What follows belongs to an exercise in optimizing a design on an open flow for small area and a short achievable clock period; a production flow would make more cautious choices. RTL that was checked went through simulation tests only; none was proved equivalent to the original. Some runs may be left out. An edit can pass the tests and still lose a function that they never use. No functional check of the RTL was part of runs 18 to 26.

Figure 1. PDN straps and rails (run 1).
Drawn at 3 px/µm. Pins as bars on the die edge.
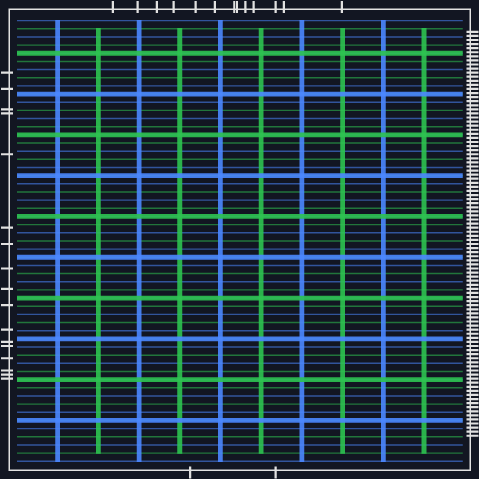
Figure 2. Placement by cell class (run 1).
Drawn at 3 px/µm. Fill, decap, tap and diode cells in gray.
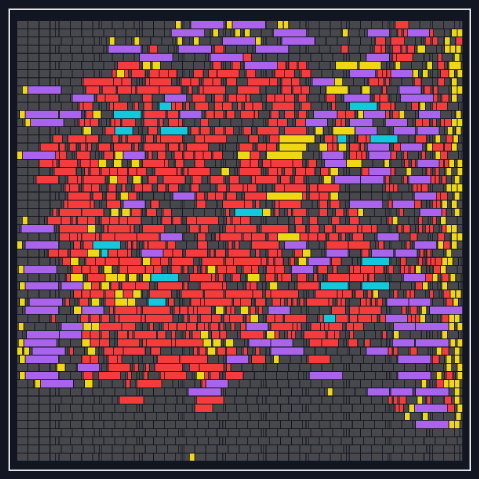
Figure 3. Clock wires, drivers and flops (run 1).
Drawn at 2 px/µm.
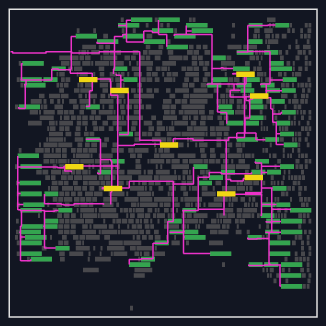
Figure 4. Metal layers overlaid (run 1).
Drawn at 4 px/µm. Two of the layers only.
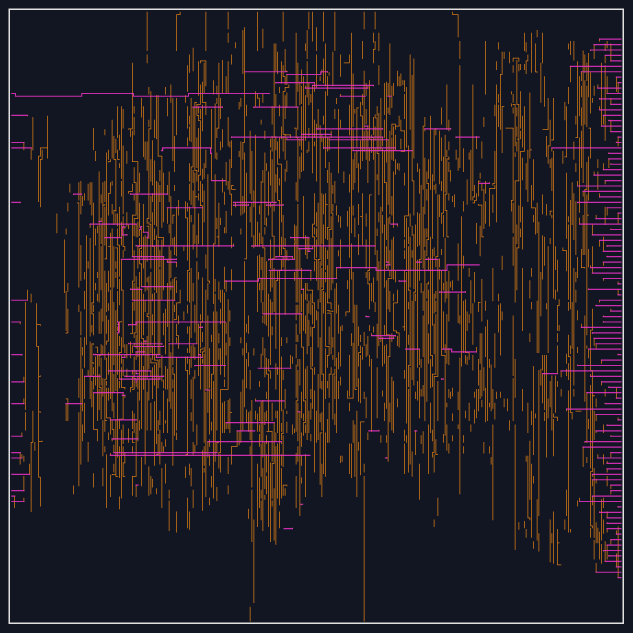
[config.mk]
export PLATFORM = sky130hd
export DESIGN_NAME = mul_pipe_single
export DESIGN_NICKNAME = mul_pipe_single
export VERILOG_FILES = /design/flow/design.v
export SDC_FILE = /design/flow/constraint.sdc
export NUM_CORES = 4
export LEC_CHECK = 0
export CAP_MARGIN = 20
export CORE_MARGIN = 2
export CORE_UTILIZATION = 40
export SLEW_MARGIN = 20
[flow/run.sh]
#!/bin/bash
# Layout flow: the standard ORFS flow (standard.sh, unchanged synthesis), with
#  - port buffers made of plain buffers instead of the delay cells buffer_ports picks by default
set -euo pipefail
cd "$(dirname "$0")/.."
source flow/params.sh
export BUFFER_PORTS_ARGS
export SETUP_SLACK_MARGIN
bash standard.sh > standard.log 2>&1
[standard.sh]
#!/bin/bash
# synth_recipe.tcl (not shown) runs the flow's synth.tcl, then flattens the netlist and writes it again
# the make line also repeats each setting of config.mk as NAME=value (left out here)
make -C /OpenROAD-flow-scripts/flow DESIGN_CONFIG=/design/flow/config.mk WORK_HOME=/design/flow/orfs CLKGATE_MAP_FILE= SYNTH_SCRIPT=/design/flow/synth_recipe.tcl "${@:-finish}"
[flow/params.sh]
BUFFER_PORTS_ARGS="-buffer_cell sky130_fd_sc_hd__buf_2"
SETUP_SLACK_MARGIN=5.6
[constraint.sdc]
create_clock -name core_clock -period 10.0 [get_ports {clk}]
set_input_delay 2.0000 -clock core_clock [delete_from_list [all_inputs] [get_ports {clk}]]
set_output_delay 2.0000 -clock core_clock [all_outputs]
set_load 0.01 [all_outputs]
[design.v]
`timescale 1ns/1ps
module mul_pipe_single #(
  parameter XLEN    = 32,
  parameter RD_BITS = 5,
  parameter TAG_W   = 4
) (
  input  wire                 clk,
  input  wire                 rst,
  input  wire                 EX_mul,
  input  wire [XLEN-1:0]      EX_mul_a,
  input  wire [XLEN-1:0]      EX_mul_b,
  input  wire [RD_BITS-1:0]   EX_mul_rd,
  input  wire [TAG_W-1:0]     EX_mul_tag,
  input  wire                 MEM_we,     
  input  wire                 MEM_jlx,    
  output wire                 mul_result_valid,
  output wire [XLEN-1:0]      mul_result,
  output wire [RD_BITS-1:0]   mul_rd,           
  output wire [TAG_W-1:0]     mul_result_tag,   
  output wire                 mul_busy,
  output wire [RD_BITS-1:0]   mul_busy_rd,
  output wire [TAG_W-1:0]     mul_busy_tag,
  output wire                 mul_wb_conflict_stall,
  output wire                 mul_issue_stall
);
  reg  [2:0]         cnt;
  reg  [31:0]        a;
  reg  [31:0]        pb;      
  reg  [3:0]         bo, bt, bn;   
  reg  [23:0]        acc;
  reg  [RD_BITS-1:0] rd;
  reg  [TAG_W-1:0]   tag;
  wire idle  = (cnt == 3'd0);
  wire valid = (cnt == 3'd5);
  assign mul_busy         = !idle;
  assign mul_result_valid = valid;
  assign mul_result       = valid ? pb  : 32'd0;
  assign mul_rd           = valid ? rd  : {RD_BITS{1'b0}};
  assign mul_result_tag   = valid ? tag : {TAG_W{1'b0}};
  assign mul_busy_rd      = mul_rd;
  assign mul_busy_tag     = mul_result_tag;
  assign mul_wb_conflict_stall = valid && (MEM_we || MEM_jlx);
  assign mul_issue_stall       = EX_mul && !idle;
  wire [8:0] nw = idle ? {EX_mul_b[7:0], 1'b0} : pb[15:7];
  wire [3:0] no, nt, nn;
  genvar gj;
  generate
    for (gj = 0; gj < 4; gj = gj + 1) begin : g_booth
      assign no[gj] = nw[2*gj] ^ nw[2*gj+1];
      assign nt[gj] = (nw[2*gj+2] & ~nw[2*gj+1] & ~nw[2*gj]) | (~nw[2*gj+2] & nw[2*gj+1] & nw[2*gj]);
      assign nn[gj] = nw[2*gj+2];
    end
  endgenerate
  wire [31:0] sa, sb, x;
  wire pp1;
  wire pp2;
  wire pp3;
  wire pp4;
  wire pp5;
  wire pp6;
  wire pp7;
  wire pp8;
  wire pp9;
  wire pp10;
  wire pp11;
  wire pp12;
  wire pp13;
  wire pp14;
  wire pp15;
  wire pp16;
  wire pp17;
  wire pp18;
  wire pp19;
  wire pp20;
  wire pp21;
  wire pp22;
  wire pp23;
  wire pp24;
  wire pp25;
  wire pp26;
  wire pp27;
  wire pp28;
  wire pp29;
  wire pp30;
  wire pp31;
  wire pp32;
  wire pp33;
  wire pp34;
  wire pp35;
  wire pp36;
  wire pp37;
  wire pp38;
  wire pp39;
  wire pp40;
  wire pp41;
  wire pp42;
  wire pp43;
  wire pp44;
  wire pp45;
  wire pp46;
  wire pp47;
  wire pp48;
  wire pp49;
  wire pp50;
  wire pp51;
  wire pp52;
  wire pp53;
  wire pp54;
  wire pp55;
  wire pp56;
  wire pp57;
  wire pp58;
  wire pp59;
  wire pp60;
  wire pp61;
  wire pp62;
  wire pp63;
  wire pp64;
  wire pp65;
  wire pp66;
  wire pp67;
  wire pp68;
  wire pp69;
  wire pp70;
  wire pp71;
  wire pp72;
  wire pp73;
  wire pp74;
  wire pp75;
  wire pp76;
  wire pp77;
  wire pp78;
  wire pp79;
  wire pp80;
  wire pp81;
  wire pp82;
  wire pp83;
  wire pp84;
  wire pp85;
  wire pp86;
  wire pp87;
  wire pp88;
  wire pp89;
  wire pp90;
  wire pp91;
  wire pp92;
  wire pp93;
  wire pp94;
  wire pp95;
  wire pp96;
  wire pp97;
  wire pp98;
  wire pp99;
  wire pp100;
  wire pp101;
  wire pp102;
  wire pp103;
  wire pp104;
  wire pp105;
  wire pp106;
  wire pp107;
  wire pp108;
  wire pp109;
  wire pp110;
  wire pp111;
  wire pp112;
  wire pp113;
  wire pp114;
  wire pp115;
  wire pp116;
  wire s117;
  wire c118;
  wire s119;
  wire c120;
  wire s121;
  wire c122;
  wire s123;
  wire c124;
  wire s125;
  wire c126;
  wire s127;
  wire c128;
  wire s129;
  wire c130;
  wire s131;
  wire c132;
  wire s133;
  wire c134;
  wire s135;
  wire c136;
  wire s137;
  wire c138;
  wire s139;
  wire c140;
  wire s141;
  wire c142;
  wire s143;
  wire c144;
  wire s145;
  wire c146;
  wire s147;
  wire c148;
  wire s149;
  wire c150;
  wire s151;
  wire c152;
  wire s153;
  wire c154;
  wire s155;
  wire c156;
  wire s157;
  wire c158;
  wire s159;
  wire c160;
  wire s161;
  wire c162;
  wire s163;
  wire c164;
  wire s165;
  wire c166;
  wire s167;
  wire c168;
  wire s169;
  wire c170;
  wire s171;
  wire c172;
  wire s173;
  wire c174;
  wire s175;
  wire c176;
  wire s177;
  wire c178;
  wire s179;
  wire c180;
  wire s181;
  wire c182;
  wire s183;
  wire c184;
  wire s185;
  wire c186;
  wire s187;
  wire c188;
  wire s189;
  wire c190;
  wire s191;
  wire c192;
  wire s193;
  wire c194;
  wire s195;
  wire c196;
  wire s197;
  wire c198;
  wire s199;
  wire c200;
  wire s201;
  wire c202;
  wire s203;
  wire c204;
  wire s205;
  wire c206;
  wire s207;
  wire c208;
  wire s209;
  wire c210;
  wire s211;
  wire c212;
  wire s213;
  wire c214;
  wire s215;
  wire c216;
  wire s217;
  wire c218;
  wire s219;
  wire c220;
  wire s221;
  wire c222;
  wire s223;
  wire c224;
  wire s225;
  wire c226;
  wire s227;
  wire c228;
  wire s229;
  wire c230;
  wire s231;
  wire c232;
  wire s233;
  wire c234;
  wire s235;
  wire c236;
  wire s237;
  wire c238;
  wire s239;
  wire c240;
  wire s241;
  wire c242;
  wire s243;
  wire c244;
  wire s245;
  wire c246;
  wire s247;
  wire c248;
  wire s249;
  wire c250;
  wire s251;
  wire c252;
  wire s253;
  wire c254;
  wire s255;
  wire c256;
  wire s257;
  wire c258;
  wire s259;
  wire c260;
  wire s261;
  wire c262;
  wire s263;
  wire c264;
  wire s265;
  wire c266;
  wire s267;
  wire c268;
  wire s269;
  wire c270;
  wire s271;
  wire c272;
  wire s273;
  wire c274;
  wire s275;
  wire c276;
  wire s277;
  wire c278;
  wire s279;
  wire c280;
  wire s281;
  wire c282;
  wire s283;
  wire c284;
  wire g285;
  wire p286;
  wire g287;
  wire p288;
  wire g289;
  wire p290;
  wire g291;
  wire p292;
  wire g293;
  wire p294;
  wire g295;
  wire p296;
  wire g297;
  wire p298;
  wire g299;
  wire p300;
  wire g301;
  wire p302;
  wire g303;
  wire p304;
  wire g305;
  wire p306;
  wire g307;
  wire p308;
  wire g309;
  wire p310;
  wire g311;
  wire p312;
  wire g313;
  wire p314;
  wire g315;
  wire p316;
  wire g317;
  wire p318;
  wire g319;
  wire p320;
  wire g321;
  wire p322;
  wire g323;
  wire p324;
  wire g325;
  wire p326;
  wire g327;
  wire p328;
  wire g329;
  wire p330;
  wire g331;
  wire p332;
  wire g333;
  wire p334;
  wire g335;
  wire p336;
  wire g337;
  wire p338;
  wire g339;
  wire p340;
  wire g341;
  wire p342;
  wire g343;
  wire p344;
  wire g345;
  wire p346;
  wire g347;
  wire p348;
  wire g349;
  wire g350;
  wire p351;
  wire g352;
  wire p353;
  wire g354;
  wire p355;
  wire g356;
  wire p357;
  wire g358;
  wire p359;
  wire g360;
  wire p361;
  wire g362;
  wire p363;
  wire g364;
  wire p365;
  wire g366;
  wire p367;
  wire g368;
  wire p369;
  wire g370;
  wire p371;
  wire g372;
  wire p373;
  wire g374;
  wire p375;
  wire g376;
  wire p377;
  wire g378;
  wire p379;
  wire g380;
  wire p381;
  wire g382;
  wire p383;
  wire g384;
  wire p385;
  wire g386;
  wire p387;
  wire g388;
  wire p389;
  wire g390;
  wire p391;
  wire g392;
  wire p393;
  wire g394;
  wire p395;
  wire g396;
  wire p397;
  wire g398;
  wire p399;
  wire g400;
  wire p401;
  wire g402;
  wire p403;
  wire g404;
  wire p405;
  wire g406;
  wire p407;
  wire g408;
  wire p409;
  wire g410;
  wire p411;
  wire g412;
  wire p413;
  wire g414;
  wire p415;
  wire g416;
  wire p417;
  wire g418;
  wire p419;
  wire g420;
  wire p421;
  wire g422;
  wire p423;
  wire g424;
  wire p425;
  wire g426;
  wire p427;
  wire g428;
  wire p429;
  wire g430;
  wire p431;
  wire g432;
  wire p433;
  wire g434;
  wire p435;
  wire g436;
  wire p437;
  wire g438;
  wire p439;
  wire g440;
  wire p441;
  wire g442;
  wire p443;
  wire g444;
  wire p445;
  wire g446;
  wire p447;
  wire g448;
  wire p449;
  wire g450;
  wire p451;
  wire g452;
  wire p453;
  wire g454;
  wire p455;
  wire g456;
  wire p457;
  wire g458;
  wire p459;
  wire g460;
  wire p461;
  wire g462;
  wire p463;
  wire g464;
  wire p465;
  wire g466;
  wire p467;
  wire g468;
  wire p469;
  wire g470;
  wire p471;
  wire g472;
  wire p473;
  wire g474;
  wire p475;
  wire g476;
  wire p477;
  wire g478;
  wire p479;
  wire g480;
  wire p481;
  wire g482;
  wire p483;
  wire g484;
  wire p485;
  wire g486;
  wire p487;
  wire g488;
  wire p489;
  wire g490;
  wire p491;
  wire g492;
  wire p493;
  wire g494;
  wire p495;
  wire g496;
  wire p497;
  wire g498;
  wire p499;
  wire g500;
  wire p501;
  wire g502;
  wire p503;
  wire g504;
  wire p505;
  wire g506;
  wire p507;
  wire g508;
  wire p509;
  assign pp1 = (bo[0] & a[0]) ^ bn[0];
  assign pp2 = ((bo[0] & a[1]) | (bt[0] & a[0])) ^ bn[0];
  assign pp3 = ((bo[0] & a[2]) | (bt[0] & a[1])) ^ bn[0];
  assign pp4 = ((bo[0] & a[3]) | (bt[0] & a[2])) ^ bn[0];
  assign pp5 = ((bo[0] & a[4]) | (bt[0] & a[3])) ^ bn[0];
  assign pp6 = ((bo[0] & a[5]) | (bt[0] & a[4])) ^ bn[0];
  assign pp7 = ((bo[0] & a[6]) | (bt[0] & a[5])) ^ bn[0];
  assign pp8 = ((bo[0] & a[7]) | (bt[0] & a[6])) ^ bn[0];
  assign pp9 = ((bo[0] & a[8]) | (bt[0] & a[7])) ^ bn[0];
  assign pp10 = ((bo[0] & a[9]) | (bt[0] & a[8])) ^ bn[0];
  assign pp11 = ((bo[0] & a[10]) | (bt[0] & a[9])) ^ bn[0];
  assign pp12 = ((bo[0] & a[11]) | (bt[0] & a[10])) ^ bn[0];
  assign pp13 = ((bo[0] & a[12]) | (bt[0] & a[11])) ^ bn[0];
  assign pp14 = ((bo[0] & a[13]) | (bt[0] & a[12])) ^ bn[0];
  assign pp15 = ((bo[0] & a[14]) | (bt[0] & a[13])) ^ bn[0];
  assign pp16 = ((bo[0] & a[15]) | (bt[0] & a[14])) ^ bn[0];
  assign pp17 = ((bo[0] & a[16]) | (bt[0] & a[15])) ^ bn[0];
  assign pp18 = ((bo[0] & a[17]) | (bt[0] & a[16])) ^ bn[0];
  assign pp19 = ((bo[0] & a[18]) | (bt[0] & a[17])) ^ bn[0];
  assign pp20 = ((bo[0] & a[19]) | (bt[0] & a[18])) ^ bn[0];
  assign pp21 = ((bo[0] & a[20]) | (bt[0] & a[19])) ^ bn[0];
  assign pp22 = ((bo[0] & a[21]) | (bt[0] & a[20])) ^ bn[0];
  assign pp23 = ((bo[0] & a[22]) | (bt[0] & a[21])) ^ bn[0];
  assign pp24 = ((bo[0] & a[23]) | (bt[0] & a[22])) ^ bn[0];
  assign pp25 = ((bo[0] & a[24]) | (bt[0] & a[23])) ^ bn[0];
  assign pp26 = ((bo[0] & a[25]) | (bt[0] & a[24])) ^ bn[0];
  assign pp27 = ((bo[0] & a[26]) | (bt[0] & a[25])) ^ bn[0];
  assign pp28 = ((bo[0] & a[27]) | (bt[0] & a[26])) ^ bn[0];
  assign pp29 = ((bo[0] & a[28]) | (bt[0] & a[27])) ^ bn[0];
  assign pp30 = ((bo[0] & a[29]) | (bt[0] & a[28])) ^ bn[0];
  assign pp31 = ((bo[0] & a[30]) | (bt[0] & a[29])) ^ bn[0];
  assign pp32 = ((bo[0] & a[31]) | (bt[0] & a[30])) ^ bn[0];
  assign pp33 = (bo[1] & a[0]) ^ bn[1];
  assign pp34 = ((bo[1] & a[1]) | (bt[1] & a[0])) ^ bn[1];
  assign pp35 = ((bo[1] & a[2]) | (bt[1] & a[1])) ^ bn[1];
  assign pp36 = ((bo[1] & a[3]) | (bt[1] & a[2])) ^ bn[1];
  assign pp37 = ((bo[1] & a[4]) | (bt[1] & a[3])) ^ bn[1];
  assign pp38 = ((bo[1] & a[5]) | (bt[1] & a[4])) ^ bn[1];
  assign pp39 = ((bo[1] & a[6]) | (bt[1] & a[5])) ^ bn[1];
  assign pp40 = ((bo[1] & a[7]) | (bt[1] & a[6])) ^ bn[1];
  assign pp41 = ((bo[1] & a[8]) | (bt[1] & a[7])) ^ bn[1];
  assign pp42 = ((bo[1] & a[9]) | (bt[1] & a[8])) ^ bn[1];
  assign pp43 = ((bo[1] & a[10]) | (bt[1] & a[9])) ^ bn[1];
  assign pp44 = ((bo[1] & a[11]) | (bt[1] & a[10])) ^ bn[1];
  assign pp45 = ((bo[1] & a[12]) | (bt[1] & a[11])) ^ bn[1];
  assign pp46 = ((bo[1] & a[13]) | (bt[1] & a[12])) ^ bn[1];
  assign pp47 = ((bo[1] & a[14]) | (bt[1] & a[13])) ^ bn[1];
  assign pp48 = ((bo[1] & a[15]) | (bt[1] & a[14])) ^ bn[1];
  assign pp49 = ((bo[1] & a[16]) | (bt[1] & a[15])) ^ bn[1];
  assign pp50 = ((bo[1] & a[17]) | (bt[1] & a[16])) ^ bn[1];
  assign pp51 = ((bo[1] & a[18]) | (bt[1] & a[17])) ^ bn[1];
  assign pp52 = ((bo[1] & a[19]) | (bt[1] & a[18])) ^ bn[1];
  assign pp53 = ((bo[1] & a[20]) | (bt[1] & a[19])) ^ bn[1];
  assign pp54 = ((bo[1] & a[21]) | (bt[1] & a[20])) ^ bn[1];
  assign pp55 = ((bo[1] & a[22]) | (bt[1] & a[21])) ^ bn[1];
  assign pp56 = ((bo[1] & a[23]) | (bt[1] & a[22])) ^ bn[1];
  assign pp57 = ((bo[1] & a[24]) | (bt[1] & a[23])) ^ bn[1];
  assign pp58 = ((bo[1] & a[25]) | (bt[1] & a[24])) ^ bn[1];
  assign pp59 = ((bo[1] & a[26]) | (bt[1] & a[25])) ^ bn[1];
  assign pp60 = ((bo[1] & a[27]) | (bt[1] & a[26])) ^ bn[1];
  assign pp61 = ((bo[1] & a[28]) | (bt[1] & a[27])) ^ bn[1];
  assign pp62 = ((bo[1] & a[29]) | (bt[1] & a[28])) ^ bn[1];
  assign pp63 = (bo[2] & a[0]) ^ bn[2];
  assign pp64 = ((bo[2] & a[1]) | (bt[2] & a[0])) ^ bn[2];
  assign pp65 = ((bo[2] & a[2]) | (bt[2] & a[1])) ^ bn[2];
  assign pp66 = ((bo[2] & a[3]) | (bt[2] & a[2])) ^ bn[2];
  assign pp67 = ((bo[2] & a[4]) | (bt[2] & a[3])) ^ bn[2];
  assign pp68 = ((bo[2] & a[5]) | (bt[2] & a[4])) ^ bn[2];
  assign pp69 = ((bo[2] & a[6]) | (bt[2] & a[5])) ^ bn[2];
  assign pp70 = ((bo[2] & a[7]) | (bt[2] & a[6])) ^ bn[2];
  assign pp71 = ((bo[2] & a[8]) | (bt[2] & a[7])) ^ bn[2];
  assign pp72 = ((bo[2] & a[9]) | (bt[2] & a[8])) ^ bn[2];
  assign pp73 = ((bo[2] & a[10]) | (bt[2] & a[9])) ^ bn[2];
  assign pp74 = ((bo[2] & a[11]) | (bt[2] & a[10])) ^ bn[2];
  assign pp75 = ((bo[2] & a[12]) | (bt[2] & a[11])) ^ bn[2];
  assign pp76 = ((bo[2] & a[13]) | (bt[2] & a[12])) ^ bn[2];
  assign pp77 = ((bo[2] & a[14]) | (bt[2] & a[13])) ^ bn[2];
  assign pp78 = ((bo[2] & a[15]) | (bt[2] & a[14])) ^ bn[2];
  assign pp79 = ((bo[2] & a[16]) | (bt[2] & a[15])) ^ bn[2];
  assign pp80 = ((bo[2] & a[17]) | (bt[2] & a[16])) ^ bn[2];
  assign pp81 = ((bo[2] & a[18]) | (bt[2] & a[17])) ^ bn[2];
  assign pp82 = ((bo[2] & a[19]) | (bt[2] & a[18])) ^ bn[2];
  assign pp83 = ((bo[2] & a[20]) | (bt[2] & a[19])) ^ bn[2];
  assign pp84 = ((bo[2] & a[21]) | (bt[2] & a[20])) ^ bn[2];
  assign pp85 = ((bo[2] & a[22]) | (bt[2] & a[21])) ^ bn[2];
  assign pp86 = ((bo[2] & a[23]) | (bt[2] & a[22])) ^ bn[2];
  assign pp87 = ((bo[2] & a[24]) | (bt[2] & a[23])) ^ bn[2];
  assign pp88 = ((bo[2] & a[25]) | (bt[2] & a[24])) ^ bn[2];
  assign pp89 = ((bo[2] & a[26]) | (bt[2] & a[25])) ^ bn[2];
  assign pp90 = ((bo[2] & a[27]) | (bt[2] & a[26])) ^ bn[2];
  assign pp91 = (bo[3] & a[0]) ^ bn[3];
  assign pp92 = ((bo[3] & a[1]) | (bt[3] & a[0])) ^ bn[3];
  assign pp93 = ((bo[3] & a[2]) | (bt[3] & a[1])) ^ bn[3];
  assign pp94 = ((bo[3] & a[3]) | (bt[3] & a[2])) ^ bn[3];
  assign pp95 = ((bo[3] & a[4]) | (bt[3] & a[3])) ^ bn[3];
  assign pp96 = ((bo[3] & a[5]) | (bt[3] & a[4])) ^ bn[3];
  assign pp97 = ((bo[3] & a[6]) | (bt[3] & a[5])) ^ bn[3];
  assign pp98 = ((bo[3] & a[7]) | (bt[3] & a[6])) ^ bn[3];
  assign pp99 = ((bo[3] & a[8]) | (bt[3] & a[7])) ^ bn[3];
  assign pp100 = ((bo[3] & a[9]) | (bt[3] & a[8])) ^ bn[3];
  assign pp101 = ((bo[3] & a[10]) | (bt[3] & a[9])) ^ bn[3];
  assign pp102 = ((bo[3] & a[11]) | (bt[3] & a[10])) ^ bn[3];
  assign pp103 = ((bo[3] & a[12]) | (bt[3] & a[11])) ^ bn[3];
  assign pp104 = ((bo[3] & a[13]) | (bt[3] & a[12])) ^ bn[3];
  assign pp105 = ((bo[3] & a[14]) | (bt[3] & a[13])) ^ bn[3];
  assign pp106 = ((bo[3] & a[15]) | (bt[3] & a[14])) ^ bn[3];
  assign pp107 = ((bo[3] & a[16]) | (bt[3] & a[15])) ^ bn[3];
  assign pp108 = ((bo[3] & a[17]) | (bt[3] & a[16])) ^ bn[3];
  assign pp109 = ((bo[3] & a[18]) | (bt[3] & a[17])) ^ bn[3];
  assign pp110 = ((bo[3] & a[19]) | (bt[3] & a[18])) ^ bn[3];
  assign pp111 = ((bo[3] & a[20]) | (bt[3] & a[19])) ^ bn[3];
  assign pp112 = ((bo[3] & a[21]) | (bt[3] & a[20])) ^ bn[3];
  assign pp113 = ((bo[3] & a[22]) | (bt[3] & a[21])) ^ bn[3];
  assign pp114 = ((bo[3] & a[23]) | (bt[3] & a[22])) ^ bn[3];
  assign pp115 = ((bo[3] & a[24]) | (bt[3] & a[23])) ^ bn[3];
  assign pp116 = ((bo[3] & a[25]) | (bt[3] & a[24])) ^ bn[3];
  assign s117 = acc[4] ^ pp5 ^ pp35;
  assign c118 = (acc[4] & pp5) | (acc[4] & pp35) | (pp5 & pp35);
  assign s119 = acc[5] ^ pp6 ^ pp36;
  assign c120 = (acc[5] & pp6) | (acc[5] & pp36) | (pp6 & pp36);
  assign s121 = acc[6] ^ pp7 ^ pp37;
  assign c122 = (acc[6] & pp7) | (acc[6] & pp37) | (pp7 & pp37);
  assign s123 = pp65 ^ pp91 ^ bn[3];
  assign c124 = (pp65 & pp91) | (pp65 & bn[3]) | (pp91 & bn[3]);
  assign s125 = acc[7] ^ pp8 ^ pp38;
  assign c126 = (acc[7] & pp8) | (acc[7] & pp38) | (pp8 & pp38);
  assign s127 = pp66 ^ pp92 ^ s125;
  assign c128 = (pp66 & pp92) | (pp66 & s125) | (pp92 & s125);
  assign s129 = acc[8] ^ pp9 ^ pp39;
  assign c130 = (acc[8] & pp9) | (acc[8] & pp39) | (pp9 & pp39);
  assign s131 = pp67 ^ pp93 ^ s129;
  assign c132 = (pp67 & pp93) | (pp67 & s129) | (pp93 & s129);
  assign s133 = acc[9] ^ pp10 ^ pp40;
  assign c134 = (acc[9] & pp10) | (acc[9] & pp40) | (pp10 & pp40);
  assign s135 = pp68 ^ pp94 ^ s133;
  assign c136 = (pp68 & pp94) | (pp68 & s133) | (pp94 & s133);
  assign s137 = acc[10] ^ pp11 ^ pp41;
  assign c138 = (acc[10] & pp11) | (acc[10] & pp41) | (pp11 & pp41);
  assign s139 = pp69 ^ pp95 ^ s137;
  assign c140 = (pp69 & pp95) | (pp69 & s137) | (pp95 & s137);
  assign s141 = acc[11] ^ pp12 ^ pp42;
  assign c142 = (acc[11] & pp12) | (acc[11] & pp42) | (pp12 & pp42);
  assign s143 = pp70 ^ pp96 ^ s141;
  assign c144 = (pp70 & pp96) | (pp70 & s141) | (pp96 & s141);
  assign s145 = acc[12] ^ pp13 ^ pp43;
  assign c146 = (acc[12] & pp13) | (acc[12] & pp43) | (pp13 & pp43);
  assign s147 = pp71 ^ pp97 ^ s145;
  assign c148 = (pp71 & pp97) | (pp71 & s145) | (pp97 & s145);
  assign s149 = acc[13] ^ pp14 ^ pp44;
  assign c150 = (acc[13] & pp14) | (acc[13] & pp44) | (pp14 & pp44);
  assign s151 = pp72 ^ pp98 ^ s149;
  assign c152 = (pp72 & pp98) | (pp72 & s149) | (pp98 & s149);
  assign s153 = acc[14] ^ pp15 ^ pp45;
  assign c154 = (acc[14] & pp15) | (acc[14] & pp45) | (pp15 & pp45);
  assign s155 = pp73 ^ pp99 ^ s153;
  assign c156 = (pp73 & pp99) | (pp73 & s153) | (pp99 & s153);
  assign s157 = acc[15] ^ pp16 ^ pp46;
  assign c158 = (acc[15] & pp16) | (acc[15] & pp46) | (pp16 & pp46);
  assign s159 = pp74 ^ pp100 ^ s157;
  assign c160 = (pp74 & pp100) | (pp74 & s157) | (pp100 & s157);
  assign s161 = acc[16] ^ pp17 ^ pp47;
  assign c162 = (acc[16] & pp17) | (acc[16] & pp47) | (pp17 & pp47);
  assign s163 = pp75 ^ pp101 ^ s161;
  assign c164 = (pp75 & pp101) | (pp75 & s161) | (pp101 & s161);
  assign s165 = acc[17] ^ pp18 ^ pp48;
  assign c166 = (acc[17] & pp18) | (acc[17] & pp48) | (pp18 & pp48);
  assign s167 = pp76 ^ pp102 ^ s165;
  assign c168 = (pp76 & pp102) | (pp76 & s165) | (pp102 & s165);
  assign s169 = acc[18] ^ pp19 ^ pp49;
  assign c170 = (acc[18] & pp19) | (acc[18] & pp49) | (pp19 & pp49);
  assign s171 = pp77 ^ pp103 ^ s169;
  assign c172 = (pp77 & pp103) | (pp77 & s169) | (pp103 & s169);
  assign s173 = acc[19] ^ pp20 ^ pp50;
  assign c174 = (acc[19] & pp20) | (acc[19] & pp50) | (pp20 & pp50);
  assign s175 = pp78 ^ pp104 ^ s173;
  assign c176 = (pp78 & pp104) | (pp78 & s173) | (pp104 & s173);
  assign s177 = acc[20] ^ pp21 ^ pp51;
  assign c178 = (acc[20] & pp21) | (acc[20] & pp51) | (pp21 & pp51);
  assign s179 = pp79 ^ pp105 ^ s177;
  assign c180 = (pp79 & pp105) | (pp79 & s177) | (pp105 & s177);
  assign s181 = acc[21] ^ pp22 ^ pp52;
  assign c182 = (acc[21] & pp22) | (acc[21] & pp52) | (pp22 & pp52);
  assign s183 = pp80 ^ pp106 ^ s181;
  assign c184 = (pp80 & pp106) | (pp80 & s181) | (pp106 & s181);
  assign s185 = acc[22] ^ pp23 ^ pp53;
  assign c186 = (acc[22] & pp23) | (acc[22] & pp53) | (pp23 & pp53);
  assign s187 = pp81 ^ pp107 ^ s185;
  assign c188 = (pp81 & pp107) | (pp81 & s185) | (pp107 & s185);
  assign s189 = acc[23] ^ pp24 ^ pp54;
  assign c190 = (acc[23] & pp24) | (acc[23] & pp54) | (pp24 & pp54);
  assign s191 = pp82 ^ pp108 ^ s189;
  assign c192 = (pp82 & pp108) | (pp82 & s189) | (pp108 & s189);
  assign s193 = pp25 ^ pp55 ^ pp83;
  assign c194 = (pp25 & pp55) | (pp25 & pp83) | (pp55 & pp83);
  assign s195 = pp26 ^ pp56 ^ pp84;
  assign c196 = (pp26 & pp56) | (pp26 & pp84) | (pp56 & pp84);
  assign s197 = pp27 ^ pp57 ^ pp85;
  assign c198 = (pp27 & pp57) | (pp27 & pp85) | (pp57 & pp85);
  assign s199 = pp28 ^ pp58 ^ pp86;
  assign c200 = (pp28 & pp58) | (pp28 & pp86) | (pp58 & pp86);
  assign s201 = pp29 ^ pp59 ^ pp87;
  assign c202 = (pp29 & pp59) | (pp29 & pp87) | (pp59 & pp87);
  assign s203 = pp30 ^ pp60 ^ pp88;
  assign c204 = (pp30 & pp60) | (pp30 & pp88) | (pp60 & pp88);
  assign s205 = pp31 ^ pp61 ^ pp89;
  assign c206 = (pp31 & pp61) | (pp31 & pp89) | (pp61 & pp89);
  assign s207 = pp32 ^ pp62 ^ pp90;
  assign c208 = (pp32 & pp62) | (pp32 & pp90) | (pp62 & pp90);
  assign s209 = acc[2] ^ pp3 ^ pp33;
  assign c210 = (acc[2] & pp3) | (acc[2] & pp33) | (pp3 & pp33);
  assign s211 = acc[3] ^ pp4 ^ pp34;
  assign c212 = (acc[3] & pp4) | (acc[3] & pp34) | (pp4 & pp34);
  assign s213 = pp63 ^ bn[2] ^ s117;
  assign c214 = (pp63 & bn[2]) | (pp63 & s117) | (bn[2] & s117);
  assign s215 = pp64 ^ s119 ^ c118;
  assign c216 = (pp64 & s119) | (pp64 & c118) | (s119 & c118);
  assign s217 = s121 ^ s123 ^ c120;
  assign c218 = (s121 & s123) | (s121 & c120) | (s123 & c120);
  assign s219 = s127 ^ c122 ^ c124;
  assign c220 = (s127 & c122) | (s127 & c124) | (c122 & c124);
  assign s221 = s131 ^ c126 ^ c128;
  assign c222 = (s131 & c126) | (s131 & c128) | (c126 & c128);
  assign s223 = s135 ^ c130 ^ c132;
  assign c224 = (s135 & c130) | (s135 & c132) | (c130 & c132);
  assign s225 = s139 ^ c134 ^ c136;
  assign c226 = (s139 & c134) | (s139 & c136) | (c134 & c136);
  assign s227 = s143 ^ c138 ^ c140;
  assign c228 = (s143 & c138) | (s143 & c140) | (c138 & c140);
  assign s229 = s147 ^ c142 ^ c144;
  assign c230 = (s147 & c142) | (s147 & c144) | (c142 & c144);
  assign s231 = s151 ^ c146 ^ c148;
  assign c232 = (s151 & c146) | (s151 & c148) | (c146 & c148);
  assign s233 = s155 ^ c150 ^ c152;
  assign c234 = (s155 & c150) | (s155 & c152) | (c150 & c152);
  assign s235 = s159 ^ c154 ^ c156;
  assign c236 = (s159 & c154) | (s159 & c156) | (c154 & c156);
  assign s237 = s163 ^ c158 ^ c160;
  assign c238 = (s163 & c158) | (s163 & c160) | (c158 & c160);
  assign s239 = s167 ^ c162 ^ c164;
  assign c240 = (s167 & c162) | (s167 & c164) | (c162 & c164);
  assign s241 = s171 ^ c166 ^ c168;
  assign c242 = (s171 & c166) | (s171 & c168) | (c166 & c168);
  assign s243 = s175 ^ c170 ^ c172;
  assign c244 = (s175 & c170) | (s175 & c172) | (c170 & c172);
  assign s245 = s179 ^ c174 ^ c176;
  assign c246 = (s179 & c174) | (s179 & c176) | (c174 & c176);
  assign s247 = s183 ^ c178 ^ c180;
  assign c248 = (s183 & c178) | (s183 & c180) | (c178 & c180);
  assign s249 = s187 ^ c182 ^ c184;
  assign c250 = (s187 & c182) | (s187 & c184) | (c182 & c184);
  assign s251 = s191 ^ c186 ^ c188;
  assign c252 = (s191 & c186) | (s191 & c188) | (c186 & c188);
  assign s253 = pp109 ^ s193 ^ c190;
  assign c254 = (pp109 & s193) | (pp109 & c190) | (s193 & c190);
  assign s255 = pp110 ^ s195 ^ c194;
  assign c256 = (pp110 & s195) | (pp110 & c194) | (s195 & c194);
  assign s257 = pp111 ^ s197 ^ c196;
  assign c258 = (pp111 & s197) | (pp111 & c196) | (s197 & c196);
  assign s259 = pp112 ^ s199 ^ c198;
  assign c260 = (pp112 & s199) | (pp112 & c198) | (s199 & c198);
  assign s261 = pp113 ^ s201 ^ c200;
  assign c262 = (pp113 & s201) | (pp113 & c200) | (s201 & c200);
  assign s263 = pp114 ^ s203 ^ c202;
  assign c264 = (pp114 & s203) | (pp114 & c202) | (s203 & c202);
  assign s265 = pp115 ^ s205 ^ c204;
  assign c266 = (pp115 & s205) | (pp115 & c204) | (s205 & c204);
  assign s267 = pp116 ^ s207 ^ c206;
  assign c268 = (pp116 & s207) | (pp116 & c206) | (s207 & c206);
  assign s269 = c192 ^ s253 ^ c252;
  assign c270 = (c192 & s253) | (c192 & c252) | (s253 & c252);
  assign s271 = s255 ^ c254;
  assign c272 = s255 & c254;
  assign s273 = s257 ^ c256;
  assign c274 = s257 & c256;
  assign s275 = s259 ^ c258;
  assign c276 = s259 & c258;
  assign s277 = s261 ^ c260;
  assign c278 = s261 & c260;
  assign s279 = s263 ^ c262;
  assign c280 = s263 & c262;
  assign s281 = s265 ^ c264;
  assign c282 = s265 & c264;
  assign s283 = s267 ^ c266;
  assign c284 = s267 & c266;
  assign sa = {s283, s281, s279, s277, s275, s273, s271, s269, s251, s249, s247, s245, s243, s241, s239, s237, s235, s233, s231, s229, s227, s225, s223, s221, s219, s217, s215, s213, s211, bn[1], acc[1], acc[0]};
  assign sb = {c282, c280, c278, c276, c274, c272, c270, 1'b0, c250, c248, c246, c244, c242, c240, c238, c236, c234, c232, c230, c228, c226, c224, c222, c220, c218, c216, c214, c212, c210, s209, pp2, pp1};
  assign g285 = (sa[0] & sb[0]);
  assign p286 = (sa[0] ^ sb[0]);
  assign g287 = (sa[1] & sb[1]);
  assign p288 = (sa[1] ^ sb[1]);
  assign g289 = (sa[2] & sb[2]);
  assign p290 = (sa[2] ^ sb[2]);
  assign g291 = (sa[3] & sb[3]);
  assign p292 = (sa[3] ^ sb[3]);
  assign g293 = (sa[4] & sb[4]);
  assign p294 = (sa[4] ^ sb[4]);
  assign g295 = (sa[5] & sb[5]);
  assign p296 = (sa[5] ^ sb[5]);
  assign g297 = (sa[6] & sb[6]);
  assign p298 = (sa[6] ^ sb[6]);
  assign g299 = (sa[7] & sb[7]);
  assign p300 = (sa[7] ^ sb[7]);
  assign g301 = (sa[8] & sb[8]);
  assign p302 = (sa[8] ^ sb[8]);
  assign g303 = (sa[9] & sb[9]);
  assign p304 = (sa[9] ^ sb[9]);
  assign g305 = (sa[10] & sb[10]);
  assign p306 = (sa[10] ^ sb[10]);
  assign g307 = (sa[11] & sb[11]);
  assign p308 = (sa[11] ^ sb[11]);
  assign g309 = (sa[12] & sb[12]);
  assign p310 = (sa[12] ^ sb[12]);
  assign g311 = (sa[13] & sb[13]);
  assign p312 = (sa[13] ^ sb[13]);
  assign g313 = (sa[14] & sb[14]);
  assign p314 = (sa[14] ^ sb[14]);
  assign g315 = (sa[15] & sb[15]);
  assign p316 = (sa[15] ^ sb[15]);
  assign g317 = (sa[16] & sb[16]);
  assign p318 = (sa[16] ^ sb[16]);
  assign g319 = (sa[17] & sb[17]);
  assign p320 = (sa[17] ^ sb[17]);
  assign g321 = (sa[18] & sb[18]);
  assign p322 = (sa[18] ^ sb[18]);
  assign g323 = (sa[19] & sb[19]);
  assign p324 = (sa[19] ^ sb[19]);
  assign g325 = (sa[20] & sb[20]);
  assign p326 = (sa[20] ^ sb[20]);
  assign g327 = (sa[21] & sb[21]);
  assign p328 = (sa[21] ^ sb[21]);
  assign g329 = (sa[22] & sb[22]);
  assign p330 = (sa[22] ^ sb[22]);
  assign g331 = (sa[23] & sb[23]);
  assign p332 = (sa[23] ^ sb[23]);
  assign g333 = (sa[24] & sb[24]);
  assign p334 = (sa[24] ^ sb[24]);
  assign g335 = (sa[25] & sb[25]);
  assign p336 = (sa[25] ^ sb[25]);
  assign g337 = (sa[26] & sb[26]);
  assign p338 = (sa[26] ^ sb[26]);
  assign g339 = (sa[27] & sb[27]);
  assign p340 = (sa[27] ^ sb[27]);
  assign g341 = (sa[28] & sb[28]);
  assign p342 = (sa[28] ^ sb[28]);
  assign g343 = (sa[29] & sb[29]);
  assign p344 = (sa[29] ^ sb[29]);
  assign g345 = (sa[30] & sb[30]);
  assign p346 = (sa[30] ^ sb[30]);
  assign g347 = (sa[31] & sb[31]);
  assign p348 = (sa[31] ^ sb[31]);
  assign g349 = g285 | (p286 & bn[0]);
  assign g350 = g287 | (p288 & g349);
  assign p351 = p288 & p286;
  assign g352 = g291 | (p292 & g289);
  assign p353 = p292 & p290;
  assign g354 = g295 | (p296 & g293);
  assign p355 = p296 & p294;
  assign g356 = g299 | (p300 & g297);
  assign p357 = p300 & p298;
  assign g358 = g303 | (p304 & g301);
  assign p359 = p304 & p302;
  assign g360 = g307 | (p308 & g305);
  assign p361 = p308 & p306;
  assign g362 = g311 | (p312 & g309);
  assign p363 = p312 & p310;
  assign g364 = g315 | (p316 & g313);
  assign p365 = p316 & p314;
  assign g366 = g319 | (p320 & g317);
  assign p367 = p320 & p318;
  assign g368 = g323 | (p324 & g321);
  assign p369 = p324 & p322;
  assign g370 = g327 | (p328 & g325);
  assign p371 = p328 & p326;
  assign g372 = g331 | (p332 & g329);
  assign p373 = p332 & p330;
  assign g374 = g335 | (p336 & g333);
  assign p375 = p336 & p334;
  assign g376 = g339 | (p340 & g337);
  assign p377 = p340 & p338;
  assign g378 = g343 | (p344 & g341);
  assign p379 = p344 & p342;
  assign g380 = g347 | (p348 & g345);
  assign p381 = p348 & p346;
  assign g382 = g289 | (p290 & g350);
  assign p383 = p290 & p351;
  assign g384 = g352 | (p353 & g350);
  assign p385 = p353 & p351;
  assign g386 = g297 | (p298 & g354);
  assign p387 = p298 & p355;
  assign g388 = g356 | (p357 & g354);
  assign p389 = p357 & p355;
  assign g390 = g305 | (p306 & g358);
  assign p391 = p306 & p359;
  assign g392 = g360 | (p361 & g358);
  assign p393 = p361 & p359;
  assign g394 = g313 | (p314 & g362);
  assign p395 = p314 & p363;
  assign g396 = g364 | (p365 & g362);
  assign p397 = p365 & p363;
  assign g398 = g321 | (p322 & g366);
  assign p399 = p322 & p367;
  assign g400 = g368 | (p369 & g366);
  assign p401 = p369 & p367;
  assign g402 = g329 | (p330 & g370);
  assign p403 = p330 & p371;
  assign g404 = g372 | (p373 & g370);
  assign p405 = p373 & p371;
  assign g406 = g337 | (p338 & g374);
  assign p407 = p338 & p375;
  assign g408 = g376 | (p377 & g374);
  assign p409 = p377 & p375;
  assign g410 = g345 | (p346 & g378);
  assign p411 = p346 & p379;
  assign g412 = g380 | (p381 & g378);
  assign p413 = p381 & p379;
  assign g414 = g293 | (p294 & g384);
  assign p415 = p294 & p385;
  assign g416 = g354 | (p355 & g384);
  assign p417 = p355 & p385;
  assign g418 = g386 | (p387 & g384);
  assign p419 = p387 & p385;
  assign g420 = g388 | (p389 & g384);
  assign p421 = p389 & p385;
  assign g422 = g309 | (p310 & g392);
  assign p423 = p310 & p393;
  assign g424 = g362 | (p363 & g392);
  assign p425 = p363 & p393;
  assign g426 = g394 | (p395 & g392);
  assign p427 = p395 & p393;
  assign g428 = g396 | (p397 & g392);
  assign p429 = p397 & p393;
  assign g430 = g325 | (p326 & g400);
  assign p431 = p326 & p401;
  assign g432 = g370 | (p371 & g400);
  assign p433 = p371 & p401;
  assign g434 = g402 | (p403 & g400);
  assign p435 = p403 & p401;
  assign g436 = g404 | (p405 & g400);
  assign p437 = p405 & p401;
  assign g438 = g341 | (p342 & g408);
  assign p439 = p342 & p409;
  assign g440 = g378 | (p379 & g408);
  assign p441 = p379 & p409;
  assign g442 = g410 | (p411 & g408);
  assign p443 = p411 & p409;
  assign g444 = g412 | (p413 & g408);
  assign p445 = p413 & p409;
  assign g446 = g301 | (p302 & g420);
  assign p447 = p302 & p421;
  assign g448 = g358 | (p359 & g420);
  assign p449 = p359 & p421;
  assign g450 = g390 | (p391 & g420);
  assign p451 = p391 & p421;
  assign g452 = g392 | (p393 & g420);
  assign p453 = p393 & p421;
  assign g454 = g422 | (p423 & g420);
  assign p455 = p423 & p421;
  assign g456 = g424 | (p425 & g420);
  assign p457 = p425 & p421;
  assign g458 = g426 | (p427 & g420);
  assign p459 = p427 & p421;
  assign g460 = g428 | (p429 & g420);
  assign p461 = p429 & p421;
  assign g462 = g333 | (p334 & g436);
  assign p463 = p334 & p437;
  assign g464 = g374 | (p375 & g436);
  assign p465 = p375 & p437;
  assign g466 = g406 | (p407 & g436);
  assign p467 = p407 & p437;
  assign g468 = g408 | (p409 & g436);
  assign p469 = p409 & p437;
  assign g470 = g438 | (p439 & g436);
  assign p471 = p439 & p437;
  assign g472 = g440 | (p441 & g436);
  assign p473 = p441 & p437;
  assign g474 = g442 | (p443 & g436);
  assign p475 = p443 & p437;
  assign g476 = g444 | (p445 & g436);
  assign p477 = p445 & p437;
  assign g478 = g317 | (p318 & g460);
  assign p479 = p318 & p461;
  assign g480 = g366 | (p367 & g460);
  assign p481 = p367 & p461;
  assign g482 = g398 | (p399 & g460);
  assign p483 = p399 & p461;
  assign g484 = g400 | (p401 & g460);
  assign p485 = p401 & p461;
  assign g486 = g430 | (p431 & g460);
  assign p487 = p431 & p461;
  assign g488 = g432 | (p433 & g460);
  assign p489 = p433 & p461;
  assign g490 = g434 | (p435 & g460);
  assign p491 = p435 & p461;
  assign g492 = g436 | (p437 & g460);
  assign p493 = p437 & p461;
  assign g494 = g462 | (p463 & g460);
  assign p495 = p463 & p461;
  assign g496 = g464 | (p465 & g460);
  assign p497 = p465 & p461;
  assign g498 = g466 | (p467 & g460);
  assign p499 = p467 & p461;
  assign g500 = g468 | (p469 & g460);
  assign p501 = p469 & p461;
  assign g502 = g470 | (p471 & g460);
  assign p503 = p471 & p461;
  assign g504 = g472 | (p473 & g460);
  assign p505 = p473 & p461;
  assign g506 = g474 | (p475 & g460);
  assign p507 = p475 & p461;
  assign g508 = g476 | (p477 & g460);
  assign p509 = p477 & p461;
  assign x[0] = p286 ^ bn[0];
  assign x[1] = p288 ^ g349;
  assign x[2] = p290 ^ g350;
  assign x[3] = p292 ^ g382;
  assign x[4] = p294 ^ g384;
  assign x[5] = p296 ^ g414;
  assign x[6] = p298 ^ g416;
  assign x[7] = p300 ^ g418;
  assign x[8] = p302 ^ g420;
  assign x[9] = p304 ^ g446;
  assign x[10] = p306 ^ g448;
  assign x[11] = p308 ^ g450;
  assign x[12] = p310 ^ g452;
  assign x[13] = p312 ^ g454;
  assign x[14] = p314 ^ g456;
  assign x[15] = p316 ^ g458;
  assign x[16] = p318 ^ g460;
  assign x[17] = p320 ^ g478;
  assign x[18] = p322 ^ g480;
  assign x[19] = p324 ^ g482;
  assign x[20] = p326 ^ g484;
  assign x[21] = p328 ^ g486;
  assign x[22] = p330 ^ g488;
  assign x[23] = p332 ^ g490;
  assign x[24] = p334 ^ g492;
  assign x[25] = p336 ^ g494;
  assign x[26] = p338 ^ g496;
  assign x[27] = p340 ^ g498;
  assign x[28] = p342 ^ g500;
  assign x[29] = p344 ^ g502;
  assign x[30] = p346 ^ g504;
  assign x[31] = p348 ^ g506;
  always @(posedge clk) begin
    if (rst) cnt <= 3'd0;
    else if (idle) cnt <= EX_mul ? 3'd1 : 3'd0;
    else if (valid) cnt <= 3'd0;
    else cnt <= cnt + 3'd1;
    bo <= no;
    bt <= nt;
    bn <= nn;
    if (idle) begin
      a     <= EX_mul_a;
      pb    <= EX_mul_b;
      rd    <= EX_mul_rd;
      tag   <= EX_mul_tag;
      acc   <= 24'd0;
    end else begin
      pb    <= {x[7:0], pb[31:8]};
      acc   <= x[31:8];
    end
  end
endmodule
==> metrics.md, run 1 <==
| Metric | Value |
|---|---|
| Outcome | `complete, no violations` |
| Clock buffers | `10` |
| Synth top area share | `0.1755` |
| Vias | `7166` |
| Number of cells on the critical path | `20` |
| DP HPWL | `between 15 and 20 mm` |
| Largest registers | `a x32, pb x32, acc x24` |
| Drt initial violations | `approximately 580` |
| Simple logic cell fraction of the synthesized area | `0.1018` |
| Final worst slack | `approximately 5.4 ns` |
| Synth area leader | `fa_1` |
| Cts hold-fix bufs | `0` |
| Met2 Track Usage GR | `0.3459` |
| Hold crit path type | `register to register` |
| CP Cell Sequence | `buf_4, a22oi_2, xnor2_2, fa_1, fa_1, inv_2, fa_2, inv_2, ha_4, nand4_1, buf_4, nor4_4, o211ai_2, nand3_4, buf_4, buf_6, a21bo_4, a21oi_2, xnor2_2, nor2_1` |
| Final GP Congestion | `~0.83` |
| Top Family by Delay on Critical Path | `adder cells` |
| Clock buffer depth | `2` |
| Tap Cells | `between 200 and 300` |
| Critical path's slowest cell | `fa_2` |
| Busiest metal layer after global routing | `met2` |
| Cell area after layout | `around 0.011 mm²` |
| Post-synthesis xor/xnor area fraction | `0.1437` |
| Post-layout util | `0.5055` |
| Final hold vios | `0` |
| Asr flop ratio synth | `0` |
| Startpoint Class | `register` |
| Largest net degree at the start of global routing | `54` |
| Die width | `153.1 µm` |
| Setup TNS Final | `0 ns` |
| Crit path DAT | `4.81 ns` |
| Most common cell in the synthesized netlist | `a22oi_1` |
| RSZ-0062 raised after global routing | `yes` |
| IO Count | `132` |
| Synth Warn # | `1` |
| Sequential area share after synthesis | `0.2891` |
| Cell with the most instances on the worst path | `buf_4` |
| Hold path cells | `2` |
| Register area | `approximately 0.0026 mm²` |
| Worst hold start | `pb[25]` |
| Post-CTS setup buffer count | `between 40 and 50` |
About Figure 1:
blue -> VSS
green -> VDD
rows = 54
met5 straps = 10
signal pins = 132
met1 rails = 55
met4 straps = 10

About Figure 2:
cyan -> clock drivers and dummy loads  # cells 16, share of their area 3.0%
red -> remaining logic cells  # cells 740, share of their area 60%
purple -> registers  # cells 108, share of their area 24%
yellow -> remaining buffers and delay cells  # cells 206, share of their area 13%

About Figure 3:
yellow -> clock-net drivers  # count 9
magenta -> clock wires  # length 1600 µm
green -> flip-flops  # count 108
routed clock nets = 10

About Figure 4:
orange -> M2  # wire length 11800 µm
magenta -> M3  # wire length 1450 µm

==> run 1 -> run 2 <==
==> flow/run.sh (replaced) <==
#!/bin/bash
# Layout flow: the standard ORFS flow (standard.sh, unchanged synthesis), with
#  - after synthesis, flow/polarity.py flips full-adder cells (FA(~a,~b,~c) = ~FA(a,b,c))
#    so that fewer inverters are needed around them; registers are untouched
#  - port buffers made of plain buffers instead of the delay cells buffer_ports picks
set -euo pipefail
cd "$(dirname "$0")/.."
source flow/params.sh
export BUFFER_PORTS_ARGS
export SETUP_SLACK_MARGIN
R=orfs/results/sky130hd/mul_pipe_single/base
bash standard.sh synth > synth.log 2>&1
if [[ "${POLARITY:-1}" == 1 ]]; then
  cp $R/1_2_yosys.v $R/1_2_yosys.std.v
  python3 flow/polarity.py $R/1_2_yosys.std.v $R/1_2_yosys.v > polarity.log 2>&1
  rm -f $R/1_synth.odb
fi
bash standard.sh > standard.log 2>&1
==> flow/params.sh (replaced) <==
BUFFER_PORTS_ARGS="-buffer_cell sky130_fd_sc_hd__buf_1"
SETUP_SLACK_MARGIN=5.6
POLARITY=1
==> flow/polarity.py (new file) <==
#!/usr/bin/env python3
"""Remove inverters around full adders in a flat gate-level netlist.

A full adder is self-dual: FA(~a, ~b, ~c) = (~cout, ~sum). So a full-adder cell can be
"flipped" (fed the complements of its inputs, its outputs then carry the complements of
their old values) without changing the circuit's function. This script chooses which
full adders to flip so that as few inverters as possible are needed, then rewrites the
netlist: inverters that only feed cell pins are removed and re-created where needed.
Registers, ports and all other cells are untouched.

usage: polarity.py IN.v OUT.v
"""
import re
import sys
from collections import defaultdict

INV = re.compile(r'sky130_fd_sc_hd__(clk)?inv_\d+$')
FA = re.compile(r'sky130_fd_sc_hd__fa_\d+$')
OUTPINS = {'X', 'Y', 'Q', 'Q_N', 'SUM', 'COUT', 'HI', 'LO'}

src = open(sys.argv[1]).read()
m = re.search(r'\bmodule\b.*?;', src, re.S)
endm = src.rindex('endmodule')
body = src[m.end():endm]

# statements of the module body
stmts = [s for s in re.split(r';', body)]
cells = []    # dict(type, name, pins: [(pin, net)], idx)
other = []    # (idx, text)
ports = set()
for i, s in enumerate(stmts):
    t = s.strip()
    if not t:
        continue
    cm = re.match(r'(sky130_fd_sc_hd__\w+)\s+(\S+)\s*\((.*)\)\s*$', t, re.S)
    if cm:
        pins = [(p, n.strip()) for p, n in re.findall(r'\.(\w+)\(([^()]*)\)', cm.group(3))]
        cells.append({'type': cm.group(1), 'name': cm.group(2), 'pins': pins})
        continue
    pm = re.match(r'(input|output|inout)\s+(\[[^\]]*\]\s*)?(\S+)', t)
    if pm:
        ports.add(pm.group(3))
    other.append(t)

def base_name(net):
    return re.sub(r'\s*\[\d+\]$', '', net.strip())

driver = {}
loads = defaultdict(list)   # net -> [(cell index, pin index)]
for ci, c in enumerate(cells):
    for pi, (p, n) in enumerate(c['pins']):
        if p in OUTPINS:
            driver[n] = ci
        else:
            loads[n].append((ci, pi))
# nets read by assign statements or ports count as fixed loads
assign_rhs = set()
for t in other:
    am = re.match(r'assign\s+(.*?)\s*=\s*(.*)$', t, re.S)
    if am:
        for tok in re.findall(r'\\\S+|[A-Za-z_][\w$]*(?:\s*\[\d+\])?', am.group(2)):
            assign_rhs.add(tok.strip())

def is_port_net(n):
    return base_name(n) in ports

# removable inverters: output feeds only cell input pins, is no port, no assign source
removable = set()
for ci, c in enumerate(cells):
    if INV.match(c['type']):
        y = dict(c['pins'])['Y']
        if not is_port_net(y) and y not in assign_rhs and y in loads:
            removable.add(ci)

def resolve(net):
    """logical source of a net: (base net, polarity) through removable inverters"""
    pol = 0
    seen = 0
    while net in driver and driver[net] in removable and seen < 100:
        net = dict(cells[driver[net]]['pins'])['A']
        pol ^= 1
        seen += 1
    return net, pol

fas = [ci for ci, c in enumerate(cells) if FA.match(c['type'])]
flip = defaultdict(int)

# load requirements: list of (cell index, pin index, base, pol)
reqs = []
for ci, c in enumerate(cells):
    if ci in removable:
        continue
    for pi, (p, n) in enumerate(c['pins']):
        if p in OUTPINS:
            continue
        b, pol = resolve(n)
        reqs.append((ci, pi, b, pol))
by_base = defaultdict(list)
by_cell = defaultdict(list)
for r in reqs:
    by_base[r[2]].append(r)
    by_cell[r[0]].append(r)

def phys(b):
    d = driver.get(b)
    return flip[d] if d is not None and FA.match(cells[d]['type']) else 0

def need(r):
    ci, pi, b, pol = r
    want = pol ^ (flip[ci] if FA.match(cells[ci]['type']) else 0)
    return want ^ phys(b)

def base_cost(b):
    return 1 if any(need(r) for r in by_base[b]) else 0

def fa_bases(ci):
    bs = {r[2] for r in by_cell[ci]}
    for p, n in cells[ci]['pins']:
        if p in OUTPINS:
            bs.add(n)
    return bs

total0 = sum(base_cost(b) for b in by_base)
improved = True
passes = 0
while improved and passes < 50:
    improved = False
    passes += 1
    for ci in fas:
        bs = fa_bases(ci)
        before = sum(base_cost(b) for b in bs)
        flip[ci] ^= 1
        after = sum(base_cost(b) for b in bs)
        if after < before:
            improved = True
        else:
            flip[ci] ^= 1
total1 = sum(base_cost(b) for b in by_base)

# rewrite
def esc(n):
    return n + ' ' if n.startswith('\\') else n

comp = {}
newcells = []
k = 0
for b in by_base:
    if base_cost(b):
        k += 1
        nn = f'polinv_n{k}'
        comp[b] = nn
        newcells.append(f'  sky130_fd_sc_hd__inv_1 polinv_{k} (\n    .A({esc(b)}),\n    .Y({nn})\n  );')
for r in reqs:
    ci, pi, b, pol = r
    p, _ = cells[ci]['pins'][pi]
    cells[ci]['pins'][pi] = (p, comp[b] if need(r) else b)

out = [src[:m.end()], '\n']
for t in other:
    out.append('  ' + t + ' ;\n')
for nn in comp.values():
    out.append(f'  wire {nn};\n')
for ci, c in enumerate(cells):
    if ci in removable:
        continue
    pins = ',\n'.join(f'    .{p}({esc(n)})' for p, n in c['pins'])
    out.append(f'  {c["type"]} {c["name"]} (\n{pins}\n  );\n')
out.append('\n'.join(newcells) + '\n')
out.append(src[endm:])
open(sys.argv[2], 'w').write(''.join(out))
print(f'polarity: {len(fas)} full adders, {sum(flip[c] for c in fas)} flipped, '
      f'inverters {len(removable)} removable -> {len(comp)} needed '
      f'(cost before {total0}, after {total1})', file=sys.stderr)
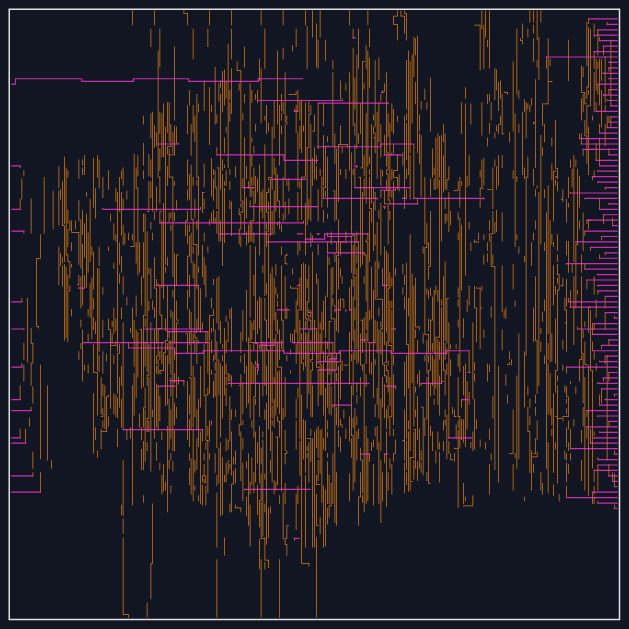
Figure 5: run 2, metal layers overlaid.
Drawn at 4 px/µm. Two of the layers only.
orange -> M2  # wire length 11500 µm
magenta -> M3  # wire length 1210 µm

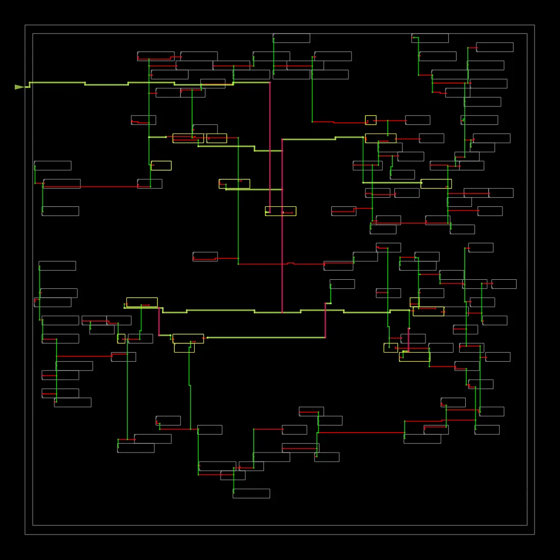
Figure 6: run 2, clock nets.
sequential cell count: 108
Worst Skew: 0.007889 ns

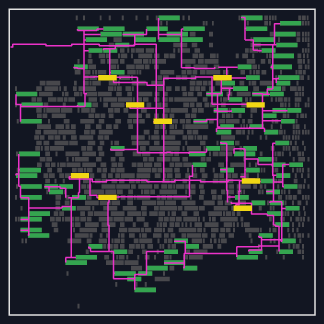
Figure 7: run 2, clock wires, drivers and flops.
Drawn at 2 px/µm.
green -> flip-flops  # count 108
yellow -> clock-net drivers  # count 9
magenta -> clock wires  # length 1650 µm
flops lie = all over the die
routed clock nets = 10

==> run 2 against run 1 <==
  * Synthesized area is 1.3% lower
  * Synthesized cell count fell by 3.3%
  * Register-to-register slack lost 0.07 ns
  * Global-route usage is 0.65 points lower
  * Design area decreased by 4.1%
  * Via count decreased by 3.4%
  * Flip-flop and latch count unchanged
  * Hold slack improved by 0.0034 ns
  * First-iteration DRC count is 19% lower
  * Sequential share of layout area rose by 0.98 points
  * Largest cell class unchanged
==> metrics.md, run 2 <==
| Metric | Value |
|---|---|
| Tap Cells | `280 (unchanged)` |
| Cts hold-fix bufs | `0 (unchanged)` |
| Register area | `0.002586 mm² (about the same)` |
| Cell with the most instances on the worst path | `fa_1` |
| Busiest metal layer after global routing | `met2` |
| Clock buffers | `9 (-1)` |
| Final worst slack | `5.351 ns (-0.06589 ns)` |
| Post-layout util | `0.4878 (-0.01768)` |
| RSZ-0062 raised after global routing | `yes` |
| DP HPWL | `15.80 mm (-1.7%)` |
| Top Family by Delay on Critical Path | `adder cells` |
| Hold path cells | `2 (unchanged)` |
| Crit path DAT | `4.96 ns (+0.15 ns)` |
| Worst hold start | `pb[27]` |
| Outcome | `complete, no violations` |
| Final GP Congestion | `0.8212 (-0.53%)` |
| Critical path's slowest cell | `fa_1` |
| Number of cells on the critical path | `16 (-20%)` |
| Startpoint Class | `register` |
| Largest registers | `a x32, pb x32, acc x24` |
| Synth Warn # | `1 (unchanged)` |
| Vias | `6923 (-3.4%)` |
| Setup TNS Final | `0 ns (unchanged)` |
| Drt initial violations | `467 (-19%)` |
| Post-CTS setup buffer count | `39 (-20%)` |
| Largest net degree at the start of global routing | `51 (-5.6%)` |
==> run 2 -> run 3 <==
==> flow/params.sh (replaced) <==
BUFFER_PORTS_ARGS="-buffer_cell sky130_fd_sc_hd__buf_1"
SETUP_SLACK_MARGIN=6.0
POLARITY=1
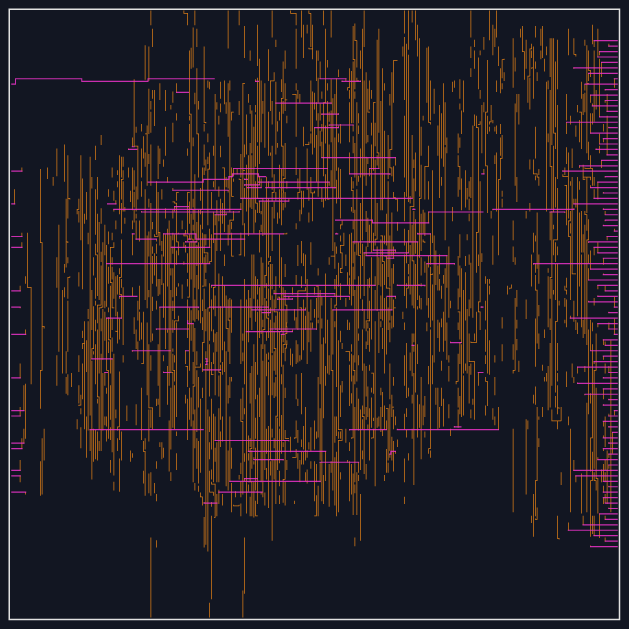
Figure 8: run 3, metal layers overlaid.
Drawn at 4 px/µm. Two of the layers only.
orange -> M2  # wire length 11500 µm
magenta -> M3  # wire length 1430 µm

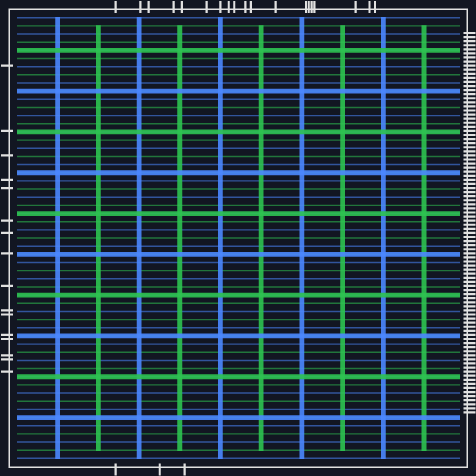
Figure 9: run 3, PDN straps and rails.
Drawn at 3 px/µm. Pins as bars on the die edge.
green -> VDD
blue -> VSS
met1 rails = 55
rows = 54

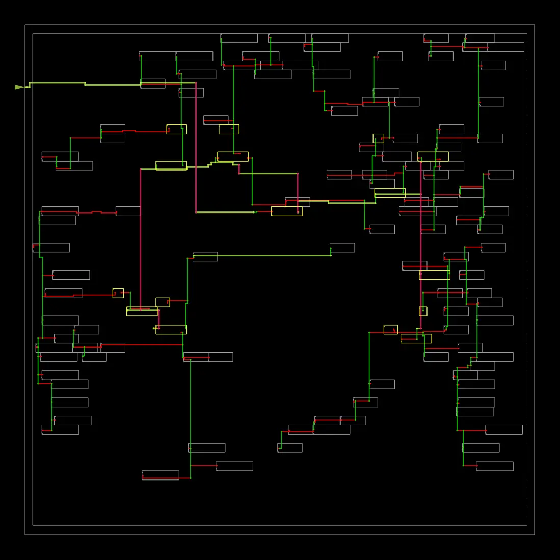
Figure 10: run 3, clock nets.
clock buffers: 9
clock sink count: 108
Worst Skew: 0.01277 ns
clk latency of the worst-skew pair: 0.36 ns

==> run 3 against run 2 <==
  * Register-to-register slack better by 0.07 ns
  * Worst setup slack better by 0.066 ns
  * Count of clock-buffer cells in the layout stayed put
  * Highest routed layer unchanged
==> metrics.md, run 3 <==
| Metric | Value |
|---|---|
| Setup TNS Final | `0 ns (unchanged)` |
| Layout clock area frac | `0.02853` |
| RSZ-0062 raised after global routing | `yes` |
| Post-CTS setup buffer count | `34 (-13%)` |
| Tap Cells | `280 (unchanged)` |
| Top Family by Delay on Critical Path | `adder cells` |
| Post-DP Area | `between 0.009 and 0.01 mm²` |
| Final worst slack | `5.417 ns (+0.06617 ns)` |
| Synthesized cell area | `0.008781 mm²` |
| Met1 track demand over resource | `0.2699` |
| Initial Util | `0.4049` |
| Cell with the most instances on the worst path | `fa_1` |
| Busiest metal layer after global routing | `met2` |
| Hold Path End | `pb[17]` |
| Cell count after synthesis | `907` |
| Largest registers | `a x32, pb x32, acc x24` |
| Critical path's slowest cell | `fa_1` |
| Post-layout util | `0.4913 (+0.003519)` |
| Startpoint Class | `register` |
| Vias | `6921 (-0.029%)` |
| Post-layout min period | `between 4 and 5 ns` |
| Outcome | `complete, no violations` |
| Final-report max-slew violation count | `0` |
| Number of cells on the critical path | `17 (+1)` |
| Global router's overall resource usage | `0.2021` |
| Max layer used | `met4` |
| Register area | `0.002584 mm² (about the same)` |
| Area occupied by multi-input gates | `0.005962 mm²` |
| Final GP Congestion | `0.8298 (+1.0%)` |
| Worst hold start | `pb[25]` |
| Num rows | `54` |
| DP HPWL | `15.71 mm (-0.56%)` |
| Sequential cell count | `108 (unchanged)` |
| First-pass iteration count of the detailed router | `5` |
| Cts hold-fix bufs | `0 (unchanged)` |
| Relative slew slack | `0.4769` |
| Synth Warn # | `1 (unchanged)` |
| Largest net degree at the start of global routing | `64 (+25%)` |
| Crit path DAT | `4.88 ns (-0.08 ns)` |
| Via/cell ratio | `5.275` |
| TritonCTS Buffers | `9` |
| Drt initial violations | `456 (-2.4%)` |
| Hold path cells | `2 (unchanged)` |
| Top class by area | `multi-input combinational cells` |
| Final-layout non-clock buffer area share | `0.1104` |
==> run 3 -> run 4 <==
--- a/flow/polarity.py
+++ b/flow/polarity.py
@@ -2,5 +2,5 @@
 """Remove inverters around full adders in a flat gate-level netlist.
 
-A full adder is self-dual: FA(~a, ~b, ~c) = (~cout, ~sum). So a full-adder cell can be
+An xor2/xnor2 cell can be swapped for the other to invert its output. A full adder is self-dual: FA(~a, ~b, ~c) = (~cout, ~sum). So a full-adder cell can be
 "flipped" (fed the complements of its inputs, its outputs then carry the complements of
 their old values) without changing the circuit's function. This script chooses which
@@ -11,4 +11,5 @@
 usage: polarity.py IN.v OUT.v
 """
+import random
 import re
 import sys
@@ -17,4 +18,5 @@
 INV = re.compile(r'sky130_fd_sc_hd__(clk)?inv_\d+$')
 FA = re.compile(r'sky130_fd_sc_hd__fa_\d+$')
+XO = re.compile(r'sky130_fd_sc_hd__x(n?)or2_(\d+)$')
 OUTPINS = {'X', 'Y', 'Q', 'Q_N', 'SUM', 'COUT', 'HI', 'LO'}
 
@@ -84,4 +86,5 @@
 
 fas = [ci for ci, c in enumerate(cells) if FA.match(c['type'])]
+xos = [ci for ci, c in enumerate(cells) if XO.match(c['type'])]
 flip = defaultdict(int)
 
@@ -104,5 +107,5 @@
 def phys(b):
     d = driver.get(b)
-    return flip[d] if d is not None and FA.match(cells[d]['type']) else 0
+    return flip[d] if d is not None and (FA.match(cells[d]['type']) or XO.match(cells[d]['type'])) else 0
 
 def need(r):
@@ -122,18 +125,36 @@
 
 total0 = sum(base_cost(b) for b in by_base)
-improved = True
-passes = 0
-while improved and passes < 50:
-    improved = False
-    passes += 1
-    for ci in fas:
-        bs = fa_bases(ci)
-        before = sum(base_cost(b) for b in bs)
-        flip[ci] ^= 1
-        after = sum(base_cost(b) for b in bs)
-        if after < before:
-            improved = True
-        else:
+movable = fas + xos
+rng = random.Random(1)
+best = None
+for trial in range(30):
+    if trial:
+        for ci in movable:
+            flip[ci] = best[ci]
+        # perturb the best solution a little, then descend again
+        for ci in rng.sample(movable, max(1, len(movable) // 10)):
             flip[ci] ^= 1
+    for sweep in range(200):
+        changed = False
+        order = list(movable)
+        rng.shuffle(order)
+        for ci in order:
+            bs = fa_bases(ci)
+            before = sum(base_cost(b) for b in bs)
+            flip[ci] ^= 1
+            after = sum(base_cost(b) for b in bs)
+            if after < before:
+                changed = True
+            elif after == before and rng.random() < 0.3 and sweep < 150:
+                pass
+            else:
+                flip[ci] ^= 1
+        if not changed and sweep >= 150:
+            break
+    cost = sum(base_cost(b) for b in by_base)
+    if best is None or cost < best_cost:
+        best, best_cost = {ci: flip[ci] for ci in movable}, cost
+for ci in movable:
+    flip[ci] = best[ci]
 total1 = sum(base_cost(b) for b in by_base)
 
@@ -164,4 +185,9 @@
     if ci in removable:
         continue
+    xm = XO.match(c['type'])
+    if xm and flip[ci]:
+        c['type'] = f"sky130_fd_sc_hd__{'xor2' if xm.group(1) else 'xnor2'}_{xm.group(2)}"
+        # xor2 drives X, xnor2 drives Y
+        c['pins'] = [({'X': 'Y', 'Y': 'X'}.get(p, p), n) for p, n in c['pins']]
     pins = ',\n'.join(f'    .{p}({esc(n)})' for p, n in c['pins'])
     out.append(f'  {c["type"]} {c["name"]} (\n{pins}\n  );\n')
@@ -170,4 +196,4 @@
 open(sys.argv[2], 'w').write(''.join(out))
 print(f'polarity: {len(fas)} full adders, {sum(flip[c] for c in fas)} flipped, '
-      f'inverters {len(removable)} removable -> {len(comp)} needed '
+      f'{sum(flip[c] for c in xos)} of {len(xos)} xor/xnor swapped, inverters {len(removable)} removable -> {len(comp)} needed '
       f'(cost before {total0}, after {total1})', file=sys.stderr)
--- a/config.mk
+++ b/config.mk
@@ -8,4 +8,5 @@
 export CAP_MARGIN = 20
 export CORE_MARGIN = 2
-export CORE_UTILIZATION = 40
+export CORE_UTILIZATION = 60
+export CTS_BUF_LIST = sky130_fd_sc_hd__clkbuf_4 sky130_fd_sc_hd__clkbuf_8
 export SLEW_MARGIN = 20
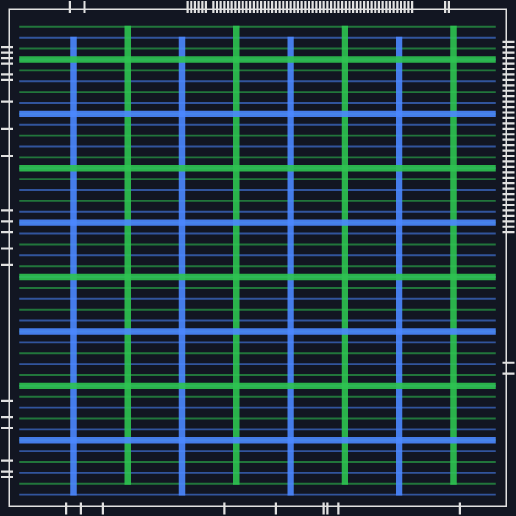
Figure 11: run 4, PDN straps and rails.
Drawn at 4 px/µm. Pins as bars on the die edge.
blue -> VSS
green -> VDD
signal pins = 132
met5 straps = 8
met4 straps = 8
rows = 43

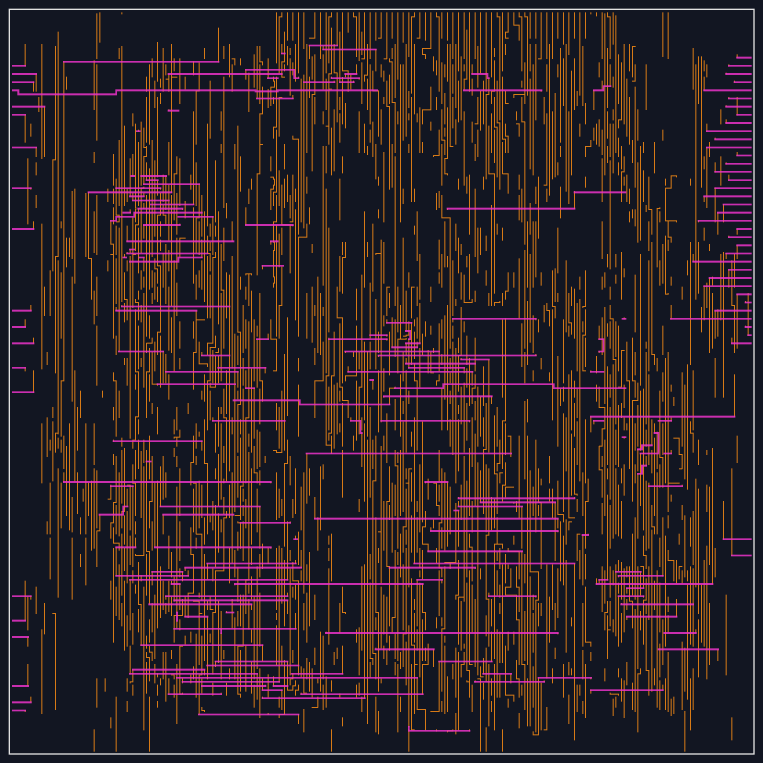
Figure 12: run 4, metal layers overlaid.
Drawn at 6 px/µm. Two of the layers only.
orange -> M2  # wire length 11700 µm
magenta -> M3  # wire length 1890 µm

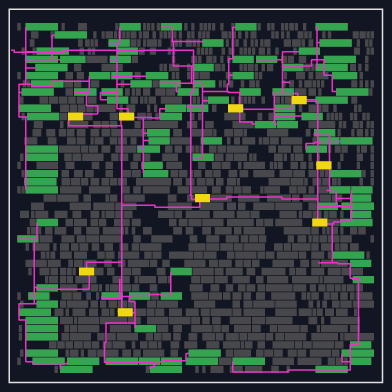
Figure 13: run 4, clock wires, drivers and flops.
Drawn at 3 px/µm.
magenta -> clock wires  # length 1290 µm
green -> flip-flops  # count 108
yellow -> clock-net drivers  # count 9
routed clock nets = 10

==> run 4 against run 3 <==
  * Critical path type unchanged
  * Clock skew rose by 0.0075 ns
  * Synthesized cell count shrank 4.6%
  * Register-to-register slack lost 0.04 ns
  * Flip-flop and latch count stayed put
  * Worst setup slack got worse by 0.044 ns
  * Global-route usage increased by 12 points
  * Synthesized area down 1.8%
  * Count of clock-buffer cells in the layout unchanged
  * First-iteration DRC count up 22%
  * Design area fell by 1.8%
  * Fmax fell by 0.95%
==> metrics.md, run 4 <==
| Metric | Value |
|---|---|
| Final GP Congestion | `0.8596 (+3.6%)` |
| Global router's overall resource usage | `0.3196 (+0.1175)` |
| DP HPWL | `15.88 mm (+1.1%)` |
| Worst Skew | `0.02031 ns (+0.007537 ns)` |
| Max layer used | `met4` |
| Sequential cell count | `108 (unchanged)` |
| Hold Path End | `pb[17]` |
| Synth Warn # | `1 (unchanged)` |
| Clk latency of the worst-skew pair | `0.40 ns (+0.04 ns)` |
| Top class by area | `multi-input combinational cells` |
| Synthesized cell area | `0.008623 mm² (-1.8%)` |
| Post-layout util | `0.7507 (+0.2593)` |
| Top Family by Delay on Critical Path | `adder cells` |
| Hold path cells | `2 (unchanged)` |
| Vias | `7103 (+2.6%)` |
| Met1 track demand over resource | `0.4493 (+0.1794)` |
| Area occupied by multi-input gates | `0.006106 mm² (+2.4%)` |
| Clock buffers | `9 (unchanged)` |
| Relative slew slack | `0.4546 (-0.02221)` |
| Post-layout min period | `4.627 ns (+0.04411 ns)` |
| Largest registers | `a x32, pb x32, acc x24` |
| Clock sink count | `108 (unchanged)` |
| Register area | `0.002590 mm² (+0.24%)` |
| Outcome | `complete, no violations` |
| Highest clock rate | `between 200 and 250 MHz` |
| Cell count after synthesis | `865 (-4.6%)` |
| Setup TNS Final | `0 ns (unchanged)` |
| RSZ-0062 raised after global routing | `yes` |
| Via/cell ratio | `6.045 (+15%)` |
| Final worst slack | `5.373 ns (-0.04411 ns)` |
| First-pass iteration count of the detailed router | `5 (unchanged)` |
| Layout clock area frac | `0.01663 (-0.01190)` |
| Largest net degree at the start of global routing | `67 (+4.7%)` |
| Startpoint Class | `register` |
| Crit path DAT | `4.89 ns (about the same)` |
| Worst hold start | `pb[25]` |
| Post-DP Area | `0.009223 mm² (-2.5%)` |
| Post-CTS setup buffer count | `50 (+47%)` |
==> run 4 -> run 5 <==
--- a/config.mk
+++ b/config.mk
@@ -8,5 +8,5 @@
 export CAP_MARGIN = 20
 export CORE_MARGIN = 2
-export CORE_UTILIZATION = 60
+export CORE_UTILIZATION = 40
 export CTS_BUF_LIST = sky130_fd_sc_hd__clkbuf_4 sky130_fd_sc_hd__clkbuf_8
 export SLEW_MARGIN = 20
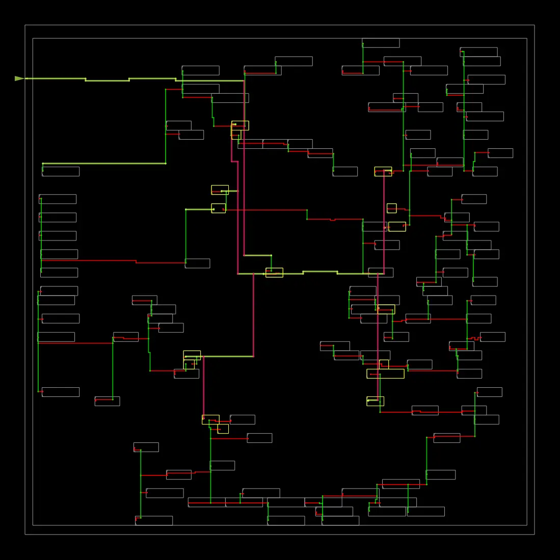
Figure 14: run 5, clock nets.
Worst Skew: 0.01721 ns
clk latency of the worst-skew pair: 0.40 ns
TritonCTS Buffers: 9
clock buffers: 10

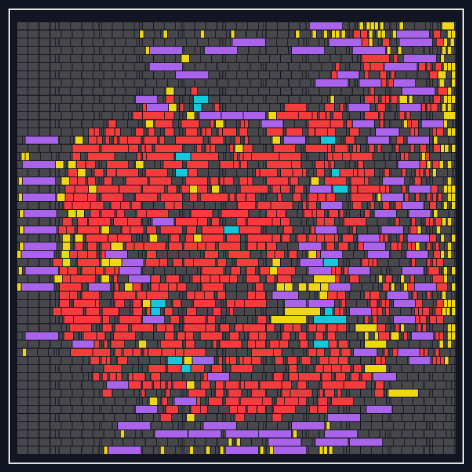
Figure 15: run 5, placement by cell class.
Drawn at 3 px/µm. Fill, decap, tap and diode cells in gray.
red -> remaining logic cells  # cells 667, share of their area 61%
yellow -> remaining buffers and delay cells  # cells 192, share of their area 11%
cyan -> clock drivers and dummy loads  # cells 16, share of their area 2.1%
purple -> registers  # cells 108, share of their area 26%

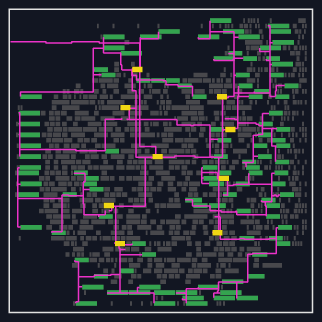
Figure 16: run 5, clock wires, drivers and flops.
Drawn at 2 px/µm.
magenta -> clock wires  # length 1570 µm
yellow -> clock-net drivers  # count 9
green -> flip-flops  # count 108
routed clock nets = 10
flops lie = all over the die

==> run 5 against run 4 <==
  * Still clean
  * Count of clock-buffer cells in the layout is 1 higher
  * Critical path depth decreased by 2
  * Critical path type unchanged
  * Critical endpoint is now acc[8]
  * Largest cell class unchanged
==> metrics.md, run 5 <==
| Metric | Value |
|---|---|
| Multi-input combinational area share | `0.5783` |
| Synthesized cell area | `0.008623 mm² (unchanged)` |
| Synth-to-Final Area Change | `19.88%` |
| Post-CTS setup buffer count | `39 (-22%)` |
| I/O Buffers | `between 100 and 150` |
| Post-layout util | `0.4902 (-0.2604)` |
| Sequential cell count | `108 (unchanged)` |
| Startpoint Class | `register` |
| Via/cell ratio | `5.378 (-11%)` |
| Hold Path End | `pb[21]` |
| Post-DP Area | `0.009304 mm² (+0.88%)` |
| Global router's overall resource usage | `0.2074 (-0.1122)` |
| Register area | `0.002591 mm² (about the same)` |
| Hold path cells | `2 (unchanged)` |
| Cell with the most instances on the worst path | `fa_1` |
| Highest clock rate | `223.4 MHz (+3.4%)` |
| Worst hold start | `pb[29]` |
| Final GP Congestion | `0.8853 (+3.0%)` |
| Area occupied by multi-input gates | `0.005978 mm² (-2.1%)` |
| Largest net degree at the start of global routing | `64 (-4.5%)` |
| Met1 track demand over resource | `0.2800 (-0.1693)` |
| Vias | `6766 (-4.7%)` |
| Max layer used | `met4` |
| First-pass iteration count of the detailed router | `5 (unchanged)` |
| Outcome | `complete, no violations` |
| Top class by area | `multi-input combinational cells` |
| Cell count after synthesis | `865 (unchanged)` |
| Crit path DAT | `4.81 ns (-0.08 ns)` |
| CTS tree | `yes` |
| Final-layout non-clock buffer area share | `0.1061` |
| Avg Cell Area, Syn | `~10 µm²` |
| Post-layout min period | `4.476 ns (-0.1507 ns)` |
| RSZ-0062 raised after global routing | `yes` |
| Largest registers | `a x32, pb x32, acc x24` |
| Clock sink count | `108 (unchanged)` |
| Setup TNS Final | `0 ns (unchanged)` |
| Final worst slack | `5.524 ns (+0.1507 ns)` |
| Top Family by Delay on Critical Path | `adder cells` |
| Buf+Inv Stages, Crit Path | `0` |
| DP HPWL | `15.47 mm (-2.6%)` |
| Relative slew slack | `0.4903 (+0.03563)` |
| Synth Warn # | `1 (unchanged)` |
==> run 5 -> run 6 <==
--- a/config.mk
+++ b/config.mk
@@ -9,4 +9,3 @@
 export CORE_MARGIN = 2
 export CORE_UTILIZATION = 40
-export CTS_BUF_LIST = sky130_fd_sc_hd__clkbuf_4 sky130_fd_sc_hd__clkbuf_8
 export SLEW_MARGIN = 20
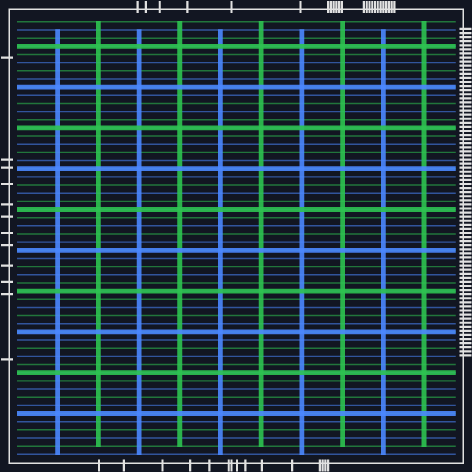
Figure 17: run 6, PDN straps and rails.
Drawn at 3 px/µm. Pins as bars on the die edge.
green -> VDD
blue -> VSS
met1 rails = 54
rows = 53
met5 straps = 10
met4 straps = 10
signal pins = 132

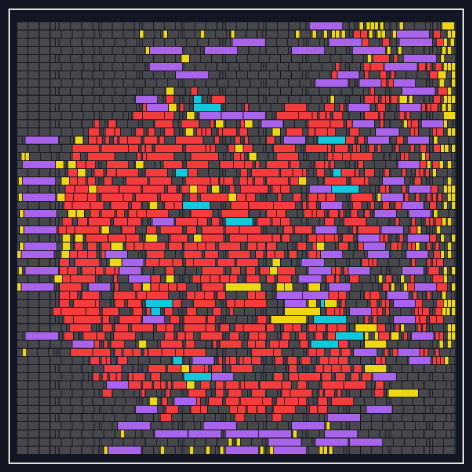
Figure 18: run 6, placement by cell class.
Drawn at 3 px/µm. Fill, decap, tap and diode cells in gray.
yellow -> remaining buffers and delay cells  # cells 190, share of their area 11%
purple -> registers  # cells 108, share of their area 25%
red -> remaining logic cells  # cells 667, share of their area 61%
cyan -> clock drivers and dummy loads  # cells 16, share of their area 3.0%

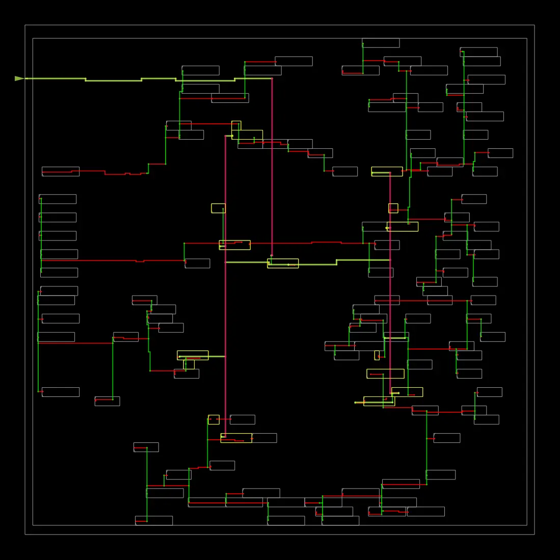
Figure 19: run 6, clock nets.
clk latency of the worst-skew pair: 0.36 ns

==> run 6 against run 5 <==
  * Register-to-register slack is essentially flat
  * Via count grew 0.35%
  * Flip-flop and latch count is the same
==> metrics.md, run 6 <==
| Metric | Value |
|---|---|
| RSZ-0062 raised after global routing | `yes` |
| Max layer used | `met4` |
| Final-layout non-clock buffer area share | `0.1049 (-0.001268)` |
| Met1 track demand over resource | `0.2790 (-0.0009602)` |
| I/O Buffers | `131 (unchanged)` |
| Vias | `6790 (+0.35%)` |
| Relative slew slack | `0.4900 (about the same)` |
| Via/cell ratio | `5.406 (+0.51%)` |
| Clock sink count | `108 (unchanged)` |
| Multi-input combinational area share | `0.5755 (-0.002836)` |
| Post-CTS setup buffer count | `40 (+2.6%)` |
| Sequential cell count | `108 (unchanged)` |
| TritonCTS Buffers | `9 (unchanged)` |
| Synthesized cell area | `0.008623 mm² (unchanged)` |
| Post-layout min period | `4.468 ns (-0.008270 ns)` |
| Largest registers | `a x32, pb x32, acc x24` |
| Area occupied by multi-input gates | `0.006048 mm² (+1.2%)` |
| Synth-to-Final Area Change | `21.88%` |
| Buf+Inv Stages, Crit Path | `0 (unchanged)` |
| Worst hold start | `pb[26]` |
| Avg Cell Area, Syn | `9.969 µm² (unchanged)` |
| First-pass iteration count of the detailed router | `5 (unchanged)` |
| Hold Path End | `pb[18]` |
| Post-DP Area | `0.009304 mm² (unchanged)` |
| CTS tree | `yes` |
| Synth Warn # | `1 (unchanged)` |
| Outcome | `complete, no violations` |
| Setup TNS Final | `0 ns (unchanged)` |
| Clock buffers | `10 (unchanged)` |
==> run 6 -> run 7 <==
--- a/config.mk
+++ b/config.mk
@@ -8,4 +8,4 @@
 export CAP_MARGIN = 20
 export CORE_MARGIN = 2
-export CORE_UTILIZATION = 40
+export CORE_UTILIZATION = 50
 export SLEW_MARGIN = 20
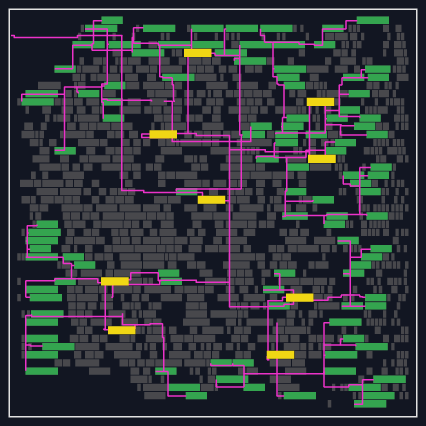
Figure 20: run 7, clock wires, drivers and flops.
Drawn at 3 px/µm.
yellow -> clock-net drivers  # count 9
magenta -> clock wires  # length 1550 µm
green -> flip-flops  # count 108
flops lie = all over the die

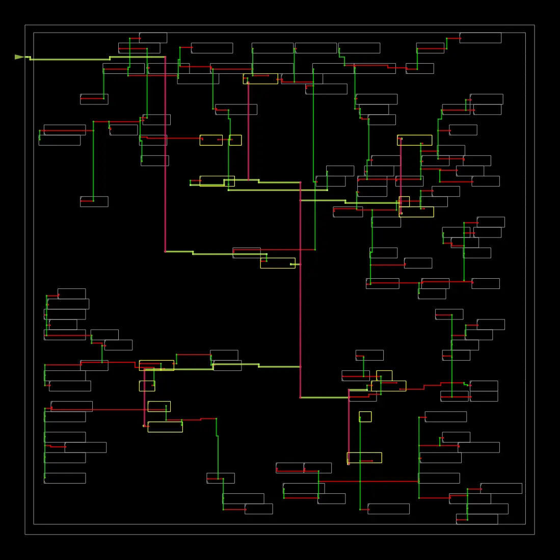
Figure 21: run 7, clock nets.
clk latency of the worst-skew pair: 0.38 ns
Worst Skew: 0.01318 ns

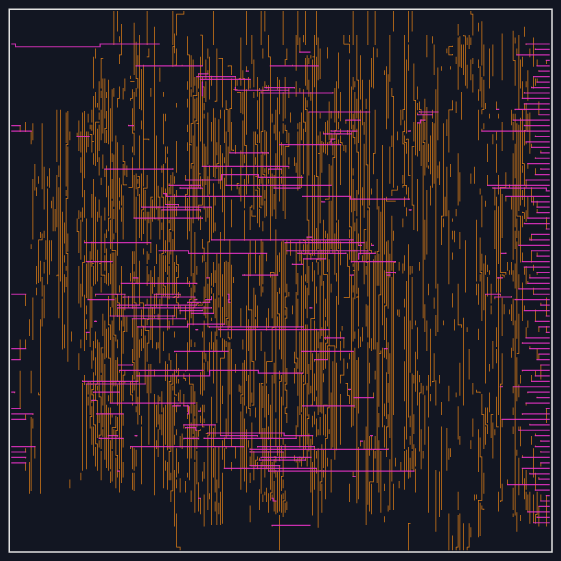
Figure 22: run 7, metal layers overlaid.
Drawn at 4 px/µm. Two of the layers only.
orange -> M2  # wire length 11600 µm
magenta -> M3  # wire length 1790 µm

==> run 7 against run 6 <==
  * Worst setup slack got worse by 0.042 ns
  * Flip-flop and latch count unchanged
  * Critical path type unchanged
  * Non-clock buffer count increased by 2
  * First-iteration DRC count increased by 28%
  * Still clean
  * Design area decreased by 1.2%
  * Largest cell class unchanged
==> metrics.md, run 7 <==
| Metric | Value |
|---|---|
| Outcome | `complete, no violations` |
| Post-layout min period | `4.510 ns (+0.04188 ns)` |
| Relative slew slack | `0.5176 (+0.02768)` |
| Buf+Inv Stages, Crit Path | `1 (+1)` |
| Sequential cell count | `108 (unchanged)` |
| Avg Cell Area, Syn | `9.969 µm² (unchanged)` |
| Maximum fanout along the worst path | `4` |
| Synth Warn # | `1 (unchanged)` |
| Setup TNS Final | `0 ns (unchanged)` |
| Synth-to-Final Area Change | `20.40%` |
| First-pass iteration count of the detailed router | `5 (unchanged)` |
| Post-DP Area | `0.009273 mm² (-0.34%)` |
| TritonCTS Buffers | `9 (unchanged)` |
| RSZ-0062 raised after global routing | `yes` |
| Clock-pin slew on the worst setup and hold paths | `0.08 ns` |
| Worst hold start | `pb[27]` |
| Clock buffers | `9 (-1)` |
| Met1 track demand over resource | `0.3445 (+0.06541)` |
| Die Area | `0.01831 mm²` |
| CTS tree | `yes` |
| Synthesized cell area | `0.008623 mm² (unchanged)` |
| Die width | `135.3 µm` |
| Clock sink count | `108 (unchanged)` |
| Post-CTS setup buffer count | `41 (+2.5%)` |
| Sequential share of cell area | `0.2495` |
| Max layer used | `met4` |
| Via/cell ratio | `5.729 (+6.0%)` |
==> run 7 -> run 8 <==
--- a/design.v
+++ b/design.v
@@ -26,6 +26,6 @@
   reg  [2:0]         cnt;
   reg  [31:0]        a;
-  reg  [31:0]        pb;      
-  reg  [3:0]         bo, bt, bn;   
+  reg  [31:0]        pbn;     
+  reg  [3:0]         bo, bt;   
   reg  [23:0]        acc;
   reg  [RD_BITS-1:0] rd;
@@ -35,5 +35,5 @@
   assign mul_busy         = !idle;
   assign mul_result_valid = valid;
-  assign mul_result       = valid ? pb  : 32'd0;
+  assign mul_result       = valid ? ~pbn : 32'd0;
   assign mul_rd           = valid ? rd  : {RD_BITS{1'b0}};
   assign mul_result_tag   = valid ? tag : {TAG_W{1'b0}};
@@ -42,6 +42,7 @@
   assign mul_wb_conflict_stall = valid && (MEM_we || MEM_jlx);
   assign mul_issue_stall       = EX_mul && !idle;
-  wire [8:0] nw = idle ? {EX_mul_b[7:0], 1'b0} : pb[15:7];
-  wire [3:0] no, nt, nn;
+  wire [8:0] nw = idle ? {EX_mul_b[7:0], 1'b0} : ~pbn[15:7];
+  wire [3:0] no, nt;
+  wire [3:0] bn = ~{pbn[7], pbn[5], pbn[3], pbn[1]};
   genvar gj;
   generate
@@ -49,5 +50,4 @@
       assign no[gj] = nw[2*gj] ^ nw[2*gj+1];
       assign nt[gj] = (nw[2*gj+2] & ~nw[2*gj+1] & ~nw[2*gj]) | (~nw[2*gj+2] & nw[2*gj+1] & nw[2*gj]);
-      assign nn[gj] = nw[2*gj+2];
     end
   endgenerate
@@ -1112,13 +1112,12 @@
     bo <= no;
     bt <= nt;
-    bn <= nn;
     if (idle) begin
       a     <= EX_mul_a;
-      pb    <= EX_mul_b;
+      pbn   <= ~EX_mul_b;
       rd    <= EX_mul_rd;
       tag   <= EX_mul_tag;
       acc   <= 24'd0;
     end else begin
-      pb    <= {x[7:0], pb[31:8]};
+      pbn   <= {~x[7:0], pbn[31:8]};
       acc   <= x[31:8];
     end
--- a/config.mk
+++ b/config.mk
@@ -8,4 +8,5 @@
 export CAP_MARGIN = 20
 export CORE_MARGIN = 2
-export CORE_UTILIZATION = 50
+export CORE_UTILIZATION = 40
+export CTS_BUF_LIST = sky130_fd_sc_hd__clkbuf_4 sky130_fd_sc_hd__clkbuf_8
 export SLEW_MARGIN = 20
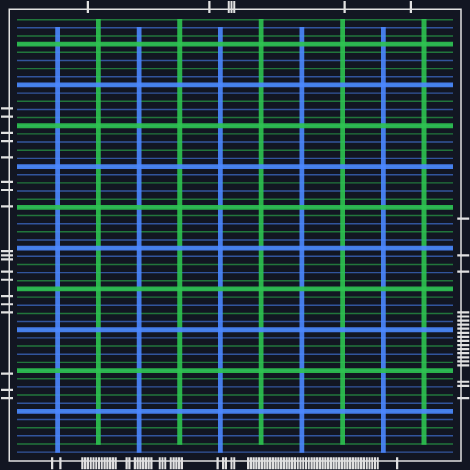
Figure 23: run 8, PDN straps and rails.
Drawn at 3 px/µm. Pins as bars on the die edge.
blue -> VSS
green -> VDD
met4 straps = 10
met1 rails = 54
rows = 53

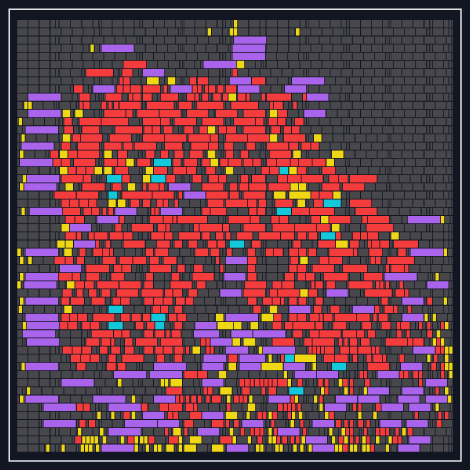
Figure 24: run 8, placement by cell class.
Drawn at 3 px/µm. Fill, decap, tap and diode cells in gray.
cyan -> clock drivers and dummy loads  # cells 16, share of their area 2.1%
purple -> registers  # cells 108, share of their area 26%
yellow -> remaining buffers and delay cells  # cells 196, share of their area 11%
red -> remaining logic cells  # cells 649, share of their area 61%

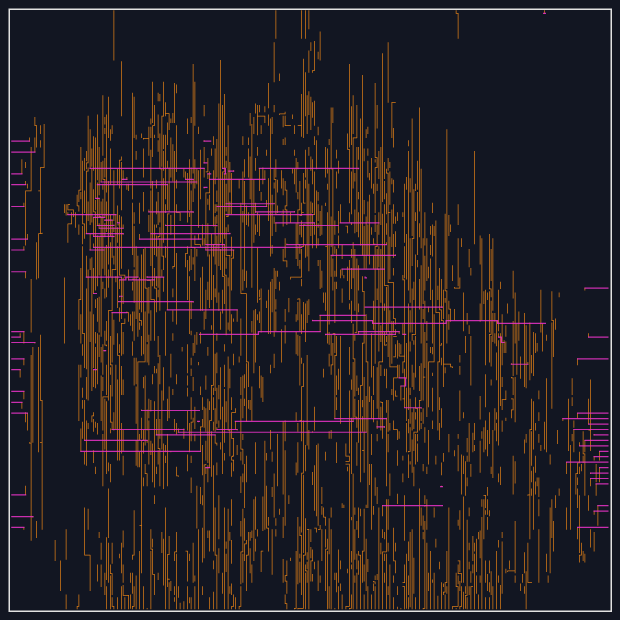
Figure 25: run 8, metal layers overlaid.
Drawn at 4 px/µm. Two of the layers only.
orange -> M2  # wire length 10900 µm
magenta -> M3  # wire length 1040 µm

==> run 8 against run 7 <==
  * Critical path type unchanged
  * Highest routed layer unchanged
  * Critical endpoint is now acc[21]
  * Via count is 4.5% lower
  * Synthesized area is 0.99% lower
  * Worst setup slack gained 0.0017 ns
  * Clock skew grew 0.0050 ns
==> metrics.md, run 8 <==
| Metric | Value |
|---|---|
| Post-DP Area | `0.009211 mm² (-0.66%)` |
| Type of the worst setup path | `register to register` |
| Met3 Usage GRT | `0.02636` |
| RR Startpoint | `a[14]` |
| CP endpoint kind | `register` |
| Clock-pin slew on the worst setup and hold paths | `0.12 ns (+0.04 ns)` |
| Crit path DAT | `approximately 4.8 ns` |
| Multi-input combinational area share | `0.5802` |
| Met1 track demand over resource | `0.2747 (-0.06973)` |
| Sequential share of cell area | `0.2509 (+0.001394)` |
| Synth-to-Final Area Change | `20.57%` |
| Largest registers | `a x32, pbn x32, acc x24` |
| Sequential cell count | `108 (unchanged)` |
| Clock buffers | `10 (+1)` |
| Relative slew slack | `0.4298 (-0.08785)` |
| Buf+Inv Stages, Crit Path | `1 (unchanged)` |
| Die width | `150.1 µm (+11%)` |
| Die Area | `0.02253 mm² (+23%)` |
| Grt ovf | `0` |
| Worst-Margin Slew | `approximately 0.86 ns` |
| Final setup viols | `0` |
| DR WL/cell | `between 15 and 20 µm` |
| Worst Skew | `0.01822 ns (+0.005042 ns)` |
| CTS tree | `yes` |
| Setup TNS Final | `0 ns (unchanged)` |
| Synth Warn # | `1 (unchanged)` |
| Via/cell ratio | `5.315 (-7.2%)` |
| Diode count | `0` |
| Global router's overall resource usage | `0.1993` |
| Clk latency of the worst-skew pair | `0.40 ns (+0.02 ns)` |
| RSZ-0062 raised after global routing | `yes` |
| Antenna viol nets, final | `0` |
| Final hold vios | `0` |
| Period utilization | `0.4508` |
| Top class by area | `multi-input combinational cells` |
| Initial Util | `0.4075` |
| Post-CTS setup buffer count | `31 (-24%)` |
| Placed Cells | `about 1200` |
| Post-layout min period | `4.508 ns (-0.001680 ns)` |
| Worst hold start | `pbn[25]` |
| Final-report max-slew violation count | `0` |
| R2R Setup Slk | `5.49 ns` |
| Synthesized cell area | `0.008538 mm² (-0.99%)` |
| CP Cell Sequence | `a22oi_1, xor2_1, fa_1, fa_1, fa_1, ha_2, a21o_1, a31oi_2, o22ai_4, a2111oi_4, buf_4, o31ai_4, a211oi_2, nor3_1` |
| Clock sink count | `108 (unchanged)` |
| Max layer used | `met4` |
| TritonCTS Buffers | `9 (unchanged)` |
| Avg Cell Area, Syn | `10.12 µm² (+1.5%)` |
| First-pass iteration count of the detailed router | `5 (unchanged)` |
| Maximum fanout along the worst path | `8 (+4)` |
| Max-cap violation count | `0` |
| Outcome | `complete, no violations` |
==> run 8 -> run 9 <==
--- a/config.mk
+++ b/config.mk
@@ -6,4 +6,5 @@
 export NUM_CORES = 4
 export LEC_CHECK = 0
+export ABC_CLOCK_PERIOD_IN_PS = 4000
 export CAP_MARGIN = 20
 export CORE_MARGIN = 2
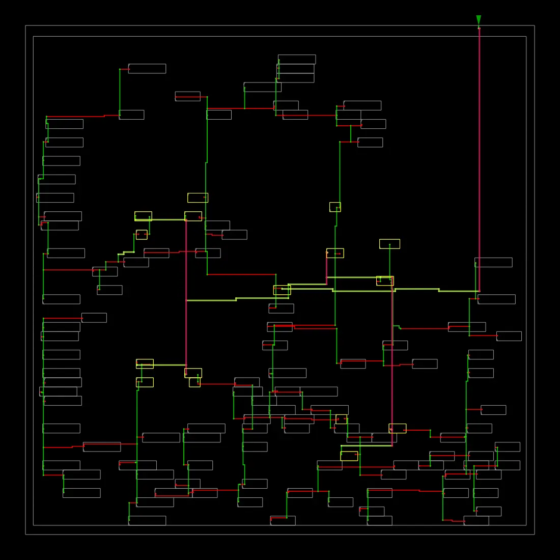
Figure 26: run 9, clock nets.
clk latency of the worst-skew pair: 0.40 ns
Worst Skew: 0.01822 ns

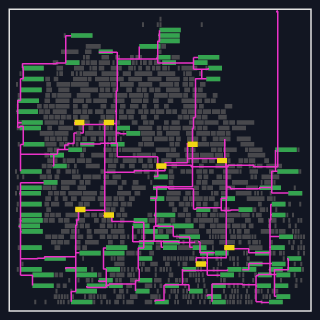
Figure 27: run 9, clock wires, drivers and flops.
Drawn at 2 px/µm.
yellow -> clock-net drivers  # count 9
magenta -> clock wires  # length 1600 µm
green -> flip-flops  # count 108
flops lie = all over the die
routed clock nets = 10

==> run 9 against run 8 <==
  * Still clean on timing, DRC and antenna
  * Clock skew is the same
  * Cell count is the same
  * Fmax unchanged
  * Critical path depth is the same
  * Hold slack unchanged
  * Design area stayed put
  * Worst setup slack unchanged
  * Flip-flop and latch count unchanged
  * Critical endpoint unchanged
  * Highest routed layer unchanged
==> metrics.md, run 9 <==
| Metric | Value |
|---|---|
| Outcome | `complete, no violations` |
| R2R Setup Slk | `5.49 ns (about the same)` |
| DIE HEIGHT | `around 150 µm` |
| Final hold vios | `0 (unchanged)` |
| Post-DP Area | `0.009211 mm² (unchanged)` |
| Max layer used | `met4` |
| RR Startpoint | `a[14]` |
| Antenna viol nets, final | `0 (unchanged)` |
| Synth-to-Final Area Change | `20.57% (unchanged)` |
| Final setup viols | `0 (unchanged)` |
| Initial antenna violation count | `0` |
| Worst hold start | `pbn[25]` |
| Type of the worst setup path | `register to register` |
| Cell area after layout | `0.01029 mm²` |
| CTS tree | `yes` |
| Post-CTS setup buffer count | `31 (unchanged)` |
| Grt ovf | `0 (unchanged)` |
| H-tree depth | `3` |
| Clock-pin slew on the worst setup and hold paths | `0.12 ns (about the same)` |
| Clock sink count | `108 (unchanged)` |
| Worst-Margin Slew | `0.8553 ns (unchanged)` |
| Commonest cells after routing, fill and taps aside | `buf_1, xor2_1, a22oi_1` |
| Setup TNS Final | `0 ns (unchanged)` |
| Avg Cell Area, Syn | `10.12 µm² (unchanged)` |
| Final-report max-slew violation count | `0 (unchanged)` |
| Max-cap violation count | `0 (unchanged)` |
| Post-layout min period | `4.508 ns (unchanged)` |
| Placed Cells | `1176 (unchanged)` |
| Met3 Usage GRT | `0.02636 (unchanged)` |
| Met1 track demand over resource | `0.2747 (unchanged)` |
| Via/cell ratio | `5.315 (unchanged)` |
| Relative slew slack | `0.4298 (unchanged)` |
| Synthesized cell area | `0.008538 mm² (unchanged)` |
| Die width | `150.1 µm (unchanged)` |
| Met3 WL post-DR | `1.037 mm` |
| RSZ-0062 raised after global routing | `yes` |
| Buf+Inv Stages, Crit Path | `1 (unchanged)` |
| Sequential share of cell area | `0.2509 (unchanged)` |
| Multi-input combinational area share | `0.5802 (unchanged)` |
| Maximum fanout along the worst path | `8 (unchanged)` |
| Initial Util | `0.4075 (unchanged)` |
| Clock buffers | `10 (unchanged)` |
| First-pass iteration count of the detailed router | `5 (unchanged)` |
| Synth Warn # | `1 (unchanged)` |
| CP endpoint kind | `register` |
| TritonCTS Buffers | `9 (unchanged)` |
| Min Hold Slack | `~0.48 ns` |
| Crit path DAT | `4.76 ns (about the same)` |
| Period utilization | `0.4508 (unchanged)` |
==> run 9 -> run 10 <==
--- a/config.mk
+++ b/config.mk
@@ -6,8 +6,6 @@
 export NUM_CORES = 4
 export LEC_CHECK = 0
-export ABC_CLOCK_PERIOD_IN_PS = 4000
 export CAP_MARGIN = 20
 export CORE_MARGIN = 2
 export CORE_UTILIZATION = 40
-export CTS_BUF_LIST = sky130_fd_sc_hd__clkbuf_4 sky130_fd_sc_hd__clkbuf_8
 export SLEW_MARGIN = 20
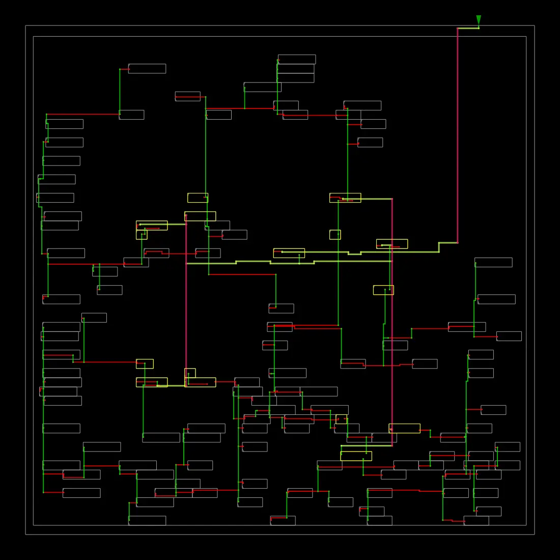
Figure 28: run 10, clock nets.
clk latency of the worst-skew pair: 0.37 ns
Worst Skew: 0.01090 ns

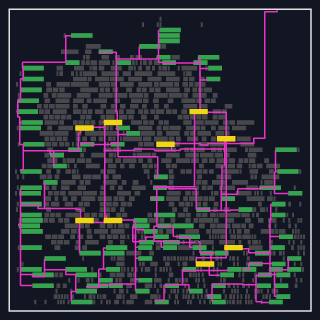
Figure 29: run 10, clock wires, drivers and flops.
Drawn at 2 px/µm.
magenta -> clock wires  # length 1640 µm
yellow -> clock-net drivers  # count 9
green -> flip-flops  # count 108
flops lie = all over the die

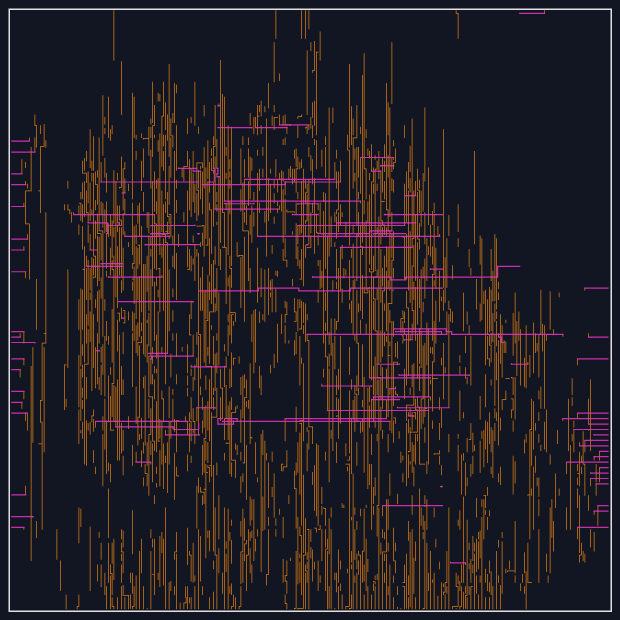
Figure 30: run 10, metal layers overlaid.
Drawn at 4 px/µm. Two of the layers only.
magenta -> M3  # wire length 1180 µm
orange -> M2  # wire length 11000 µm

==> run 10 against run 9 <==
  * Core utilization up 0.27 points
  * Flip-flop and latch count is the same
  * Via count is 0.29% higher
  * Routed wire length is 0.85% higher
  * Worst setup slack lost 0.026 ns
  * Die area unchanged
  * Largest cell class unchanged
  * Cell count is the same
  * Fmax down 0.57%
  * Synthesized area unchanged
  * Still clean
  * Design area is 0.56% higher
==> metrics.md, run 10 <==
| Metric | Value |
|---|---|
| Commonest cells after routing, fill and taps aside | `buf_1, xor2_1, a22oi_1` |
| Maximum fanout along the worst path | `6 (-2)` |
| Met2 Track Usage GR | `0.3381` |
| H-tree depth | `3 (unchanged)` |
| Avg Cell Area, Syn | `10.12 µm² (unchanged)` |
| Crit path DAT | `4.75 ns (about the same)` |
| Max-cap violation count | `0 (unchanged)` |
| R2R Setup Slk | `5.47 ns (-0.03 ns)` |
| Clock buffers | `10 (unchanged)` |
| I/O Buffers | `~130` |
| Core Region | `between 0.02 and 0.025 mm²` |
| CP endpoint kind | `register` |
| Synthesized cell area | `0.008538 mm² (unchanged)` |
| Placed Cells | `1176 (unchanged)` |
| Period utilization | `0.4534 (+0.002586)` |
| Post-layout min period | `4.534 ns (+0.02586 ns)` |
| Outcome | `complete, no violations` |
| Synth-to-Final Area Change | `21.25%` |
| Via/cell ratio | `5.330 (+0.29%)` |
| Post-DP Area | `0.009211 mm² (unchanged)` |
| CTS tree | `yes` |
| Sequential share of cell area | `0.2495 (-0.001393)` |
| Buf+Inv Stages, Crit Path | `1 (unchanged)` |
| Multi-input combinational area share | `0.5728 (-0.007453)` |
| DIE HEIGHT | `150.1 µm (unchanged)` |
| Final-report max-slew violation count | `0 (unchanged)` |
| Met3 WL post-DR | `1.175 mm (+13%)` |
| Met1 track demand over resource | `0.2726 (-0.002121)` |
| Commonest non-fill, non-tap cell in the layout | `buf_1` |
| Met3 Usage GRT | `0.03091 (+0.004545)` |
| Clock sink count | `108 (unchanged)` |
| Final hold vios | `0 (unchanged)` |
| Worst hold start | `pbn[25]` |
| TritonCTS Buffers | `9 (unchanged)` |
| Clock-pin slew on the worst setup and hold paths | `0.08 ns (-0.04 ns)` |
| Layout clock area frac | `0.02961` |
| Max layer used | `met4` |
| Cts hold-fix bufs | `0` |
| Synth Warn # | `1 (unchanged)` |
| Post-layout util | `0.4940` |
| Post-CTS setup buffer count | `33 (+6.5%)` |
| Min Hold Slack | `0.4677 ns (-0.009355 ns)` |
| Die width | `150.1 µm (unchanged)` |
| RSZ-0062 raised after global routing | `yes` |
| RR Startpoint | `a[10]` |
| First-pass iteration count of the detailed router | `6 (+1)` |
| Antenna viol nets, final | `0 (unchanged)` |
| Worst-Margin Slew | `0.8605 ns (+0.005218 ns)` |
| Initial antenna violation count | `0 (unchanged)` |
| Relative slew slack | `0.4263 (-0.003479)` |
| Die Area | `between 0.02 and 0.025 mm²` |
| Mapped Nets | `approximately 1000` |
| Setup TNS Final | `0 ns (unchanged)` |
==> run 10 -> run 11 <==
--- a/config.mk
+++ b/config.mk
@@ -9,3 +9,4 @@
 export CORE_MARGIN = 2
 export CORE_UTILIZATION = 40
+export CTS_BUF_LIST = sky130_fd_sc_hd__clkbuf_8
 export SLEW_MARGIN = 20
==> run 11 against run 10 <==
  * Sequential share of layout area up 0.14 points
  * Die area unchanged
  * Synthesized cell count did not move
  * Critical endpoint unchanged
==> metrics.md, run 11 <==
| Metric | Value |
|---|---|
| Outcome | `complete, no violations` |
| TritonCTS Buffers | `9 (unchanged)` |
| Placed Cells | `1176 (unchanged)` |
| Post-CTS setup buffer count | `31 (-6.1%)` |
| Sequential share of cell area | `0.2509 (+0.001393)` |
| Worst Skew | `0.01822 ns (+0.007315 ns)` |
| Initial antenna violation count | `0 (unchanged)` |
| Via/cell ratio | `5.315 (-0.29%)` |
| Buf+Inv Stages, Crit Path | `1 (unchanged)` |
| R2R Setup Slk | `5.49 ns (+0.03 ns)` |
| Die width | `150.1 µm (unchanged)` |
| Synthesized cell area | `0.008538 mm² (unchanged)` |
| Worst-Margin Slew | `0.8553 ns (-0.005218 ns)` |
| Maximum fanout along the worst path | `8 (+2)` |
| Met1 track demand over resource | `0.2747 (+0.002121)` |
| Layout clock area frac | `0.01993 (-0.009679)` |
| DIE HEIGHT | `150.1 µm (unchanged)` |
| Period utilization | `0.4508 (-0.002586)` |
| Commonest cells after routing, fill and taps aside | `buf_1, xor2_1, a22oi_1` |
| Clock-pin slew on the worst setup and hold paths | `0.12 ns (+0.04 ns)` |
| RR Startpoint | `a[14]` |
| Multi-input combinational area share | `0.5802 (+0.007453)` |
| Commonest non-fill, non-tap cell in the layout | `buf_1` |
| Post-layout util | `0.4913 (-0.002746)` |
| Final-report max-slew violation count | `0 (unchanged)` |
| Met3 WL post-DR | `1.037 mm (-12%)` |
| Post-layout min period | `4.508 ns (-0.02586 ns)` |
| Post-DP Area | `0.009211 mm² (unchanged)` |
| Met3 Usage GRT | `0.02636 (-0.004545)` |
| CTS tree | `yes` |
| Worst hold start | `pbn[25]` |
| Cts hold-fix bufs | `0 (unchanged)` |
| First-pass iteration count of the detailed router | `5 (-1)` |
==> run 11 -> run 12 <==
==> flow/params.sh (replaced) <==
BUFFER_PORTS_ARGS="-buffer_cell sky130_fd_sc_hd__buf_1"
SETUP_SLACK_MARGIN=7.0
POLARITY=1
--- a/config.mk
+++ b/config.mk
@@ -9,4 +9,3 @@
 export CORE_MARGIN = 2
 export CORE_UTILIZATION = 40
-export CTS_BUF_LIST = sky130_fd_sc_hd__clkbuf_8
 export SLEW_MARGIN = 20
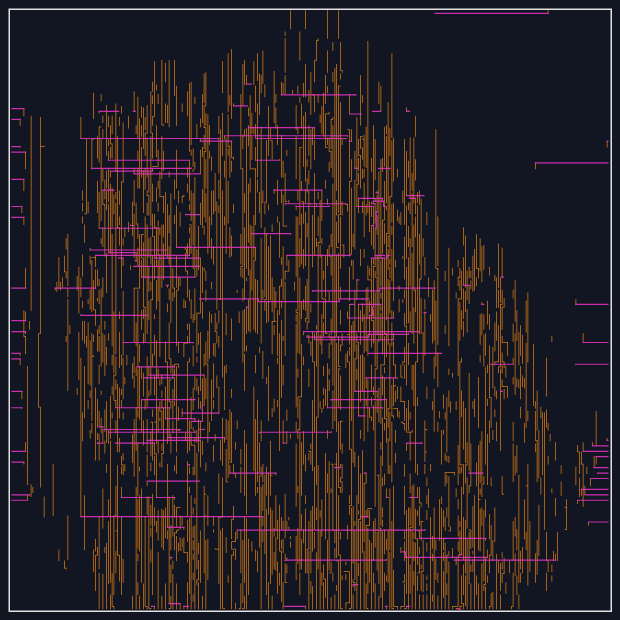
Figure 31: run 12, metal layers overlaid.
Drawn at 4 px/µm. Two of the layers only.
magenta -> M3  # wire length 1340 µm
orange -> M2  # wire length 12400 µm

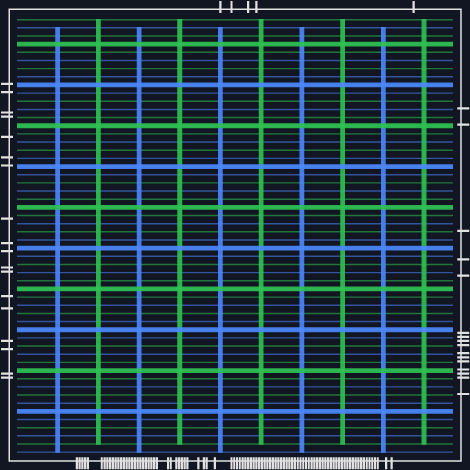
Figure 32: run 12, PDN straps and rails.
Drawn at 3 px/µm. Pins as bars on the die edge.
green -> VDD
blue -> VSS
met5 straps = 10
met1 rails = 54
met4 straps = 10
signal pins = 132
rows = 53

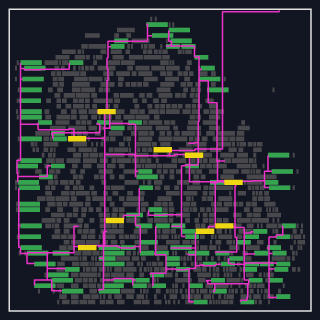
Figure 33: run 12, clock wires, drivers and flops.
Drawn at 2 px/µm.
magenta -> clock wires  # length 1560 µm
green -> flip-flops  # count 108
yellow -> clock-net drivers  # count 9
routed clock nets = 10

==> run 12 against run 11 <==
  * Via count increased by 5.3%
  * Register-to-register slack better by 0.04 ns
  * Design area is 11% higher
  * Hold slack improved by 0.0071 ns
  * Critical path type unchanged
==> metrics.md, run 12 <==
| Metric | Value |
|---|---|
| Final-report max-slew violation count | `0 (unchanged)` |
| Synthesized cell area | `0.008538 mm² (unchanged)` |
| Period utilization | `0.4471 (-0.003746)` |
| Die width | `150.1 µm (unchanged)` |
| Cts hold-fix bufs | `0 (unchanged)` |
| Post-layout min period | `4.471 ns (-0.03746 ns)` |
| Met3 Usage GRT | `0.03182 (+0.005455)` |
| Commonest non-fill, non-tap cell in the layout | `xor2_1` |
| IO Count | `roughly 130` |
| Maximum fanout along the worst path | `6 (-2)` |
| Post-DP Area | `0.009301 mm² (+0.98%)` |
| Commonest cells after routing, fill and taps aside | `xor2_1, a22oi_1, buf_1` |
| Buf+Inv Stages, Crit Path | `2 (+1)` |
| Relative slew slack | `0.4472` |
| Layout clock area frac | `0.02794 (+0.008004)` |
| Sequential share of cell area | `0.2271 (-0.02375)` |
| Clock-pin slew on the worst setup and hold paths | `0.08 ns (-0.04 ns)` |
| Met3 WL post-DR | `1.337 mm (+29%)` |
| Post-layout util | `0.5450 (+0.05374)` |
| Placed Cells | `1175 (-0.085%)` |
| Worst hold start | `pbn[24]` |
| Via/cell ratio | `5.472 (+3.0%)` |
| First-pass iteration count of the detailed router | `7 (+2)` |
| DIE HEIGHT | `150.1 µm (unchanged)` |
| Worst-Margin Slew | `0.8292 ns (-0.02614 ns)` |
| Met1 track demand over resource | `0.3132 (+0.03851)` |
| Initial antenna violation count | `0 (unchanged)` |
| TritonCTS Buffers | `9 (unchanged)` |
| R2R Setup Slk | `5.53 ns (+0.04 ns)` |
| Worst Skew | `0.009305 ns (-0.008913 ns)` |
| Post-CTS setup buffer count | `56 (+81%)` |
| Outcome | `complete, no violations` |
| CTS tree | `yes` |
==> run 12 -> run 13 <==
==> flow/params.sh (replaced) <==
BUFFER_PORTS_ARGS="-buffer_cell sky130_fd_sc_hd__buf_1"
SETUP_SLACK_MARGIN=4.5
POLARITY=1
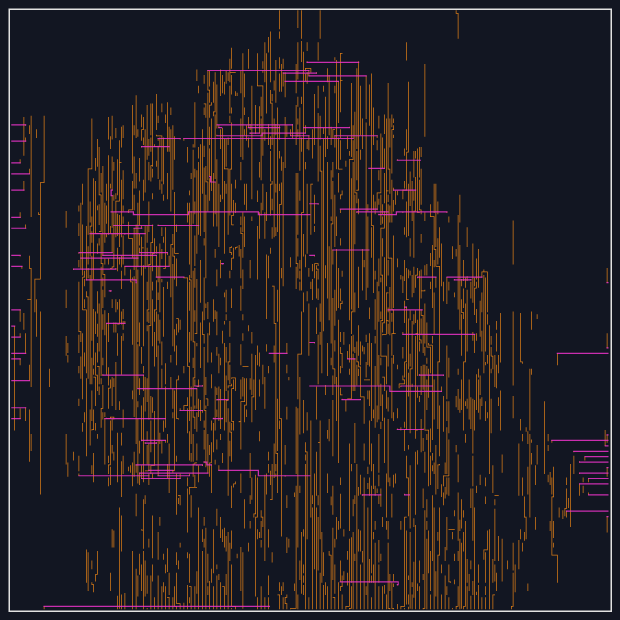
Figure 34: run 13, metal layers overlaid.
Drawn at 4 px/µm. Two of the layers only.
magenta -> M3  # wire length 932 µm
orange -> M2  # wire length 10500 µm

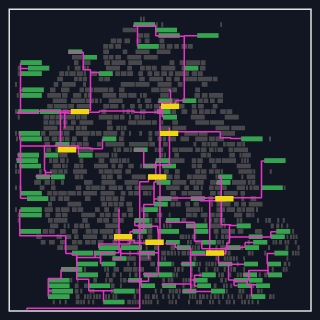
Figure 35: run 13, clock wires, drivers and flops.
Drawn at 2 px/µm.
magenta -> clock wires  # length 1540 µm
yellow -> clock-net drivers  # count 9
green -> flip-flops  # count 108
flops lie = all over the die

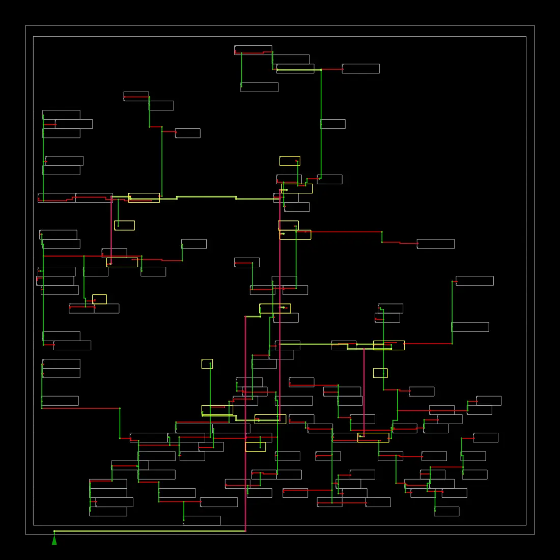
Figure 36: run 13, clock nets.
clock buffers: 9
Worst Skew: 0.01630 ns

==> run 13 against run 12 <==
  * Highest routed layer unchanged
  * Core utilization fell by 9.6 points
  * Critical path type unchanged
  * Count of clock-buffer cells in the layout shrank 2
  * Cell count is 6.3% lower
  * Clock skew is 0.0070 ns higher
  * First-iteration DRC count fell by 31%
  * Still clean on timing, DRC and antenna
==> metrics.md, run 13 <==
| Metric | Value |
|---|---|
| Top class by area | `multi-input combinational cells` |
| Maximum fanout along the worst path | `20 (+14)` |
| WP data required | `10.24 ns` |
| Met3 Usage GRT | `0.03030 (-0.001515)` |
| Multi-input combinational area share | `0.5830` |
| CTS tree | `yes` |
| Layout clock area frac | `0.03414 (+0.006208)` |
| Outcome | `complete, no violations` |
| Post-layout util | `0.4494 (-0.09559)` |
| Period utilization | `0.5061 (+0.05905)` |
| Setup crit end | `acc[21]` |
| DIE HEIGHT | `150.1 µm (unchanged)` |
| Relative slew slack | `0.5126 (+0.06537)` |
| Synth Warn # | `1` |
| Final hold vios | `0` |
| Worst-Margin Slew | `0.7301 ns (-0.09906 ns)` |
| Synthesized cell area | `0.008538 mm² (unchanged)` |
| Clock-pin slew on the worst setup and hold paths | `0.09 ns (about the same)` |
| I/O Buffers | `approximately 130` |
| Fillers | `2083` |
| Worst hold start | `pbn[26]` |
| Buf+Inv Stages, Crit Path | `1 (-1)` |
| IO Count | `132 (unchanged)` |
| Final-report max-slew violation count | `0 (unchanged)` |
| Placed Cells | `1176 (+0.085%)` |
| Cell area after layout | `between 0.009 and 0.01 mm²` |
| Commonest non-fill, non-tap cell in the layout | `buf_1` |
| Met1 track demand over resource | `0.2700 (-0.04323)` |
| Post-DP Area | `0.009092 mm² (-2.2%)` |
| Sequential share of cell area | `0.2734 (+0.04631)` |
| Post-CTS setup buffer count | `0 (-100%)` |
| Via/cell ratio | `5.388 (-1.6%)` |
| Cell count after synthesis | `roughly 840` |
| R2R depth | `13` |
| Initial antenna violation count | `0 (unchanged)` |
| Cts hold-fix bufs | `0 (unchanged)` |
| Buffers excl. clock | `around 140` |
| Post-CTS Resized | `0` |
| FF-to-FF End | `acc[21]` |
| Post-layout min period | `5.061 ns (+0.5904 ns)` |
| Core Region | `between 0.02 and 0.025 mm²` |
| R2R Setup Slk | `4.94 ns (-0.59 ns)` |
| Met3 WL post-DR | `932 µm (-30%)` |
| TritonCTS Buffers | `9 (unchanged)` |
| Commonest cells after routing, fill and taps aside | `buf_1, a22oi_1, xor2_1` |
| First-pass iteration count of the detailed router | `6 (-1)` |
| Crit path DAT | `between 5 and 6 ns` |
| Drt initial violations | `451` |
| Die width | `150.1 µm (unchanged)` |
==> run 13 -> run 14 <==
==> flow/params.sh (replaced) <==
BUFFER_PORTS_ARGS="-buffer_cell sky130_fd_sc_hd__buf_1"
SETUP_SLACK_MARGIN=4.0
POLARITY=1
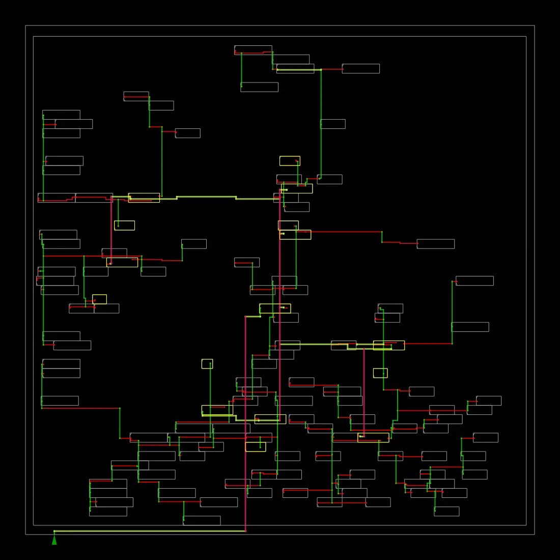
Figure 37: run 14, clock nets.
Worst Skew: 0.01630 ns

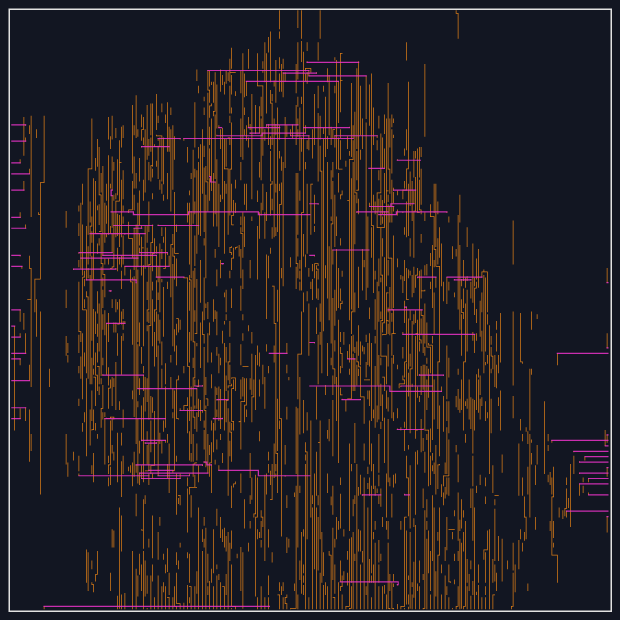
Figure 38: run 14, metal layers overlaid.
Drawn at 4 px/µm. Two of the layers only.
orange -> M2  # wire length 10500 µm
magenta -> M3  # wire length 934 µm

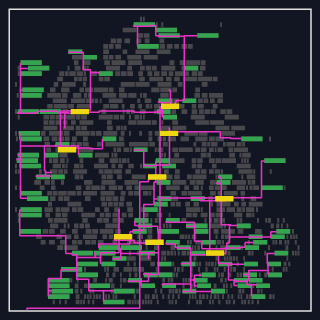
Figure 39: run 14, clock wires, drivers and flops.
Drawn at 2 px/µm.
yellow -> clock-net drivers  # count 9
magenta -> clock wires  # length 1540 µm
green -> flip-flops  # count 108
flops lie = all over the die
routed clock nets = 10

==> run 14 against run 13 <==
  * Count of clock-buffer cells in the layout did not move
  * Die area did not move
  * Core utilization barely moved
  * Critical path type unchanged
==> metrics.md, run 14 <==
| Metric | Value |
|---|---|
| Outcome | `complete, no violations` |
| Maximum fanout along the worst path | `20 (unchanged)` |
| R2R depth | `13 (unchanged)` |
| Vias | `roughly 6400` |
| Nets | `about 1100` |
| Sequential share of cell area | `0.2733 (about the same)` |
| Final hold vios | `0 (unchanged)` |
| Top class by area | `multi-input combinational cells` |
| WP data required | `10.24 ns (about the same)` |
| RSZ-0062 raised after global routing | `no` |
| CTS tree | `yes` |
| R2R Setup Slk | `4.56 ns (-0.38 ns)` |
| Post-CTS setup buffer count | `0 (unchanged)` |
| First-pass iteration count of the detailed router | `5 (-1)` |
| Buf+Inv Stages, Crit Path | `1 (unchanged)` |
| DIE HEIGHT | `150.1 µm (unchanged)` |
| Via/cell ratio | `5.385 (about the same)` |
| Buffers excl. clock | `144 (unchanged)` |
| Synth Warn # | `1 (unchanged)` |
| Post-layout min period | `5.445 ns (+0.3836 ns)` |
| Met1 track demand over resource | `0.2700 (unchanged)` |
| Commonest non-fill, non-tap cell in the layout | `buf_1` |
| Met3 WL post-DR | `934 µm (+0.21%)` |
| Period utilization | `0.5445 (+0.03836)` |
| Commonest cells after routing, fill and taps aside | `buf_1, a22oi_1, xor2_1` |
| Worst-Margin Slew | `0.8045 ns (+0.07436 ns)` |
| Final-layout non-clock buffer area share | `0.06258` |
| DP HPWL | `15.25 mm` |
| Relative slew slack | `0.4630 (-0.04964)` |
| Post-CTS Resized | `0 (unchanged)` |
| Drt initial violations | `451 (unchanged)` |
| Cell area after layout | `0.009417 mm² (about the same)` |
| Placed Cells | `1176 (unchanged)` |
| Worst hold start | `pbn[26]` |
| Die width | `150.1 µm (unchanged)` |
| Cell count after synthesis | `844 (unchanged)` |
| Layout clock area frac | `0.03415 (about the same)` |
| FF-to-FF End | `acc[21]` |
| Setup crit end | `acc[21]` |
| I/O Buffers | `131 (unchanged)` |
| IO Count | `132 (unchanged)` |
| Clock-pin slew on the worst setup and hold paths | `0.09 ns (about the same)` |
| Core Region | `0.02096 mm² (unchanged)` |
| Initial antenna violation count | `0 (unchanged)` |
| Fillers | `2084 (+0.048%)` |
| TritonCTS Buffers | `9 (unchanged)` |
| Cts hold-fix bufs | `0 (unchanged)` |
| Post-layout util | `0.4494 (about the same)` |
| Synthesized cell area | `0.008538 mm² (unchanged)` |
==> run 14 -> run 15 <==
==> flow/params.sh (replaced) <==
BUFFER_PORTS_ARGS="-buffer_cell sky130_fd_sc_hd__buf_1"
SETUP_SLACK_MARGIN=5.0
POLARITY=1
--- a/config.mk
+++ b/config.mk
@@ -6,4 +6,5 @@
 export NUM_CORES = 4
 export LEC_CHECK = 0
+export ABC_AREA = 1
 export CAP_MARGIN = 20
 export CORE_MARGIN = 2
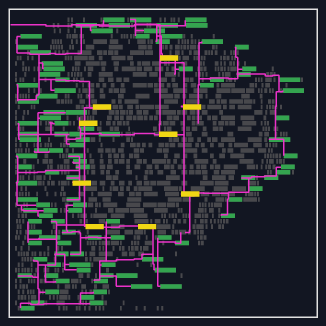
Figure 40: run 15, clock wires, drivers and flops.
Drawn at 2 px/µm.
magenta -> clock wires  # length 1570 µm
green -> flip-flops  # count 108
yellow -> clock-net drivers  # count 9
routed clock nets = 10

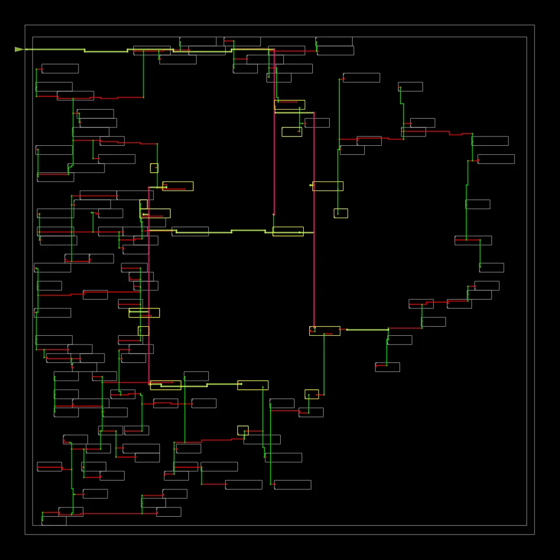
Figure 41: run 15, clock nets.
Worst Skew: 0.01780 ns

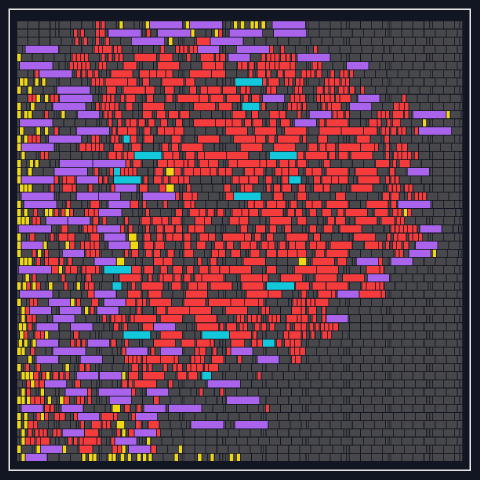
Figure 42: run 15, placement by cell class.
Drawn at 3 px/µm. Fill, decap, tap and diode cells in gray.
purple -> registers  # cells 108, share of their area 27%
cyan -> clock drivers and dummy loads  # cells 16, share of their area 3.1%
yellow -> remaining buffers and delay cells  # cells 139, share of their area 5.8%
red -> remaining logic cells  # cells 877, share of their area 64%

==> run 15 against run 14 <==
  * Die area is 4.2% higher
  * Via count is 14% higher
  * Routed wire length up 13%
  * Cell count up 19%
  * Critical endpoint is now acc[9]
  * Highest routed layer unchanged
==> metrics.md, run 15 <==
| Metric | Value |
|---|---|
| Commonest cells after routing, fill and taps aside | `nand2_1, buf_1, inv_1` |
| First-pass iteration count of the detailed router | `7 (+2)` |
| Vias | `7307 (+14%)` |
| Drt initial violations | `650 (+44%)` |
| H-tree depth | `3` |
| Buf+Inv Stages, Crit Path | `2 (+1)` |
| Crit path DAT | `about 5.0 ns` |
| Sequential share of cell area | `0.2607 (-0.01261)` |
| Worst hold start | `pbn[21]` |
| Fillers | `2179 (+4.6%)` |
| IO Count | `132 (unchanged)` |
| Final-layout non-clock buffer area share | `0.05587 (-0.006718)` |
| Clock-pin slew on the worst setup and hold paths | `0.09 ns (about the same)` |
| RSZ-0062 raised after global routing | `yes` |
| I/O Buffers | `131 (unchanged)` |
| Post-CTS setup buffer count | `0 (unchanged)` |
| CTS tree | `yes` |
| DP HPWL | `17.84 mm (+17%)` |
| Maximum fanout along the worst path | `16 (-20%)` |
| Worst-Margin Slew | `0.9339 ns (+0.1294 ns)` |
| Cell count after synthesis | `1034 (+23%)` |
| Placed Cells | `1396 (+19%)` |
| RR Startpoint | `pbn[1]` |
| Setup crit end | `acc[9]` |
| Period utilization | `0.4745 (-0.06991)` |
| Met2 Track Usage GR | `0.3386` |
| Via/cell ratio | `5.146 (-4.4%)` |
| Post-CTS Resized | `5 (+5)` |
| Core Region | `0.02182 mm² (+4.1%)` |
| Met3 WL post-DR | `1.683 mm (+80%)` |
| WP data required | `10.24 ns (about the same)` |
| Buffers excl. clock | `139 (-3.5%)` |
| Top class by area | `multi-input combinational cells` |
| Relative slew slack | `0.3767 (-0.08624)` |
| Cell area after layout | `0.009877 mm² (+4.9%)` |
| Nets | `1328 (+20%)` |
| Post-DP Area | `0.009505 mm²` |
| Final hold vios | `0 (unchanged)` |
| Commonest non-fill, non-tap cell in the layout | `nand2_1` |
| Outcome | `complete, no violations` |
| Met1 track demand over resource | `0.2785 (+0.008494)` |
| Cts hold-fix bufs | `0 (unchanged)` |
| TritonCTS Buffers | `9 (unchanged)` |
| R2R Setup Slk | `5.25 ns (+0.70 ns)` |
| Synthesized cell area | `0.008905 mm² (+4.3%)` |
| Post-layout min period | `4.745 ns (-0.6991 ns)` |
| Post-layout util | `0.4526 (+0.003219)` |
| Initial antenna violation count | `0 (unchanged)` |
| Layout clock area frac | `0.02977 (-0.004379)` |
| Synth Warn # | `1 (unchanged)` |
| Die width | `153.2 µm (+2.1%)` |
| R2R depth | `16 (+3)` |
==> run 15 -> run 16 <==
--- a/config.mk
+++ b/config.mk
@@ -6,5 +6,4 @@
 export NUM_CORES = 4
 export LEC_CHECK = 0
-export ABC_AREA = 1
 export CAP_MARGIN = 20
 export CORE_MARGIN = 2
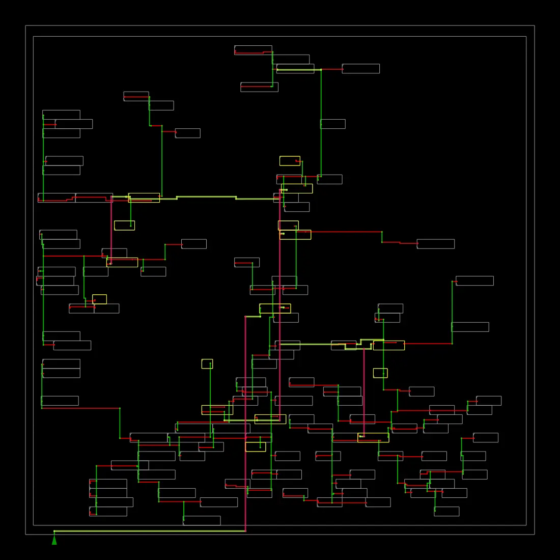
Figure 43: run 16, clock nets.
Worst Skew: 0.01416 ns

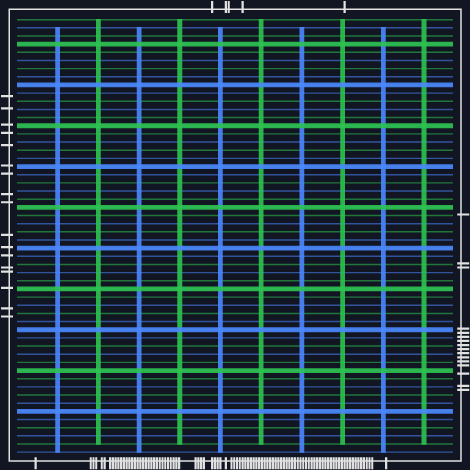
Figure 44: run 16, PDN straps and rails.
Drawn at 3 px/µm. Pins as bars on the die edge.
green -> VDD
blue -> VSS
met5 straps = 10
rows = 53
signal pins = 132
met4 straps = 10

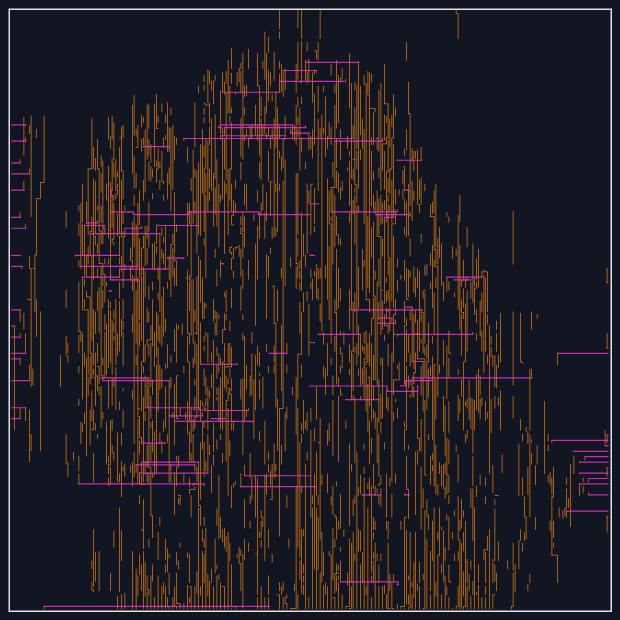
Figure 45: run 16, metal layers overlaid.
Drawn at 4 px/µm. Two of the layers only.
orange -> M2  # wire length 10500 µm
magenta -> M3  # wire length 937 µm

==> run 16 against run 15 <==
  * Die area down 4.0%
  * Synthesized cell count fell by 18%
  * Sequential share of layout area rose by 1.1 points
  * Critical path type unchanged
==> metrics.md, run 16 <==
| Metric | Value |
|---|---|
| Post-CTS Resized | `2 (-3)` |
| Final-layout non-clock buffer area share | `0.06958 (+0.01372)` |
| R2R depth | `14 (-2)` |
| CTS root buf | `clkbuf_16` |
| Post-layout util | `0.4531 (+0.0004830)` |
| Final hold vios | `0 (unchanged)` |
| Via/cell ratio | `5.402 (+5.0%)` |
| Post-layout min period | `4.793 ns (+0.04766 ns)` |
| Buf+Inv Stages, Crit Path | `1 (-1)` |
| First-pass iteration count of the detailed router | `5 (-2)` |
| Setup crit end | `acc[21]` |
| Cell area after layout | `0.009494 mm² (-3.9%)` |
| CTS tree | `yes` |
| Sequential share of cell area | `0.2715 (+0.01078)` |
| Die width | `150.1 µm (-2.0%)` |
| Top class by area | `multi-input combinational cells` |
| Worst hold start | `pbn[26]` |
| Met1 track demand over resource | `0.2717 (-0.006759)` |
| Initial antenna violation count | `0 (unchanged)` |
| Crit path DAT | `5.03 ns (+0.04 ns)` |
| Core Region | `0.02096 mm² (-4.0%)` |
| Layout clock area frac | `0.03387 (+0.004100)` |
| Cell count after synthesis | `844 (-18%)` |
| Synth Warn # | `1 (unchanged)` |
| I/O Buffers | `131 (unchanged)` |
| Buffers excl. clock | `151 (+8.6%)` |
| Post-CTS setup buffer count | `0 (unchanged)` |
| RSZ-0062 raised after global routing | `no` |
| Fillers | `2080 (-4.5%)` |
| Drt initial violations | `443 (-32%)` |
| Worst-Margin Slew | `0.7213 ns (-0.2126 ns)` |
| TritonCTS Buffers | `9 (unchanged)` |
| Nets | `1112 (-16%)` |
| Outcome | `complete, no violations` |
| IO Count | `132 (unchanged)` |
| RR Startpoint | `bo[1]` |
| Clock-pin slew on the worst setup and hold paths | `0.09 ns (about the same)` |
| Synthesized cell area | `0.008538 mm² (-4.1%)` |
| WP data required | `10.24 ns (about the same)` |
| DP HPWL | `15.25 mm (-15%)` |
| Placed Cells | `1176 (-16%)` |
| R2R Setup Slk | `5.21 ns (-0.05 ns)` |
| Commonest cells after routing, fill and taps aside | `buf_1, a22oi_1, xor2_1` |
| Period utilization | `0.4793 (+0.004766)` |
| Cts hold-fix bufs | `0 (unchanged)` |
==> run 16 -> run 17 <==
==> flow/params.sh (replaced) <==
BUFFER_PORTS_ARGS="-buffer_cell sky130_fd_sc_hd__buf_1"
SETUP_SLACK_MARGIN=5.5
POLARITY=1
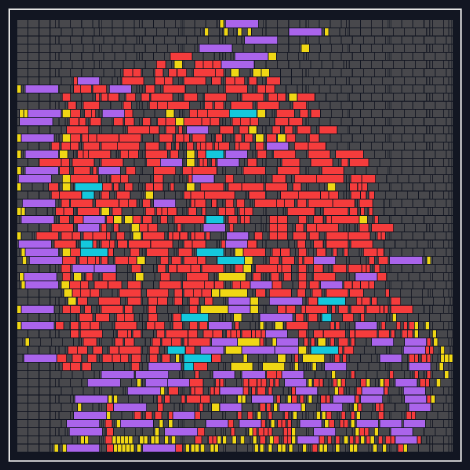
Figure 46: run 17, placement by cell class.
Drawn at 3 px/µm. Fill, decap, tap and diode cells in gray.
red -> remaining logic cells  # cells 649, share of their area 60%
yellow -> remaining buffers and delay cells  # cells 187, share of their area 10%
cyan -> clock drivers and dummy loads  # cells 16, share of their area 3.2%
purple -> registers  # cells 108, share of their area 26%

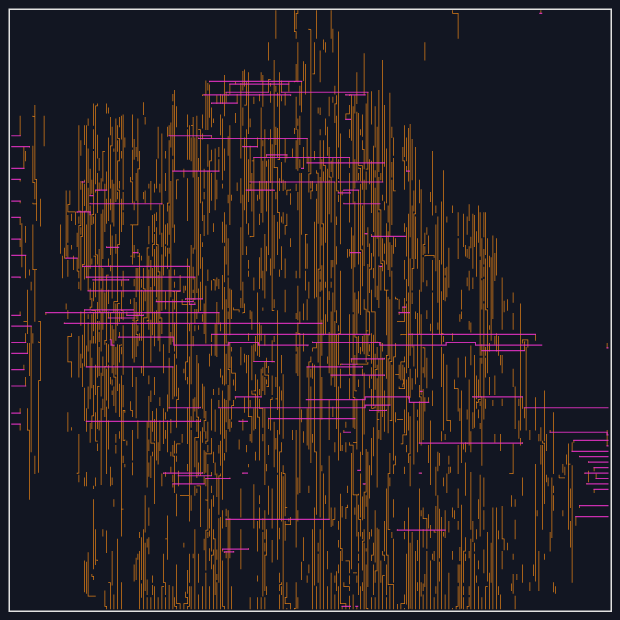
Figure 47: run 17, metal layers overlaid.
Drawn at 4 px/µm. Two of the layers only.
orange -> M2  # wire length 10900 µm
magenta -> M3  # wire length 1220 µm

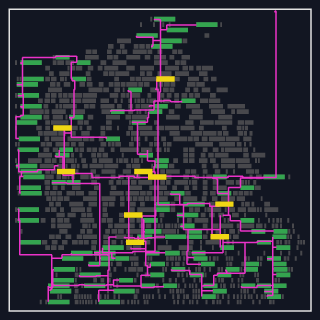
Figure 48: run 17, clock wires, drivers and flops.
Drawn at 2 px/µm.
green -> flip-flops  # count 108
yellow -> clock-net drivers  # count 9
magenta -> clock wires  # length 1670 µm
flops lie = all over the die
routed clock nets = 10

==> run 17 against run 16 <==
  * Still clean
  * Count of clock-buffer cells in the layout unchanged
  * Worst setup slack better by 0.23 ns
  * Die area unchanged
  * Routed wire length up 4.6%
  * Non-clock buffer count up 36
  * Highest routed layer unchanged
==> metrics.md, run 17 <==
| Metric | Value |
|---|---|
| Outcome | `complete, no violations` |
| R2R Setup Slk | `5.43 ns (+0.23 ns)` |
| Layout clock area frac | `0.03107 (-0.002797)` |
| Commonest cells after routing, fill and taps aside | `buf_1, a22oi_1, xor2_1` |
| Top class by area | `multi-input combinational cells` |
| Buffers excl. clock | `187 (+24%)` |
| Post-DP Area | `about 0.0091 mm²` |
| Share of cells above drive strength 1 | `0.1344` |
| Worst-Margin Slew | `0.7634 ns (+0.04209 ns)` |
| Sequential share of cell area | `0.2555 (-0.01597)` |
| Fillers | `2003 (-3.7%)` |
| Final worst slack | `roughly 5.4 ns` |
| Synthesized cell area | `0.008538 mm² (unchanged)` |
| Initial antenna violation count | `0 (unchanged)` |
| Synth Warn # | `1 (unchanged)` |
| Die width | `150.1 µm (unchanged)` |
| H-tree depth | `3` |
| Worst Skew | `0.01080 ns (-0.003359 ns)` |
| I/O Buffers | `131 (unchanged)` |
| CTS root buf | `clkbuf_16` |
| R2R depth | `14 (unchanged)` |
| Met1 track demand over resource | `0.2815 (+0.009759)` |
| Crit path DAT | `4.79 ns (-0.24 ns)` |
| IO Count | `132 (unchanged)` |
| Placed Cells | `1177 (+0.085%)` |
| Core Region | `0.02096 mm² (unchanged)` |
| DP HPWL | `14.90 mm (-2.3%)` |
| First-pass iteration count of the detailed router | `5 (unchanged)` |
| Final-layout non-clock buffer area share | `0.1011 (+0.03156)` |
| TritonCTS Buffers | `9 (unchanged)` |
| WP data required | `10.22 ns (-0.02 ns)` |
| Post-CTS setup buffer count | `26 (+26)` |
| Via/cell ratio | `5.305 (-1.8%)` |
| Buf+Inv Stages, Crit Path | `1 (unchanged)` |
| Post-layout min period | `4.566 ns (-0.2271 ns)` |
| Setup crit end | `acc[21]` |
| Cell count after synthesis | `844 (unchanged)` |
| Drt initial violations | `449 (+1.4%)` |
| Worst hold start | `pbn[28]` |
| Clock-pin slew on the worst setup and hold paths | `0.09 ns (about the same)` |
| Clock sink count | `between 100 and 150` |
| Post-CTS Resized | `31 (+29)` |
| Post-layout util | `0.4823 (+0.02926)` |
| Final hold vios | `0 (unchanged)` |
| Cts hold-fix bufs | `0 (unchanged)` |
| Cell area after layout | `0.01011 mm² (+6.5%)` |
| Period utilization | `0.4566 (-0.02271)` |
| CTS tree | `yes` |
==> run 17 -> run 18 <==
--- a/design.v
+++ b/design.v
@@ -27,5 +27,5 @@
   reg  [31:0]        a;
   reg  [31:0]        pbn;     
-  reg  [3:0]         bo, bt;   
+  reg                bprev;    
   reg  [23:0]        acc;
   reg  [RD_BITS-1:0] rd;
@@ -42,12 +42,12 @@
   assign mul_wb_conflict_stall = valid && (MEM_we || MEM_jlx);
   assign mul_issue_stall       = EX_mul && !idle;
-  wire [8:0] nw = idle ? {EX_mul_b[7:0], 1'b0} : ~pbn[15:7];
-  wire [3:0] no, nt;
+  wire [8:0] nw = {~pbn[7:0], bprev};
+  wire [3:0] bo, bt;
   wire [3:0] bn = ~{pbn[7], pbn[5], pbn[3], pbn[1]};
   genvar gj;
   generate
     for (gj = 0; gj < 4; gj = gj + 1) begin : g_booth
-      assign no[gj] = nw[2*gj] ^ nw[2*gj+1];
-      assign nt[gj] = (nw[2*gj+2] & ~nw[2*gj+1] & ~nw[2*gj]) | (~nw[2*gj+2] & nw[2*gj+1] & nw[2*gj]);
+      assign bo[gj] = nw[2*gj] ^ nw[2*gj+1];
+      assign bt[gj] = (nw[2*gj+2] & ~nw[2*gj+1] & ~nw[2*gj]) | (~nw[2*gj+2] & nw[2*gj+1] & nw[2*gj]);
     end
   endgenerate
@@ -1110,6 +1110,4 @@
     else if (valid) cnt <= 3'd0;
     else cnt <= cnt + 3'd1;
-    bo <= no;
-    bt <= nt;
     if (idle) begin
       a     <= EX_mul_a;
@@ -1118,7 +1116,9 @@
       tag   <= EX_mul_tag;
       acc   <= 24'd0;
+      bprev <= 1'b0;
     end else begin
       pbn   <= {~x[7:0], pbn[31:8]};
       acc   <= x[31:8];
+      bprev <= ~pbn[7];
     end
   end
==> flow/params.sh (replaced) <==
BUFFER_PORTS_ARGS="-buffer_cell sky130_fd_sc_hd__buf_1"
SETUP_SLACK_MARGIN=5.0
POLARITY=1
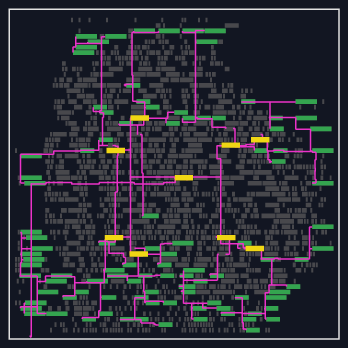
Figure 49: run 18, clock wires, drivers and flops.
Drawn at 2 px/µm.
magenta -> clock wires  # length 1610 µm
yellow -> clock-net drivers  # count 9
green -> flip-flops  # count 101
flops lie = all over the die
routed clock nets = 10

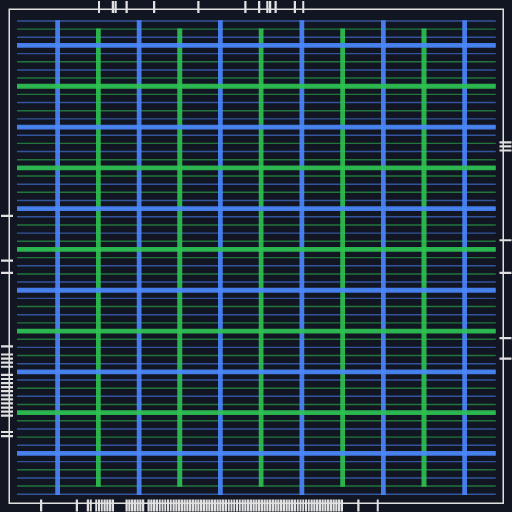
Figure 50: run 18, PDN straps and rails.
Drawn at 3 px/µm. Pins as bars on the die edge.
blue -> VSS
green -> VDD
signal pins = 132
rows = 58
met4 straps = 11
met1 rails = 59

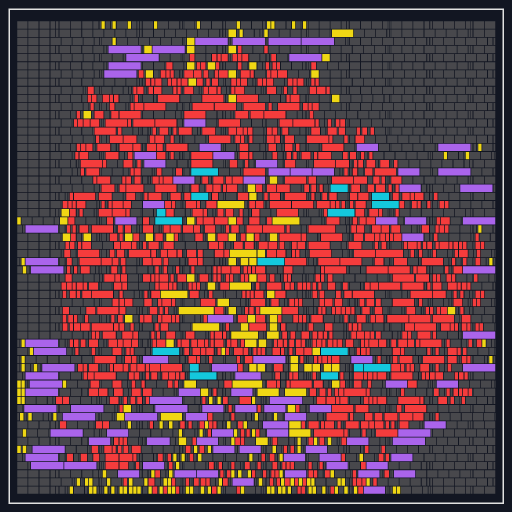
Figure 51: run 18, placement by cell class.
Drawn at 3 px/µm. Fill, decap, tap and diode cells in gray.
red -> remaining logic cells  # cells 1068, share of their area 64%
cyan -> clock drivers and dummy loads  # cells 16, share of their area 2.7%
purple -> registers  # cells 101, share of their area 21%
yellow -> remaining buffers and delay cells  # cells 216, share of their area 12%

==> run 18 against run 17 <==
  * Design area grew 18%
  * Worst setup slack lost 0.28 ns
  * Core utilization shrank 0.79 points
  * Hold slack is essentially flat
  * Synthesized cell count grew 57%
  * Clock skew grew 0.0069 ns
  * Die area grew 20%
  * Global-route usage grew 3.2 points
  * Register-to-register slack lost 0.28 ns
  * Synthesized area grew 20%
==> metrics.md, run 18 <==
| Metric | Value |
|---|---|
| WP data required | `10.23 ns (about the same)` |
| Commonest cells after routing, fill and taps aside | `nand2_1, nor2_1, buf_1` |
| Cell count after synthesis | `1321 (+57%)` |
| R2R Setup Slk | `5.15 ns (-0.28 ns)` |
| TritonCTS Buffers | `9 (unchanged)` |
| Outcome | `complete, no violations` |
| Initial antenna violation count | `0 (unchanged)` |
| Sequential share of cell area | `0.2053 (-0.05023)` |
| Worst-Margin Slew | `0.6525 ns (-0.1110 ns)` |
| Buf+Inv Stages, Crit Path | `3 (+2)` |
| CTS tree | `yes` |
| Share of cells above drive strength 1 | `0.1042 (-0.03016)` |
| Period utilization | `0.4846 (+0.02795)` |
| Via/cell ratio | `5.742 (+8.2%)` |
| Synth Warn # | `1 (unchanged)` |
| Layout clock area frac | `0.02650 (-0.004574)` |
| Cts hold-fix bufs | `0 (unchanged)` |
| Clock-pin slew on the worst setup and hold paths | `0.08 ns (about the same)` |
| Drt initial violations | `1041 (+130%)` |
| Worst hold start | `pbn[16]` |
| Synthesized cell area | `0.01026 mm² (+20%)` |
| Clock sink count | `101 (-6.5%)` |
| Die width | `164.1 µm (+9.4%)` |
| Post-CTS Resized | `30 (-3.2%)` |
| Crit path DAT | `5.08 ns (+0.29 ns)` |
| Worst Skew | `0.01768 ns (+0.006879 ns)` |
| R2R depth | `18 (+4)` |
| Cell area after layout | `0.01195 mm² (+18%)` |
| H-tree depth | `3 (unchanged)` |
| Fillers | `2516 (+26%)` |
| Post-layout min period | `4.846 ns (+0.2795 ns)` |
==> run 18 -> run 19 <==
--- a/design.v
+++ b/design.v
@@ -27,5 +27,5 @@
   reg  [31:0]        a;
   reg  [31:0]        pbn;     
-  reg                bprev;    
+  reg  [3:0]         bo, bt;   
   reg  [23:0]        acc;
   reg  [RD_BITS-1:0] rd;
@@ -42,12 +42,12 @@
   assign mul_wb_conflict_stall = valid && (MEM_we || MEM_jlx);
   assign mul_issue_stall       = EX_mul && !idle;
-  wire [8:0] nw = {~pbn[7:0], bprev};
-  wire [3:0] bo, bt;
+  wire [8:0] nw = idle ? {EX_mul_b[7:0], 1'b0} : ~pbn[15:7];
+  wire [3:0] no, nt;
   wire [3:0] bn = ~{pbn[7], pbn[5], pbn[3], pbn[1]};
   genvar gj;
   generate
     for (gj = 0; gj < 4; gj = gj + 1) begin : g_booth
-      assign bo[gj] = nw[2*gj] ^ nw[2*gj+1];
-      assign bt[gj] = (nw[2*gj+2] & ~nw[2*gj+1] & ~nw[2*gj]) | (~nw[2*gj+2] & nw[2*gj+1] & nw[2*gj]);
+      assign no[gj] = nw[2*gj] ^ nw[2*gj+1];
+      assign nt[gj] = (nw[2*gj+2] & ~nw[2*gj+1] & ~nw[2*gj]) | (~nw[2*gj+2] & nw[2*gj+1] & nw[2*gj]);
     end
   endgenerate
@@ -516,50 +516,4 @@
   wire g462;
   wire p463;
-  wire g464;
-  wire p465;
-  wire g466;
-  wire p467;
-  wire g468;
-  wire p469;
-  wire g470;
-  wire p471;
-  wire g472;
-  wire p473;
-  wire g474;
-  wire p475;
-  wire g476;
-  wire p477;
-  wire g478;
-  wire p479;
-  wire g480;
-  wire p481;
-  wire g482;
-  wire p483;
-  wire g484;
-  wire p485;
-  wire g486;
-  wire p487;
-  wire g488;
-  wire p489;
-  wire g490;
-  wire p491;
-  wire g492;
-  wire p493;
-  wire g494;
-  wire p495;
-  wire g496;
-  wire p497;
-  wire g498;
-  wire p499;
-  wire g500;
-  wire p501;
-  wire g502;
-  wire p503;
-  wire g504;
-  wire p505;
-  wire g506;
-  wire p507;
-  wire g508;
-  wire p509;
   assign pp1 = (bo[0] & a[0]) ^ bn[0];
   assign pp2 = ((bo[0] & a[1]) | (bt[0] & a[0])) ^ bn[0];
@@ -945,164 +899,118 @@
   assign g380 = g347 | (p348 & g345);
   assign p381 = p348 & p346;
-  assign g382 = g289 | (p290 & g350);
-  assign p383 = p290 & p351;
-  assign g384 = g352 | (p353 & g350);
-  assign p385 = p353 & p351;
-  assign g386 = g297 | (p298 & g354);
-  assign p387 = p298 & p355;
-  assign g388 = g356 | (p357 & g354);
-  assign p389 = p357 & p355;
-  assign g390 = g305 | (p306 & g358);
-  assign p391 = p306 & p359;
-  assign g392 = g360 | (p361 & g358);
-  assign p393 = p361 & p359;
-  assign g394 = g313 | (p314 & g362);
-  assign p395 = p314 & p363;
-  assign g396 = g364 | (p365 & g362);
-  assign p397 = p365 & p363;
-  assign g398 = g321 | (p322 & g366);
-  assign p399 = p322 & p367;
-  assign g400 = g368 | (p369 & g366);
-  assign p401 = p369 & p367;
-  assign g402 = g329 | (p330 & g370);
-  assign p403 = p330 & p371;
-  assign g404 = g372 | (p373 & g370);
-  assign p405 = p373 & p371;
-  assign g406 = g337 | (p338 & g374);
-  assign p407 = p338 & p375;
-  assign g408 = g376 | (p377 & g374);
-  assign p409 = p377 & p375;
-  assign g410 = g345 | (p346 & g378);
-  assign p411 = p346 & p379;
-  assign g412 = g380 | (p381 & g378);
-  assign p413 = p381 & p379;
-  assign g414 = g293 | (p294 & g384);
-  assign p415 = p294 & p385;
-  assign g416 = g354 | (p355 & g384);
-  assign p417 = p355 & p385;
-  assign g418 = g386 | (p387 & g384);
-  assign p419 = p387 & p385;
-  assign g420 = g388 | (p389 & g384);
-  assign p421 = p389 & p385;
-  assign g422 = g309 | (p310 & g392);
-  assign p423 = p310 & p393;
-  assign g424 = g362 | (p363 & g392);
-  assign p425 = p363 & p393;
-  assign g426 = g394 | (p395 & g392);
-  assign p427 = p395 & p393;
-  assign g428 = g396 | (p397 & g392);
-  assign p429 = p397 & p393;
-  assign g430 = g325 | (p326 & g400);
-  assign p431 = p326 & p401;
-  assign g432 = g370 | (p371 & g400);
-  assign p433 = p371 & p401;
-  assign g434 = g402 | (p403 & g400);
-  assign p435 = p403 & p401;
-  assign g436 = g404 | (p405 & g400);
-  assign p437 = p405 & p401;
-  assign g438 = g341 | (p342 & g408);
-  assign p439 = p342 & p409;
-  assign g440 = g378 | (p379 & g408);
-  assign p441 = p379 & p409;
-  assign g442 = g410 | (p411 & g408);
-  assign p443 = p411 & p409;
-  assign g444 = g412 | (p413 & g408);
-  assign p445 = p413 & p409;
-  assign g446 = g301 | (p302 & g420);
-  assign p447 = p302 & p421;
-  assign g448 = g358 | (p359 & g420);
-  assign p449 = p359 & p421;
-  assign g450 = g390 | (p391 & g420);
-  assign p451 = p391 & p421;
-  assign g452 = g392 | (p393 & g420);
-  assign p453 = p393 & p421;
-  assign g454 = g422 | (p423 & g420);
-  assign p455 = p423 & p421;
-  assign g456 = g424 | (p425 & g420);
-  assign p457 = p425 & p421;
-  assign g458 = g426 | (p427 & g420);
-  assign p459 = p427 & p421;
-  assign g460 = g428 | (p429 & g420);
-  assign p461 = p429 & p421;
-  assign g462 = g333 | (p334 & g436);
-  assign p463 = p334 & p437;
-  assign g464 = g374 | (p375 & g436);
-  assign p465 = p375 & p437;
-  assign g466 = g406 | (p407 & g436);
-  assign p467 = p407 & p437;
-  assign g468 = g408 | (p409 & g436);
-  assign p469 = p409 & p437;
-  assign g470 = g438 | (p439 & g436);
-  assign p471 = p439 & p437;
-  assign g472 = g440 | (p441 & g436);
-  assign p473 = p441 & p437;
-  assign g474 = g442 | (p443 & g436);
-  assign p475 = p443 & p437;
-  assign g476 = g444 | (p445 & g436);
-  assign p477 = p445 & p437;
-  assign g478 = g317 | (p318 & g460);
-  assign p479 = p318 & p461;
-  assign g480 = g366 | (p367 & g460);
-  assign p481 = p367 & p461;
-  assign g482 = g398 | (p399 & g460);
-  assign p483 = p399 & p461;
-  assign g484 = g400 | (p401 & g460);
-  assign p485 = p401 & p461;
-  assign g486 = g430 | (p431 & g460);
-  assign p487 = p431 & p461;
-  assign g488 = g432 | (p433 & g460);
-  assign p489 = p433 & p461;
-  assign g490 = g434 | (p435 & g460);
-  assign p491 = p435 & p461;
-  assign g492 = g436 | (p437 & g460);
-  assign p493 = p437 & p461;
-  assign g494 = g462 | (p463 & g460);
-  assign p495 = p463 & p461;
-  assign g496 = g464 | (p465 & g460);
-  assign p497 = p465 & p461;
-  assign g498 = g466 | (p467 & g460);
-  assign p499 = p467 & p461;
-  assign g500 = g468 | (p469 & g460);
-  assign p501 = p469 & p461;
-  assign g502 = g470 | (p471 & g460);
-  assign p503 = p471 & p461;
-  assign g504 = g472 | (p473 & g460);
-  assign p505 = p473 & p461;
-  assign g506 = g474 | (p475 & g460);
-  assign p507 = p475 & p461;
-  assign g508 = g476 | (p477 & g460);
-  assign p509 = p477 & p461;
+  assign g382 = g352 | (p353 & g350);
+  assign p383 = p353 & p351;
+  assign g384 = g356 | (p357 & g354);
+  assign p385 = p357 & p355;
+  assign g386 = g360 | (p361 & g358);
+  assign p387 = p361 & p359;
+  assign g388 = g364 | (p365 & g362);
+  assign p389 = p365 & p363;
+  assign g390 = g368 | (p369 & g366);
+  assign p391 = p369 & p367;
+  assign g392 = g372 | (p373 & g370);
+  assign p393 = p373 & p371;
+  assign g394 = g376 | (p377 & g374);
+  assign p395 = p377 & p375;
+  assign g396 = g380 | (p381 & g378);
+  assign p397 = p381 & p379;
+  assign g398 = g384 | (p385 & g382);
+  assign p399 = p385 & p383;
+  assign g400 = g388 | (p389 & g386);
+  assign p401 = p389 & p387;
+  assign g402 = g392 | (p393 & g390);
+  assign p403 = p393 & p391;
+  assign g404 = g396 | (p397 & g394);
+  assign p405 = p397 & p395;
+  assign g406 = g400 | (p401 & g398);
+  assign p407 = p401 & p399;
+  assign g408 = g404 | (p405 & g402);
+  assign p409 = p405 & p403;
+  assign g410 = g408 | (p409 & g406);
+  assign p411 = p409 & p407;
+  assign g412 = g402 | (p403 & g406);
+  assign p413 = p403 & p407;
+  assign g414 = g386 | (p387 & g398);
+  assign p415 = p387 & p399;
+  assign g416 = g390 | (p391 & g406);
+  assign p417 = p391 & p407;
+  assign g418 = g394 | (p395 & g412);
+  assign p419 = p395 & p413;
+  assign g420 = g354 | (p355 & g382);
+  assign p421 = p355 & p383;
+  assign g422 = g358 | (p359 & g398);
+  assign p423 = p359 & p399;
+  assign g424 = g362 | (p363 & g414);
+  assign p425 = p363 & p415;
+  assign g426 = g366 | (p367 & g406);
+  assign p427 = p367 & p407;
+  assign g428 = g370 | (p371 & g416);
+  assign p429 = p371 & p417;
+  assign g430 = g374 | (p375 & g412);
+  assign p431 = p375 & p413;
+  assign g432 = g378 | (p379 & g418);
+  assign p433 = p379 & p419;
+  assign g434 = g289 | (p290 & g350);
+  assign p435 = p290 & p351;
+  assign g436 = g293 | (p294 & g382);
+  assign p437 = p294 & p383;
+  assign g438 = g297 | (p298 & g420);
+  assign p439 = p298 & p421;
+  assign g440 = g301 | (p302 & g398);
+  assign p441 = p302 & p399;
+  assign g442 = g305 | (p306 & g422);
+  assign p443 = p306 & p423;
+  assign g444 = g309 | (p310 & g414);
+  assign p445 = p310 & p415;
+  assign g446 = g313 | (p314 & g424);
+  assign p447 = p314 & p425;
+  assign g448 = g317 | (p318 & g406);
+  assign p449 = p318 & p407;
+  assign g450 = g321 | (p322 & g426);
+  assign p451 = p322 & p427;
+  assign g452 = g325 | (p326 & g416);
+  assign p453 = p326 & p417;
+  assign g454 = g329 | (p330 & g428);
+  assign p455 = p330 & p429;
+  assign g456 = g333 | (p334 & g412);
+  assign p457 = p334 & p413;
+  assign g458 = g337 | (p338 & g430);
+  assign p459 = p338 & p431;
+  assign g460 = g341 | (p342 & g418);
+  assign p461 = p342 & p419;
+  assign g462 = g345 | (p346 & g432);
+  assign p463 = p346 & p433;
   assign x[0] = p286 ^ bn[0];
   assign x[1] = p288 ^ g349;
   assign x[2] = p290 ^ g350;
-  assign x[3] = p292 ^ g382;
-  assign x[4] = p294 ^ g384;
-  assign x[5] = p296 ^ g414;
-  assign x[6] = p298 ^ g416;
-  assign x[7] = p300 ^ g418;
-  assign x[8] = p302 ^ g420;
-  assign x[9] = p304 ^ g446;
-  assign x[10] = p306 ^ g448;
-  assign x[11] = p308 ^ g450;
-  assign x[12] = p310 ^ g452;
-  assign x[13] = p312 ^ g454;
-  assign x[14] = p314 ^ g456;
-  assign x[15] = p316 ^ g458;
-  assign x[16] = p318 ^ g460;
-  assign x[17] = p320 ^ g478;
-  assign x[18] = p322 ^ g480;
-  assign x[19] = p324 ^ g482;
-  assign x[20] = p326 ^ g484;
-  assign x[21] = p328 ^ g486;
-  assign x[22] = p330 ^ g488;
-  assign x[23] = p332 ^ g490;
-  assign x[24] = p334 ^ g492;
-  assign x[25] = p336 ^ g494;
-  assign x[26] = p338 ^ g496;
-  assign x[27] = p340 ^ g498;
-  assign x[28] = p342 ^ g500;
-  assign x[29] = p344 ^ g502;
-  assign x[30] = p346 ^ g504;
-  assign x[31] = p348 ^ g506;
+  assign x[3] = p292 ^ g434;
+  assign x[4] = p294 ^ g382;
+  assign x[5] = p296 ^ g436;
+  assign x[6] = p298 ^ g420;
+  assign x[7] = p300 ^ g438;
+  assign x[8] = p302 ^ g398;
+  assign x[9] = p304 ^ g440;
+  assign x[10] = p306 ^ g422;
+  assign x[11] = p308 ^ g442;
+  assign x[12] = p310 ^ g414;
+  assign x[13] = p312 ^ g444;
+  assign x[14] = p314 ^ g424;
+  assign x[15] = p316 ^ g446;
+  assign x[16] = p318 ^ g406;
+  assign x[17] = p320 ^ g448;
+  assign x[18] = p322 ^ g426;
+  assign x[19] = p324 ^ g450;
+  assign x[20] = p326 ^ g416;
+  assign x[21] = p328 ^ g452;
+  assign x[22] = p330 ^ g428;
+  assign x[23] = p332 ^ g454;
+  assign x[24] = p334 ^ g412;
+  assign x[25] = p336 ^ g456;
+  assign x[26] = p338 ^ g430;
+  assign x[27] = p340 ^ g458;
+  assign x[28] = p342 ^ g418;
+  assign x[29] = p344 ^ g460;
+  assign x[30] = p346 ^ g432;
+  assign x[31] = p348 ^ g462;
   always @(posedge clk) begin
     if (rst) cnt <= 3'd0;
@@ -1110,4 +1018,6 @@
     else if (valid) cnt <= 3'd0;
     else cnt <= cnt + 3'd1;
+    bo <= no;
+    bt <= nt;
     if (idle) begin
       a     <= EX_mul_a;
@@ -1116,9 +1026,7 @@
       tag   <= EX_mul_tag;
       acc   <= 24'd0;
-      bprev <= 1'b0;
     end else begin
       pbn   <= {~x[7:0], pbn[31:8]};
       acc   <= x[31:8];
-      bprev <= ~pbn[7];
     end
   end
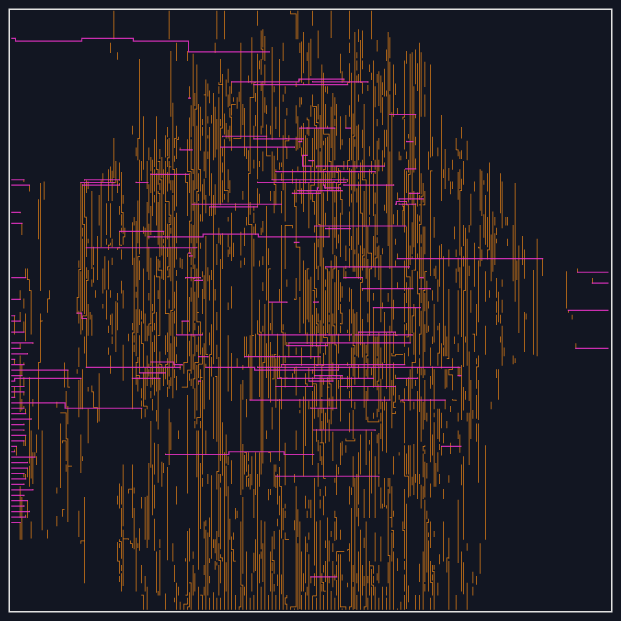
Figure 52: run 19, metal layers overlaid.
Drawn at 4 px/µm. Two of the layers only.
magenta -> M3  # wire length 1340 µm
orange -> M2  # wire length 10700 µm

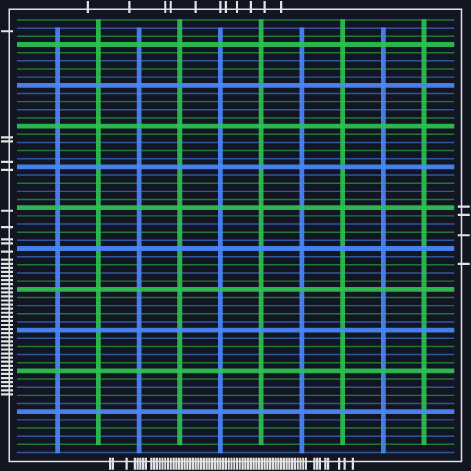
Figure 53: run 19, PDN straps and rails.
Drawn at 3 px/µm. Pins as bars on the die edge.
blue -> VSS
green -> VDD
met1 rails = 54
rows = 53
met5 straps = 10
signal pins = 132

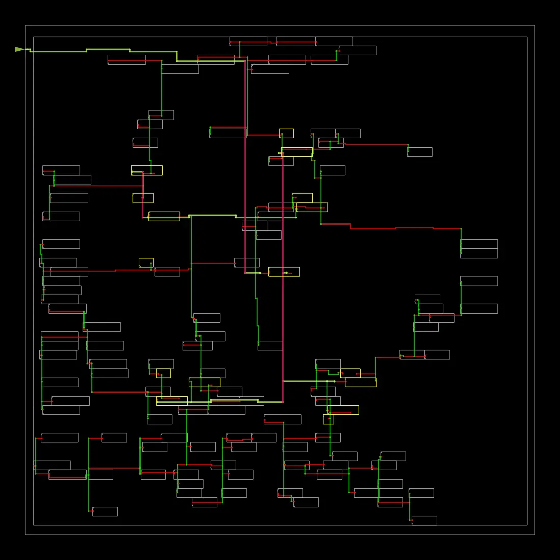
Figure 54: run 19, clock nets.
Worst Skew: 0.01666 ns

==> run 19 against run 18 <==
  * Critical path depth unchanged
  * Clock skew decreased by 0.0010 ns
  * Synthesized cell count decreased by 36%
  * Die area decreased by 16%
  * Sequential share of layout area increased by 5.4 points
  * Register-to-register slack got worse by 0.37 ns
  * Cell count decreased by 29%
  * Routed wire length decreased by 33%
  * Design area decreased by 16%
==> metrics.md, run 19 <==
| Metric | Value |
|---|---|
| Outcome | `complete, no violations` |
| Share of cells above drive strength 1 | `0.1171 (+0.01288)` |
| Commonest cells after routing, fill and taps aside | `buf_1, a22oi_1, xor2_1` |
| Top class by area | `multi-input combinational cells` |
| Post-layout min period | `5.217 ns (+0.3718 ns)` |
| Met2 wire length | `around 11 mm` |
| RR Startpoint | `a[8]` |
| Period utilization | `0.5217 (+0.03718)` |
| Sequential cell count | `roughly 110` |
| Post-CTS Resized | `31 (+3.3%)` |
| H-tree depth | `3 (unchanged)` |
| Via/cell ratio | `5.315 (-7.4%)` |
| Cell area after layout | `0.009978 mm² (-16%)` |
| Worst-Margin Slew | `0.6402 ns (-0.01221 ns)` |
| Clock sink count | `108 (+6.9%)` |
| Sequential share of cell area | `0.2592 (+0.05391)` |
| Die width | `150.2 µm (-8.5%)` |
| R2R Setup Slk | `4.78 ns (-0.37 ns)` |
| Worst hold start | `pbn[30]` |
| Synthesized cell area | `0.008552 mm² (-17%)` |
| Buf+Inv Stages, Crit Path | `0 (-3)` |
| Busiest metal layer after global routing | `met2` |
| Initial antenna violation count | `0 (unchanged)` |
| Layout clock area frac | `0.03172 (+0.005227)` |
| WP data required | `10.23 ns (about the same)` |
| Crit path DAT | `5.45 ns (+0.37 ns)` |
| Synth Warn # | `1 (unchanged)` |
| Drt initial violations | `519 (-50%)` |
| Cell count after synthesis | `843 (-36%)` |
| CTS tree | `yes` |
| CTS root buf | `clkbuf_16` |
| Cts hold-fix bufs | `0 (unchanged)` |
| Clock-pin slew on the worst setup and hold paths | `0.09 ns (about the same)` |
| Final Non-Filler Cells | `between 1000 and 1500` |
| TritonCTS Buffers | `9 (unchanged)` |
==> run 19 -> run 20 <==
--- a/design.v
+++ b/design.v
@@ -26,6 +26,6 @@
   reg  [2:0]         cnt;
   reg  [31:0]        a;
-  reg  [31:0]        pbn;     
-  reg  [3:0]         bo, bt;   
+  reg  [31:0]        pb;      
+  reg  [3:0]         bo, bt, bn;   
   reg  [23:0]        acc;
   reg  [RD_BITS-1:0] rd;
@@ -35,5 +35,5 @@
   assign mul_busy         = !idle;
   assign mul_result_valid = valid;
-  assign mul_result       = valid ? ~pbn : 32'd0;
+  assign mul_result       = valid ? pb  : 32'd0;
   assign mul_rd           = valid ? rd  : {RD_BITS{1'b0}};
   assign mul_result_tag   = valid ? tag : {TAG_W{1'b0}};
@@ -42,7 +42,6 @@
   assign mul_wb_conflict_stall = valid && (MEM_we || MEM_jlx);
   assign mul_issue_stall       = EX_mul && !idle;
-  wire [8:0] nw = idle ? {EX_mul_b[7:0], 1'b0} : ~pbn[15:7];
-  wire [3:0] no, nt;
-  wire [3:0] bn = ~{pbn[7], pbn[5], pbn[3], pbn[1]};
+  wire [8:0] nw = idle ? {EX_mul_b[7:0], 1'b0} : pb[15:7];
+  wire [3:0] no, nt, nn;
   genvar gj;
   generate
@@ -50,4 +49,5 @@
       assign no[gj] = nw[2*gj] ^ nw[2*gj+1];
       assign nt[gj] = (nw[2*gj+2] & ~nw[2*gj+1] & ~nw[2*gj]) | (~nw[2*gj+2] & nw[2*gj+1] & nw[2*gj]);
+      assign nn[gj] = nw[2*gj+2];
     end
   endgenerate
@@ -1020,12 +1020,13 @@
     bo <= no;
     bt <= nt;
+    bn <= nn;
     if (idle) begin
       a     <= EX_mul_a;
-      pbn   <= ~EX_mul_b;
+      pb    <= EX_mul_b;
       rd    <= EX_mul_rd;
       tag   <= EX_mul_tag;
       acc   <= 24'd0;
     end else begin
-      pbn   <= {~x[7:0], pbn[31:8]};
+      pb    <= {x[7:0], pb[31:8]};
       acc   <= x[31:8];
     end
==> flow/run.sh (replaced) <==
#!/bin/bash
# Layout flow: the standard ORFS flow (standard.sh, unchanged synthesis), with
#  - port buffers made of plain buffers instead of the delay cells buffer_ports picks by default
set -euo pipefail
cd "$(dirname "$0")/.."
source flow/params.sh
export BUFFER_PORTS_ARGS
export SETUP_SLACK_MARGIN
bash standard.sh > standard.log 2>&1
==> flow/params.sh (replaced) <==
BUFFER_PORTS_ARGS="-buffer_cell sky130_fd_sc_hd__buf_2"
SETUP_SLACK_MARGIN=5.6
removed: flow/polarity.py
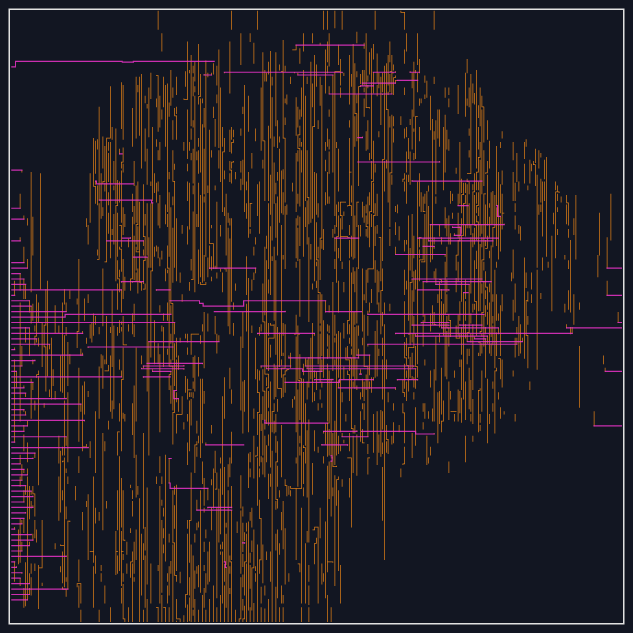
Figure 55: run 20, metal layers overlaid.
Drawn at 4 px/µm. Two of the layers only.
orange -> M2  # wire length 11100 µm
magenta -> M3  # wire length 1490 µm

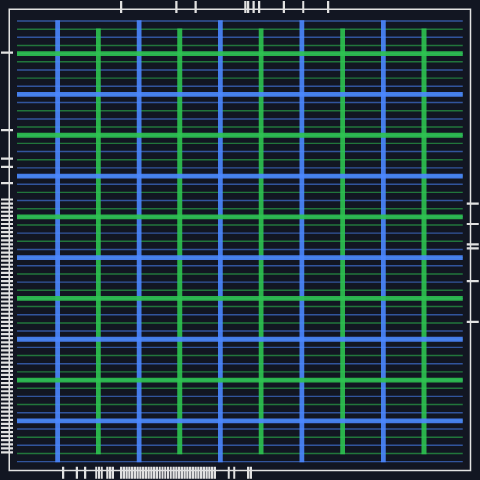
Figure 56: run 20, PDN straps and rails.
Drawn at 3 px/µm. Pins as bars on the die edge.
green -> VDD
blue -> VSS
met4 straps = 10
rows = 54

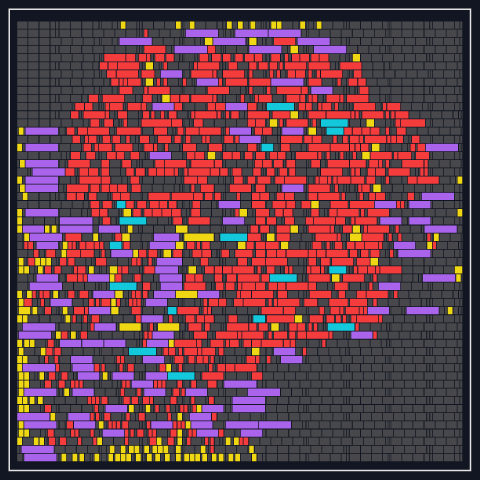
Figure 57: run 20, placement by cell class.
Drawn at 3 px/µm. Fill, decap, tap and diode cells in gray.
cyan -> clock drivers and dummy loads  # cells 16, share of their area 3.1%
yellow -> remaining buffers and delay cells  # cells 173, share of their area 10%
purple -> registers  # cells 108, share of their area 26%
red -> remaining logic cells  # cells 728, share of their area 61%

==> run 20 against run 19 <==
  * Still clean
  * First-iteration DRC count fell by 36%
  * Clock skew fell by 0.0046 ns
  * Design area rose by 4.8%
  * Cell count rose by 6.8%
  * Die area rose by 4.1%
  * Routed wire length rose by 6.6%
  * Synthesized cell count rose by 9.7%
  * Global-route usage rose by 0.40 points
  * Register-to-register slack got worse by 0.06 ns
==> metrics.md, run 20 <==
| Metric | Value |
|---|---|
| Post-CTS setup buffer count | `15` |
| CTS tree | `yes` |
| Worst-Margin Slew | `0.8255 ns (+0.1852 ns)` |
| Period utilization | `0.5278 (+0.006070)` |
| Sequential area share after synthesis | `0.2886` |
| Cell count after synthesis | `925 (+9.7%)` |
| Crit path DAT | `5.52 ns (+0.07 ns)` |
| Commonest cells after routing, fill and taps aside | `buf_2, inv_1, a22oi_1` |
| Synth Warn # | `1 (unchanged)` |
| I/O Buffers | `roughly 130` |
| Max-cap violation count | `0` |
| Sequential cell count | `108 (unchanged)` |
| Yosys cell types | `42` |
| Cell area after layout | `0.01046 mm² (+4.8%)` |
| Top class by area | `multi-input combinational cells` |
| WP data required | `10.25 ns (+0.02 ns)` |
| Number of cells on the critical path | `20` |
| Cts hold-fix bufs | `0 (unchanged)` |
| CTS root buf | `clkbuf_16` |
| Largest family of logic cells by synthesized area | `adder cells` |
| Post-CTS Resized | `22 (-29%)` |
| Clock sink count | `108 (unchanged)` |
| Outcome | `complete, no violations` |
| Post-layout min period | `5.278 ns (+0.06070 ns)` |
| Final Non-Filler Cells | `1306 (+6.8%)` |
| Synthesized cell area | `0.008912 mm² (+4.2%)` |
| Drt initial violations | `330 (-36%)` |
| H-tree depth | `3 (unchanged)` |
| Via/cell ratio | `5.214 (-1.9%)` |
| Simple logic cell fraction of the synthesized area | `0.09687` |
| Die width | `153.3 µm (+2.0%)` |
| RR Startpoint | `a[5]` |
| Worst Skew | `0.01202 ns (-0.004640 ns)` |
| Busiest metal layer after global routing | `met2` |
| Share of cells above drive strength 1 | `0.2263 (+0.1093)` |
| Met2 wire length | `11.09 mm (+3.8%)` |
| Clock-pin slew on the worst setup and hold paths | `0.09 ns (about the same)` |
| Worst hold start | `pb[20]` |
| Relative slew slack | `0.4497` |
| TritonCTS Buffers | `9 (unchanged)` |
| Sequential share of cell area | `0.2474 (-0.01182)` |
| Initial antenna violation count | `1 (+1)` |
| Hold Path End | `pb[12]` |
| Layout clock area frac | `0.02956 (-0.002164)` |
| CP Cell Sequence | `a22oi_2, xnor2_2, fa_1, inv_1, fa_1, fa_1, inv_2, ha_4, a21o_1, or3b_4, a31o_4, a211o_4, a41o_1, o41ai_4, fa_2, xnor2_2, xnor2_1, xnor2_1, xnor2_1, nor2_1` |
## Run 21: files that changed since run 20, shown whole
removed: flow/run.sh
removed: flow/params.sh
removed: standard.sh
==> design.v <==
`timescale 1ns/1ps
module mul_pipe_single #(
  parameter XLEN    = 32,
  parameter RD_BITS = 5,
  parameter TAG_W   = 4   
) (
  input  wire                 clk,
  input  wire                 rst,
  input  wire                 EX_mul,
  input  wire [XLEN-1:0]      EX_mul_a,
  input  wire [XLEN-1:0]      EX_mul_b,
  input  wire [RD_BITS-1:0]   EX_mul_rd,
  input  wire [TAG_W-1:0]     EX_mul_tag,     
  input  wire                 MEM_we,     
  input  wire                 MEM_jlx,    
  output wire                 mul_result_valid,
  output wire [XLEN-1:0]      mul_result,
  output wire [RD_BITS-1:0]   mul_rd,           
  output wire [TAG_W-1:0]     mul_result_tag,   
  output wire                 mul_busy,
  output wire [RD_BITS-1:0]   mul_busy_rd,
  output wire [TAG_W-1:0]     mul_busy_tag,    
  output wire                 mul_wb_conflict_stall,
  output wire                 mul_issue_stall
);
  reg v1, v2, v3, v4, v5;
  reg [XLEN-1:0] p1, p2, p3, p4, p5;
  reg [RD_BITS-1:0] rd1, rd2, rd3, rd4, rd5;
  reg [TAG_W-1:0]   t1,  t2,  t3,  t4,  t5;
  assign mul_busy    = v1 | v2 | v3 | v4 | v5;
  assign mul_busy_rd = rd5;         
  assign mul_busy_tag= t5;
  assign mul_result_valid = v5;
  assign mul_result       = p5;
  assign mul_rd           = rd5;
  assign mul_result_tag   = t5;
  assign mul_wb_conflict_stall = v5 && (MEM_we || MEM_jlx);
  assign mul_issue_stall = EX_mul && mul_busy;
  wire accept_new = EX_mul && !mul_busy;
  always @(posedge clk) begin
    if (rst) begin
      v1 <= 1'b0; v2 <= 1'b0; v3 <= 1'b0; v4 <= 1'b0; v5 <= 1'b0;
      p1 <= {XLEN{1'b0}}; p2 <= {XLEN{1'b0}};
      p3 <= {XLEN{1'b0}}; p4 <= {XLEN{1'b0}}; p5 <= {XLEN{1'b0}};
      rd1 <= {RD_BITS{1'b0}}; rd2 <= {RD_BITS{1'b0}}; rd3 <= {RD_BITS{1'b0}};
      rd4 <= {RD_BITS{1'b0}}; rd5 <= {RD_BITS{1'b0}};
      t1  <= {TAG_W{1'b0}}; t2  <= {TAG_W{1'b0}}; t3  <= {TAG_W{1'b0}};
      t4  <= {TAG_W{1'b0}}; t5  <= {TAG_W{1'b0}};
    end else begin
      v5 <= v4;  p5 <= p4;  rd5 <= rd4;  t5 <= t4;
      v4 <= v3;  p4 <= p3;  rd4 <= rd3;  t4 <= t3;
      v3 <= v2;  p3 <= p2;  rd3 <= rd2;  t3 <= t2;
      v2 <= v1;  p2 <= p1;  rd2 <= rd1;  t2 <= t1;
      if (accept_new) begin
        v1  <= 1'b1;
        p1  <= EX_mul_a * EX_mul_b;
        rd1 <= EX_mul_rd;
        t1  <= EX_mul_tag;
      end else begin
        v1  <= 1'b0;
        p1  <= {XLEN{1'b0}};
        rd1 <= {RD_BITS{1'b0}};
        t1  <= {TAG_W{1'b0}};
      end
    end
  end
endmodule
==> run.sh <==
#!/bin/bash
# synth_recipe.tcl (not shown) runs the flow's synth.tcl, then flattens the netlist and writes it again
# the make line also repeats each setting of config.mk as NAME=value (left out here)
make -C /OpenROAD-flow-scripts/flow DESIGN_CONFIG=/design/flow/config.mk WORK_HOME=/design/flow/orfs CLKGATE_MAP_FILE= SYNTH_SCRIPT=/design/flow/synth_recipe.tcl finish
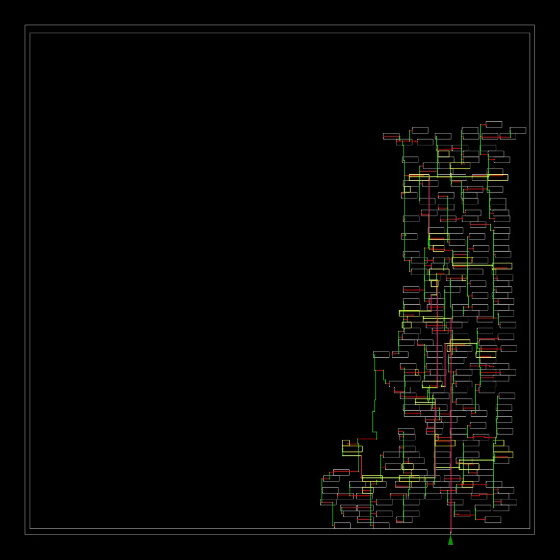
Figure 58: run 21, clock nets.
sequential cell count: 210
clock sink count: 210
TritonCTS Buffers: 19
clk latency of the worst-skew pair: 0.47 ns

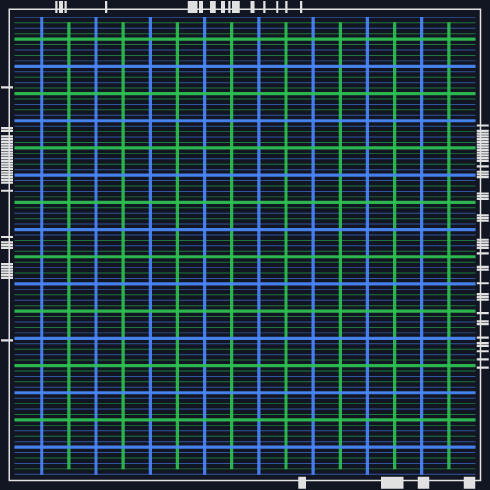
Figure 59: run 21, PDN straps and rails.
Drawn at 2 px/µm. Pins as bars on the die edge.
blue -> VSS
green -> VDD
rows = 84
met5 straps = 16
met4 straps = 16
met1 rails = 85
signal pins = 132

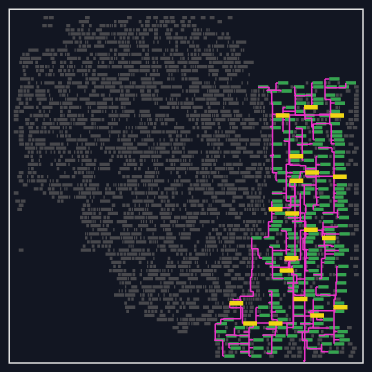
Figure 60: run 21, clock wires, drivers and flops.
Drawn at 1.5 px/µm.
green -> flip-flops  # count 210
yellow -> clock-net drivers  # count 19
magenta -> clock wires  # length 2070 µm
flops lie = a column on the right

==> run 21 against run 20 <==
  * Die area up 130%
  * Hold slack worse by 0.023 ns
  * Via count up 100%
  * Still clean
  * Clock skew up 0.0024 ns
  * Global-route usage down 1.6 points
  * Register-to-register slack gained 3.5 ns
==> metrics.md, run 21 <==
| Metric | Value |
|---|---|
| Clock-pin slew on the worst setup and hold paths | `0.07 ns (-0.02 ns)` |
| Final Non-Filler Cells | `2936 (+120%)` |
| Synthesized cell area | `0.02132 mm² (+140%)` |
| Post-synth EDFFs | `0` |
| Met2 wire length | `23.16 mm (+110%)` |
| Commonest cells after routing, fill and taps aside | `fa_1, and2_1, inv_1` |
| Cell count after synthesis | `2146 (+130%)` |
| H-tree depth | `1 (-2)` |
| Worst hold start | `p1[21]` |
| Sequential area share after synthesis | `0.1972 (-0.09148)` |
| Top class by area | `multi-input combinational cells` |
| Simple logic cell fraction of the synthesized area | `0.2046 (+0.1077)` |
| Via/cell ratio | `4.743 (-9.0%)` |
| Synth Warn # | `1 (unchanged)` |
| Nets | `between 2000 and 3000` |
| Top cells by area, synth | `fa_1, dfxtp_1, and2_1, ha_1, inv_1` |
| Num rows | `84` |
| Largest family of logic cells by synthesized area | `adder cells` |
| Outcome | `complete, no violations` |
| Worst-Margin Slew | `0.9907 ns (+0.1653 ns)` |
| Initial antenna violation count | `1 (unchanged)` |
| Cts hold-fix bufs | `0 (unchanged)` |
| Relative slew slack | `0.3375 (-0.1122)` |
| Hold Path End | `p2[21]` |
| Yosys cell types | `42 (unchanged)` |
| Global router's overall resource usage | `0.1851` |
| Period utilization | `0.9154 (+0.3876)` |
| Die width | `234.9 µm (+53%)` |
| CP Cell Sequence | `clkdlybuf4s50_1, buf_4, and2_1, fa_1, inv_1, fa_1, fa_1, inv_1, fa_1, inv_1, fa_1, inv_1, fa_1, fa_1, fa_1, ha_1, a21oi_1, a21boi_0, o21ai_0, nor3_1, a211o_1, o21ai_1, xnor2_1, nor2_1` |
| Layout clock area frac | `0.02564 (-0.003919)` |
| Post-DP Area | `0.02339 mm²` |
| RSZ-0062 raised after global routing | `no` |
| Number of cells on the critical path | `24 (+20%)` |
| Cell area after layout | `0.02401 mm² (+130%)` |
| First-pass GRT wire length | `about 80 mm` |
| Post-layout min period | `9.154 ns (+3.876 ns)` |
| Crit path DAT | `9.51 ns (+3.99 ns)` |
| Sequential share of cell area | `0.1751 (-0.07226)` |
| Fraction of the mapped netlist area in adder cells | `0.4552` |
| I/O Buffers | `131 (unchanged)` |
| Worst Skew | `0.01440 ns (+0.002381 ns)` |
| CTS root buf | `clkbuf_16` |
| FF-to-FF End | `p1[0]` |
| Post-CTS setup buffer count | `0 (-15)` |
| Post-CTS Resized | `0 (-100%)` |
| Max-cap violation count | `0 (unchanged)` |
| Share of cells above drive strength 1 | `0.04005 (-0.1863)` |
| Drt initial violations | `671 (+100%)` |
| Setup TNS Final | `0 ns` |
| WP data required | `10.36 ns (+0.11 ns)` |
| Core Region | `approximately 0.053 mm²` |
| Busiest metal layer after global routing | `met2` |
| CTS tree | `yes` |
| Largest net degree at the start of global routing | `slightly above 90` |
--- run 22: outline of the changes from run 21 ---
design.v: 67 -> 1234 lines; modules unchanged: 0
  mul_pipe_single: edited, 66 -> 1233 lines
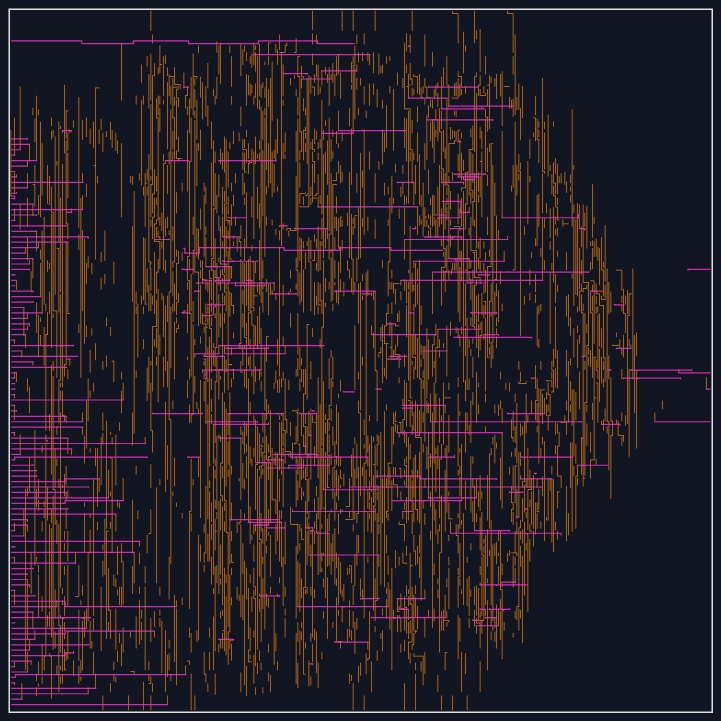
Figure 61: run 22, metal layers overlaid.
Drawn at 4 px/µm. Two of the layers only.
orange -> M2  # wire length 15600 µm
magenta -> M3  # wire length 2510 µm

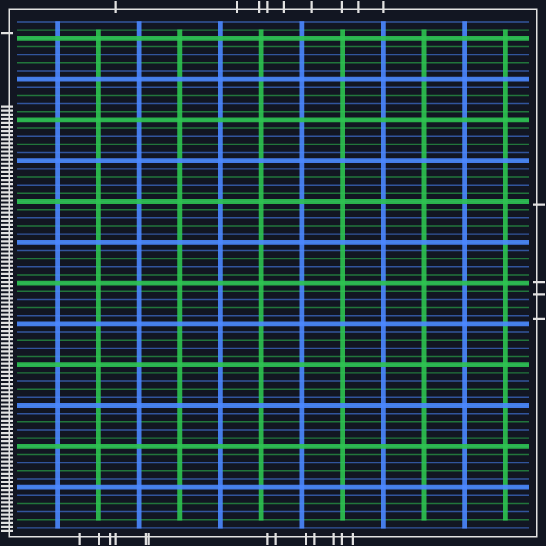
Figure 62: run 22, PDN straps and rails.
Drawn at 3 px/µm. Pins as bars on the die edge.
green -> VDD
blue -> VSS
met4 straps = 12
met5 straps = 12
met1 rails = 63
signal pins = 132

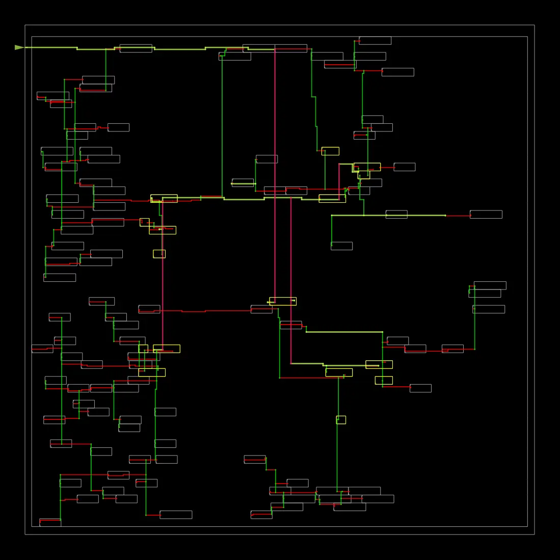
Figure 63: run 22, clock nets.
sequential cell count: 101
Worst Skew: 0.01784 ns

==> run 22 against run 21 <==
  * Still clean on timing, DRC and antenna
  * Flip-flop and latch count shrank 109
  * Clock skew grew 0.0034 ns
  * Hold slack gained 0.015 ns
==> metrics.md, run 22 <==
| Metric | Value |
|---|---|
| Outcome | `complete, no violations` |
| Placed Cells | `between 1500 and 2000` |
| Drt initial violations | `877 (+31%)` |
| Sequential share of cell area | `0.1840 (+0.008853)` |
| TritonCTS Buffers | `9 (-10)` |
| H-tree depth | `3 (+2)` |
| Core Region | `0.02878 mm² (-45%)` |
| FF-to-FF End | `acc[23]` |
| Synth Warn # | `1 (unchanged)` |
| Number of cells on the critical path | `17 (-29%)` |
| Nets | `1747 (-39%)` |
| Crit path DAT | `6.41 ns (-3.10 ns)` |
| Cts hold-fix bufs | `0 (unchanged)` |
| Largest net degree at the start of global routing | `77 (-15%)` |
| Top class by area | `multi-input combinational cells` |
| Worst hold start | `pb[26]` |
| WP data required | `10.27 ns (-0.09 ns)` |
| CP Cell Sequence | `buf_4, and2_1, buf_4, a221oi_1, fa_1, inv_1, fa_1, inv_1, fa_1, ha_1, a21o_1, a21oi_1, o211ai_1, a21o_1, nor3_1, nor4b_1, nor4_2` |
| Fraction of the mapped netlist area in adder cells | `0.2393 (-0.2160)` |
| Clock sink count | `101 (-52%)` |
| Post-layout min period | `6.136 ns (-3.017 ns)` |
| First-pass GRT wire length | `56.27 mm (-31%)` |
| CTS root buf | `clkbuf_16` |
| Post-CTS setup buffer count | `0 (unchanged)` |
| Num rows | `62 (-26%)` |
| Top cells by area, synth | `fa_1, edfxtp_1, dfxtp_1, ha_1, a21oi_1` |
| Cell count after synthesis | `1546 (-28%)` |
| Post-DP Area | `0.01300 mm² (-44%)` |
| Largest family of logic cells by synthesized area | `compound AO/OA/AOI/OAI gates` |
| CTS tree | `yes` |
| Initial antenna violation count | `0 (-1)` |
| Share of cells above drive strength 1 | `0.03262 (-0.007438)` |
| Met2 wire length | `15.57 mm (-33%)` |
| Final Non-Filler Cells | `1917 (-35%)` |
| Die width | `175.4 µm (-25%)` |
| Hold Path End | `pb[18]` |
| Cell area after layout | `0.01331 mm² (-45%)` |
| Worst-Margin Slew | `1.048 ns (+0.05721 ns)` |
| I/O Buffers | `131 (unchanged)` |
| Synthesized cell area | `0.01175 mm² (-45%)` |
| Sequential area share after synthesis | `0.2071 (+0.009935)` |
| Layout clock area frac | `0.02303 (-0.002610)` |
| Critical path's slowest cell | `dfxtp_4` |
| Clock-pin slew on the worst setup and hold paths | `0.09 ns (+0.02 ns)` |
| Clk latency of the worst-skew pair | `0.38 ns (-0.09 ns)` |
| Via/cell ratio | `5.746 (+21%)` |
==> run 22 -> run 23 <==
--- a/config.mk
+++ b/config.mk
@@ -9,3 +9,4 @@
 export CORE_MARGIN = 2
 export CORE_UTILIZATION = 40
+export SETUP_SLACK_MARGIN = 5
 export SLEW_MARGIN = 20
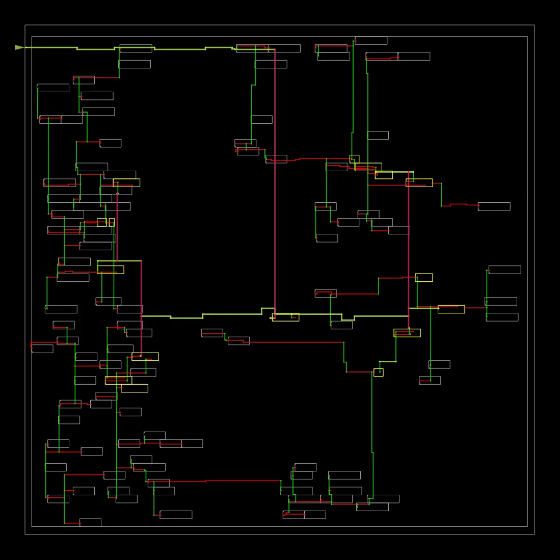
Figure 64: run 23, clock nets.
clock buffers: 10
TritonCTS Buffers: 9
clock sink count: 101

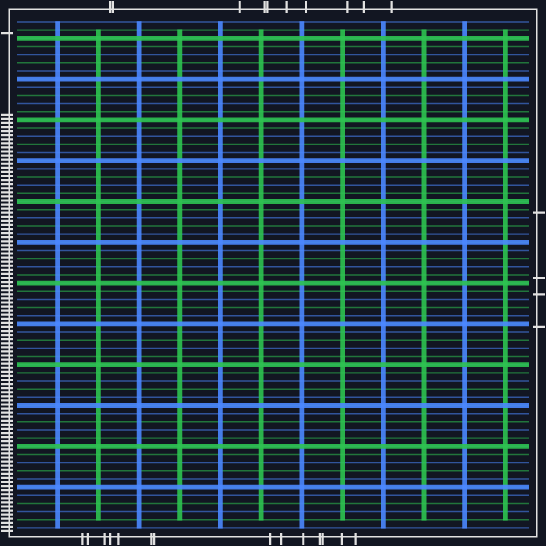
Figure 65: run 23, PDN straps and rails.
Drawn at 3 px/µm. Pins as bars on the die edge.
green -> VDD
blue -> VSS
signal pins = 132
met1 rails = 63
met4 straps = 12

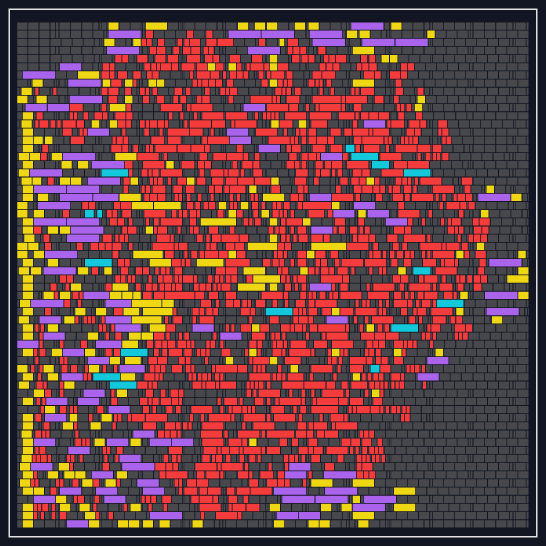
Figure 66: run 23, placement by cell class.
Drawn at 3 px/µm. Fill, decap, tap and diode cells in gray.
yellow -> remaining buffers and delay cells  # cells 236, share of their area 18%
red -> remaining logic cells  # cells 1269, share of their area 63%
purple -> registers  # cells 101, share of their area 17%
cyan -> clock drivers and dummy loads  # cells 16, share of their area 2.2%

==> run 23 against run 22 <==
  * Hold slack worse by 0.0012 ns
  * Via count up 6.4%
  * Fmax up 26%
  * Cell count up 4.6%
  * First-iteration DRC count up 30%
  * Register-to-register slack better by 1.3 ns
  * Non-clock buffer count up 85
  * Core utilization up 5.4 points
  * Global-route usage up 1.7 points
  * Critical path type is now primary input to primary output
==> metrics.md, run 23 <==
| Metric | Value |
|---|---|
| Critical path's slowest cell | `clkdlybuf4s50_1` |
| Sequential share of cell area | `0.1655 (-0.01846)` |
| Final Non-Filler Cells | `2006 (+4.6%)` |
| Num rows | `62 (unchanged)` |
| Clk latency of the worst-skew pair | `0.38 ns (about the same)` |
| WP data required | `8.00 ns (-2.27 ns)` |
| Worst Skew | `0.01842 ns (+0.0005762 ns)` |
| Via/cell ratio | `5.842 (+1.7%)` |
| Hold Path End | `pb[3]` |
| CP Cell Sequence | `clkdlybuf4s50_1, and2_1, dlygate4sd2_1` |
| Layout clock area frac | `0.02114 (-0.001890)` |
| Worst-Margin Slew | `0.8729 ns (-0.1750 ns)` |
| Drt initial violations | `1141 (+30%)` |
| Placed Cells | `1901 (unchanged)` |
| Cts hold-fix bufs | `0 (unchanged)` |
| Sequential cell count | `101 (unchanged)` |
| Crit path DAT | `2.88 ns (-3.53 ns)` |
| I/O Buffers | `131 (unchanged)` |
| Sequential area share after synthesis | `0.2071 (unchanged)` |
| Worst hold start | `pb[11]` |
| Fraction of the mapped netlist area in adder cells | `0.2393 (unchanged)` |
| H-tree depth | `3 (unchanged)` |
| CTS tree | `yes` |
| Post-layout min period | `4.876 ns (-1.261 ns)` |
| Outcome | `complete, no violations` |
| Initial antenna violation count | `0 (unchanged)` |
| Synthesized cell area | `0.01175 mm² (unchanged)` |
| Die width | `175.4 µm (unchanged)` |
| Cell count after synthesis | `1546 (unchanged)` |
| FF-to-FF End | `acc[9]` |
| Largest net degree at the start of global routing | `94 (+22%)` |
--- run 24: outline of the changes from run 23 ---
design.v: 1234 -> 1220 lines; modules unchanged: 0
  mul_pipe_single: edited, 1233 -> 1219 lines
==> flow/run.sh (new file) <==
#!/bin/bash
# Layout flow: the standard ORFS flow (standard.sh, unchanged synthesis), with
#  - port buffers made of plain buffers instead of the delay cells buffer_ports picks by default
set -euo pipefail
cd "$(dirname "$0")/.."
source flow/params.sh
export BUFFER_PORTS_ARGS
export SETUP_SLACK_MARGIN
bash standard.sh > standard.log 2>&1
==> flow/params.sh (new file) <==
BUFFER_PORTS_ARGS="-buffer_cell sky130_fd_sc_hd__buf_2"
SETUP_SLACK_MARGIN=5.6
==> standard.sh (new file) <==
#!/bin/bash
# synth_recipe.tcl (not shown) runs the flow's synth.tcl, then flattens the netlist and writes it again
# the make line also repeats each setting of config.mk as NAME=value (left out here)
make -C /OpenROAD-flow-scripts/flow DESIGN_CONFIG=/design/flow/config.mk WORK_HOME=/design/flow/orfs CLKGATE_MAP_FILE= SYNTH_SCRIPT=/design/flow/synth_recipe.tcl "${@:-finish}"
--- a/config.mk
+++ b/config.mk
@@ -9,4 +9,3 @@
 export CORE_MARGIN = 2
 export CORE_UTILIZATION = 40
-export SETUP_SLACK_MARGIN = 5
 export SLEW_MARGIN = 20
removed: run.sh
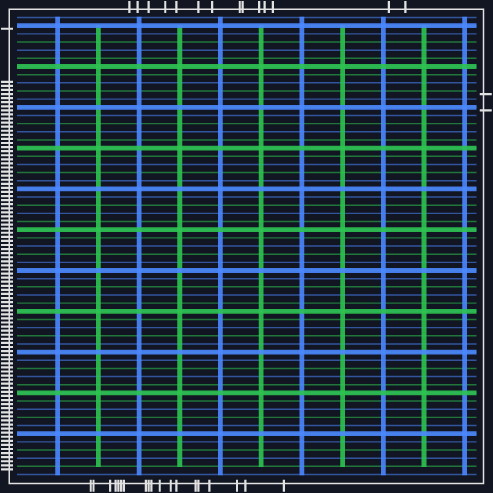
Figure 67: run 24, PDN straps and rails.
Drawn at 3 px/µm. Pins as bars on the die edge.
blue -> VSS
green -> VDD
rows = 56
signal pins = 132

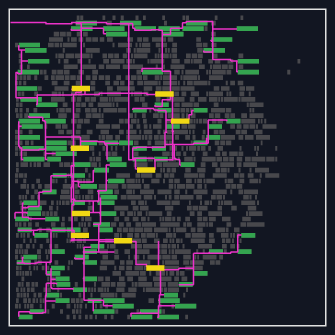
Figure 68: run 24, clock wires, drivers and flops.
Drawn at 2 px/µm.
yellow -> clock-net drivers  # count 9
magenta -> clock wires  # length 1540 µm
green -> flip-flops  # count 108
routed clock nets = 10

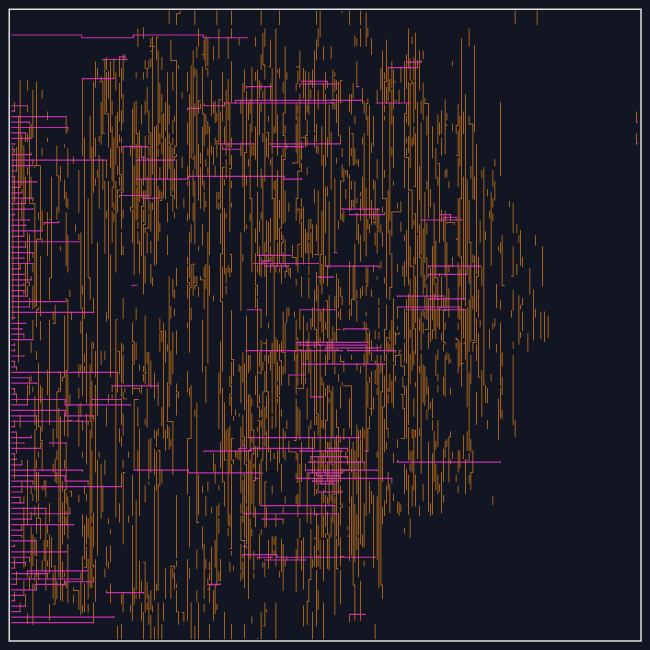
Figure 69: run 24, metal layers overlaid.
Drawn at 4 px/µm. Two of the layers only.
orange -> M2  # wire length 11800 µm
magenta -> M3  # wire length 1610 µm

==> run 24 against run 23 <==
  * Still clean on timing, DRC and antenna
  * Critical path depth up 13
  * Hold slack better by 0.0023 ns
  * Register-to-register slack better by 0.15 ns
  * Cell count down 29%
  * Critical path type is now register to register
==> metrics.md, run 24 <==
| Metric | Value |
|---|---|
| Outcome | `complete, no violations` |
| Hold Path End | `pb[8]` |
| Worst hold start | `pb[16]` |
| CTS tree | `yes` |
| Drt initial violations | `464 (-59%)` |
| Worst Skew | `0.008317 ns (-0.01010 ns)` |
| H-tree depth | `3 (unchanged)` |
| Sequential share of cell area | `0.2334 (+0.06786)` |
| Initial antenna violation count | `0 (unchanged)` |
| Via/cell ratio | `5.210 (-11%)` |
| Clock buffers | `12 (+2)` |
| I/O Buffers | `131 (unchanged)` |
| Buffers excl. clock | `~180` |
| Cts hold-fix bufs | `0 (unchanged)` |
| Final Non-Filler Cells | `1434 (-29%)` |
| TritonCTS Buffers | `9 (unchanged)` |
| Placed Cells | `1384 (-27%)` |
| Sequential cell count | `108 (+6.9%)` |
| Largest net degree at the start of global routing | `68 (-28%)` |
| Critical path's slowest cell | `fa_1` |
| CP Cell Sequence | `a22oi_2, xnor2_2, fa_1, inv_1, fa_1, inv_2, fa_1, ha_4, a2111oi_4, o21ai_1, a311o_1, or4_4, buf_4, a31oi_2, xor2_1, nor2_1` |
| Die width | `157.6 µm (-10%)` |
| Worst-Margin Slew | `0.8597 ns (-0.01317 ns)` |
| Post-layout min period | `4.714 ns (-0.1621 ns)` |
| WP data required | `10.22 ns (+2.22 ns)` |
| Layout clock area frac | `0.02874 (+0.007597)` |
| Crit path DAT | `4.93 ns (+2.05 ns)` |
| Clk latency of the worst-skew pair | `0.36 ns (-0.02 ns)` |
| Top cells by area, synth | `fa_1, dfxtp_1, edfxtp_1, xnor2_1, a22oi_1` |
| FF-to-FF End | `acc[18]` |
==> run 24 -> run 25 <==
==> run.sh (new file) <==
#!/bin/bash
# synth_recipe.tcl (not shown) runs the flow's synth.tcl, then flattens the netlist and writes it again
# the make line also repeats each setting of config.mk as NAME=value (left out here)
make -C /OpenROAD-flow-scripts/flow DESIGN_CONFIG=/design/flow/config.mk WORK_HOME=/design/flow/orfs CLKGATE_MAP_FILE= SYNTH_SCRIPT=/design/flow/synth_recipe.tcl finish
--- a/config.mk
+++ b/config.mk
@@ -9,3 +9,4 @@
 export CORE_MARGIN = 2
 export CORE_UTILIZATION = 40
+export SETUP_SLACK_MARGIN = 5
 export SLEW_MARGIN = 20
removed: flow/run.sh
removed: flow/params.sh
removed: standard.sh
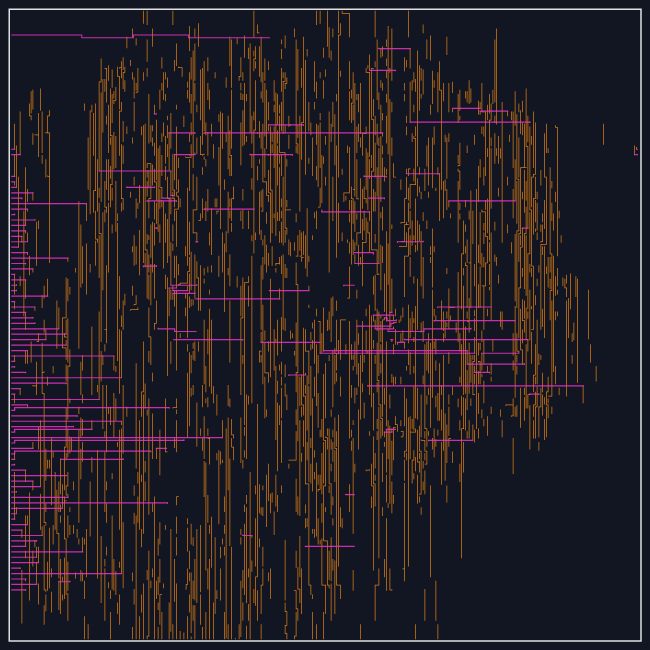
Figure 70: run 25, metal layers overlaid.
Drawn at 4 px/µm. Two of the layers only.
magenta -> M3  # wire length 1460 µm
orange -> M2  # wire length 11500 µm

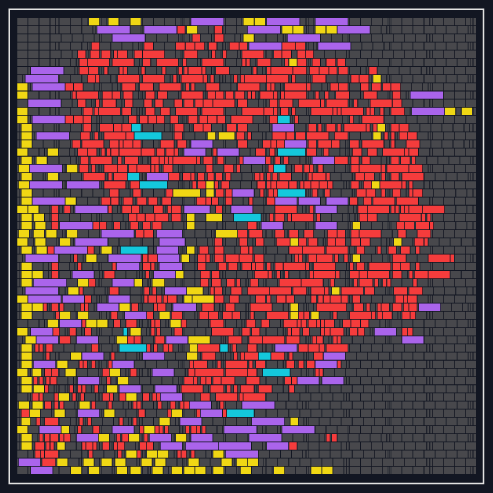
Figure 71: run 25, placement by cell class.
Drawn at 3 px/µm. Fill, decap, tap and diode cells in gray.
cyan -> clock drivers and dummy loads  # cells 16, share of their area 2.6%
purple -> registers  # cells 108, share of their area 23%
red -> remaining logic cells  # cells 813, share of their area 59%
yellow -> remaining buffers and delay cells  # cells 166, share of their area 15%

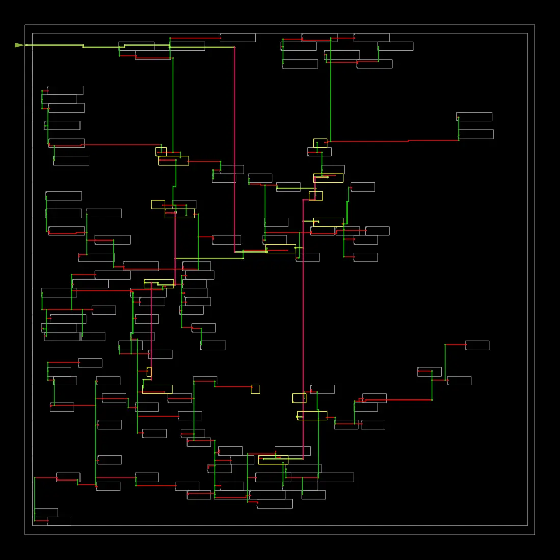
Figure 72: run 25, clock nets.
clock sink count: 108
clock buffers: 9
sequential cell count: 108

==> run 25 against run 24 <==
  * Worst setup slack got worse by 0.17 ns
  * Still clean on timing, DRC and antenna
  * Synthesized area unchanged
  * Critical path type is now primary input to primary output
==> metrics.md, run 25 <==
| Metric | Value |
|---|---|
| #MultiIn Comb | `681` |
| Register area | `around 0.0026 mm²` |
| Post-DP Area | `~0.011 mm²` |
| Cts hold-fix bufs | `0 (unchanged)` |
| Layout clock area frac | `0.02534 (-0.003396)` |
| FF-to-FF End | `acc[21]` |
| R2R depth | `16` |
| Share of cells above drive strength 1 | `0.06618` |
| Post-layout min period | `4.883 ns (+0.1696 ns)` |
| Buffers excl. clock | `166 (-6.7%)` |
| Outcome | `complete, no violations` |
| Fillers | `about 2200` |
| Global router's overall resource usage | `0.2039` |
| Final hold vios | `0` |
| CTS root buf | `clkbuf_16` |
| Largest family of logic cells by synthesized area | `adder cells` |
| Worst-Margin Slew | `0.9198 ns (+0.06010 ns)` |
| Initial Util | `0.4042` |
| CTS tree | `yes` |
| First-pass GRT wire length | `around 39 mm` |
| Final Non-Filler Cells | `1422 (-0.84%)` |
| Most instantiated cells after synthesis | `inv_1, a22oi_1, xnor2_1` |
| Drt initial violations | `412 (-11%)` |
| Nets | `between 1000 and 1500` |
| Clk latency of the worst-skew pair | `0.37 ns (about the same)` |
| Initial antenna violation count | `0 (unchanged)` |
| Hold Path End | `pb[9]` |
| Die width | `157.6 µm (unchanged)` |
| Synth-to-Final Area Change | `21.45%` |
| Top cells by area, synth | `fa_1, dfxtp_1, edfxtp_1, xnor2_1, a22oi_1` |
| I/O Buffers | `131 (unchanged)` |
| Seq cells post-synth | `roughly 110` |
| CP Cell Sequence | `clkdlybuf4s50_1, and2_1, dlygate4sd2_1` |
| Synth Warn # | `1` |
| Highest clock rate | `roughly 200 MHz` |
| Sequential share of cell area | `0.2259 (-0.007478)` |
| Placed Cells | `1387 (+0.22%)` |
| Worst Skew | `0.01236 ns (+0.004047 ns)` |
| Final-report max-slew violation count | `0` |
| Worst hold start | `pb[17]` |
| Busiest metal layer after global routing | `met2` |
| Max-cap violation count | `0` |
| Vias | `about 7300` |
| Via/cell ratio | `5.144 (-1.3%)` |
| Critical path's slowest cell | `clkdlybuf4s50_1` |
| TritonCTS Buffers | `9 (unchanged)` |
| DP HPWL | `17.90 mm` |
| Crit path DAT | `2.88 ns (-2.05 ns)` |
| Largest net degree at the start of global routing | `54 (-21%)` |
| WP data required | `8.00 ns (-2.22 ns)` |
| H-tree depth | `3 (unchanged)` |
## Run 26: large edit since run 25, in outline
design.v: 1220 -> 1104 lines; modules unchanged: 0
  mul_pipe_single: edited, 1219 -> 1103 lines
==> flow/run.sh (new file) <==
#!/bin/bash
# Layout flow: the standard ORFS flow (standard.sh, unchanged synthesis), with
#  - after synthesis, flow/polarity.py flips full-adder cells (FA(~a,~b,~c) = ~FA(a,b,c))
#    so that fewer inverters are needed around them; registers are untouched
#  - port buffers made of plain buffers instead of the delay cells buffer_ports picks
set -euo pipefail
cd "$(dirname "$0")/.."
source flow/params.sh
export BUFFER_PORTS_ARGS
export SETUP_SLACK_MARGIN
R=orfs/results/sky130hd/mul_pipe_single/base
bash standard.sh synth > synth.log 2>&1
if [[ "${POLARITY:-1}" == 1 ]]; then
  cp $R/1_2_yosys.v $R/1_2_yosys.std.v
  python3 flow/polarity.py $R/1_2_yosys.std.v $R/1_2_yosys.v > polarity.log 2>&1
  rm -f $R/1_synth.odb
fi
bash standard.sh > standard.log 2>&1
==> flow/params.sh (new file) <==
BUFFER_PORTS_ARGS="-buffer_cell sky130_fd_sc_hd__buf_1"
SETUP_SLACK_MARGIN=5.0
POLARITY=1
==> flow/polarity.py (new file) <==
#!/usr/bin/env python3
"""Remove inverters around full adders in a flat gate-level netlist.

An xor2/xnor2 cell can be swapped for the other to invert its output. A full adder is self-dual: FA(~a, ~b, ~c) = (~cout, ~sum). So a full-adder cell can be
"flipped" (fed the complements of its inputs, its outputs then carry the complements of
their old values) without changing the circuit's function. This script chooses which
full adders to flip so that as few inverters as possible are needed, then rewrites the
netlist: inverters that only feed cell pins are removed and re-created where needed.
Registers, ports and all other cells are untouched.

usage: polarity.py IN.v OUT.v
"""
import random
import re
import sys
from collections import defaultdict

INV = re.compile(r'sky130_fd_sc_hd__(clk)?inv_\d+$')
FA = re.compile(r'sky130_fd_sc_hd__fa_\d+$')
XO = re.compile(r'sky130_fd_sc_hd__x(n?)or2_(\d+)$')
OUTPINS = {'X', 'Y', 'Q', 'Q_N', 'SUM', 'COUT', 'HI', 'LO'}

src = open(sys.argv[1]).read()
m = re.search(r'\bmodule\b.*?;', src, re.S)
endm = src.rindex('endmodule')
body = src[m.end():endm]

# statements of the module body
stmts = [s for s in re.split(r';', body)]
cells = []    # dict(type, name, pins: [(pin, net)], idx)
other = []    # (idx, text)
ports = set()
for i, s in enumerate(stmts):
    t = s.strip()
    if not t:
        continue
    cm = re.match(r'(sky130_fd_sc_hd__\w+)\s+(\S+)\s*\((.*)\)\s*$', t, re.S)
    if cm:
        pins = [(p, n.strip()) for p, n in re.findall(r'\.(\w+)\(([^()]*)\)', cm.group(3))]
        cells.append({'type': cm.group(1), 'name': cm.group(2), 'pins': pins})
        continue
    pm = re.match(r'(input|output|inout)\s+(\[[^\]]*\]\s*)?(\S+)', t)
    if pm:
        ports.add(pm.group(3))
    other.append(t)

def base_name(net):
    return re.sub(r'\s*\[\d+\]$', '', net.strip())

driver = {}
loads = defaultdict(list)   # net -> [(cell index, pin index)]
for ci, c in enumerate(cells):
    for pi, (p, n) in enumerate(c['pins']):
        if p in OUTPINS:
            driver[n] = ci
        else:
            loads[n].append((ci, pi))
# nets read by assign statements or ports count as fixed loads
assign_rhs = set()
for t in other:
    am = re.match(r'assign\s+(.*?)\s*=\s*(.*)$', t, re.S)
    if am:
        for tok in re.findall(r'\\\S+|[A-Za-z_][\w$]*(?:\s*\[\d+\])?', am.group(2)):
            assign_rhs.add(tok.strip())

def is_port_net(n):
    return base_name(n) in ports

# removable inverters: output feeds only cell input pins, is no port, no assign source
removable = set()
for ci, c in enumerate(cells):
    if INV.match(c['type']):
        y = dict(c['pins'])['Y']
        if not is_port_net(y) and y not in assign_rhs and y in loads:
            removable.add(ci)

def resolve(net):
    """logical source of a net: (base net, polarity) through removable inverters"""
    pol = 0
    seen = 0
    while net in driver and driver[net] in removable and seen < 100:
        net = dict(cells[driver[net]]['pins'])['A']
        pol ^= 1
        seen += 1
    return net, pol

fas = [ci for ci, c in enumerate(cells) if FA.match(c['type'])]
xos = [ci for ci, c in enumerate(cells) if XO.match(c['type'])]
flip = defaultdict(int)

# load requirements: list of (cell index, pin index, base, pol)
reqs = []
for ci, c in enumerate(cells):
    if ci in removable:
        continue
    for pi, (p, n) in enumerate(c['pins']):
        if p in OUTPINS:
            continue
        b, pol = resolve(n)
        reqs.append((ci, pi, b, pol))
by_base = defaultdict(list)
by_cell = defaultdict(list)
for r in reqs:
    by_base[r[2]].append(r)
    by_cell[r[0]].append(r)

def phys(b):
    d = driver.get(b)
    return flip[d] if d is not None and (FA.match(cells[d]['type']) or XO.match(cells[d]['type'])) else 0

def need(r):
    ci, pi, b, pol = r
    want = pol ^ (flip[ci] if FA.match(cells[ci]['type']) else 0)
    return want ^ phys(b)

def base_cost(b):
    return 1 if any(need(r) for r in by_base[b]) else 0

def fa_bases(ci):
    bs = {r[2] for r in by_cell[ci]}
    for p, n in cells[ci]['pins']:
        if p in OUTPINS:
            bs.add(n)
    return bs

total0 = sum(base_cost(b) for b in by_base)
movable = fas + xos
rng = random.Random(1)
best = None
for trial in range(30):
    if trial:
        for ci in movable:
            flip[ci] = best[ci]
        # perturb the best solution a little, then descend again
        for ci in rng.sample(movable, max(1, len(movable) // 10)):
            flip[ci] ^= 1
    for sweep in range(200):
        changed = False
        order = list(movable)
        rng.shuffle(order)
        for ci in order:
            bs = fa_bases(ci)
            before = sum(base_cost(b) for b in bs)
            flip[ci] ^= 1
            after = sum(base_cost(b) for b in bs)
            if after < before:
                changed = True
            elif after == before and rng.random() < 0.3 and sweep < 150:
                pass
            else:
                flip[ci] ^= 1
        if not changed and sweep >= 150:
            break
    cost = sum(base_cost(b) for b in by_base)
    if best is None or cost < best_cost:
        best, best_cost = {ci: flip[ci] for ci in movable}, cost
for ci in movable:
    flip[ci] = best[ci]
total1 = sum(base_cost(b) for b in by_base)

# rewrite
def esc(n):
    return n + ' ' if n.startswith('\\') else n

comp = {}
newcells = []
k = 0
for b in by_base:
    if base_cost(b):
        k += 1
        nn = f'polinv_n{k}'
        comp[b] = nn
        newcells.append(f'  sky130_fd_sc_hd__inv_1 polinv_{k} (\n    .A({esc(b)}),\n    .Y({nn})\n  );')
for r in reqs:
    ci, pi, b, pol = r
    p, _ = cells[ci]['pins'][pi]
    cells[ci]['pins'][pi] = (p, comp[b] if need(r) else b)

out = [src[:m.end()], '\n']
for t in other:
    out.append('  ' + t + ' ;\n')
for nn in comp.values():
    out.append(f'  wire {nn};\n')
for ci, c in enumerate(cells):
    if ci in removable:
        continue
    xm = XO.match(c['type'])
    if xm and flip[ci]:
        c['type'] = f"sky130_fd_sc_hd__{'xor2' if xm.group(1) else 'xnor2'}_{xm.group(2)}"
        # xor2 drives X, xnor2 drives Y
        c['pins'] = [({'X': 'Y', 'Y': 'X'}.get(p, p), n) for p, n in c['pins']]
    pins = ',\n'.join(f'    .{p}({esc(n)})' for p, n in c['pins'])
    out.append(f'  {c["type"]} {c["name"]} (\n{pins}\n  );\n')
out.append('\n'.join(newcells) + '\n')
out.append(src[endm:])
open(sys.argv[2], 'w').write(''.join(out))
print(f'polarity: {len(fas)} full adders, {sum(flip[c] for c in fas)} flipped, '
      f'{sum(flip[c] for c in xos)} of {len(xos)} xor/xnor swapped, inverters {len(removable)} removable -> {len(comp)} needed '
      f'(cost before {total0}, after {total1})', file=sys.stderr)
==> standard.sh (new file) <==
#!/bin/bash
# synth_recipe.tcl (not shown) runs the flow's synth.tcl, then flattens the netlist and writes it again
# the make line also repeats each setting of config.mk as NAME=value (left out here)
make -C /OpenROAD-flow-scripts/flow DESIGN_CONFIG=/design/flow/config.mk WORK_HOME=/design/flow/orfs CLKGATE_MAP_FILE= SYNTH_SCRIPT=/design/flow/synth_recipe.tcl "${@:-finish}"
--- a/config.mk
+++ b/config.mk
@@ -9,4 +9,3 @@
 export CORE_MARGIN = 2
 export CORE_UTILIZATION = 40
-export SETUP_SLACK_MARGIN = 5
 export SLEW_MARGIN = 20
removed: run.sh
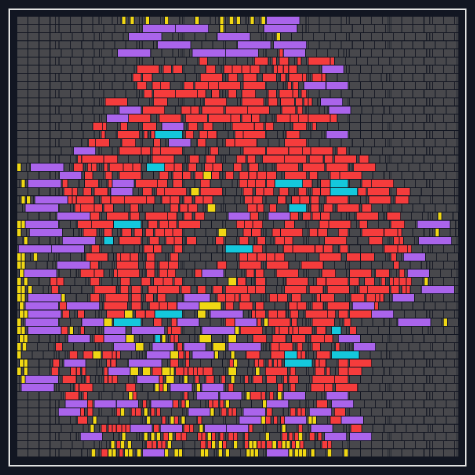
Figure 73: run 26, placement by cell class.
Drawn at 3 px/µm. Fill, decap, tap and diode cells in gray.
purple -> registers  # cells 111, share of their area 28%
red -> remaining logic cells  # cells 628, share of their area 61%
cyan -> clock drivers and dummy loads  # cells 16, share of their area 3.3%
yellow -> remaining buffers and delay cells  # cells 152, share of their area 7.2%

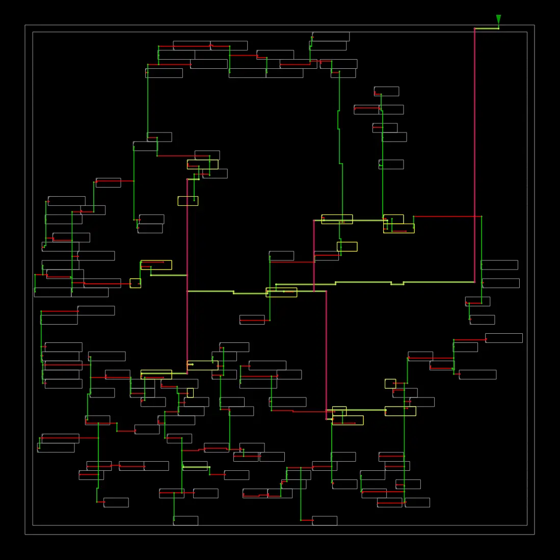
Figure 74: run 26, clock nets.
sequential cell count: 111
clk latency of the worst-skew pair: 0.37 ns

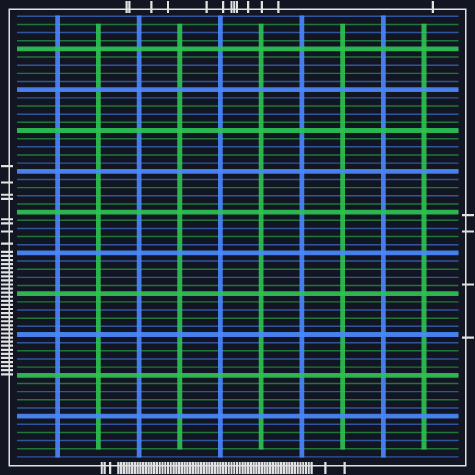
Figure 75: run 26, PDN straps and rails.
Drawn at 3 px/µm. Pins as bars on the die edge.
blue -> VSS
green -> VDD
met5 straps = 10
rows = 54
met1 rails = 55

==> run 26 against run 25 <==
  * Register-to-register slack gained 0.09 ns
  * Die area fell by 7.3%
  * Via count down 15%
  * Global-route usage fell by 1.5 points
  * Critical path type is now register to register
==> metrics.md, run 26 <==
| Metric | Value |
|---|---|
| Post-layout min period | `4.723 ns (-0.1608 ns)` |
| Vias | `6236 (-15%)` |
| Register area | `0.002638 mm² (+1.9%)` |
| Clock buffers | `9 (unchanged)` |
| Hold Path End | `pbn[20]` |
| DP HPWL | `14.78 mm (-17%)` |
| R2R depth | `12 (-4)` |
| CTS tree | `yes` |
| CP Cell Sequence | `a22oi_1, xor2_1, fa_1, fa_1, fa_1, ha_1, fa_1, fa_1, a21o_1, a21oi_1, fa_1, nor2_1` |
| Synth-to-Final Area Change | `10.74%` |
| Buffers excl. clock | `152 (-8.4%)` |
| Clock sink count | `111 (+2.8%)` |
| FF-to-FF End | `acc[12]` |
| Largest net degree at the start of global routing | `71 (+31%)` |
| Max-cap violation count | `0 (unchanged)` |
| Synth Warn # | `1 (unchanged)` |
| #MultiIn Comb | `608 (-11%)` |
| Critical path's slowest cell | `edfxtp_1` |
| First-pass GRT wire length | `33.27 mm (-15%)` |
| Layout clock area frac | `0.03186 (+0.006516)` |
| Worst-Margin Slew | `0.7565 ns (-0.1633 ns)` |
| Share of cells above drive strength 1 | `0.05623 (-0.009954)` |
| Via/cell ratio | `5.254 (+2.1%)` |
| Sequential share of cell area | `0.2730 (+0.04710)` |
| Nets | `1125 (-15%)` |
| WP data required | `10.29 ns (+2.29 ns)` |
| CTS root buf | `clkbuf_16` |
| Final hold vios | `0 (unchanged)` |
| Die width | `151.7 µm (-3.7%)` |
| Fillers | `2076 (-5.7%)` |
| Post-DP Area | `0.009255 mm² (-15%)` |
| Outcome | `complete, no violations` |
| H-tree depth | `3 (unchanged)` |
| Final Non-Filler Cells | `1187 (-17%)` |
| Worst Skew | `0.01183 ns (-0.0005302 ns)` |
==> run 26 -> run 27 <==
--- a/design.v
+++ b/design.v
@@ -453,5 +453,5 @@
   wire g397;
   wire g398;
-  wire g399;
+  wire p399;
   wire g400;
   wire p401;
@@ -548,6 +548,4 @@
   wire g492;
   wire p493;
-  wire g494;
-  wire p495;
   assign pp1 = (bo[0] & a[0]) ^ bn[0];
   assign pp2 = ((bo[0] & a[1]) | (bt[0] & a[0])) ^ bn[0];
@@ -680,6 +678,6 @@
   assign s129 = acc[8] ^ pp9 ^ pp39;
   assign c130 = (acc[8] & pp9) | (acc[8] & pp39) | (pp9 & pp39);
-  assign s131 = pp67 ^ pp93 ^ s129;
-  assign c132 = (pp67 & pp93) | (pp67 & s129) | (pp93 & s129);
+  assign s131 = pp67 ^ pp93 ^ kc[1];
+  assign c132 = (pp67 & pp93) | (pp67 & kc[1]) | (pp93 & kc[1]);
   assign s133 = acc[9] ^ pp10 ^ pp40;
   assign c134 = (acc[9] & pp10) | (acc[9] & pp40) | (pp10 & pp40);
@@ -712,6 +710,6 @@
   assign s161 = acc[16] ^ pp17 ^ pp47;
   assign c162 = (acc[16] & pp17) | (acc[16] & pp47) | (pp17 & pp47);
-  assign s163 = pp75 ^ pp101 ^ s161;
-  assign c164 = (pp75 & pp101) | (pp75 & s161) | (pp101 & s161);
+  assign s163 = pp75 ^ pp101 ^ kc[2];
+  assign c164 = (pp75 & pp101) | (pp75 & kc[2]) | (pp101 & kc[2]);
   assign s165 = acc[17] ^ pp18 ^ pp48;
   assign c166 = (acc[17] & pp18) | (acc[17] & pp48) | (pp18 & pp48);
@@ -770,6 +768,6 @@
   assign s219 = s127 ^ c122 ^ c124;
   assign c220 = (s127 & c122) | (s127 & c124) | (c122 & c124);
-  assign s221 = s131 ^ c126 ^ c128;
-  assign c222 = (s131 & c126) | (s131 & c128) | (c126 & c128);
+  assign s221 = s129 ^ s131 ^ c126;
+  assign c222 = (s129 & s131) | (s129 & c126) | (s131 & c126);
   assign s223 = s135 ^ c130 ^ c132;
   assign c224 = (s135 & c130) | (s135 & c132) | (c130 & c132);
@@ -786,6 +784,6 @@
   assign s235 = s159 ^ c154 ^ c156;
   assign c236 = (s159 & c154) | (s159 & c156) | (c154 & c156);
-  assign s237 = s163 ^ c158 ^ c160;
-  assign c238 = (s163 & c158) | (s163 & c160) | (c158 & c160);
+  assign s237 = s161 ^ s163 ^ c158;
+  assign c238 = (s161 & s163) | (s161 & c158) | (s163 & c158);
   assign s239 = s167 ^ c162 ^ c164;
   assign c240 = (s167 & c162) | (s167 & c164) | (c162 & c164);
@@ -834,6 +832,6 @@
   assign s283 = s219 ^ c218;
   assign c284 = s219 & c218;
-  assign s285 = s221 ^ c220;
-  assign c286 = s221 & c220;
+  assign s285 = c128 ^ s221 ^ c220;
+  assign c286 = (c128 & s221) | (c128 & c220) | (s221 & c220);
   assign s287 = s223 ^ c222;
   assign c288 = s223 & c222;
@@ -850,6 +848,6 @@
   assign s299 = s235 ^ c234;
   assign c300 = s235 & c234;
-  assign s301 = s237 ^ c236;
-  assign c302 = s237 & c236;
+  assign s301 = c160 ^ s237 ^ c236;
+  assign c302 = (c160 & s237) | (c160 & c236) | (s237 & c236);
   assign s303 = s239 ^ c238;
   assign c304 = s239 & c238;
@@ -949,137 +947,135 @@
   assign p396 = (sa[31] ^ sb[31]);
   assign g397 = g333 | (p334 & bn[0]);
-  assign g398 = g349 | (p350 & kc[1]);
-  assign g399 = g365 | (p366 & kc[2]);
-  assign g400 = g335 | (p336 & g397);
-  assign p401 = p336 & p334;
-  assign g402 = g339 | (p340 & g337);
-  assign p403 = p340 & p338;
-  assign g404 = g343 | (p344 & g341);
-  assign p405 = p344 & p342;
-  assign g406 = g347 | (p348 & g345);
-  assign p407 = p348 & p346;
-  assign g408 = g351 | (p352 & g398);
-  assign p409 = p352 & p350;
-  assign g410 = g355 | (p356 & g353);
-  assign p411 = p356 & p354;
-  assign g412 = g359 | (p360 & g357);
-  assign p413 = p360 & p358;
-  assign g414 = g363 | (p364 & g361);
-  assign p415 = p364 & p362;
-  assign g416 = g367 | (p368 & g399);
-  assign p417 = p368 & p366;
-  assign g418 = g371 | (p372 & g369);
-  assign p419 = p372 & p370;
-  assign g420 = g375 | (p376 & g373);
-  assign p421 = p376 & p374;
-  assign g422 = g379 | (p380 & g377);
-  assign p423 = p380 & p378;
-  assign g424 = g383 | (p384 & g381);
-  assign p425 = p384 & p382;
-  assign g426 = g387 | (p388 & g385);
-  assign p427 = p388 & p386;
-  assign g428 = g391 | (p392 & g389);
-  assign p429 = p392 & p390;
-  assign g430 = g395 | (p396 & g393);
-  assign p431 = p396 & p394;
-  assign g432 = g337 | (p338 & g400);
-  assign p433 = p338 & p401;
-  assign g434 = g402 | (p403 & g400);
-  assign p435 = p403 & p401;
-  assign g436 = g345 | (p346 & g404);
-  assign p437 = p346 & p405;
-  assign g438 = g406 | (p407 & g404);
-  assign p439 = p407 & p405;
-  assign g440 = g353 | (p354 & g408);
-  assign p441 = p354 & p409;
-  assign g442 = g410 | (p411 & g408);
-  assign p443 = p411 & p409;
-  assign g444 = g361 | (p362 & g412);
-  assign p445 = p362 & p413;
-  assign g446 = g414 | (p415 & g412);
-  assign p447 = p415 & p413;
-  assign g448 = g369 | (p370 & g416);
-  assign p449 = p370 & p417;
-  assign g450 = g418 | (p419 & g416);
-  assign p451 = p419 & p417;
-  assign g452 = g377 | (p378 & g420);
-  assign p453 = p378 & p421;
-  assign g454 = g422 | (p423 & g420);
-  assign p455 = p423 & p421;
-  assign g456 = g385 | (p386 & g424);
-  assign p457 = p386 & p425;
-  assign g458 = g426 | (p427 & g424);
-  assign p459 = p427 & p425;
-  assign g460 = g393 | (p394 & g428);
-  assign p461 = p394 & p429;
-  assign g462 = g430 | (p431 & g428);
-  assign p463 = p431 & p429;
-  assign g464 = g341 | (p342 & g434);
-  assign p465 = p342 & p435;
-  assign g466 = g404 | (p405 & g434);
-  assign p467 = p405 & p435;
-  assign g468 = g436 | (p437 & g434);
-  assign p469 = p437 & p435;
-  assign g470 = g438 | (p439 & g434);
-  assign p471 = p439 & p435;
-  assign g472 = g357 | (p358 & g442);
-  assign p473 = p358 & p443;
-  assign g474 = g412 | (p413 & g442);
-  assign p475 = p413 & p443;
-  assign g476 = g444 | (p445 & g442);
-  assign p477 = p445 & p443;
-  assign g478 = g446 | (p447 & g442);
-  assign p479 = p447 & p443;
-  assign g480 = g373 | (p374 & g450);
-  assign p481 = p374 & p451;
-  assign g482 = g420 | (p421 & g450);
-  assign p483 = p421 & p451;
-  assign g484 = g452 | (p453 & g450);
-  assign p485 = p453 & p451;
-  assign g486 = g454 | (p455 & g450);
-  assign p487 = p455 & p451;
-  assign g488 = g389 | (p390 & g458);
-  assign p489 = p390 & p459;
-  assign g490 = g428 | (p429 & g458);
-  assign p491 = p429 & p459;
-  assign g492 = g460 | (p461 & g458);
-  assign p493 = p461 & p459;
-  assign g494 = g462 | (p463 & g458);
-  assign p495 = p463 & p459;
+  assign g398 = g335 | (p336 & g397);
+  assign p399 = p336 & p334;
+  assign g400 = g339 | (p340 & g337);
+  assign p401 = p340 & p338;
+  assign g402 = g343 | (p344 & g341);
+  assign p403 = p344 & p342;
+  assign g404 = g347 | (p348 & g345);
+  assign p405 = p348 & p346;
+  assign g406 = g351 | (p352 & g349);
+  assign p407 = p352 & p350;
+  assign g408 = g355 | (p356 & g353);
+  assign p409 = p356 & p354;
+  assign g410 = g359 | (p360 & g357);
+  assign p411 = p360 & p358;
+  assign g412 = g363 | (p364 & g361);
+  assign p413 = p364 & p362;
+  assign g414 = g367 | (p368 & g365);
+  assign p415 = p368 & p366;
+  assign g416 = g371 | (p372 & g369);
+  assign p417 = p372 & p370;
+  assign g418 = g375 | (p376 & g373);
+  assign p419 = p376 & p374;
+  assign g420 = g379 | (p380 & g377);
+  assign p421 = p380 & p378;
+  assign g422 = g383 | (p384 & g381);
+  assign p423 = p384 & p382;
+  assign g424 = g387 | (p388 & g385);
+  assign p425 = p388 & p386;
+  assign g426 = g391 | (p392 & g389);
+  assign p427 = p392 & p390;
+  assign g428 = g395 | (p396 & g393);
+  assign p429 = p396 & p394;
+  assign g430 = g337 | (p338 & g398);
+  assign p431 = p338 & p399;
+  assign g432 = g400 | (p401 & g398);
+  assign p433 = p401 & p399;
+  assign g434 = g345 | (p346 & g402);
+  assign p435 = p346 & p403;
+  assign g436 = g404 | (p405 & g402);
+  assign p437 = p405 & p403;
+  assign g438 = g353 | (p354 & g406);
+  assign p439 = p354 & p407;
+  assign g440 = g408 | (p409 & g406);
+  assign p441 = p409 & p407;
+  assign g442 = g361 | (p362 & g410);
+  assign p443 = p362 & p411;
+  assign g444 = g412 | (p413 & g410);
+  assign p445 = p413 & p411;
+  assign g446 = g369 | (p370 & g414);
+  assign p447 = p370 & p415;
+  assign g448 = g416 | (p417 & g414);
+  assign p449 = p417 & p415;
+  assign g450 = g377 | (p378 & g418);
+  assign p451 = p378 & p419;
+  assign g452 = g420 | (p421 & g418);
+  assign p453 = p421 & p419;
+  assign g454 = g385 | (p386 & g422);
+  assign p455 = p386 & p423;
+  assign g456 = g424 | (p425 & g422);
+  assign p457 = p425 & p423;
+  assign g458 = g393 | (p394 & g426);
+  assign p459 = p394 & p427;
+  assign g460 = g428 | (p429 & g426);
+  assign p461 = p429 & p427;
+  assign g462 = g341 | (p342 & g432);
+  assign p463 = p342 & p433;
+  assign g464 = g402 | (p403 & g432);
+  assign p465 = p403 & p433;
+  assign g466 = g434 | (p435 & g432);
+  assign p467 = p435 & p433;
+  assign g468 = g436 | (p437 & g432);
+  assign p469 = p437 & p433;
+  assign g470 = g357 | (p358 & g440);
+  assign p471 = p358 & p441;
+  assign g472 = g410 | (p411 & g440);
+  assign p473 = p411 & p441;
+  assign g474 = g442 | (p443 & g440);
+  assign p475 = p443 & p441;
+  assign g476 = g444 | (p445 & g440);
+  assign p477 = p445 & p441;
+  assign g478 = g373 | (p374 & g448);
+  assign p479 = p374 & p449;
+  assign g480 = g418 | (p419 & g448);
+  assign p481 = p419 & p449;
+  assign g482 = g450 | (p451 & g448);
+  assign p483 = p451 & p449;
+  assign g484 = g452 | (p453 & g448);
+  assign p485 = p453 & p449;
+  assign g486 = g389 | (p390 & g456);
+  assign p487 = p390 & p457;
+  assign g488 = g426 | (p427 & g456);
+  assign p489 = p427 & p457;
+  assign g490 = g458 | (p459 & g456);
+  assign p491 = p459 & p457;
+  assign g492 = g460 | (p461 & g456);
+  assign p493 = p461 & p457;
   assign x[0] = p334 ^ bn[0];
   assign x[1] = p336 ^ g397;
-  assign x[2] = p338 ^ g400;
-  assign x[3] = p340 ^ g432;
-  assign x[4] = p342 ^ g434;
-  assign x[5] = p344 ^ g464;
-  assign x[6] = p346 ^ g466;
-  assign x[7] = p348 ^ g468;
-  assign kco[0] = g470;
-  assign x[8] = p350 ^ kc[1];
-  assign x[9] = p352 ^ g398;
-  assign x[10] = p354 ^ g408;
-  assign x[11] = p356 ^ g440;
-  assign x[12] = p358 ^ g442;
-  assign x[13] = p360 ^ g472;
-  assign x[14] = p362 ^ g474;
-  assign x[15] = p364 ^ g476;
-  assign kco[1] = g478;
-  assign x[16] = p366 ^ kc[2];
-  assign x[17] = p368 ^ g399;
-  assign x[18] = p370 ^ g416;
-  assign x[19] = p372 ^ g448;
-  assign x[20] = p374 ^ g450;
-  assign x[21] = p376 ^ g480;
-  assign x[22] = p378 ^ g482;
-  assign x[23] = p380 ^ g484;
-  assign kco[2] = g486;
+  assign x[2] = p338 ^ g398;
+  assign x[3] = p340 ^ g430;
+  assign x[4] = p342 ^ g432;
+  assign x[5] = p344 ^ g462;
+  assign x[6] = p346 ^ g464;
+  assign x[7] = p348 ^ g466;
+  assign kco[0] = g468;
+  assign x[8] = p350;
+  assign x[9] = p352 ^ g349;
+  assign x[10] = p354 ^ g406;
+  assign x[11] = p356 ^ g438;
+  assign x[12] = p358 ^ g440;
+  assign x[13] = p360 ^ g470;
+  assign x[14] = p362 ^ g472;
+  assign x[15] = p364 ^ g474;
+  assign kco[1] = g476;
+  assign x[16] = p366;
+  assign x[17] = p368 ^ g365;
+  assign x[18] = p370 ^ g414;
+  assign x[19] = p372 ^ g446;
+  assign x[20] = p374 ^ g448;
+  assign x[21] = p376 ^ g478;
+  assign x[22] = p378 ^ g480;
+  assign x[23] = p380 ^ g482;
+  assign kco[2] = g484;
   assign x[24] = p382;
   assign x[25] = p384 ^ g381;
-  assign x[26] = p386 ^ g424;
-  assign x[27] = p388 ^ g456;
-  assign x[28] = p390 ^ g458;
-  assign x[29] = p392 ^ g488;
-  assign x[30] = p394 ^ g490;
-  assign x[31] = p396 ^ g492;
+  assign x[26] = p386 ^ g422;
+  assign x[27] = p388 ^ g454;
+  assign x[28] = p390 ^ g456;
+  assign x[29] = p392 ^ g486;
+  assign x[30] = p394 ^ g488;
+  assign x[31] = p396 ^ g490;
   always @(posedge clk) begin
     if (rst) cnt <= 3'd0;
--- a/config.mk
+++ b/config.mk
@@ -9,3 +9,4 @@
 export CORE_MARGIN = 2
 export CORE_UTILIZATION = 40
+export CTS_BUF_LIST = sky130_fd_sc_hd__clkbuf_8 sky130_fd_sc_hd__clkbuf_16
 export SLEW_MARGIN = 20
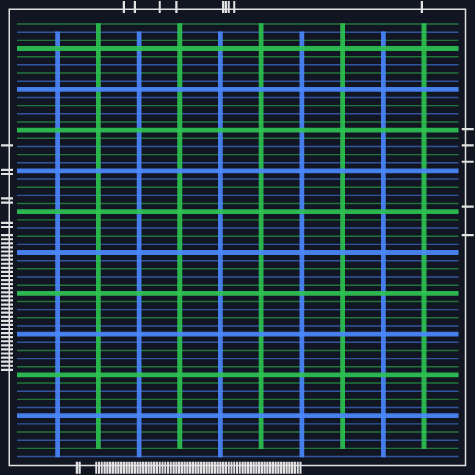
Figure 76: run 27, PDN straps and rails.
Drawn at 3 px/µm. Pins as bars on the die edge.
blue -> VSS
green -> VDD
rows = 53
met4 straps = 10

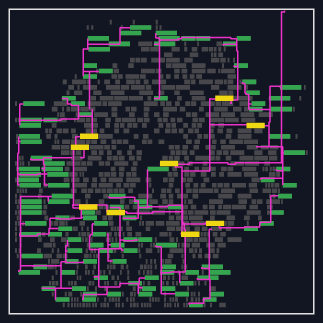
Figure 77: run 27, clock wires, drivers and flops.
Drawn at 2 px/µm.
magenta -> clock wires  # length 1500 µm
yellow -> clock-net drivers  # count 9
green -> flip-flops  # count 111
routed clock nets = 10

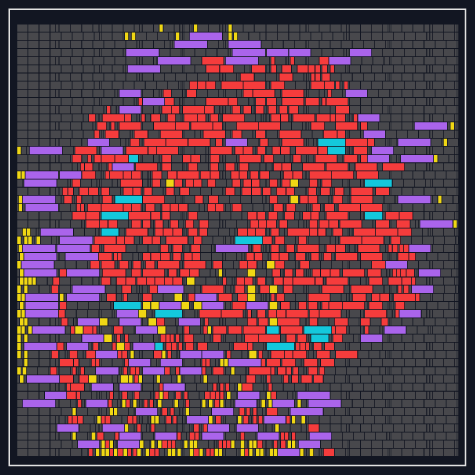
Figure 78: run 27, placement by cell class.
Drawn at 3 px/µm. Fill, decap, tap and diode cells in gray.
yellow -> remaining buffers and delay cells  # cells 157, share of their area 7.4%
cyan -> clock drivers and dummy loads  # cells 16, share of their area 3.4%
purple -> registers  # cells 111, share of their area 28%
red -> remaining logic cells  # cells 622, share of their area 61%

==> run 27 against run 26 <==
  * Register-to-register slack improved by 0.06 ns
  * Design area about the same
  * Cell count is 0.42% lower
  * Critical path depth up 3
  * Critical endpoint is now acc[23]
  * Highest routed layer unchanged
==> metrics.md, run 27 <==
| Metric | Value |
|---|---|
| CP Cell Sequence | `a22oi_1, xor2_1, fa_1, fa_1, fa_1, fa_1, ha_1, fa_1, inv_1, nor2b_1, o21ai_0, a21boi_0, o41ai_1, xnor2_1, nor2_1` |
| CTS root buf | `clkbuf_16` |
| Outcome | `complete, no violations` |
| Clock buffers | `9 (unchanged)` |
| Highest clock rate | `about 210 MHz` |
| Register area | `0.002638 mm² (unchanged)` |
| Worst-Margin Slew | `0.7474 ns (-0.009125 ns)` |
| Fillers | `2052 (-1.2%)` |
| Top class by area | `multi-input combinational cells` |
| Layout clock area frac | `0.03292 (+0.001066)` |
| IO Count | `about 130` |
| Max layer used | `met4` |
| Nets | `1124 (-0.089%)` |
| WP data required | `10.24 ns (-0.05 ns)` |
| CTS tree | `yes` |
| DR WL/cell | `17.08 µm` |
| Post-layout min period | `4.663 ns (-0.05999 ns)` |
| Clk latency of the worst-skew pair | `0.37 ns (about the same)` |
| Buffers excl. clock | `157 (+3.3%)` |
| H-tree depth | `3 (unchanged)` |
| Die Area | `around 0.023 mm²` |
| R2R depth | `15 (+3)` |
| DIE HEIGHT | `about 150 µm` |
| Max-cap violation count | `0 (unchanged)` |
| Share of cells above drive strength 1 | `0.05629 (+0.00006206)` |
| DP HPWL | `14.96 mm (+1.2%)` |
| DRC Markers | `0` |
| Critical path's slowest cell | `edfxtp_1` |
| Post-DP Area | `0.009228 mm² (-0.30%)` |
| Sequential share of cell area | `0.2732 (about the same)` |
| #MultiIn Comb | `602 (-0.99%)` |
| Final hold vios | `0 (unchanged)` |
| Largest net degree at the start of global routing | `71 (unchanged)` |
| I/O Buffers | `131` |
| Die width | `151.6 µm (about the same)` |
| Type of the worst setup path | `register to register` |
| Via/cell ratio | `5.203 (-0.96%)` |
| Clock sink count | `111 (unchanged)` |
| Post-place setup slack | `4.296 ns` |
| Hold Path End | `pbn[22]` |
| FF-to-FF End | `acc[23]` |
| Final Non-Filler Cells | `1182 (-0.42%)` |
| Synth-to-Final Area Change | `10.83% (about the same)` |
| First-pass GRT wire length | `33.13 mm (-0.44%)` |
==> run 27 -> run 28 <==
==> flow/params.sh (replaced) <==
BUFFER_PORTS_ARGS="-buffer_cell sky130_fd_sc_hd__buf_1"
SETUP_SLACK_MARGIN=4.8
POLARITY=1
--- a/config.mk
+++ b/config.mk
@@ -9,4 +9,3 @@
 export CORE_MARGIN = 2
 export CORE_UTILIZATION = 40
-export CTS_BUF_LIST = sky130_fd_sc_hd__clkbuf_8 sky130_fd_sc_hd__clkbuf_16
 export SLEW_MARGIN = 20
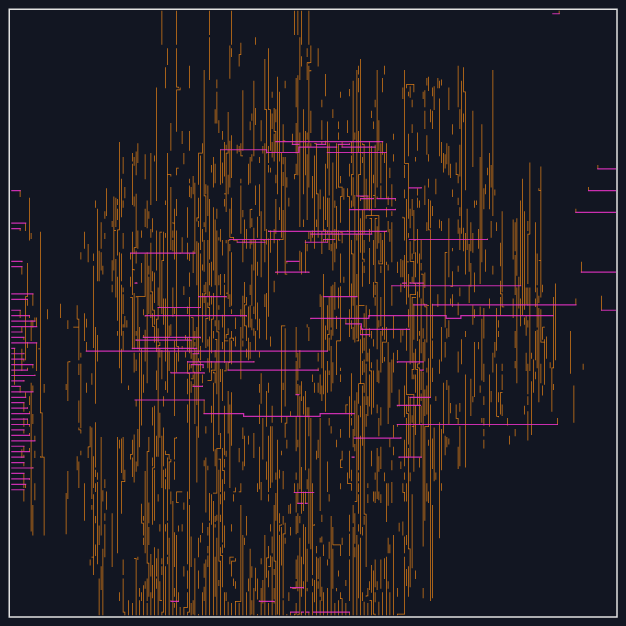
Figure 79: run 28, metal layers overlaid.
Drawn at 4 px/µm. Two of the layers only.
magenta -> M3  # wire length 945 µm
orange -> M2  # wire length 9530 µm

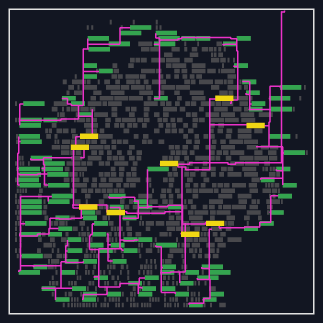
Figure 80: run 28, clock wires, drivers and flops.
Drawn at 2 px/µm.
yellow -> clock-net drivers  # count 9
magenta -> clock wires  # length 1500 µm
green -> flip-flops  # count 111
flops lie = all over the die

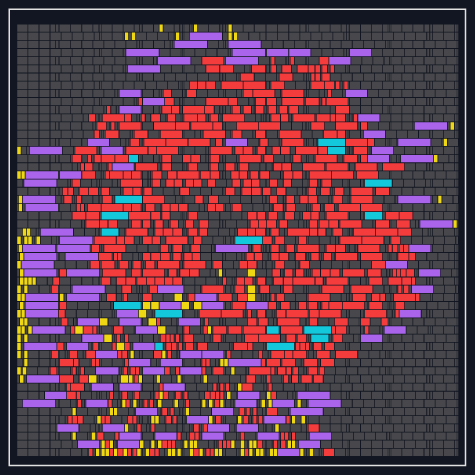
Figure 81: run 28, placement by cell class.
Drawn at 3 px/µm. Fill, decap, tap and diode cells in gray.
purple -> registers  # cells 111, share of their area 29%
yellow -> remaining buffers and delay cells  # cells 148, share of their area 6.7%
red -> remaining logic cells  # cells 622, share of their area 61%
cyan -> clock drivers and dummy loads  # cells 16, share of their area 3.4%

==> run 28 against run 27 <==
  * Still clean on timing, DRC and antenna
  * Core utilization down 0.35 points
  * Synthesized cell count did not move
  * First-iteration DRC count is 4.2% lower
  * Die area stayed put
  * Sequential share of layout area grew 0.21 points
  * Cell count down 0.76%
  * Non-clock buffer count fell by 9
  * Via count is 1.1% lower
  * Routed wire length is 0.10% lower
  * Global-route usage unchanged
  * Critical endpoint is now acc[7]
==> metrics.md, run 28 <==
| Metric | Value |
|---|---|
| IO Count | `132 (unchanged)` |
| WP data required | `10.23 ns (about the same)` |
| CTS tree | `yes` |
| CP Cell Sequence | `inv_1, xnor2_1, fa_1, fa_1, fa_1, fa_1, ha_1, fa_1, a21o_1, a21oi_1, o21ai_0, o211a_1, xnor2_1, nor2_1` |
| CTS root buf | `clkbuf_16` |
| Final Non-Filler Cells | `1173 (-0.76%)` |
| Outcome | `complete, no violations` |
| Fillers | `2062 (+0.49%)` |
| DP HPWL | `14.96 mm (unchanged)` |
| Clock buffers | `9 (unchanged)` |
| Die width | `151.6 µm (unchanged)` |
| Register area | `0.002638 mm² (unchanged)` |
| Worst-Margin Slew | `0.7592 ns (+0.01178 ns)` |
| Max layer used | `met4` |
| First-pass GRT wire length | `33.13 mm (unchanged)` |
| Highest clock rate | `207.6 MHz (-3.2%)` |
| Clk latency of the worst-skew pair | `0.37 ns (about the same)` |
| FF-to-FF End | `acc[7]` |
| Max-cap violation count | `0 (unchanged)` |
| H-tree depth | `3 (unchanged)` |
| I/O Buffers | `131 (unchanged)` |
| #MultiIn Comb | `602 (unchanged)` |
| DIE HEIGHT | `151.6 µm (unchanged)` |
| Hold Path End | `pbn[22]` |
| Die Area | `0.02297 mm² (unchanged)` |
| Largest net degree at the start of global routing | `71 (unchanged)` |
| Final hold vios | `0 (unchanged)` |
| Share of cells above drive strength 1 | `0.04459 (-0.01170)` |
| DRC Markers | `0 (unchanged)` |
| Top class by area | `multi-input combinational cells` |
| Clock-pin slew on the worst setup and hold paths | `0.09 ns` |
| Clock sink count | `111 (unchanged)` |
| Post-DP Area | `0.009228 mm² (unchanged)` |
| Layout clock area frac | `0.03318 (+0.0002580)` |
| Synth-to-Final Area Change | `9.970%` |
==> run 28 -> run 29 <==
==> flow/params.sh (replaced) <==
BUFFER_PORTS_ARGS="-buffer_cell sky130_fd_sc_hd__buf_1"
SETUP_SLACK_MARGIN=5.4
POLARITY=1
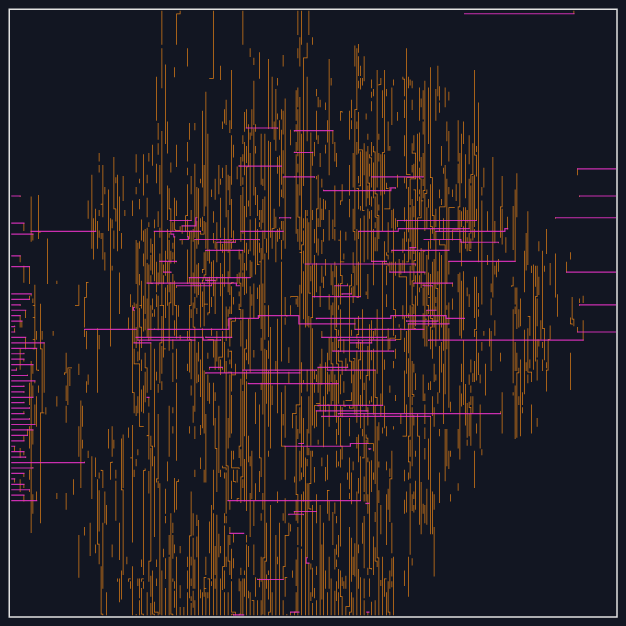
Figure 82: run 29, metal layers overlaid.
Drawn at 4 px/µm. Two of the layers only.
orange -> M2  # wire length 10200 µm
magenta -> M3  # wire length 1220 µm

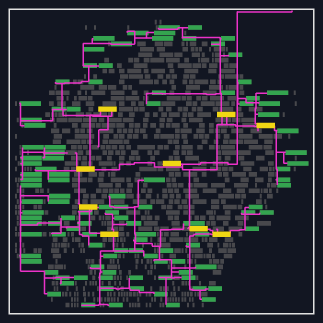
Figure 83: run 29, clock wires, drivers and flops.
Drawn at 2 px/µm.
green -> flip-flops  # count 111
magenta -> clock wires  # length 1540 µm
yellow -> clock-net drivers  # count 9
routed clock nets = 10

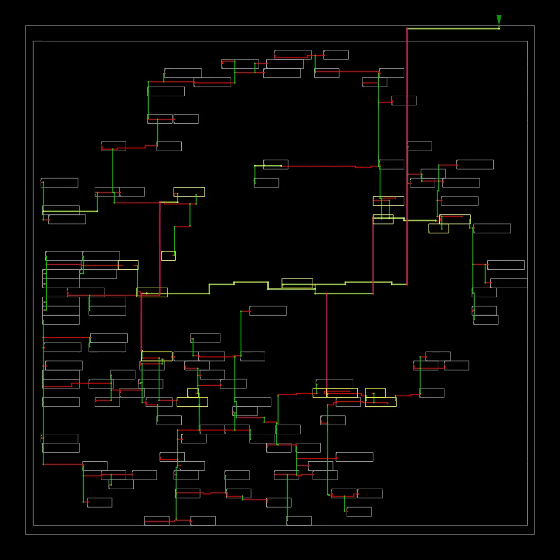
Figure 84: run 29, clock nets.
clk latency of the worst-skew pair: 0.38 ns
clock sink count: 111
Worst Skew: 0.01702 ns

==> run 29 against run 28 <==
  * Design area increased by 4.4%
  * Via count increased by 3.3%
  * Routed wire length increased by 7.2%
  * Fmax increased by 8.1%
  * Core utilization increased by 2.0 points
  * Global-route usage increased by 0.82 points
  * Still clean on timing, DRC and antenna
  * Synthesized cell count unchanged
  * Worst setup slack improved by 0.36 ns
  * First-iteration DRC count increased by 18%
  * Cell count increased by 2.6%
==> metrics.md, run 29 <==
| Metric | Value |
|---|---|
| IO Count | `132 (unchanged)` |
| FF-to-FF End | `acc[4]` |
| Layout clock area frac | `0.03216 (-0.001020)` |
| DRC Markers | `0 (unchanged)` |
| First-pass GRT wire length | `34.37 mm (+3.7%)` |
| Final Non-Filler Cells | `1203 (+2.6%)` |
| Final worst slack | `about 5.5 ns` |
| DP HPWL | `14.90 mm (-0.34%)` |
| I/O Buffers | `131 (unchanged)` |
| Synth Warn # | `1` |
| H-tree depth | `3 (unchanged)` |
| DR WL/cell | `about 18 µm` |
| Post-DP Area | `0.009235 mm² (about the same)` |
| Max-cap violation count | `0 (unchanged)` |
| Clock-pin slew on the worst setup and hold paths | `0.09 ns (about the same)` |
| WP data required | `10.30 ns (+0.07 ns)` |
| #MultiIn Comb | `602 (unchanged)` |
| Die width | `151.6 µm (unchanged)` |
| Clock buffers | `9 (unchanged)` |
| CTS tree | `yes` |
| Period utilization | `0.4457` |
| Final hold vios | `0 (unchanged)` |
| Top class by area | `multi-input combinational cells` |
| Fillers | `1997 (-3.2%)` |
| Via/cell ratio | `around 5.2` |
| Met3 Usage GRT | `0.02904` |
| Hold Path End | `pbn[15]` |
| Max incr delay on CP | `about 0.5 ns` |
| Worst-Margin Slew | `1.016 ns (+0.2564 ns)` |
| Outcome | `complete, no violations` |
| CP Cell Sequence | `buf_12, a22oi_1, xnor2_1, fa_1, fa_1, fa_1, fa_1, ha_1, fa_2, a21o_1, a21oi_4, fa_1, nor2_1` |
| Register area | `0.002640 mm² (about the same)` |
| Met1 track demand over resource | `0.2865` |
| Largest net degree at the start of global routing | `71 (unchanged)` |
| Highest clock rate | `224.4 MHz (+8.1%)` |
==> run 29 -> run 30 <==
==> flow/params.sh (replaced) <==
BUFFER_PORTS_ARGS="-buffer_cell sky130_fd_sc_hd__buf_1"
SETUP_SLACK_MARGIN=5.0
POLARITY=1
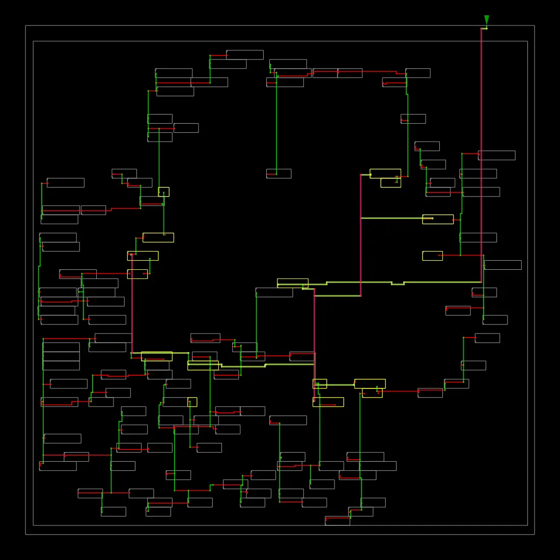
Figure 85: run 30, clock nets.
clk latency of the worst-skew pair: 0.37 ns
Worst Skew: 0.01597 ns

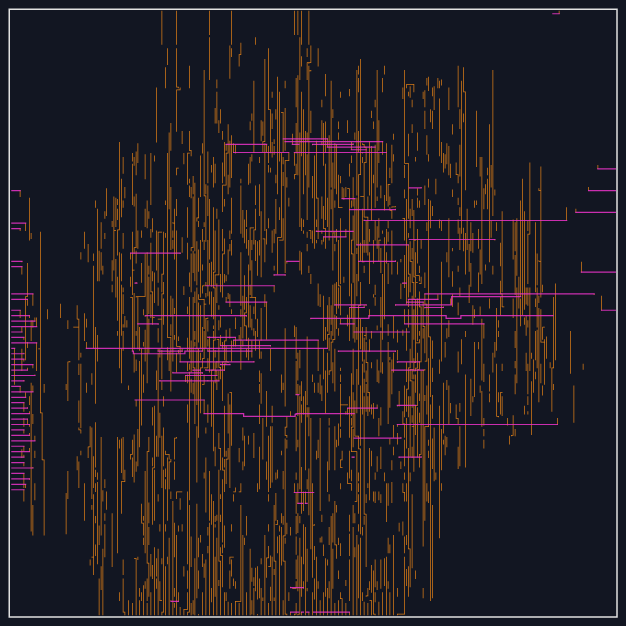
Figure 86: run 30, metal layers overlaid.
Drawn at 4 px/µm. Two of the layers only.
magenta -> M3  # wire length 1070 µm
orange -> M2  # wire length 9550 µm

==> run 30 against run 29 <==
  * Via count shrank 2.1%
  * Synthesized area is the same
  * Core utilization shrank 1.6 points
  * Register-to-register slack lost 0.21 ns
  * Design area shrank 3.5%
  * Routed wire length shrank 6.7%
  * Worst setup slack lost 0.21 ns
==> metrics.md, run 30 <==
| Metric | Value |
|---|---|
| I/O Buffers | `131 (unchanged)` |
| Fillers | `2052 (+2.8%)` |
| Clock-pin slew on the worst setup and hold paths | `0.08 ns (about the same)` |
| CTS tree | `yes` |
| Hold crit path type | `register to register` |
| First-pass iteration count of the detailed router | `5` |
| Routed WL | `20.18 mm` |
| Initial Util | `0.4104` |
| Post-CTS setup buffer count | `3` |
| CTS root buf | `clkbuf_16` |
| Period utilization | `0.4663 (+0.02057)` |
| IO Count | `132 (unchanged)` |
| #MultiIn Comb | `602 (unchanged)` |
| Post-layout util | `0.4549` |
| Clock sink count | `111 (unchanged)` |
| H-tree depth | `3 (unchanged)` |
| Top class by area | `multi-input combinational cells` |
| Hold path cells | `2` |
| Hold Path End | `pbn[22]` |
| WP data required | `10.24 ns (-0.06 ns)` |
| Setup TNS Final | `0 ns` |
| Max-cap violation count | `0 (unchanged)` |
| Via/cell ratio | `5.203 (-0.41%)` |
| RSZ-0062 raised after global routing | `no` |
| Outcome | `complete, no violations` |
| First-pass GRT wire length | `33.13 mm (-3.6%)` |
| Die width | `151.6 µm (unchanged)` |
| DRC Markers | `0 (unchanged)` |
| Register area | `0.002638 mm² (about the same)` |
| Layout clock area frac | `0.03292 (+0.0007617)` |
| Post-DP Area | `0.009228 mm² (about the same)` |
| CP Cell Sequence | `a22oi_1, xor2_1, fa_1, fa_1, fa_1, fa_1, ha_1, fa_1, inv_1, nor2b_1, o21ai_0, a21boi_0, o41ai_1, xnor2_1, nor2_1` |
| Post-place setup slack | `roughly 4.3 ns` |
| Clock buffers | `9 (unchanged)` |
| Largest net degree at the start of global routing | `71 (unchanged)` |
| Highest clock rate | `214.5 MHz (-4.4%)` |
| DP HPWL | `14.96 mm (+0.34%)` |
| Worst-Margin Slew | `0.7474 ns (-0.2681 ns)` |
| Max incr delay on CP | `0.54 ns (+0.04 ns)` |
| Final hold vios | `0 (unchanged)` |
| Met3 Usage GRT | `0.02904 (unchanged)` |
| Cts hold-fix bufs | `0` |
| Final worst slack | `5.337 ns (-0.2057 ns)` |
| FF-to-FF End | `acc[23]` |
| Synth Warn # | `1 (unchanged)` |
| Top Family by Delay on Critical Path | `adder cells` |
| Final Non-Filler Cells | `1182 (-1.7%)` |

## what the ideal ports hide
The flow's constraints put no driver on any port. The routed layouts listed below were extracted and timed again, unchanged, in two steps. Step 1 sets driving cells, clkbuf_16 on the clock port and buf_2 on the other inputs (assumed; they add their load-dependent delay and slew). Step 2 also shifts input and output timing later by t, the mid clock arrival at the registers, as if the neighbouring blocks saw the same clock. Slacks: ideal ports / drivers / drivers and shift; pairs: ideal ports / drivers.
| run | t (ns) | slack for setup (ns) | worst setup path after step 2 | slew at the worst register clock pin (ns) | worst data-port slew with drivers (ns) |
|---|---|---|---|---|---|
| run 1 | 0.409 | 5.417 / 5.417 / 5.417 | register to register | 0.09 / 0.09 | 0.07 |
| run 2 | 0.412 | 5.351 / 5.351 / 5.351 | register to register | 0.08 / 0.08 | 0.06 |
| run 3 | 0.398 | 5.417 / 5.417 / 5.417 | register to register | 0.09 / 0.09 | 0.06 |
| run 4 | 0.428 | 5.373 / 5.373 / 5.373 | register to register | 0.11 / 0.11 | 0.05 |
| run 5 | 0.431 | 5.524 / 5.524 / 5.524 | register to register | 0.12 / 0.12 | 0.05 |
| run 6 | 0.399 | 5.532 / 5.532 / 5.532 | register to register | 0.08 / 0.08 | 0.05 |
| run 7 | 0.411 | 5.490 / 5.490 / 5.490 | register to register | 0.09 / 0.09 | 0.05 |
| run 8 | 0.432 | 5.492 / 5.492 / 5.492 | register to register | 0.12 / 0.12 | 0.05 |
| run 9 | 0.432 | 5.492 / 5.492 / 5.492 | register to register | 0.12 / 0.12 | 0.05 |
| run 10 | 0.404 | 5.466 / 5.466 / 5.466 | register to register | 0.08 / 0.08 | 0.05 |
| run 11 | 0.432 | 5.492 / 5.492 / 5.492 | register to register | 0.12 / 0.12 | 0.05 |
| run 12 | 0.399 | 5.529 / 5.529 / 5.529 | register to register | 0.08 / 0.08 | 0.06 |
| run 13 | 0.406 | 4.939 / 4.939 / 4.939 | register to register | 0.09 / 0.09 | 0.05 |
| run 14 | 0.406 | 4.555 / 4.555 / 4.555 | register to register | 0.09 / 0.09 | 0.05 |
| run 15 | 0.406 | 5.255 / 5.255 / 5.255 | register to register | 0.09 / 0.09 | 0.05 |
| run 16 | 0.404 | 5.207 / 5.207 / 5.207 | register to register | 0.09 / 0.09 | 0.05 |
| run 17 | 0.410 | 5.434 / 5.434 / 5.434 | register to register | 0.09 / 0.09 | 0.07 |
| run 18 | 0.415 | 5.154 / 5.154 / 5.154 | register to register | 0.10 / 0.10 | 0.04 |
| run 19 | 0.404 | 4.783 / 4.783 / 4.783 | register to register | 0.09 / 0.09 | 0.05 |
| run 20 | 0.409 | 4.722 / 4.722 / 4.722 | register to register | 0.09 / 0.09 | 0.06 |
| run 21 | 0.506 | 0.846 / 0.860 / 0.353 | input to register | 0.07 / 0.07 | 0.04 |
| run 22 | 0.422 | 3.864 / 3.864 / 3.864 | register to register | 0.09 / 0.09 | 0.05 |
| run 23 | 0.429 | 5.124 / 5.101 / 5.101 | input to output | 0.09 / 0.09 | 0.05 |
| run 24 | 0.401 | 5.286 / 5.286 / 5.286 | register to register | 0.08 / 0.08 | 0.05 |
| run 25 | 0.407 | 5.117 / 5.094 / 5.094 | input to output | 0.09 / 0.09 | 0.07 |
| run 26 | 0.412 | 5.277 / 5.277 / 5.277 | register to register | 0.09 / 0.09 | 0.05 |
| run 27 | 0.409 | 5.337 / 5.337 / 5.337 | register to register | 0.09 / 0.09 | 0.08 |
| run 28 | 0.408 | 5.183 / 5.183 / 5.183 | register to register | 0.09 / 0.09 | 0.08 |
| run 29 | 0.416 | 5.543 / 5.543 / 5.543 | register to register | 0.09 / 0.09 | 0.07 |
| run 30 | 0.409 | 5.337 / 5.337 / 5.337 | register to register | 0.09 / 0.09 | 0.08 |
After both steps every run listed still meets setup and hold. For run 21, which loses most, drivers alone change the setup slack by +0.014 ns; drivers and shift together by -0.493 ns.
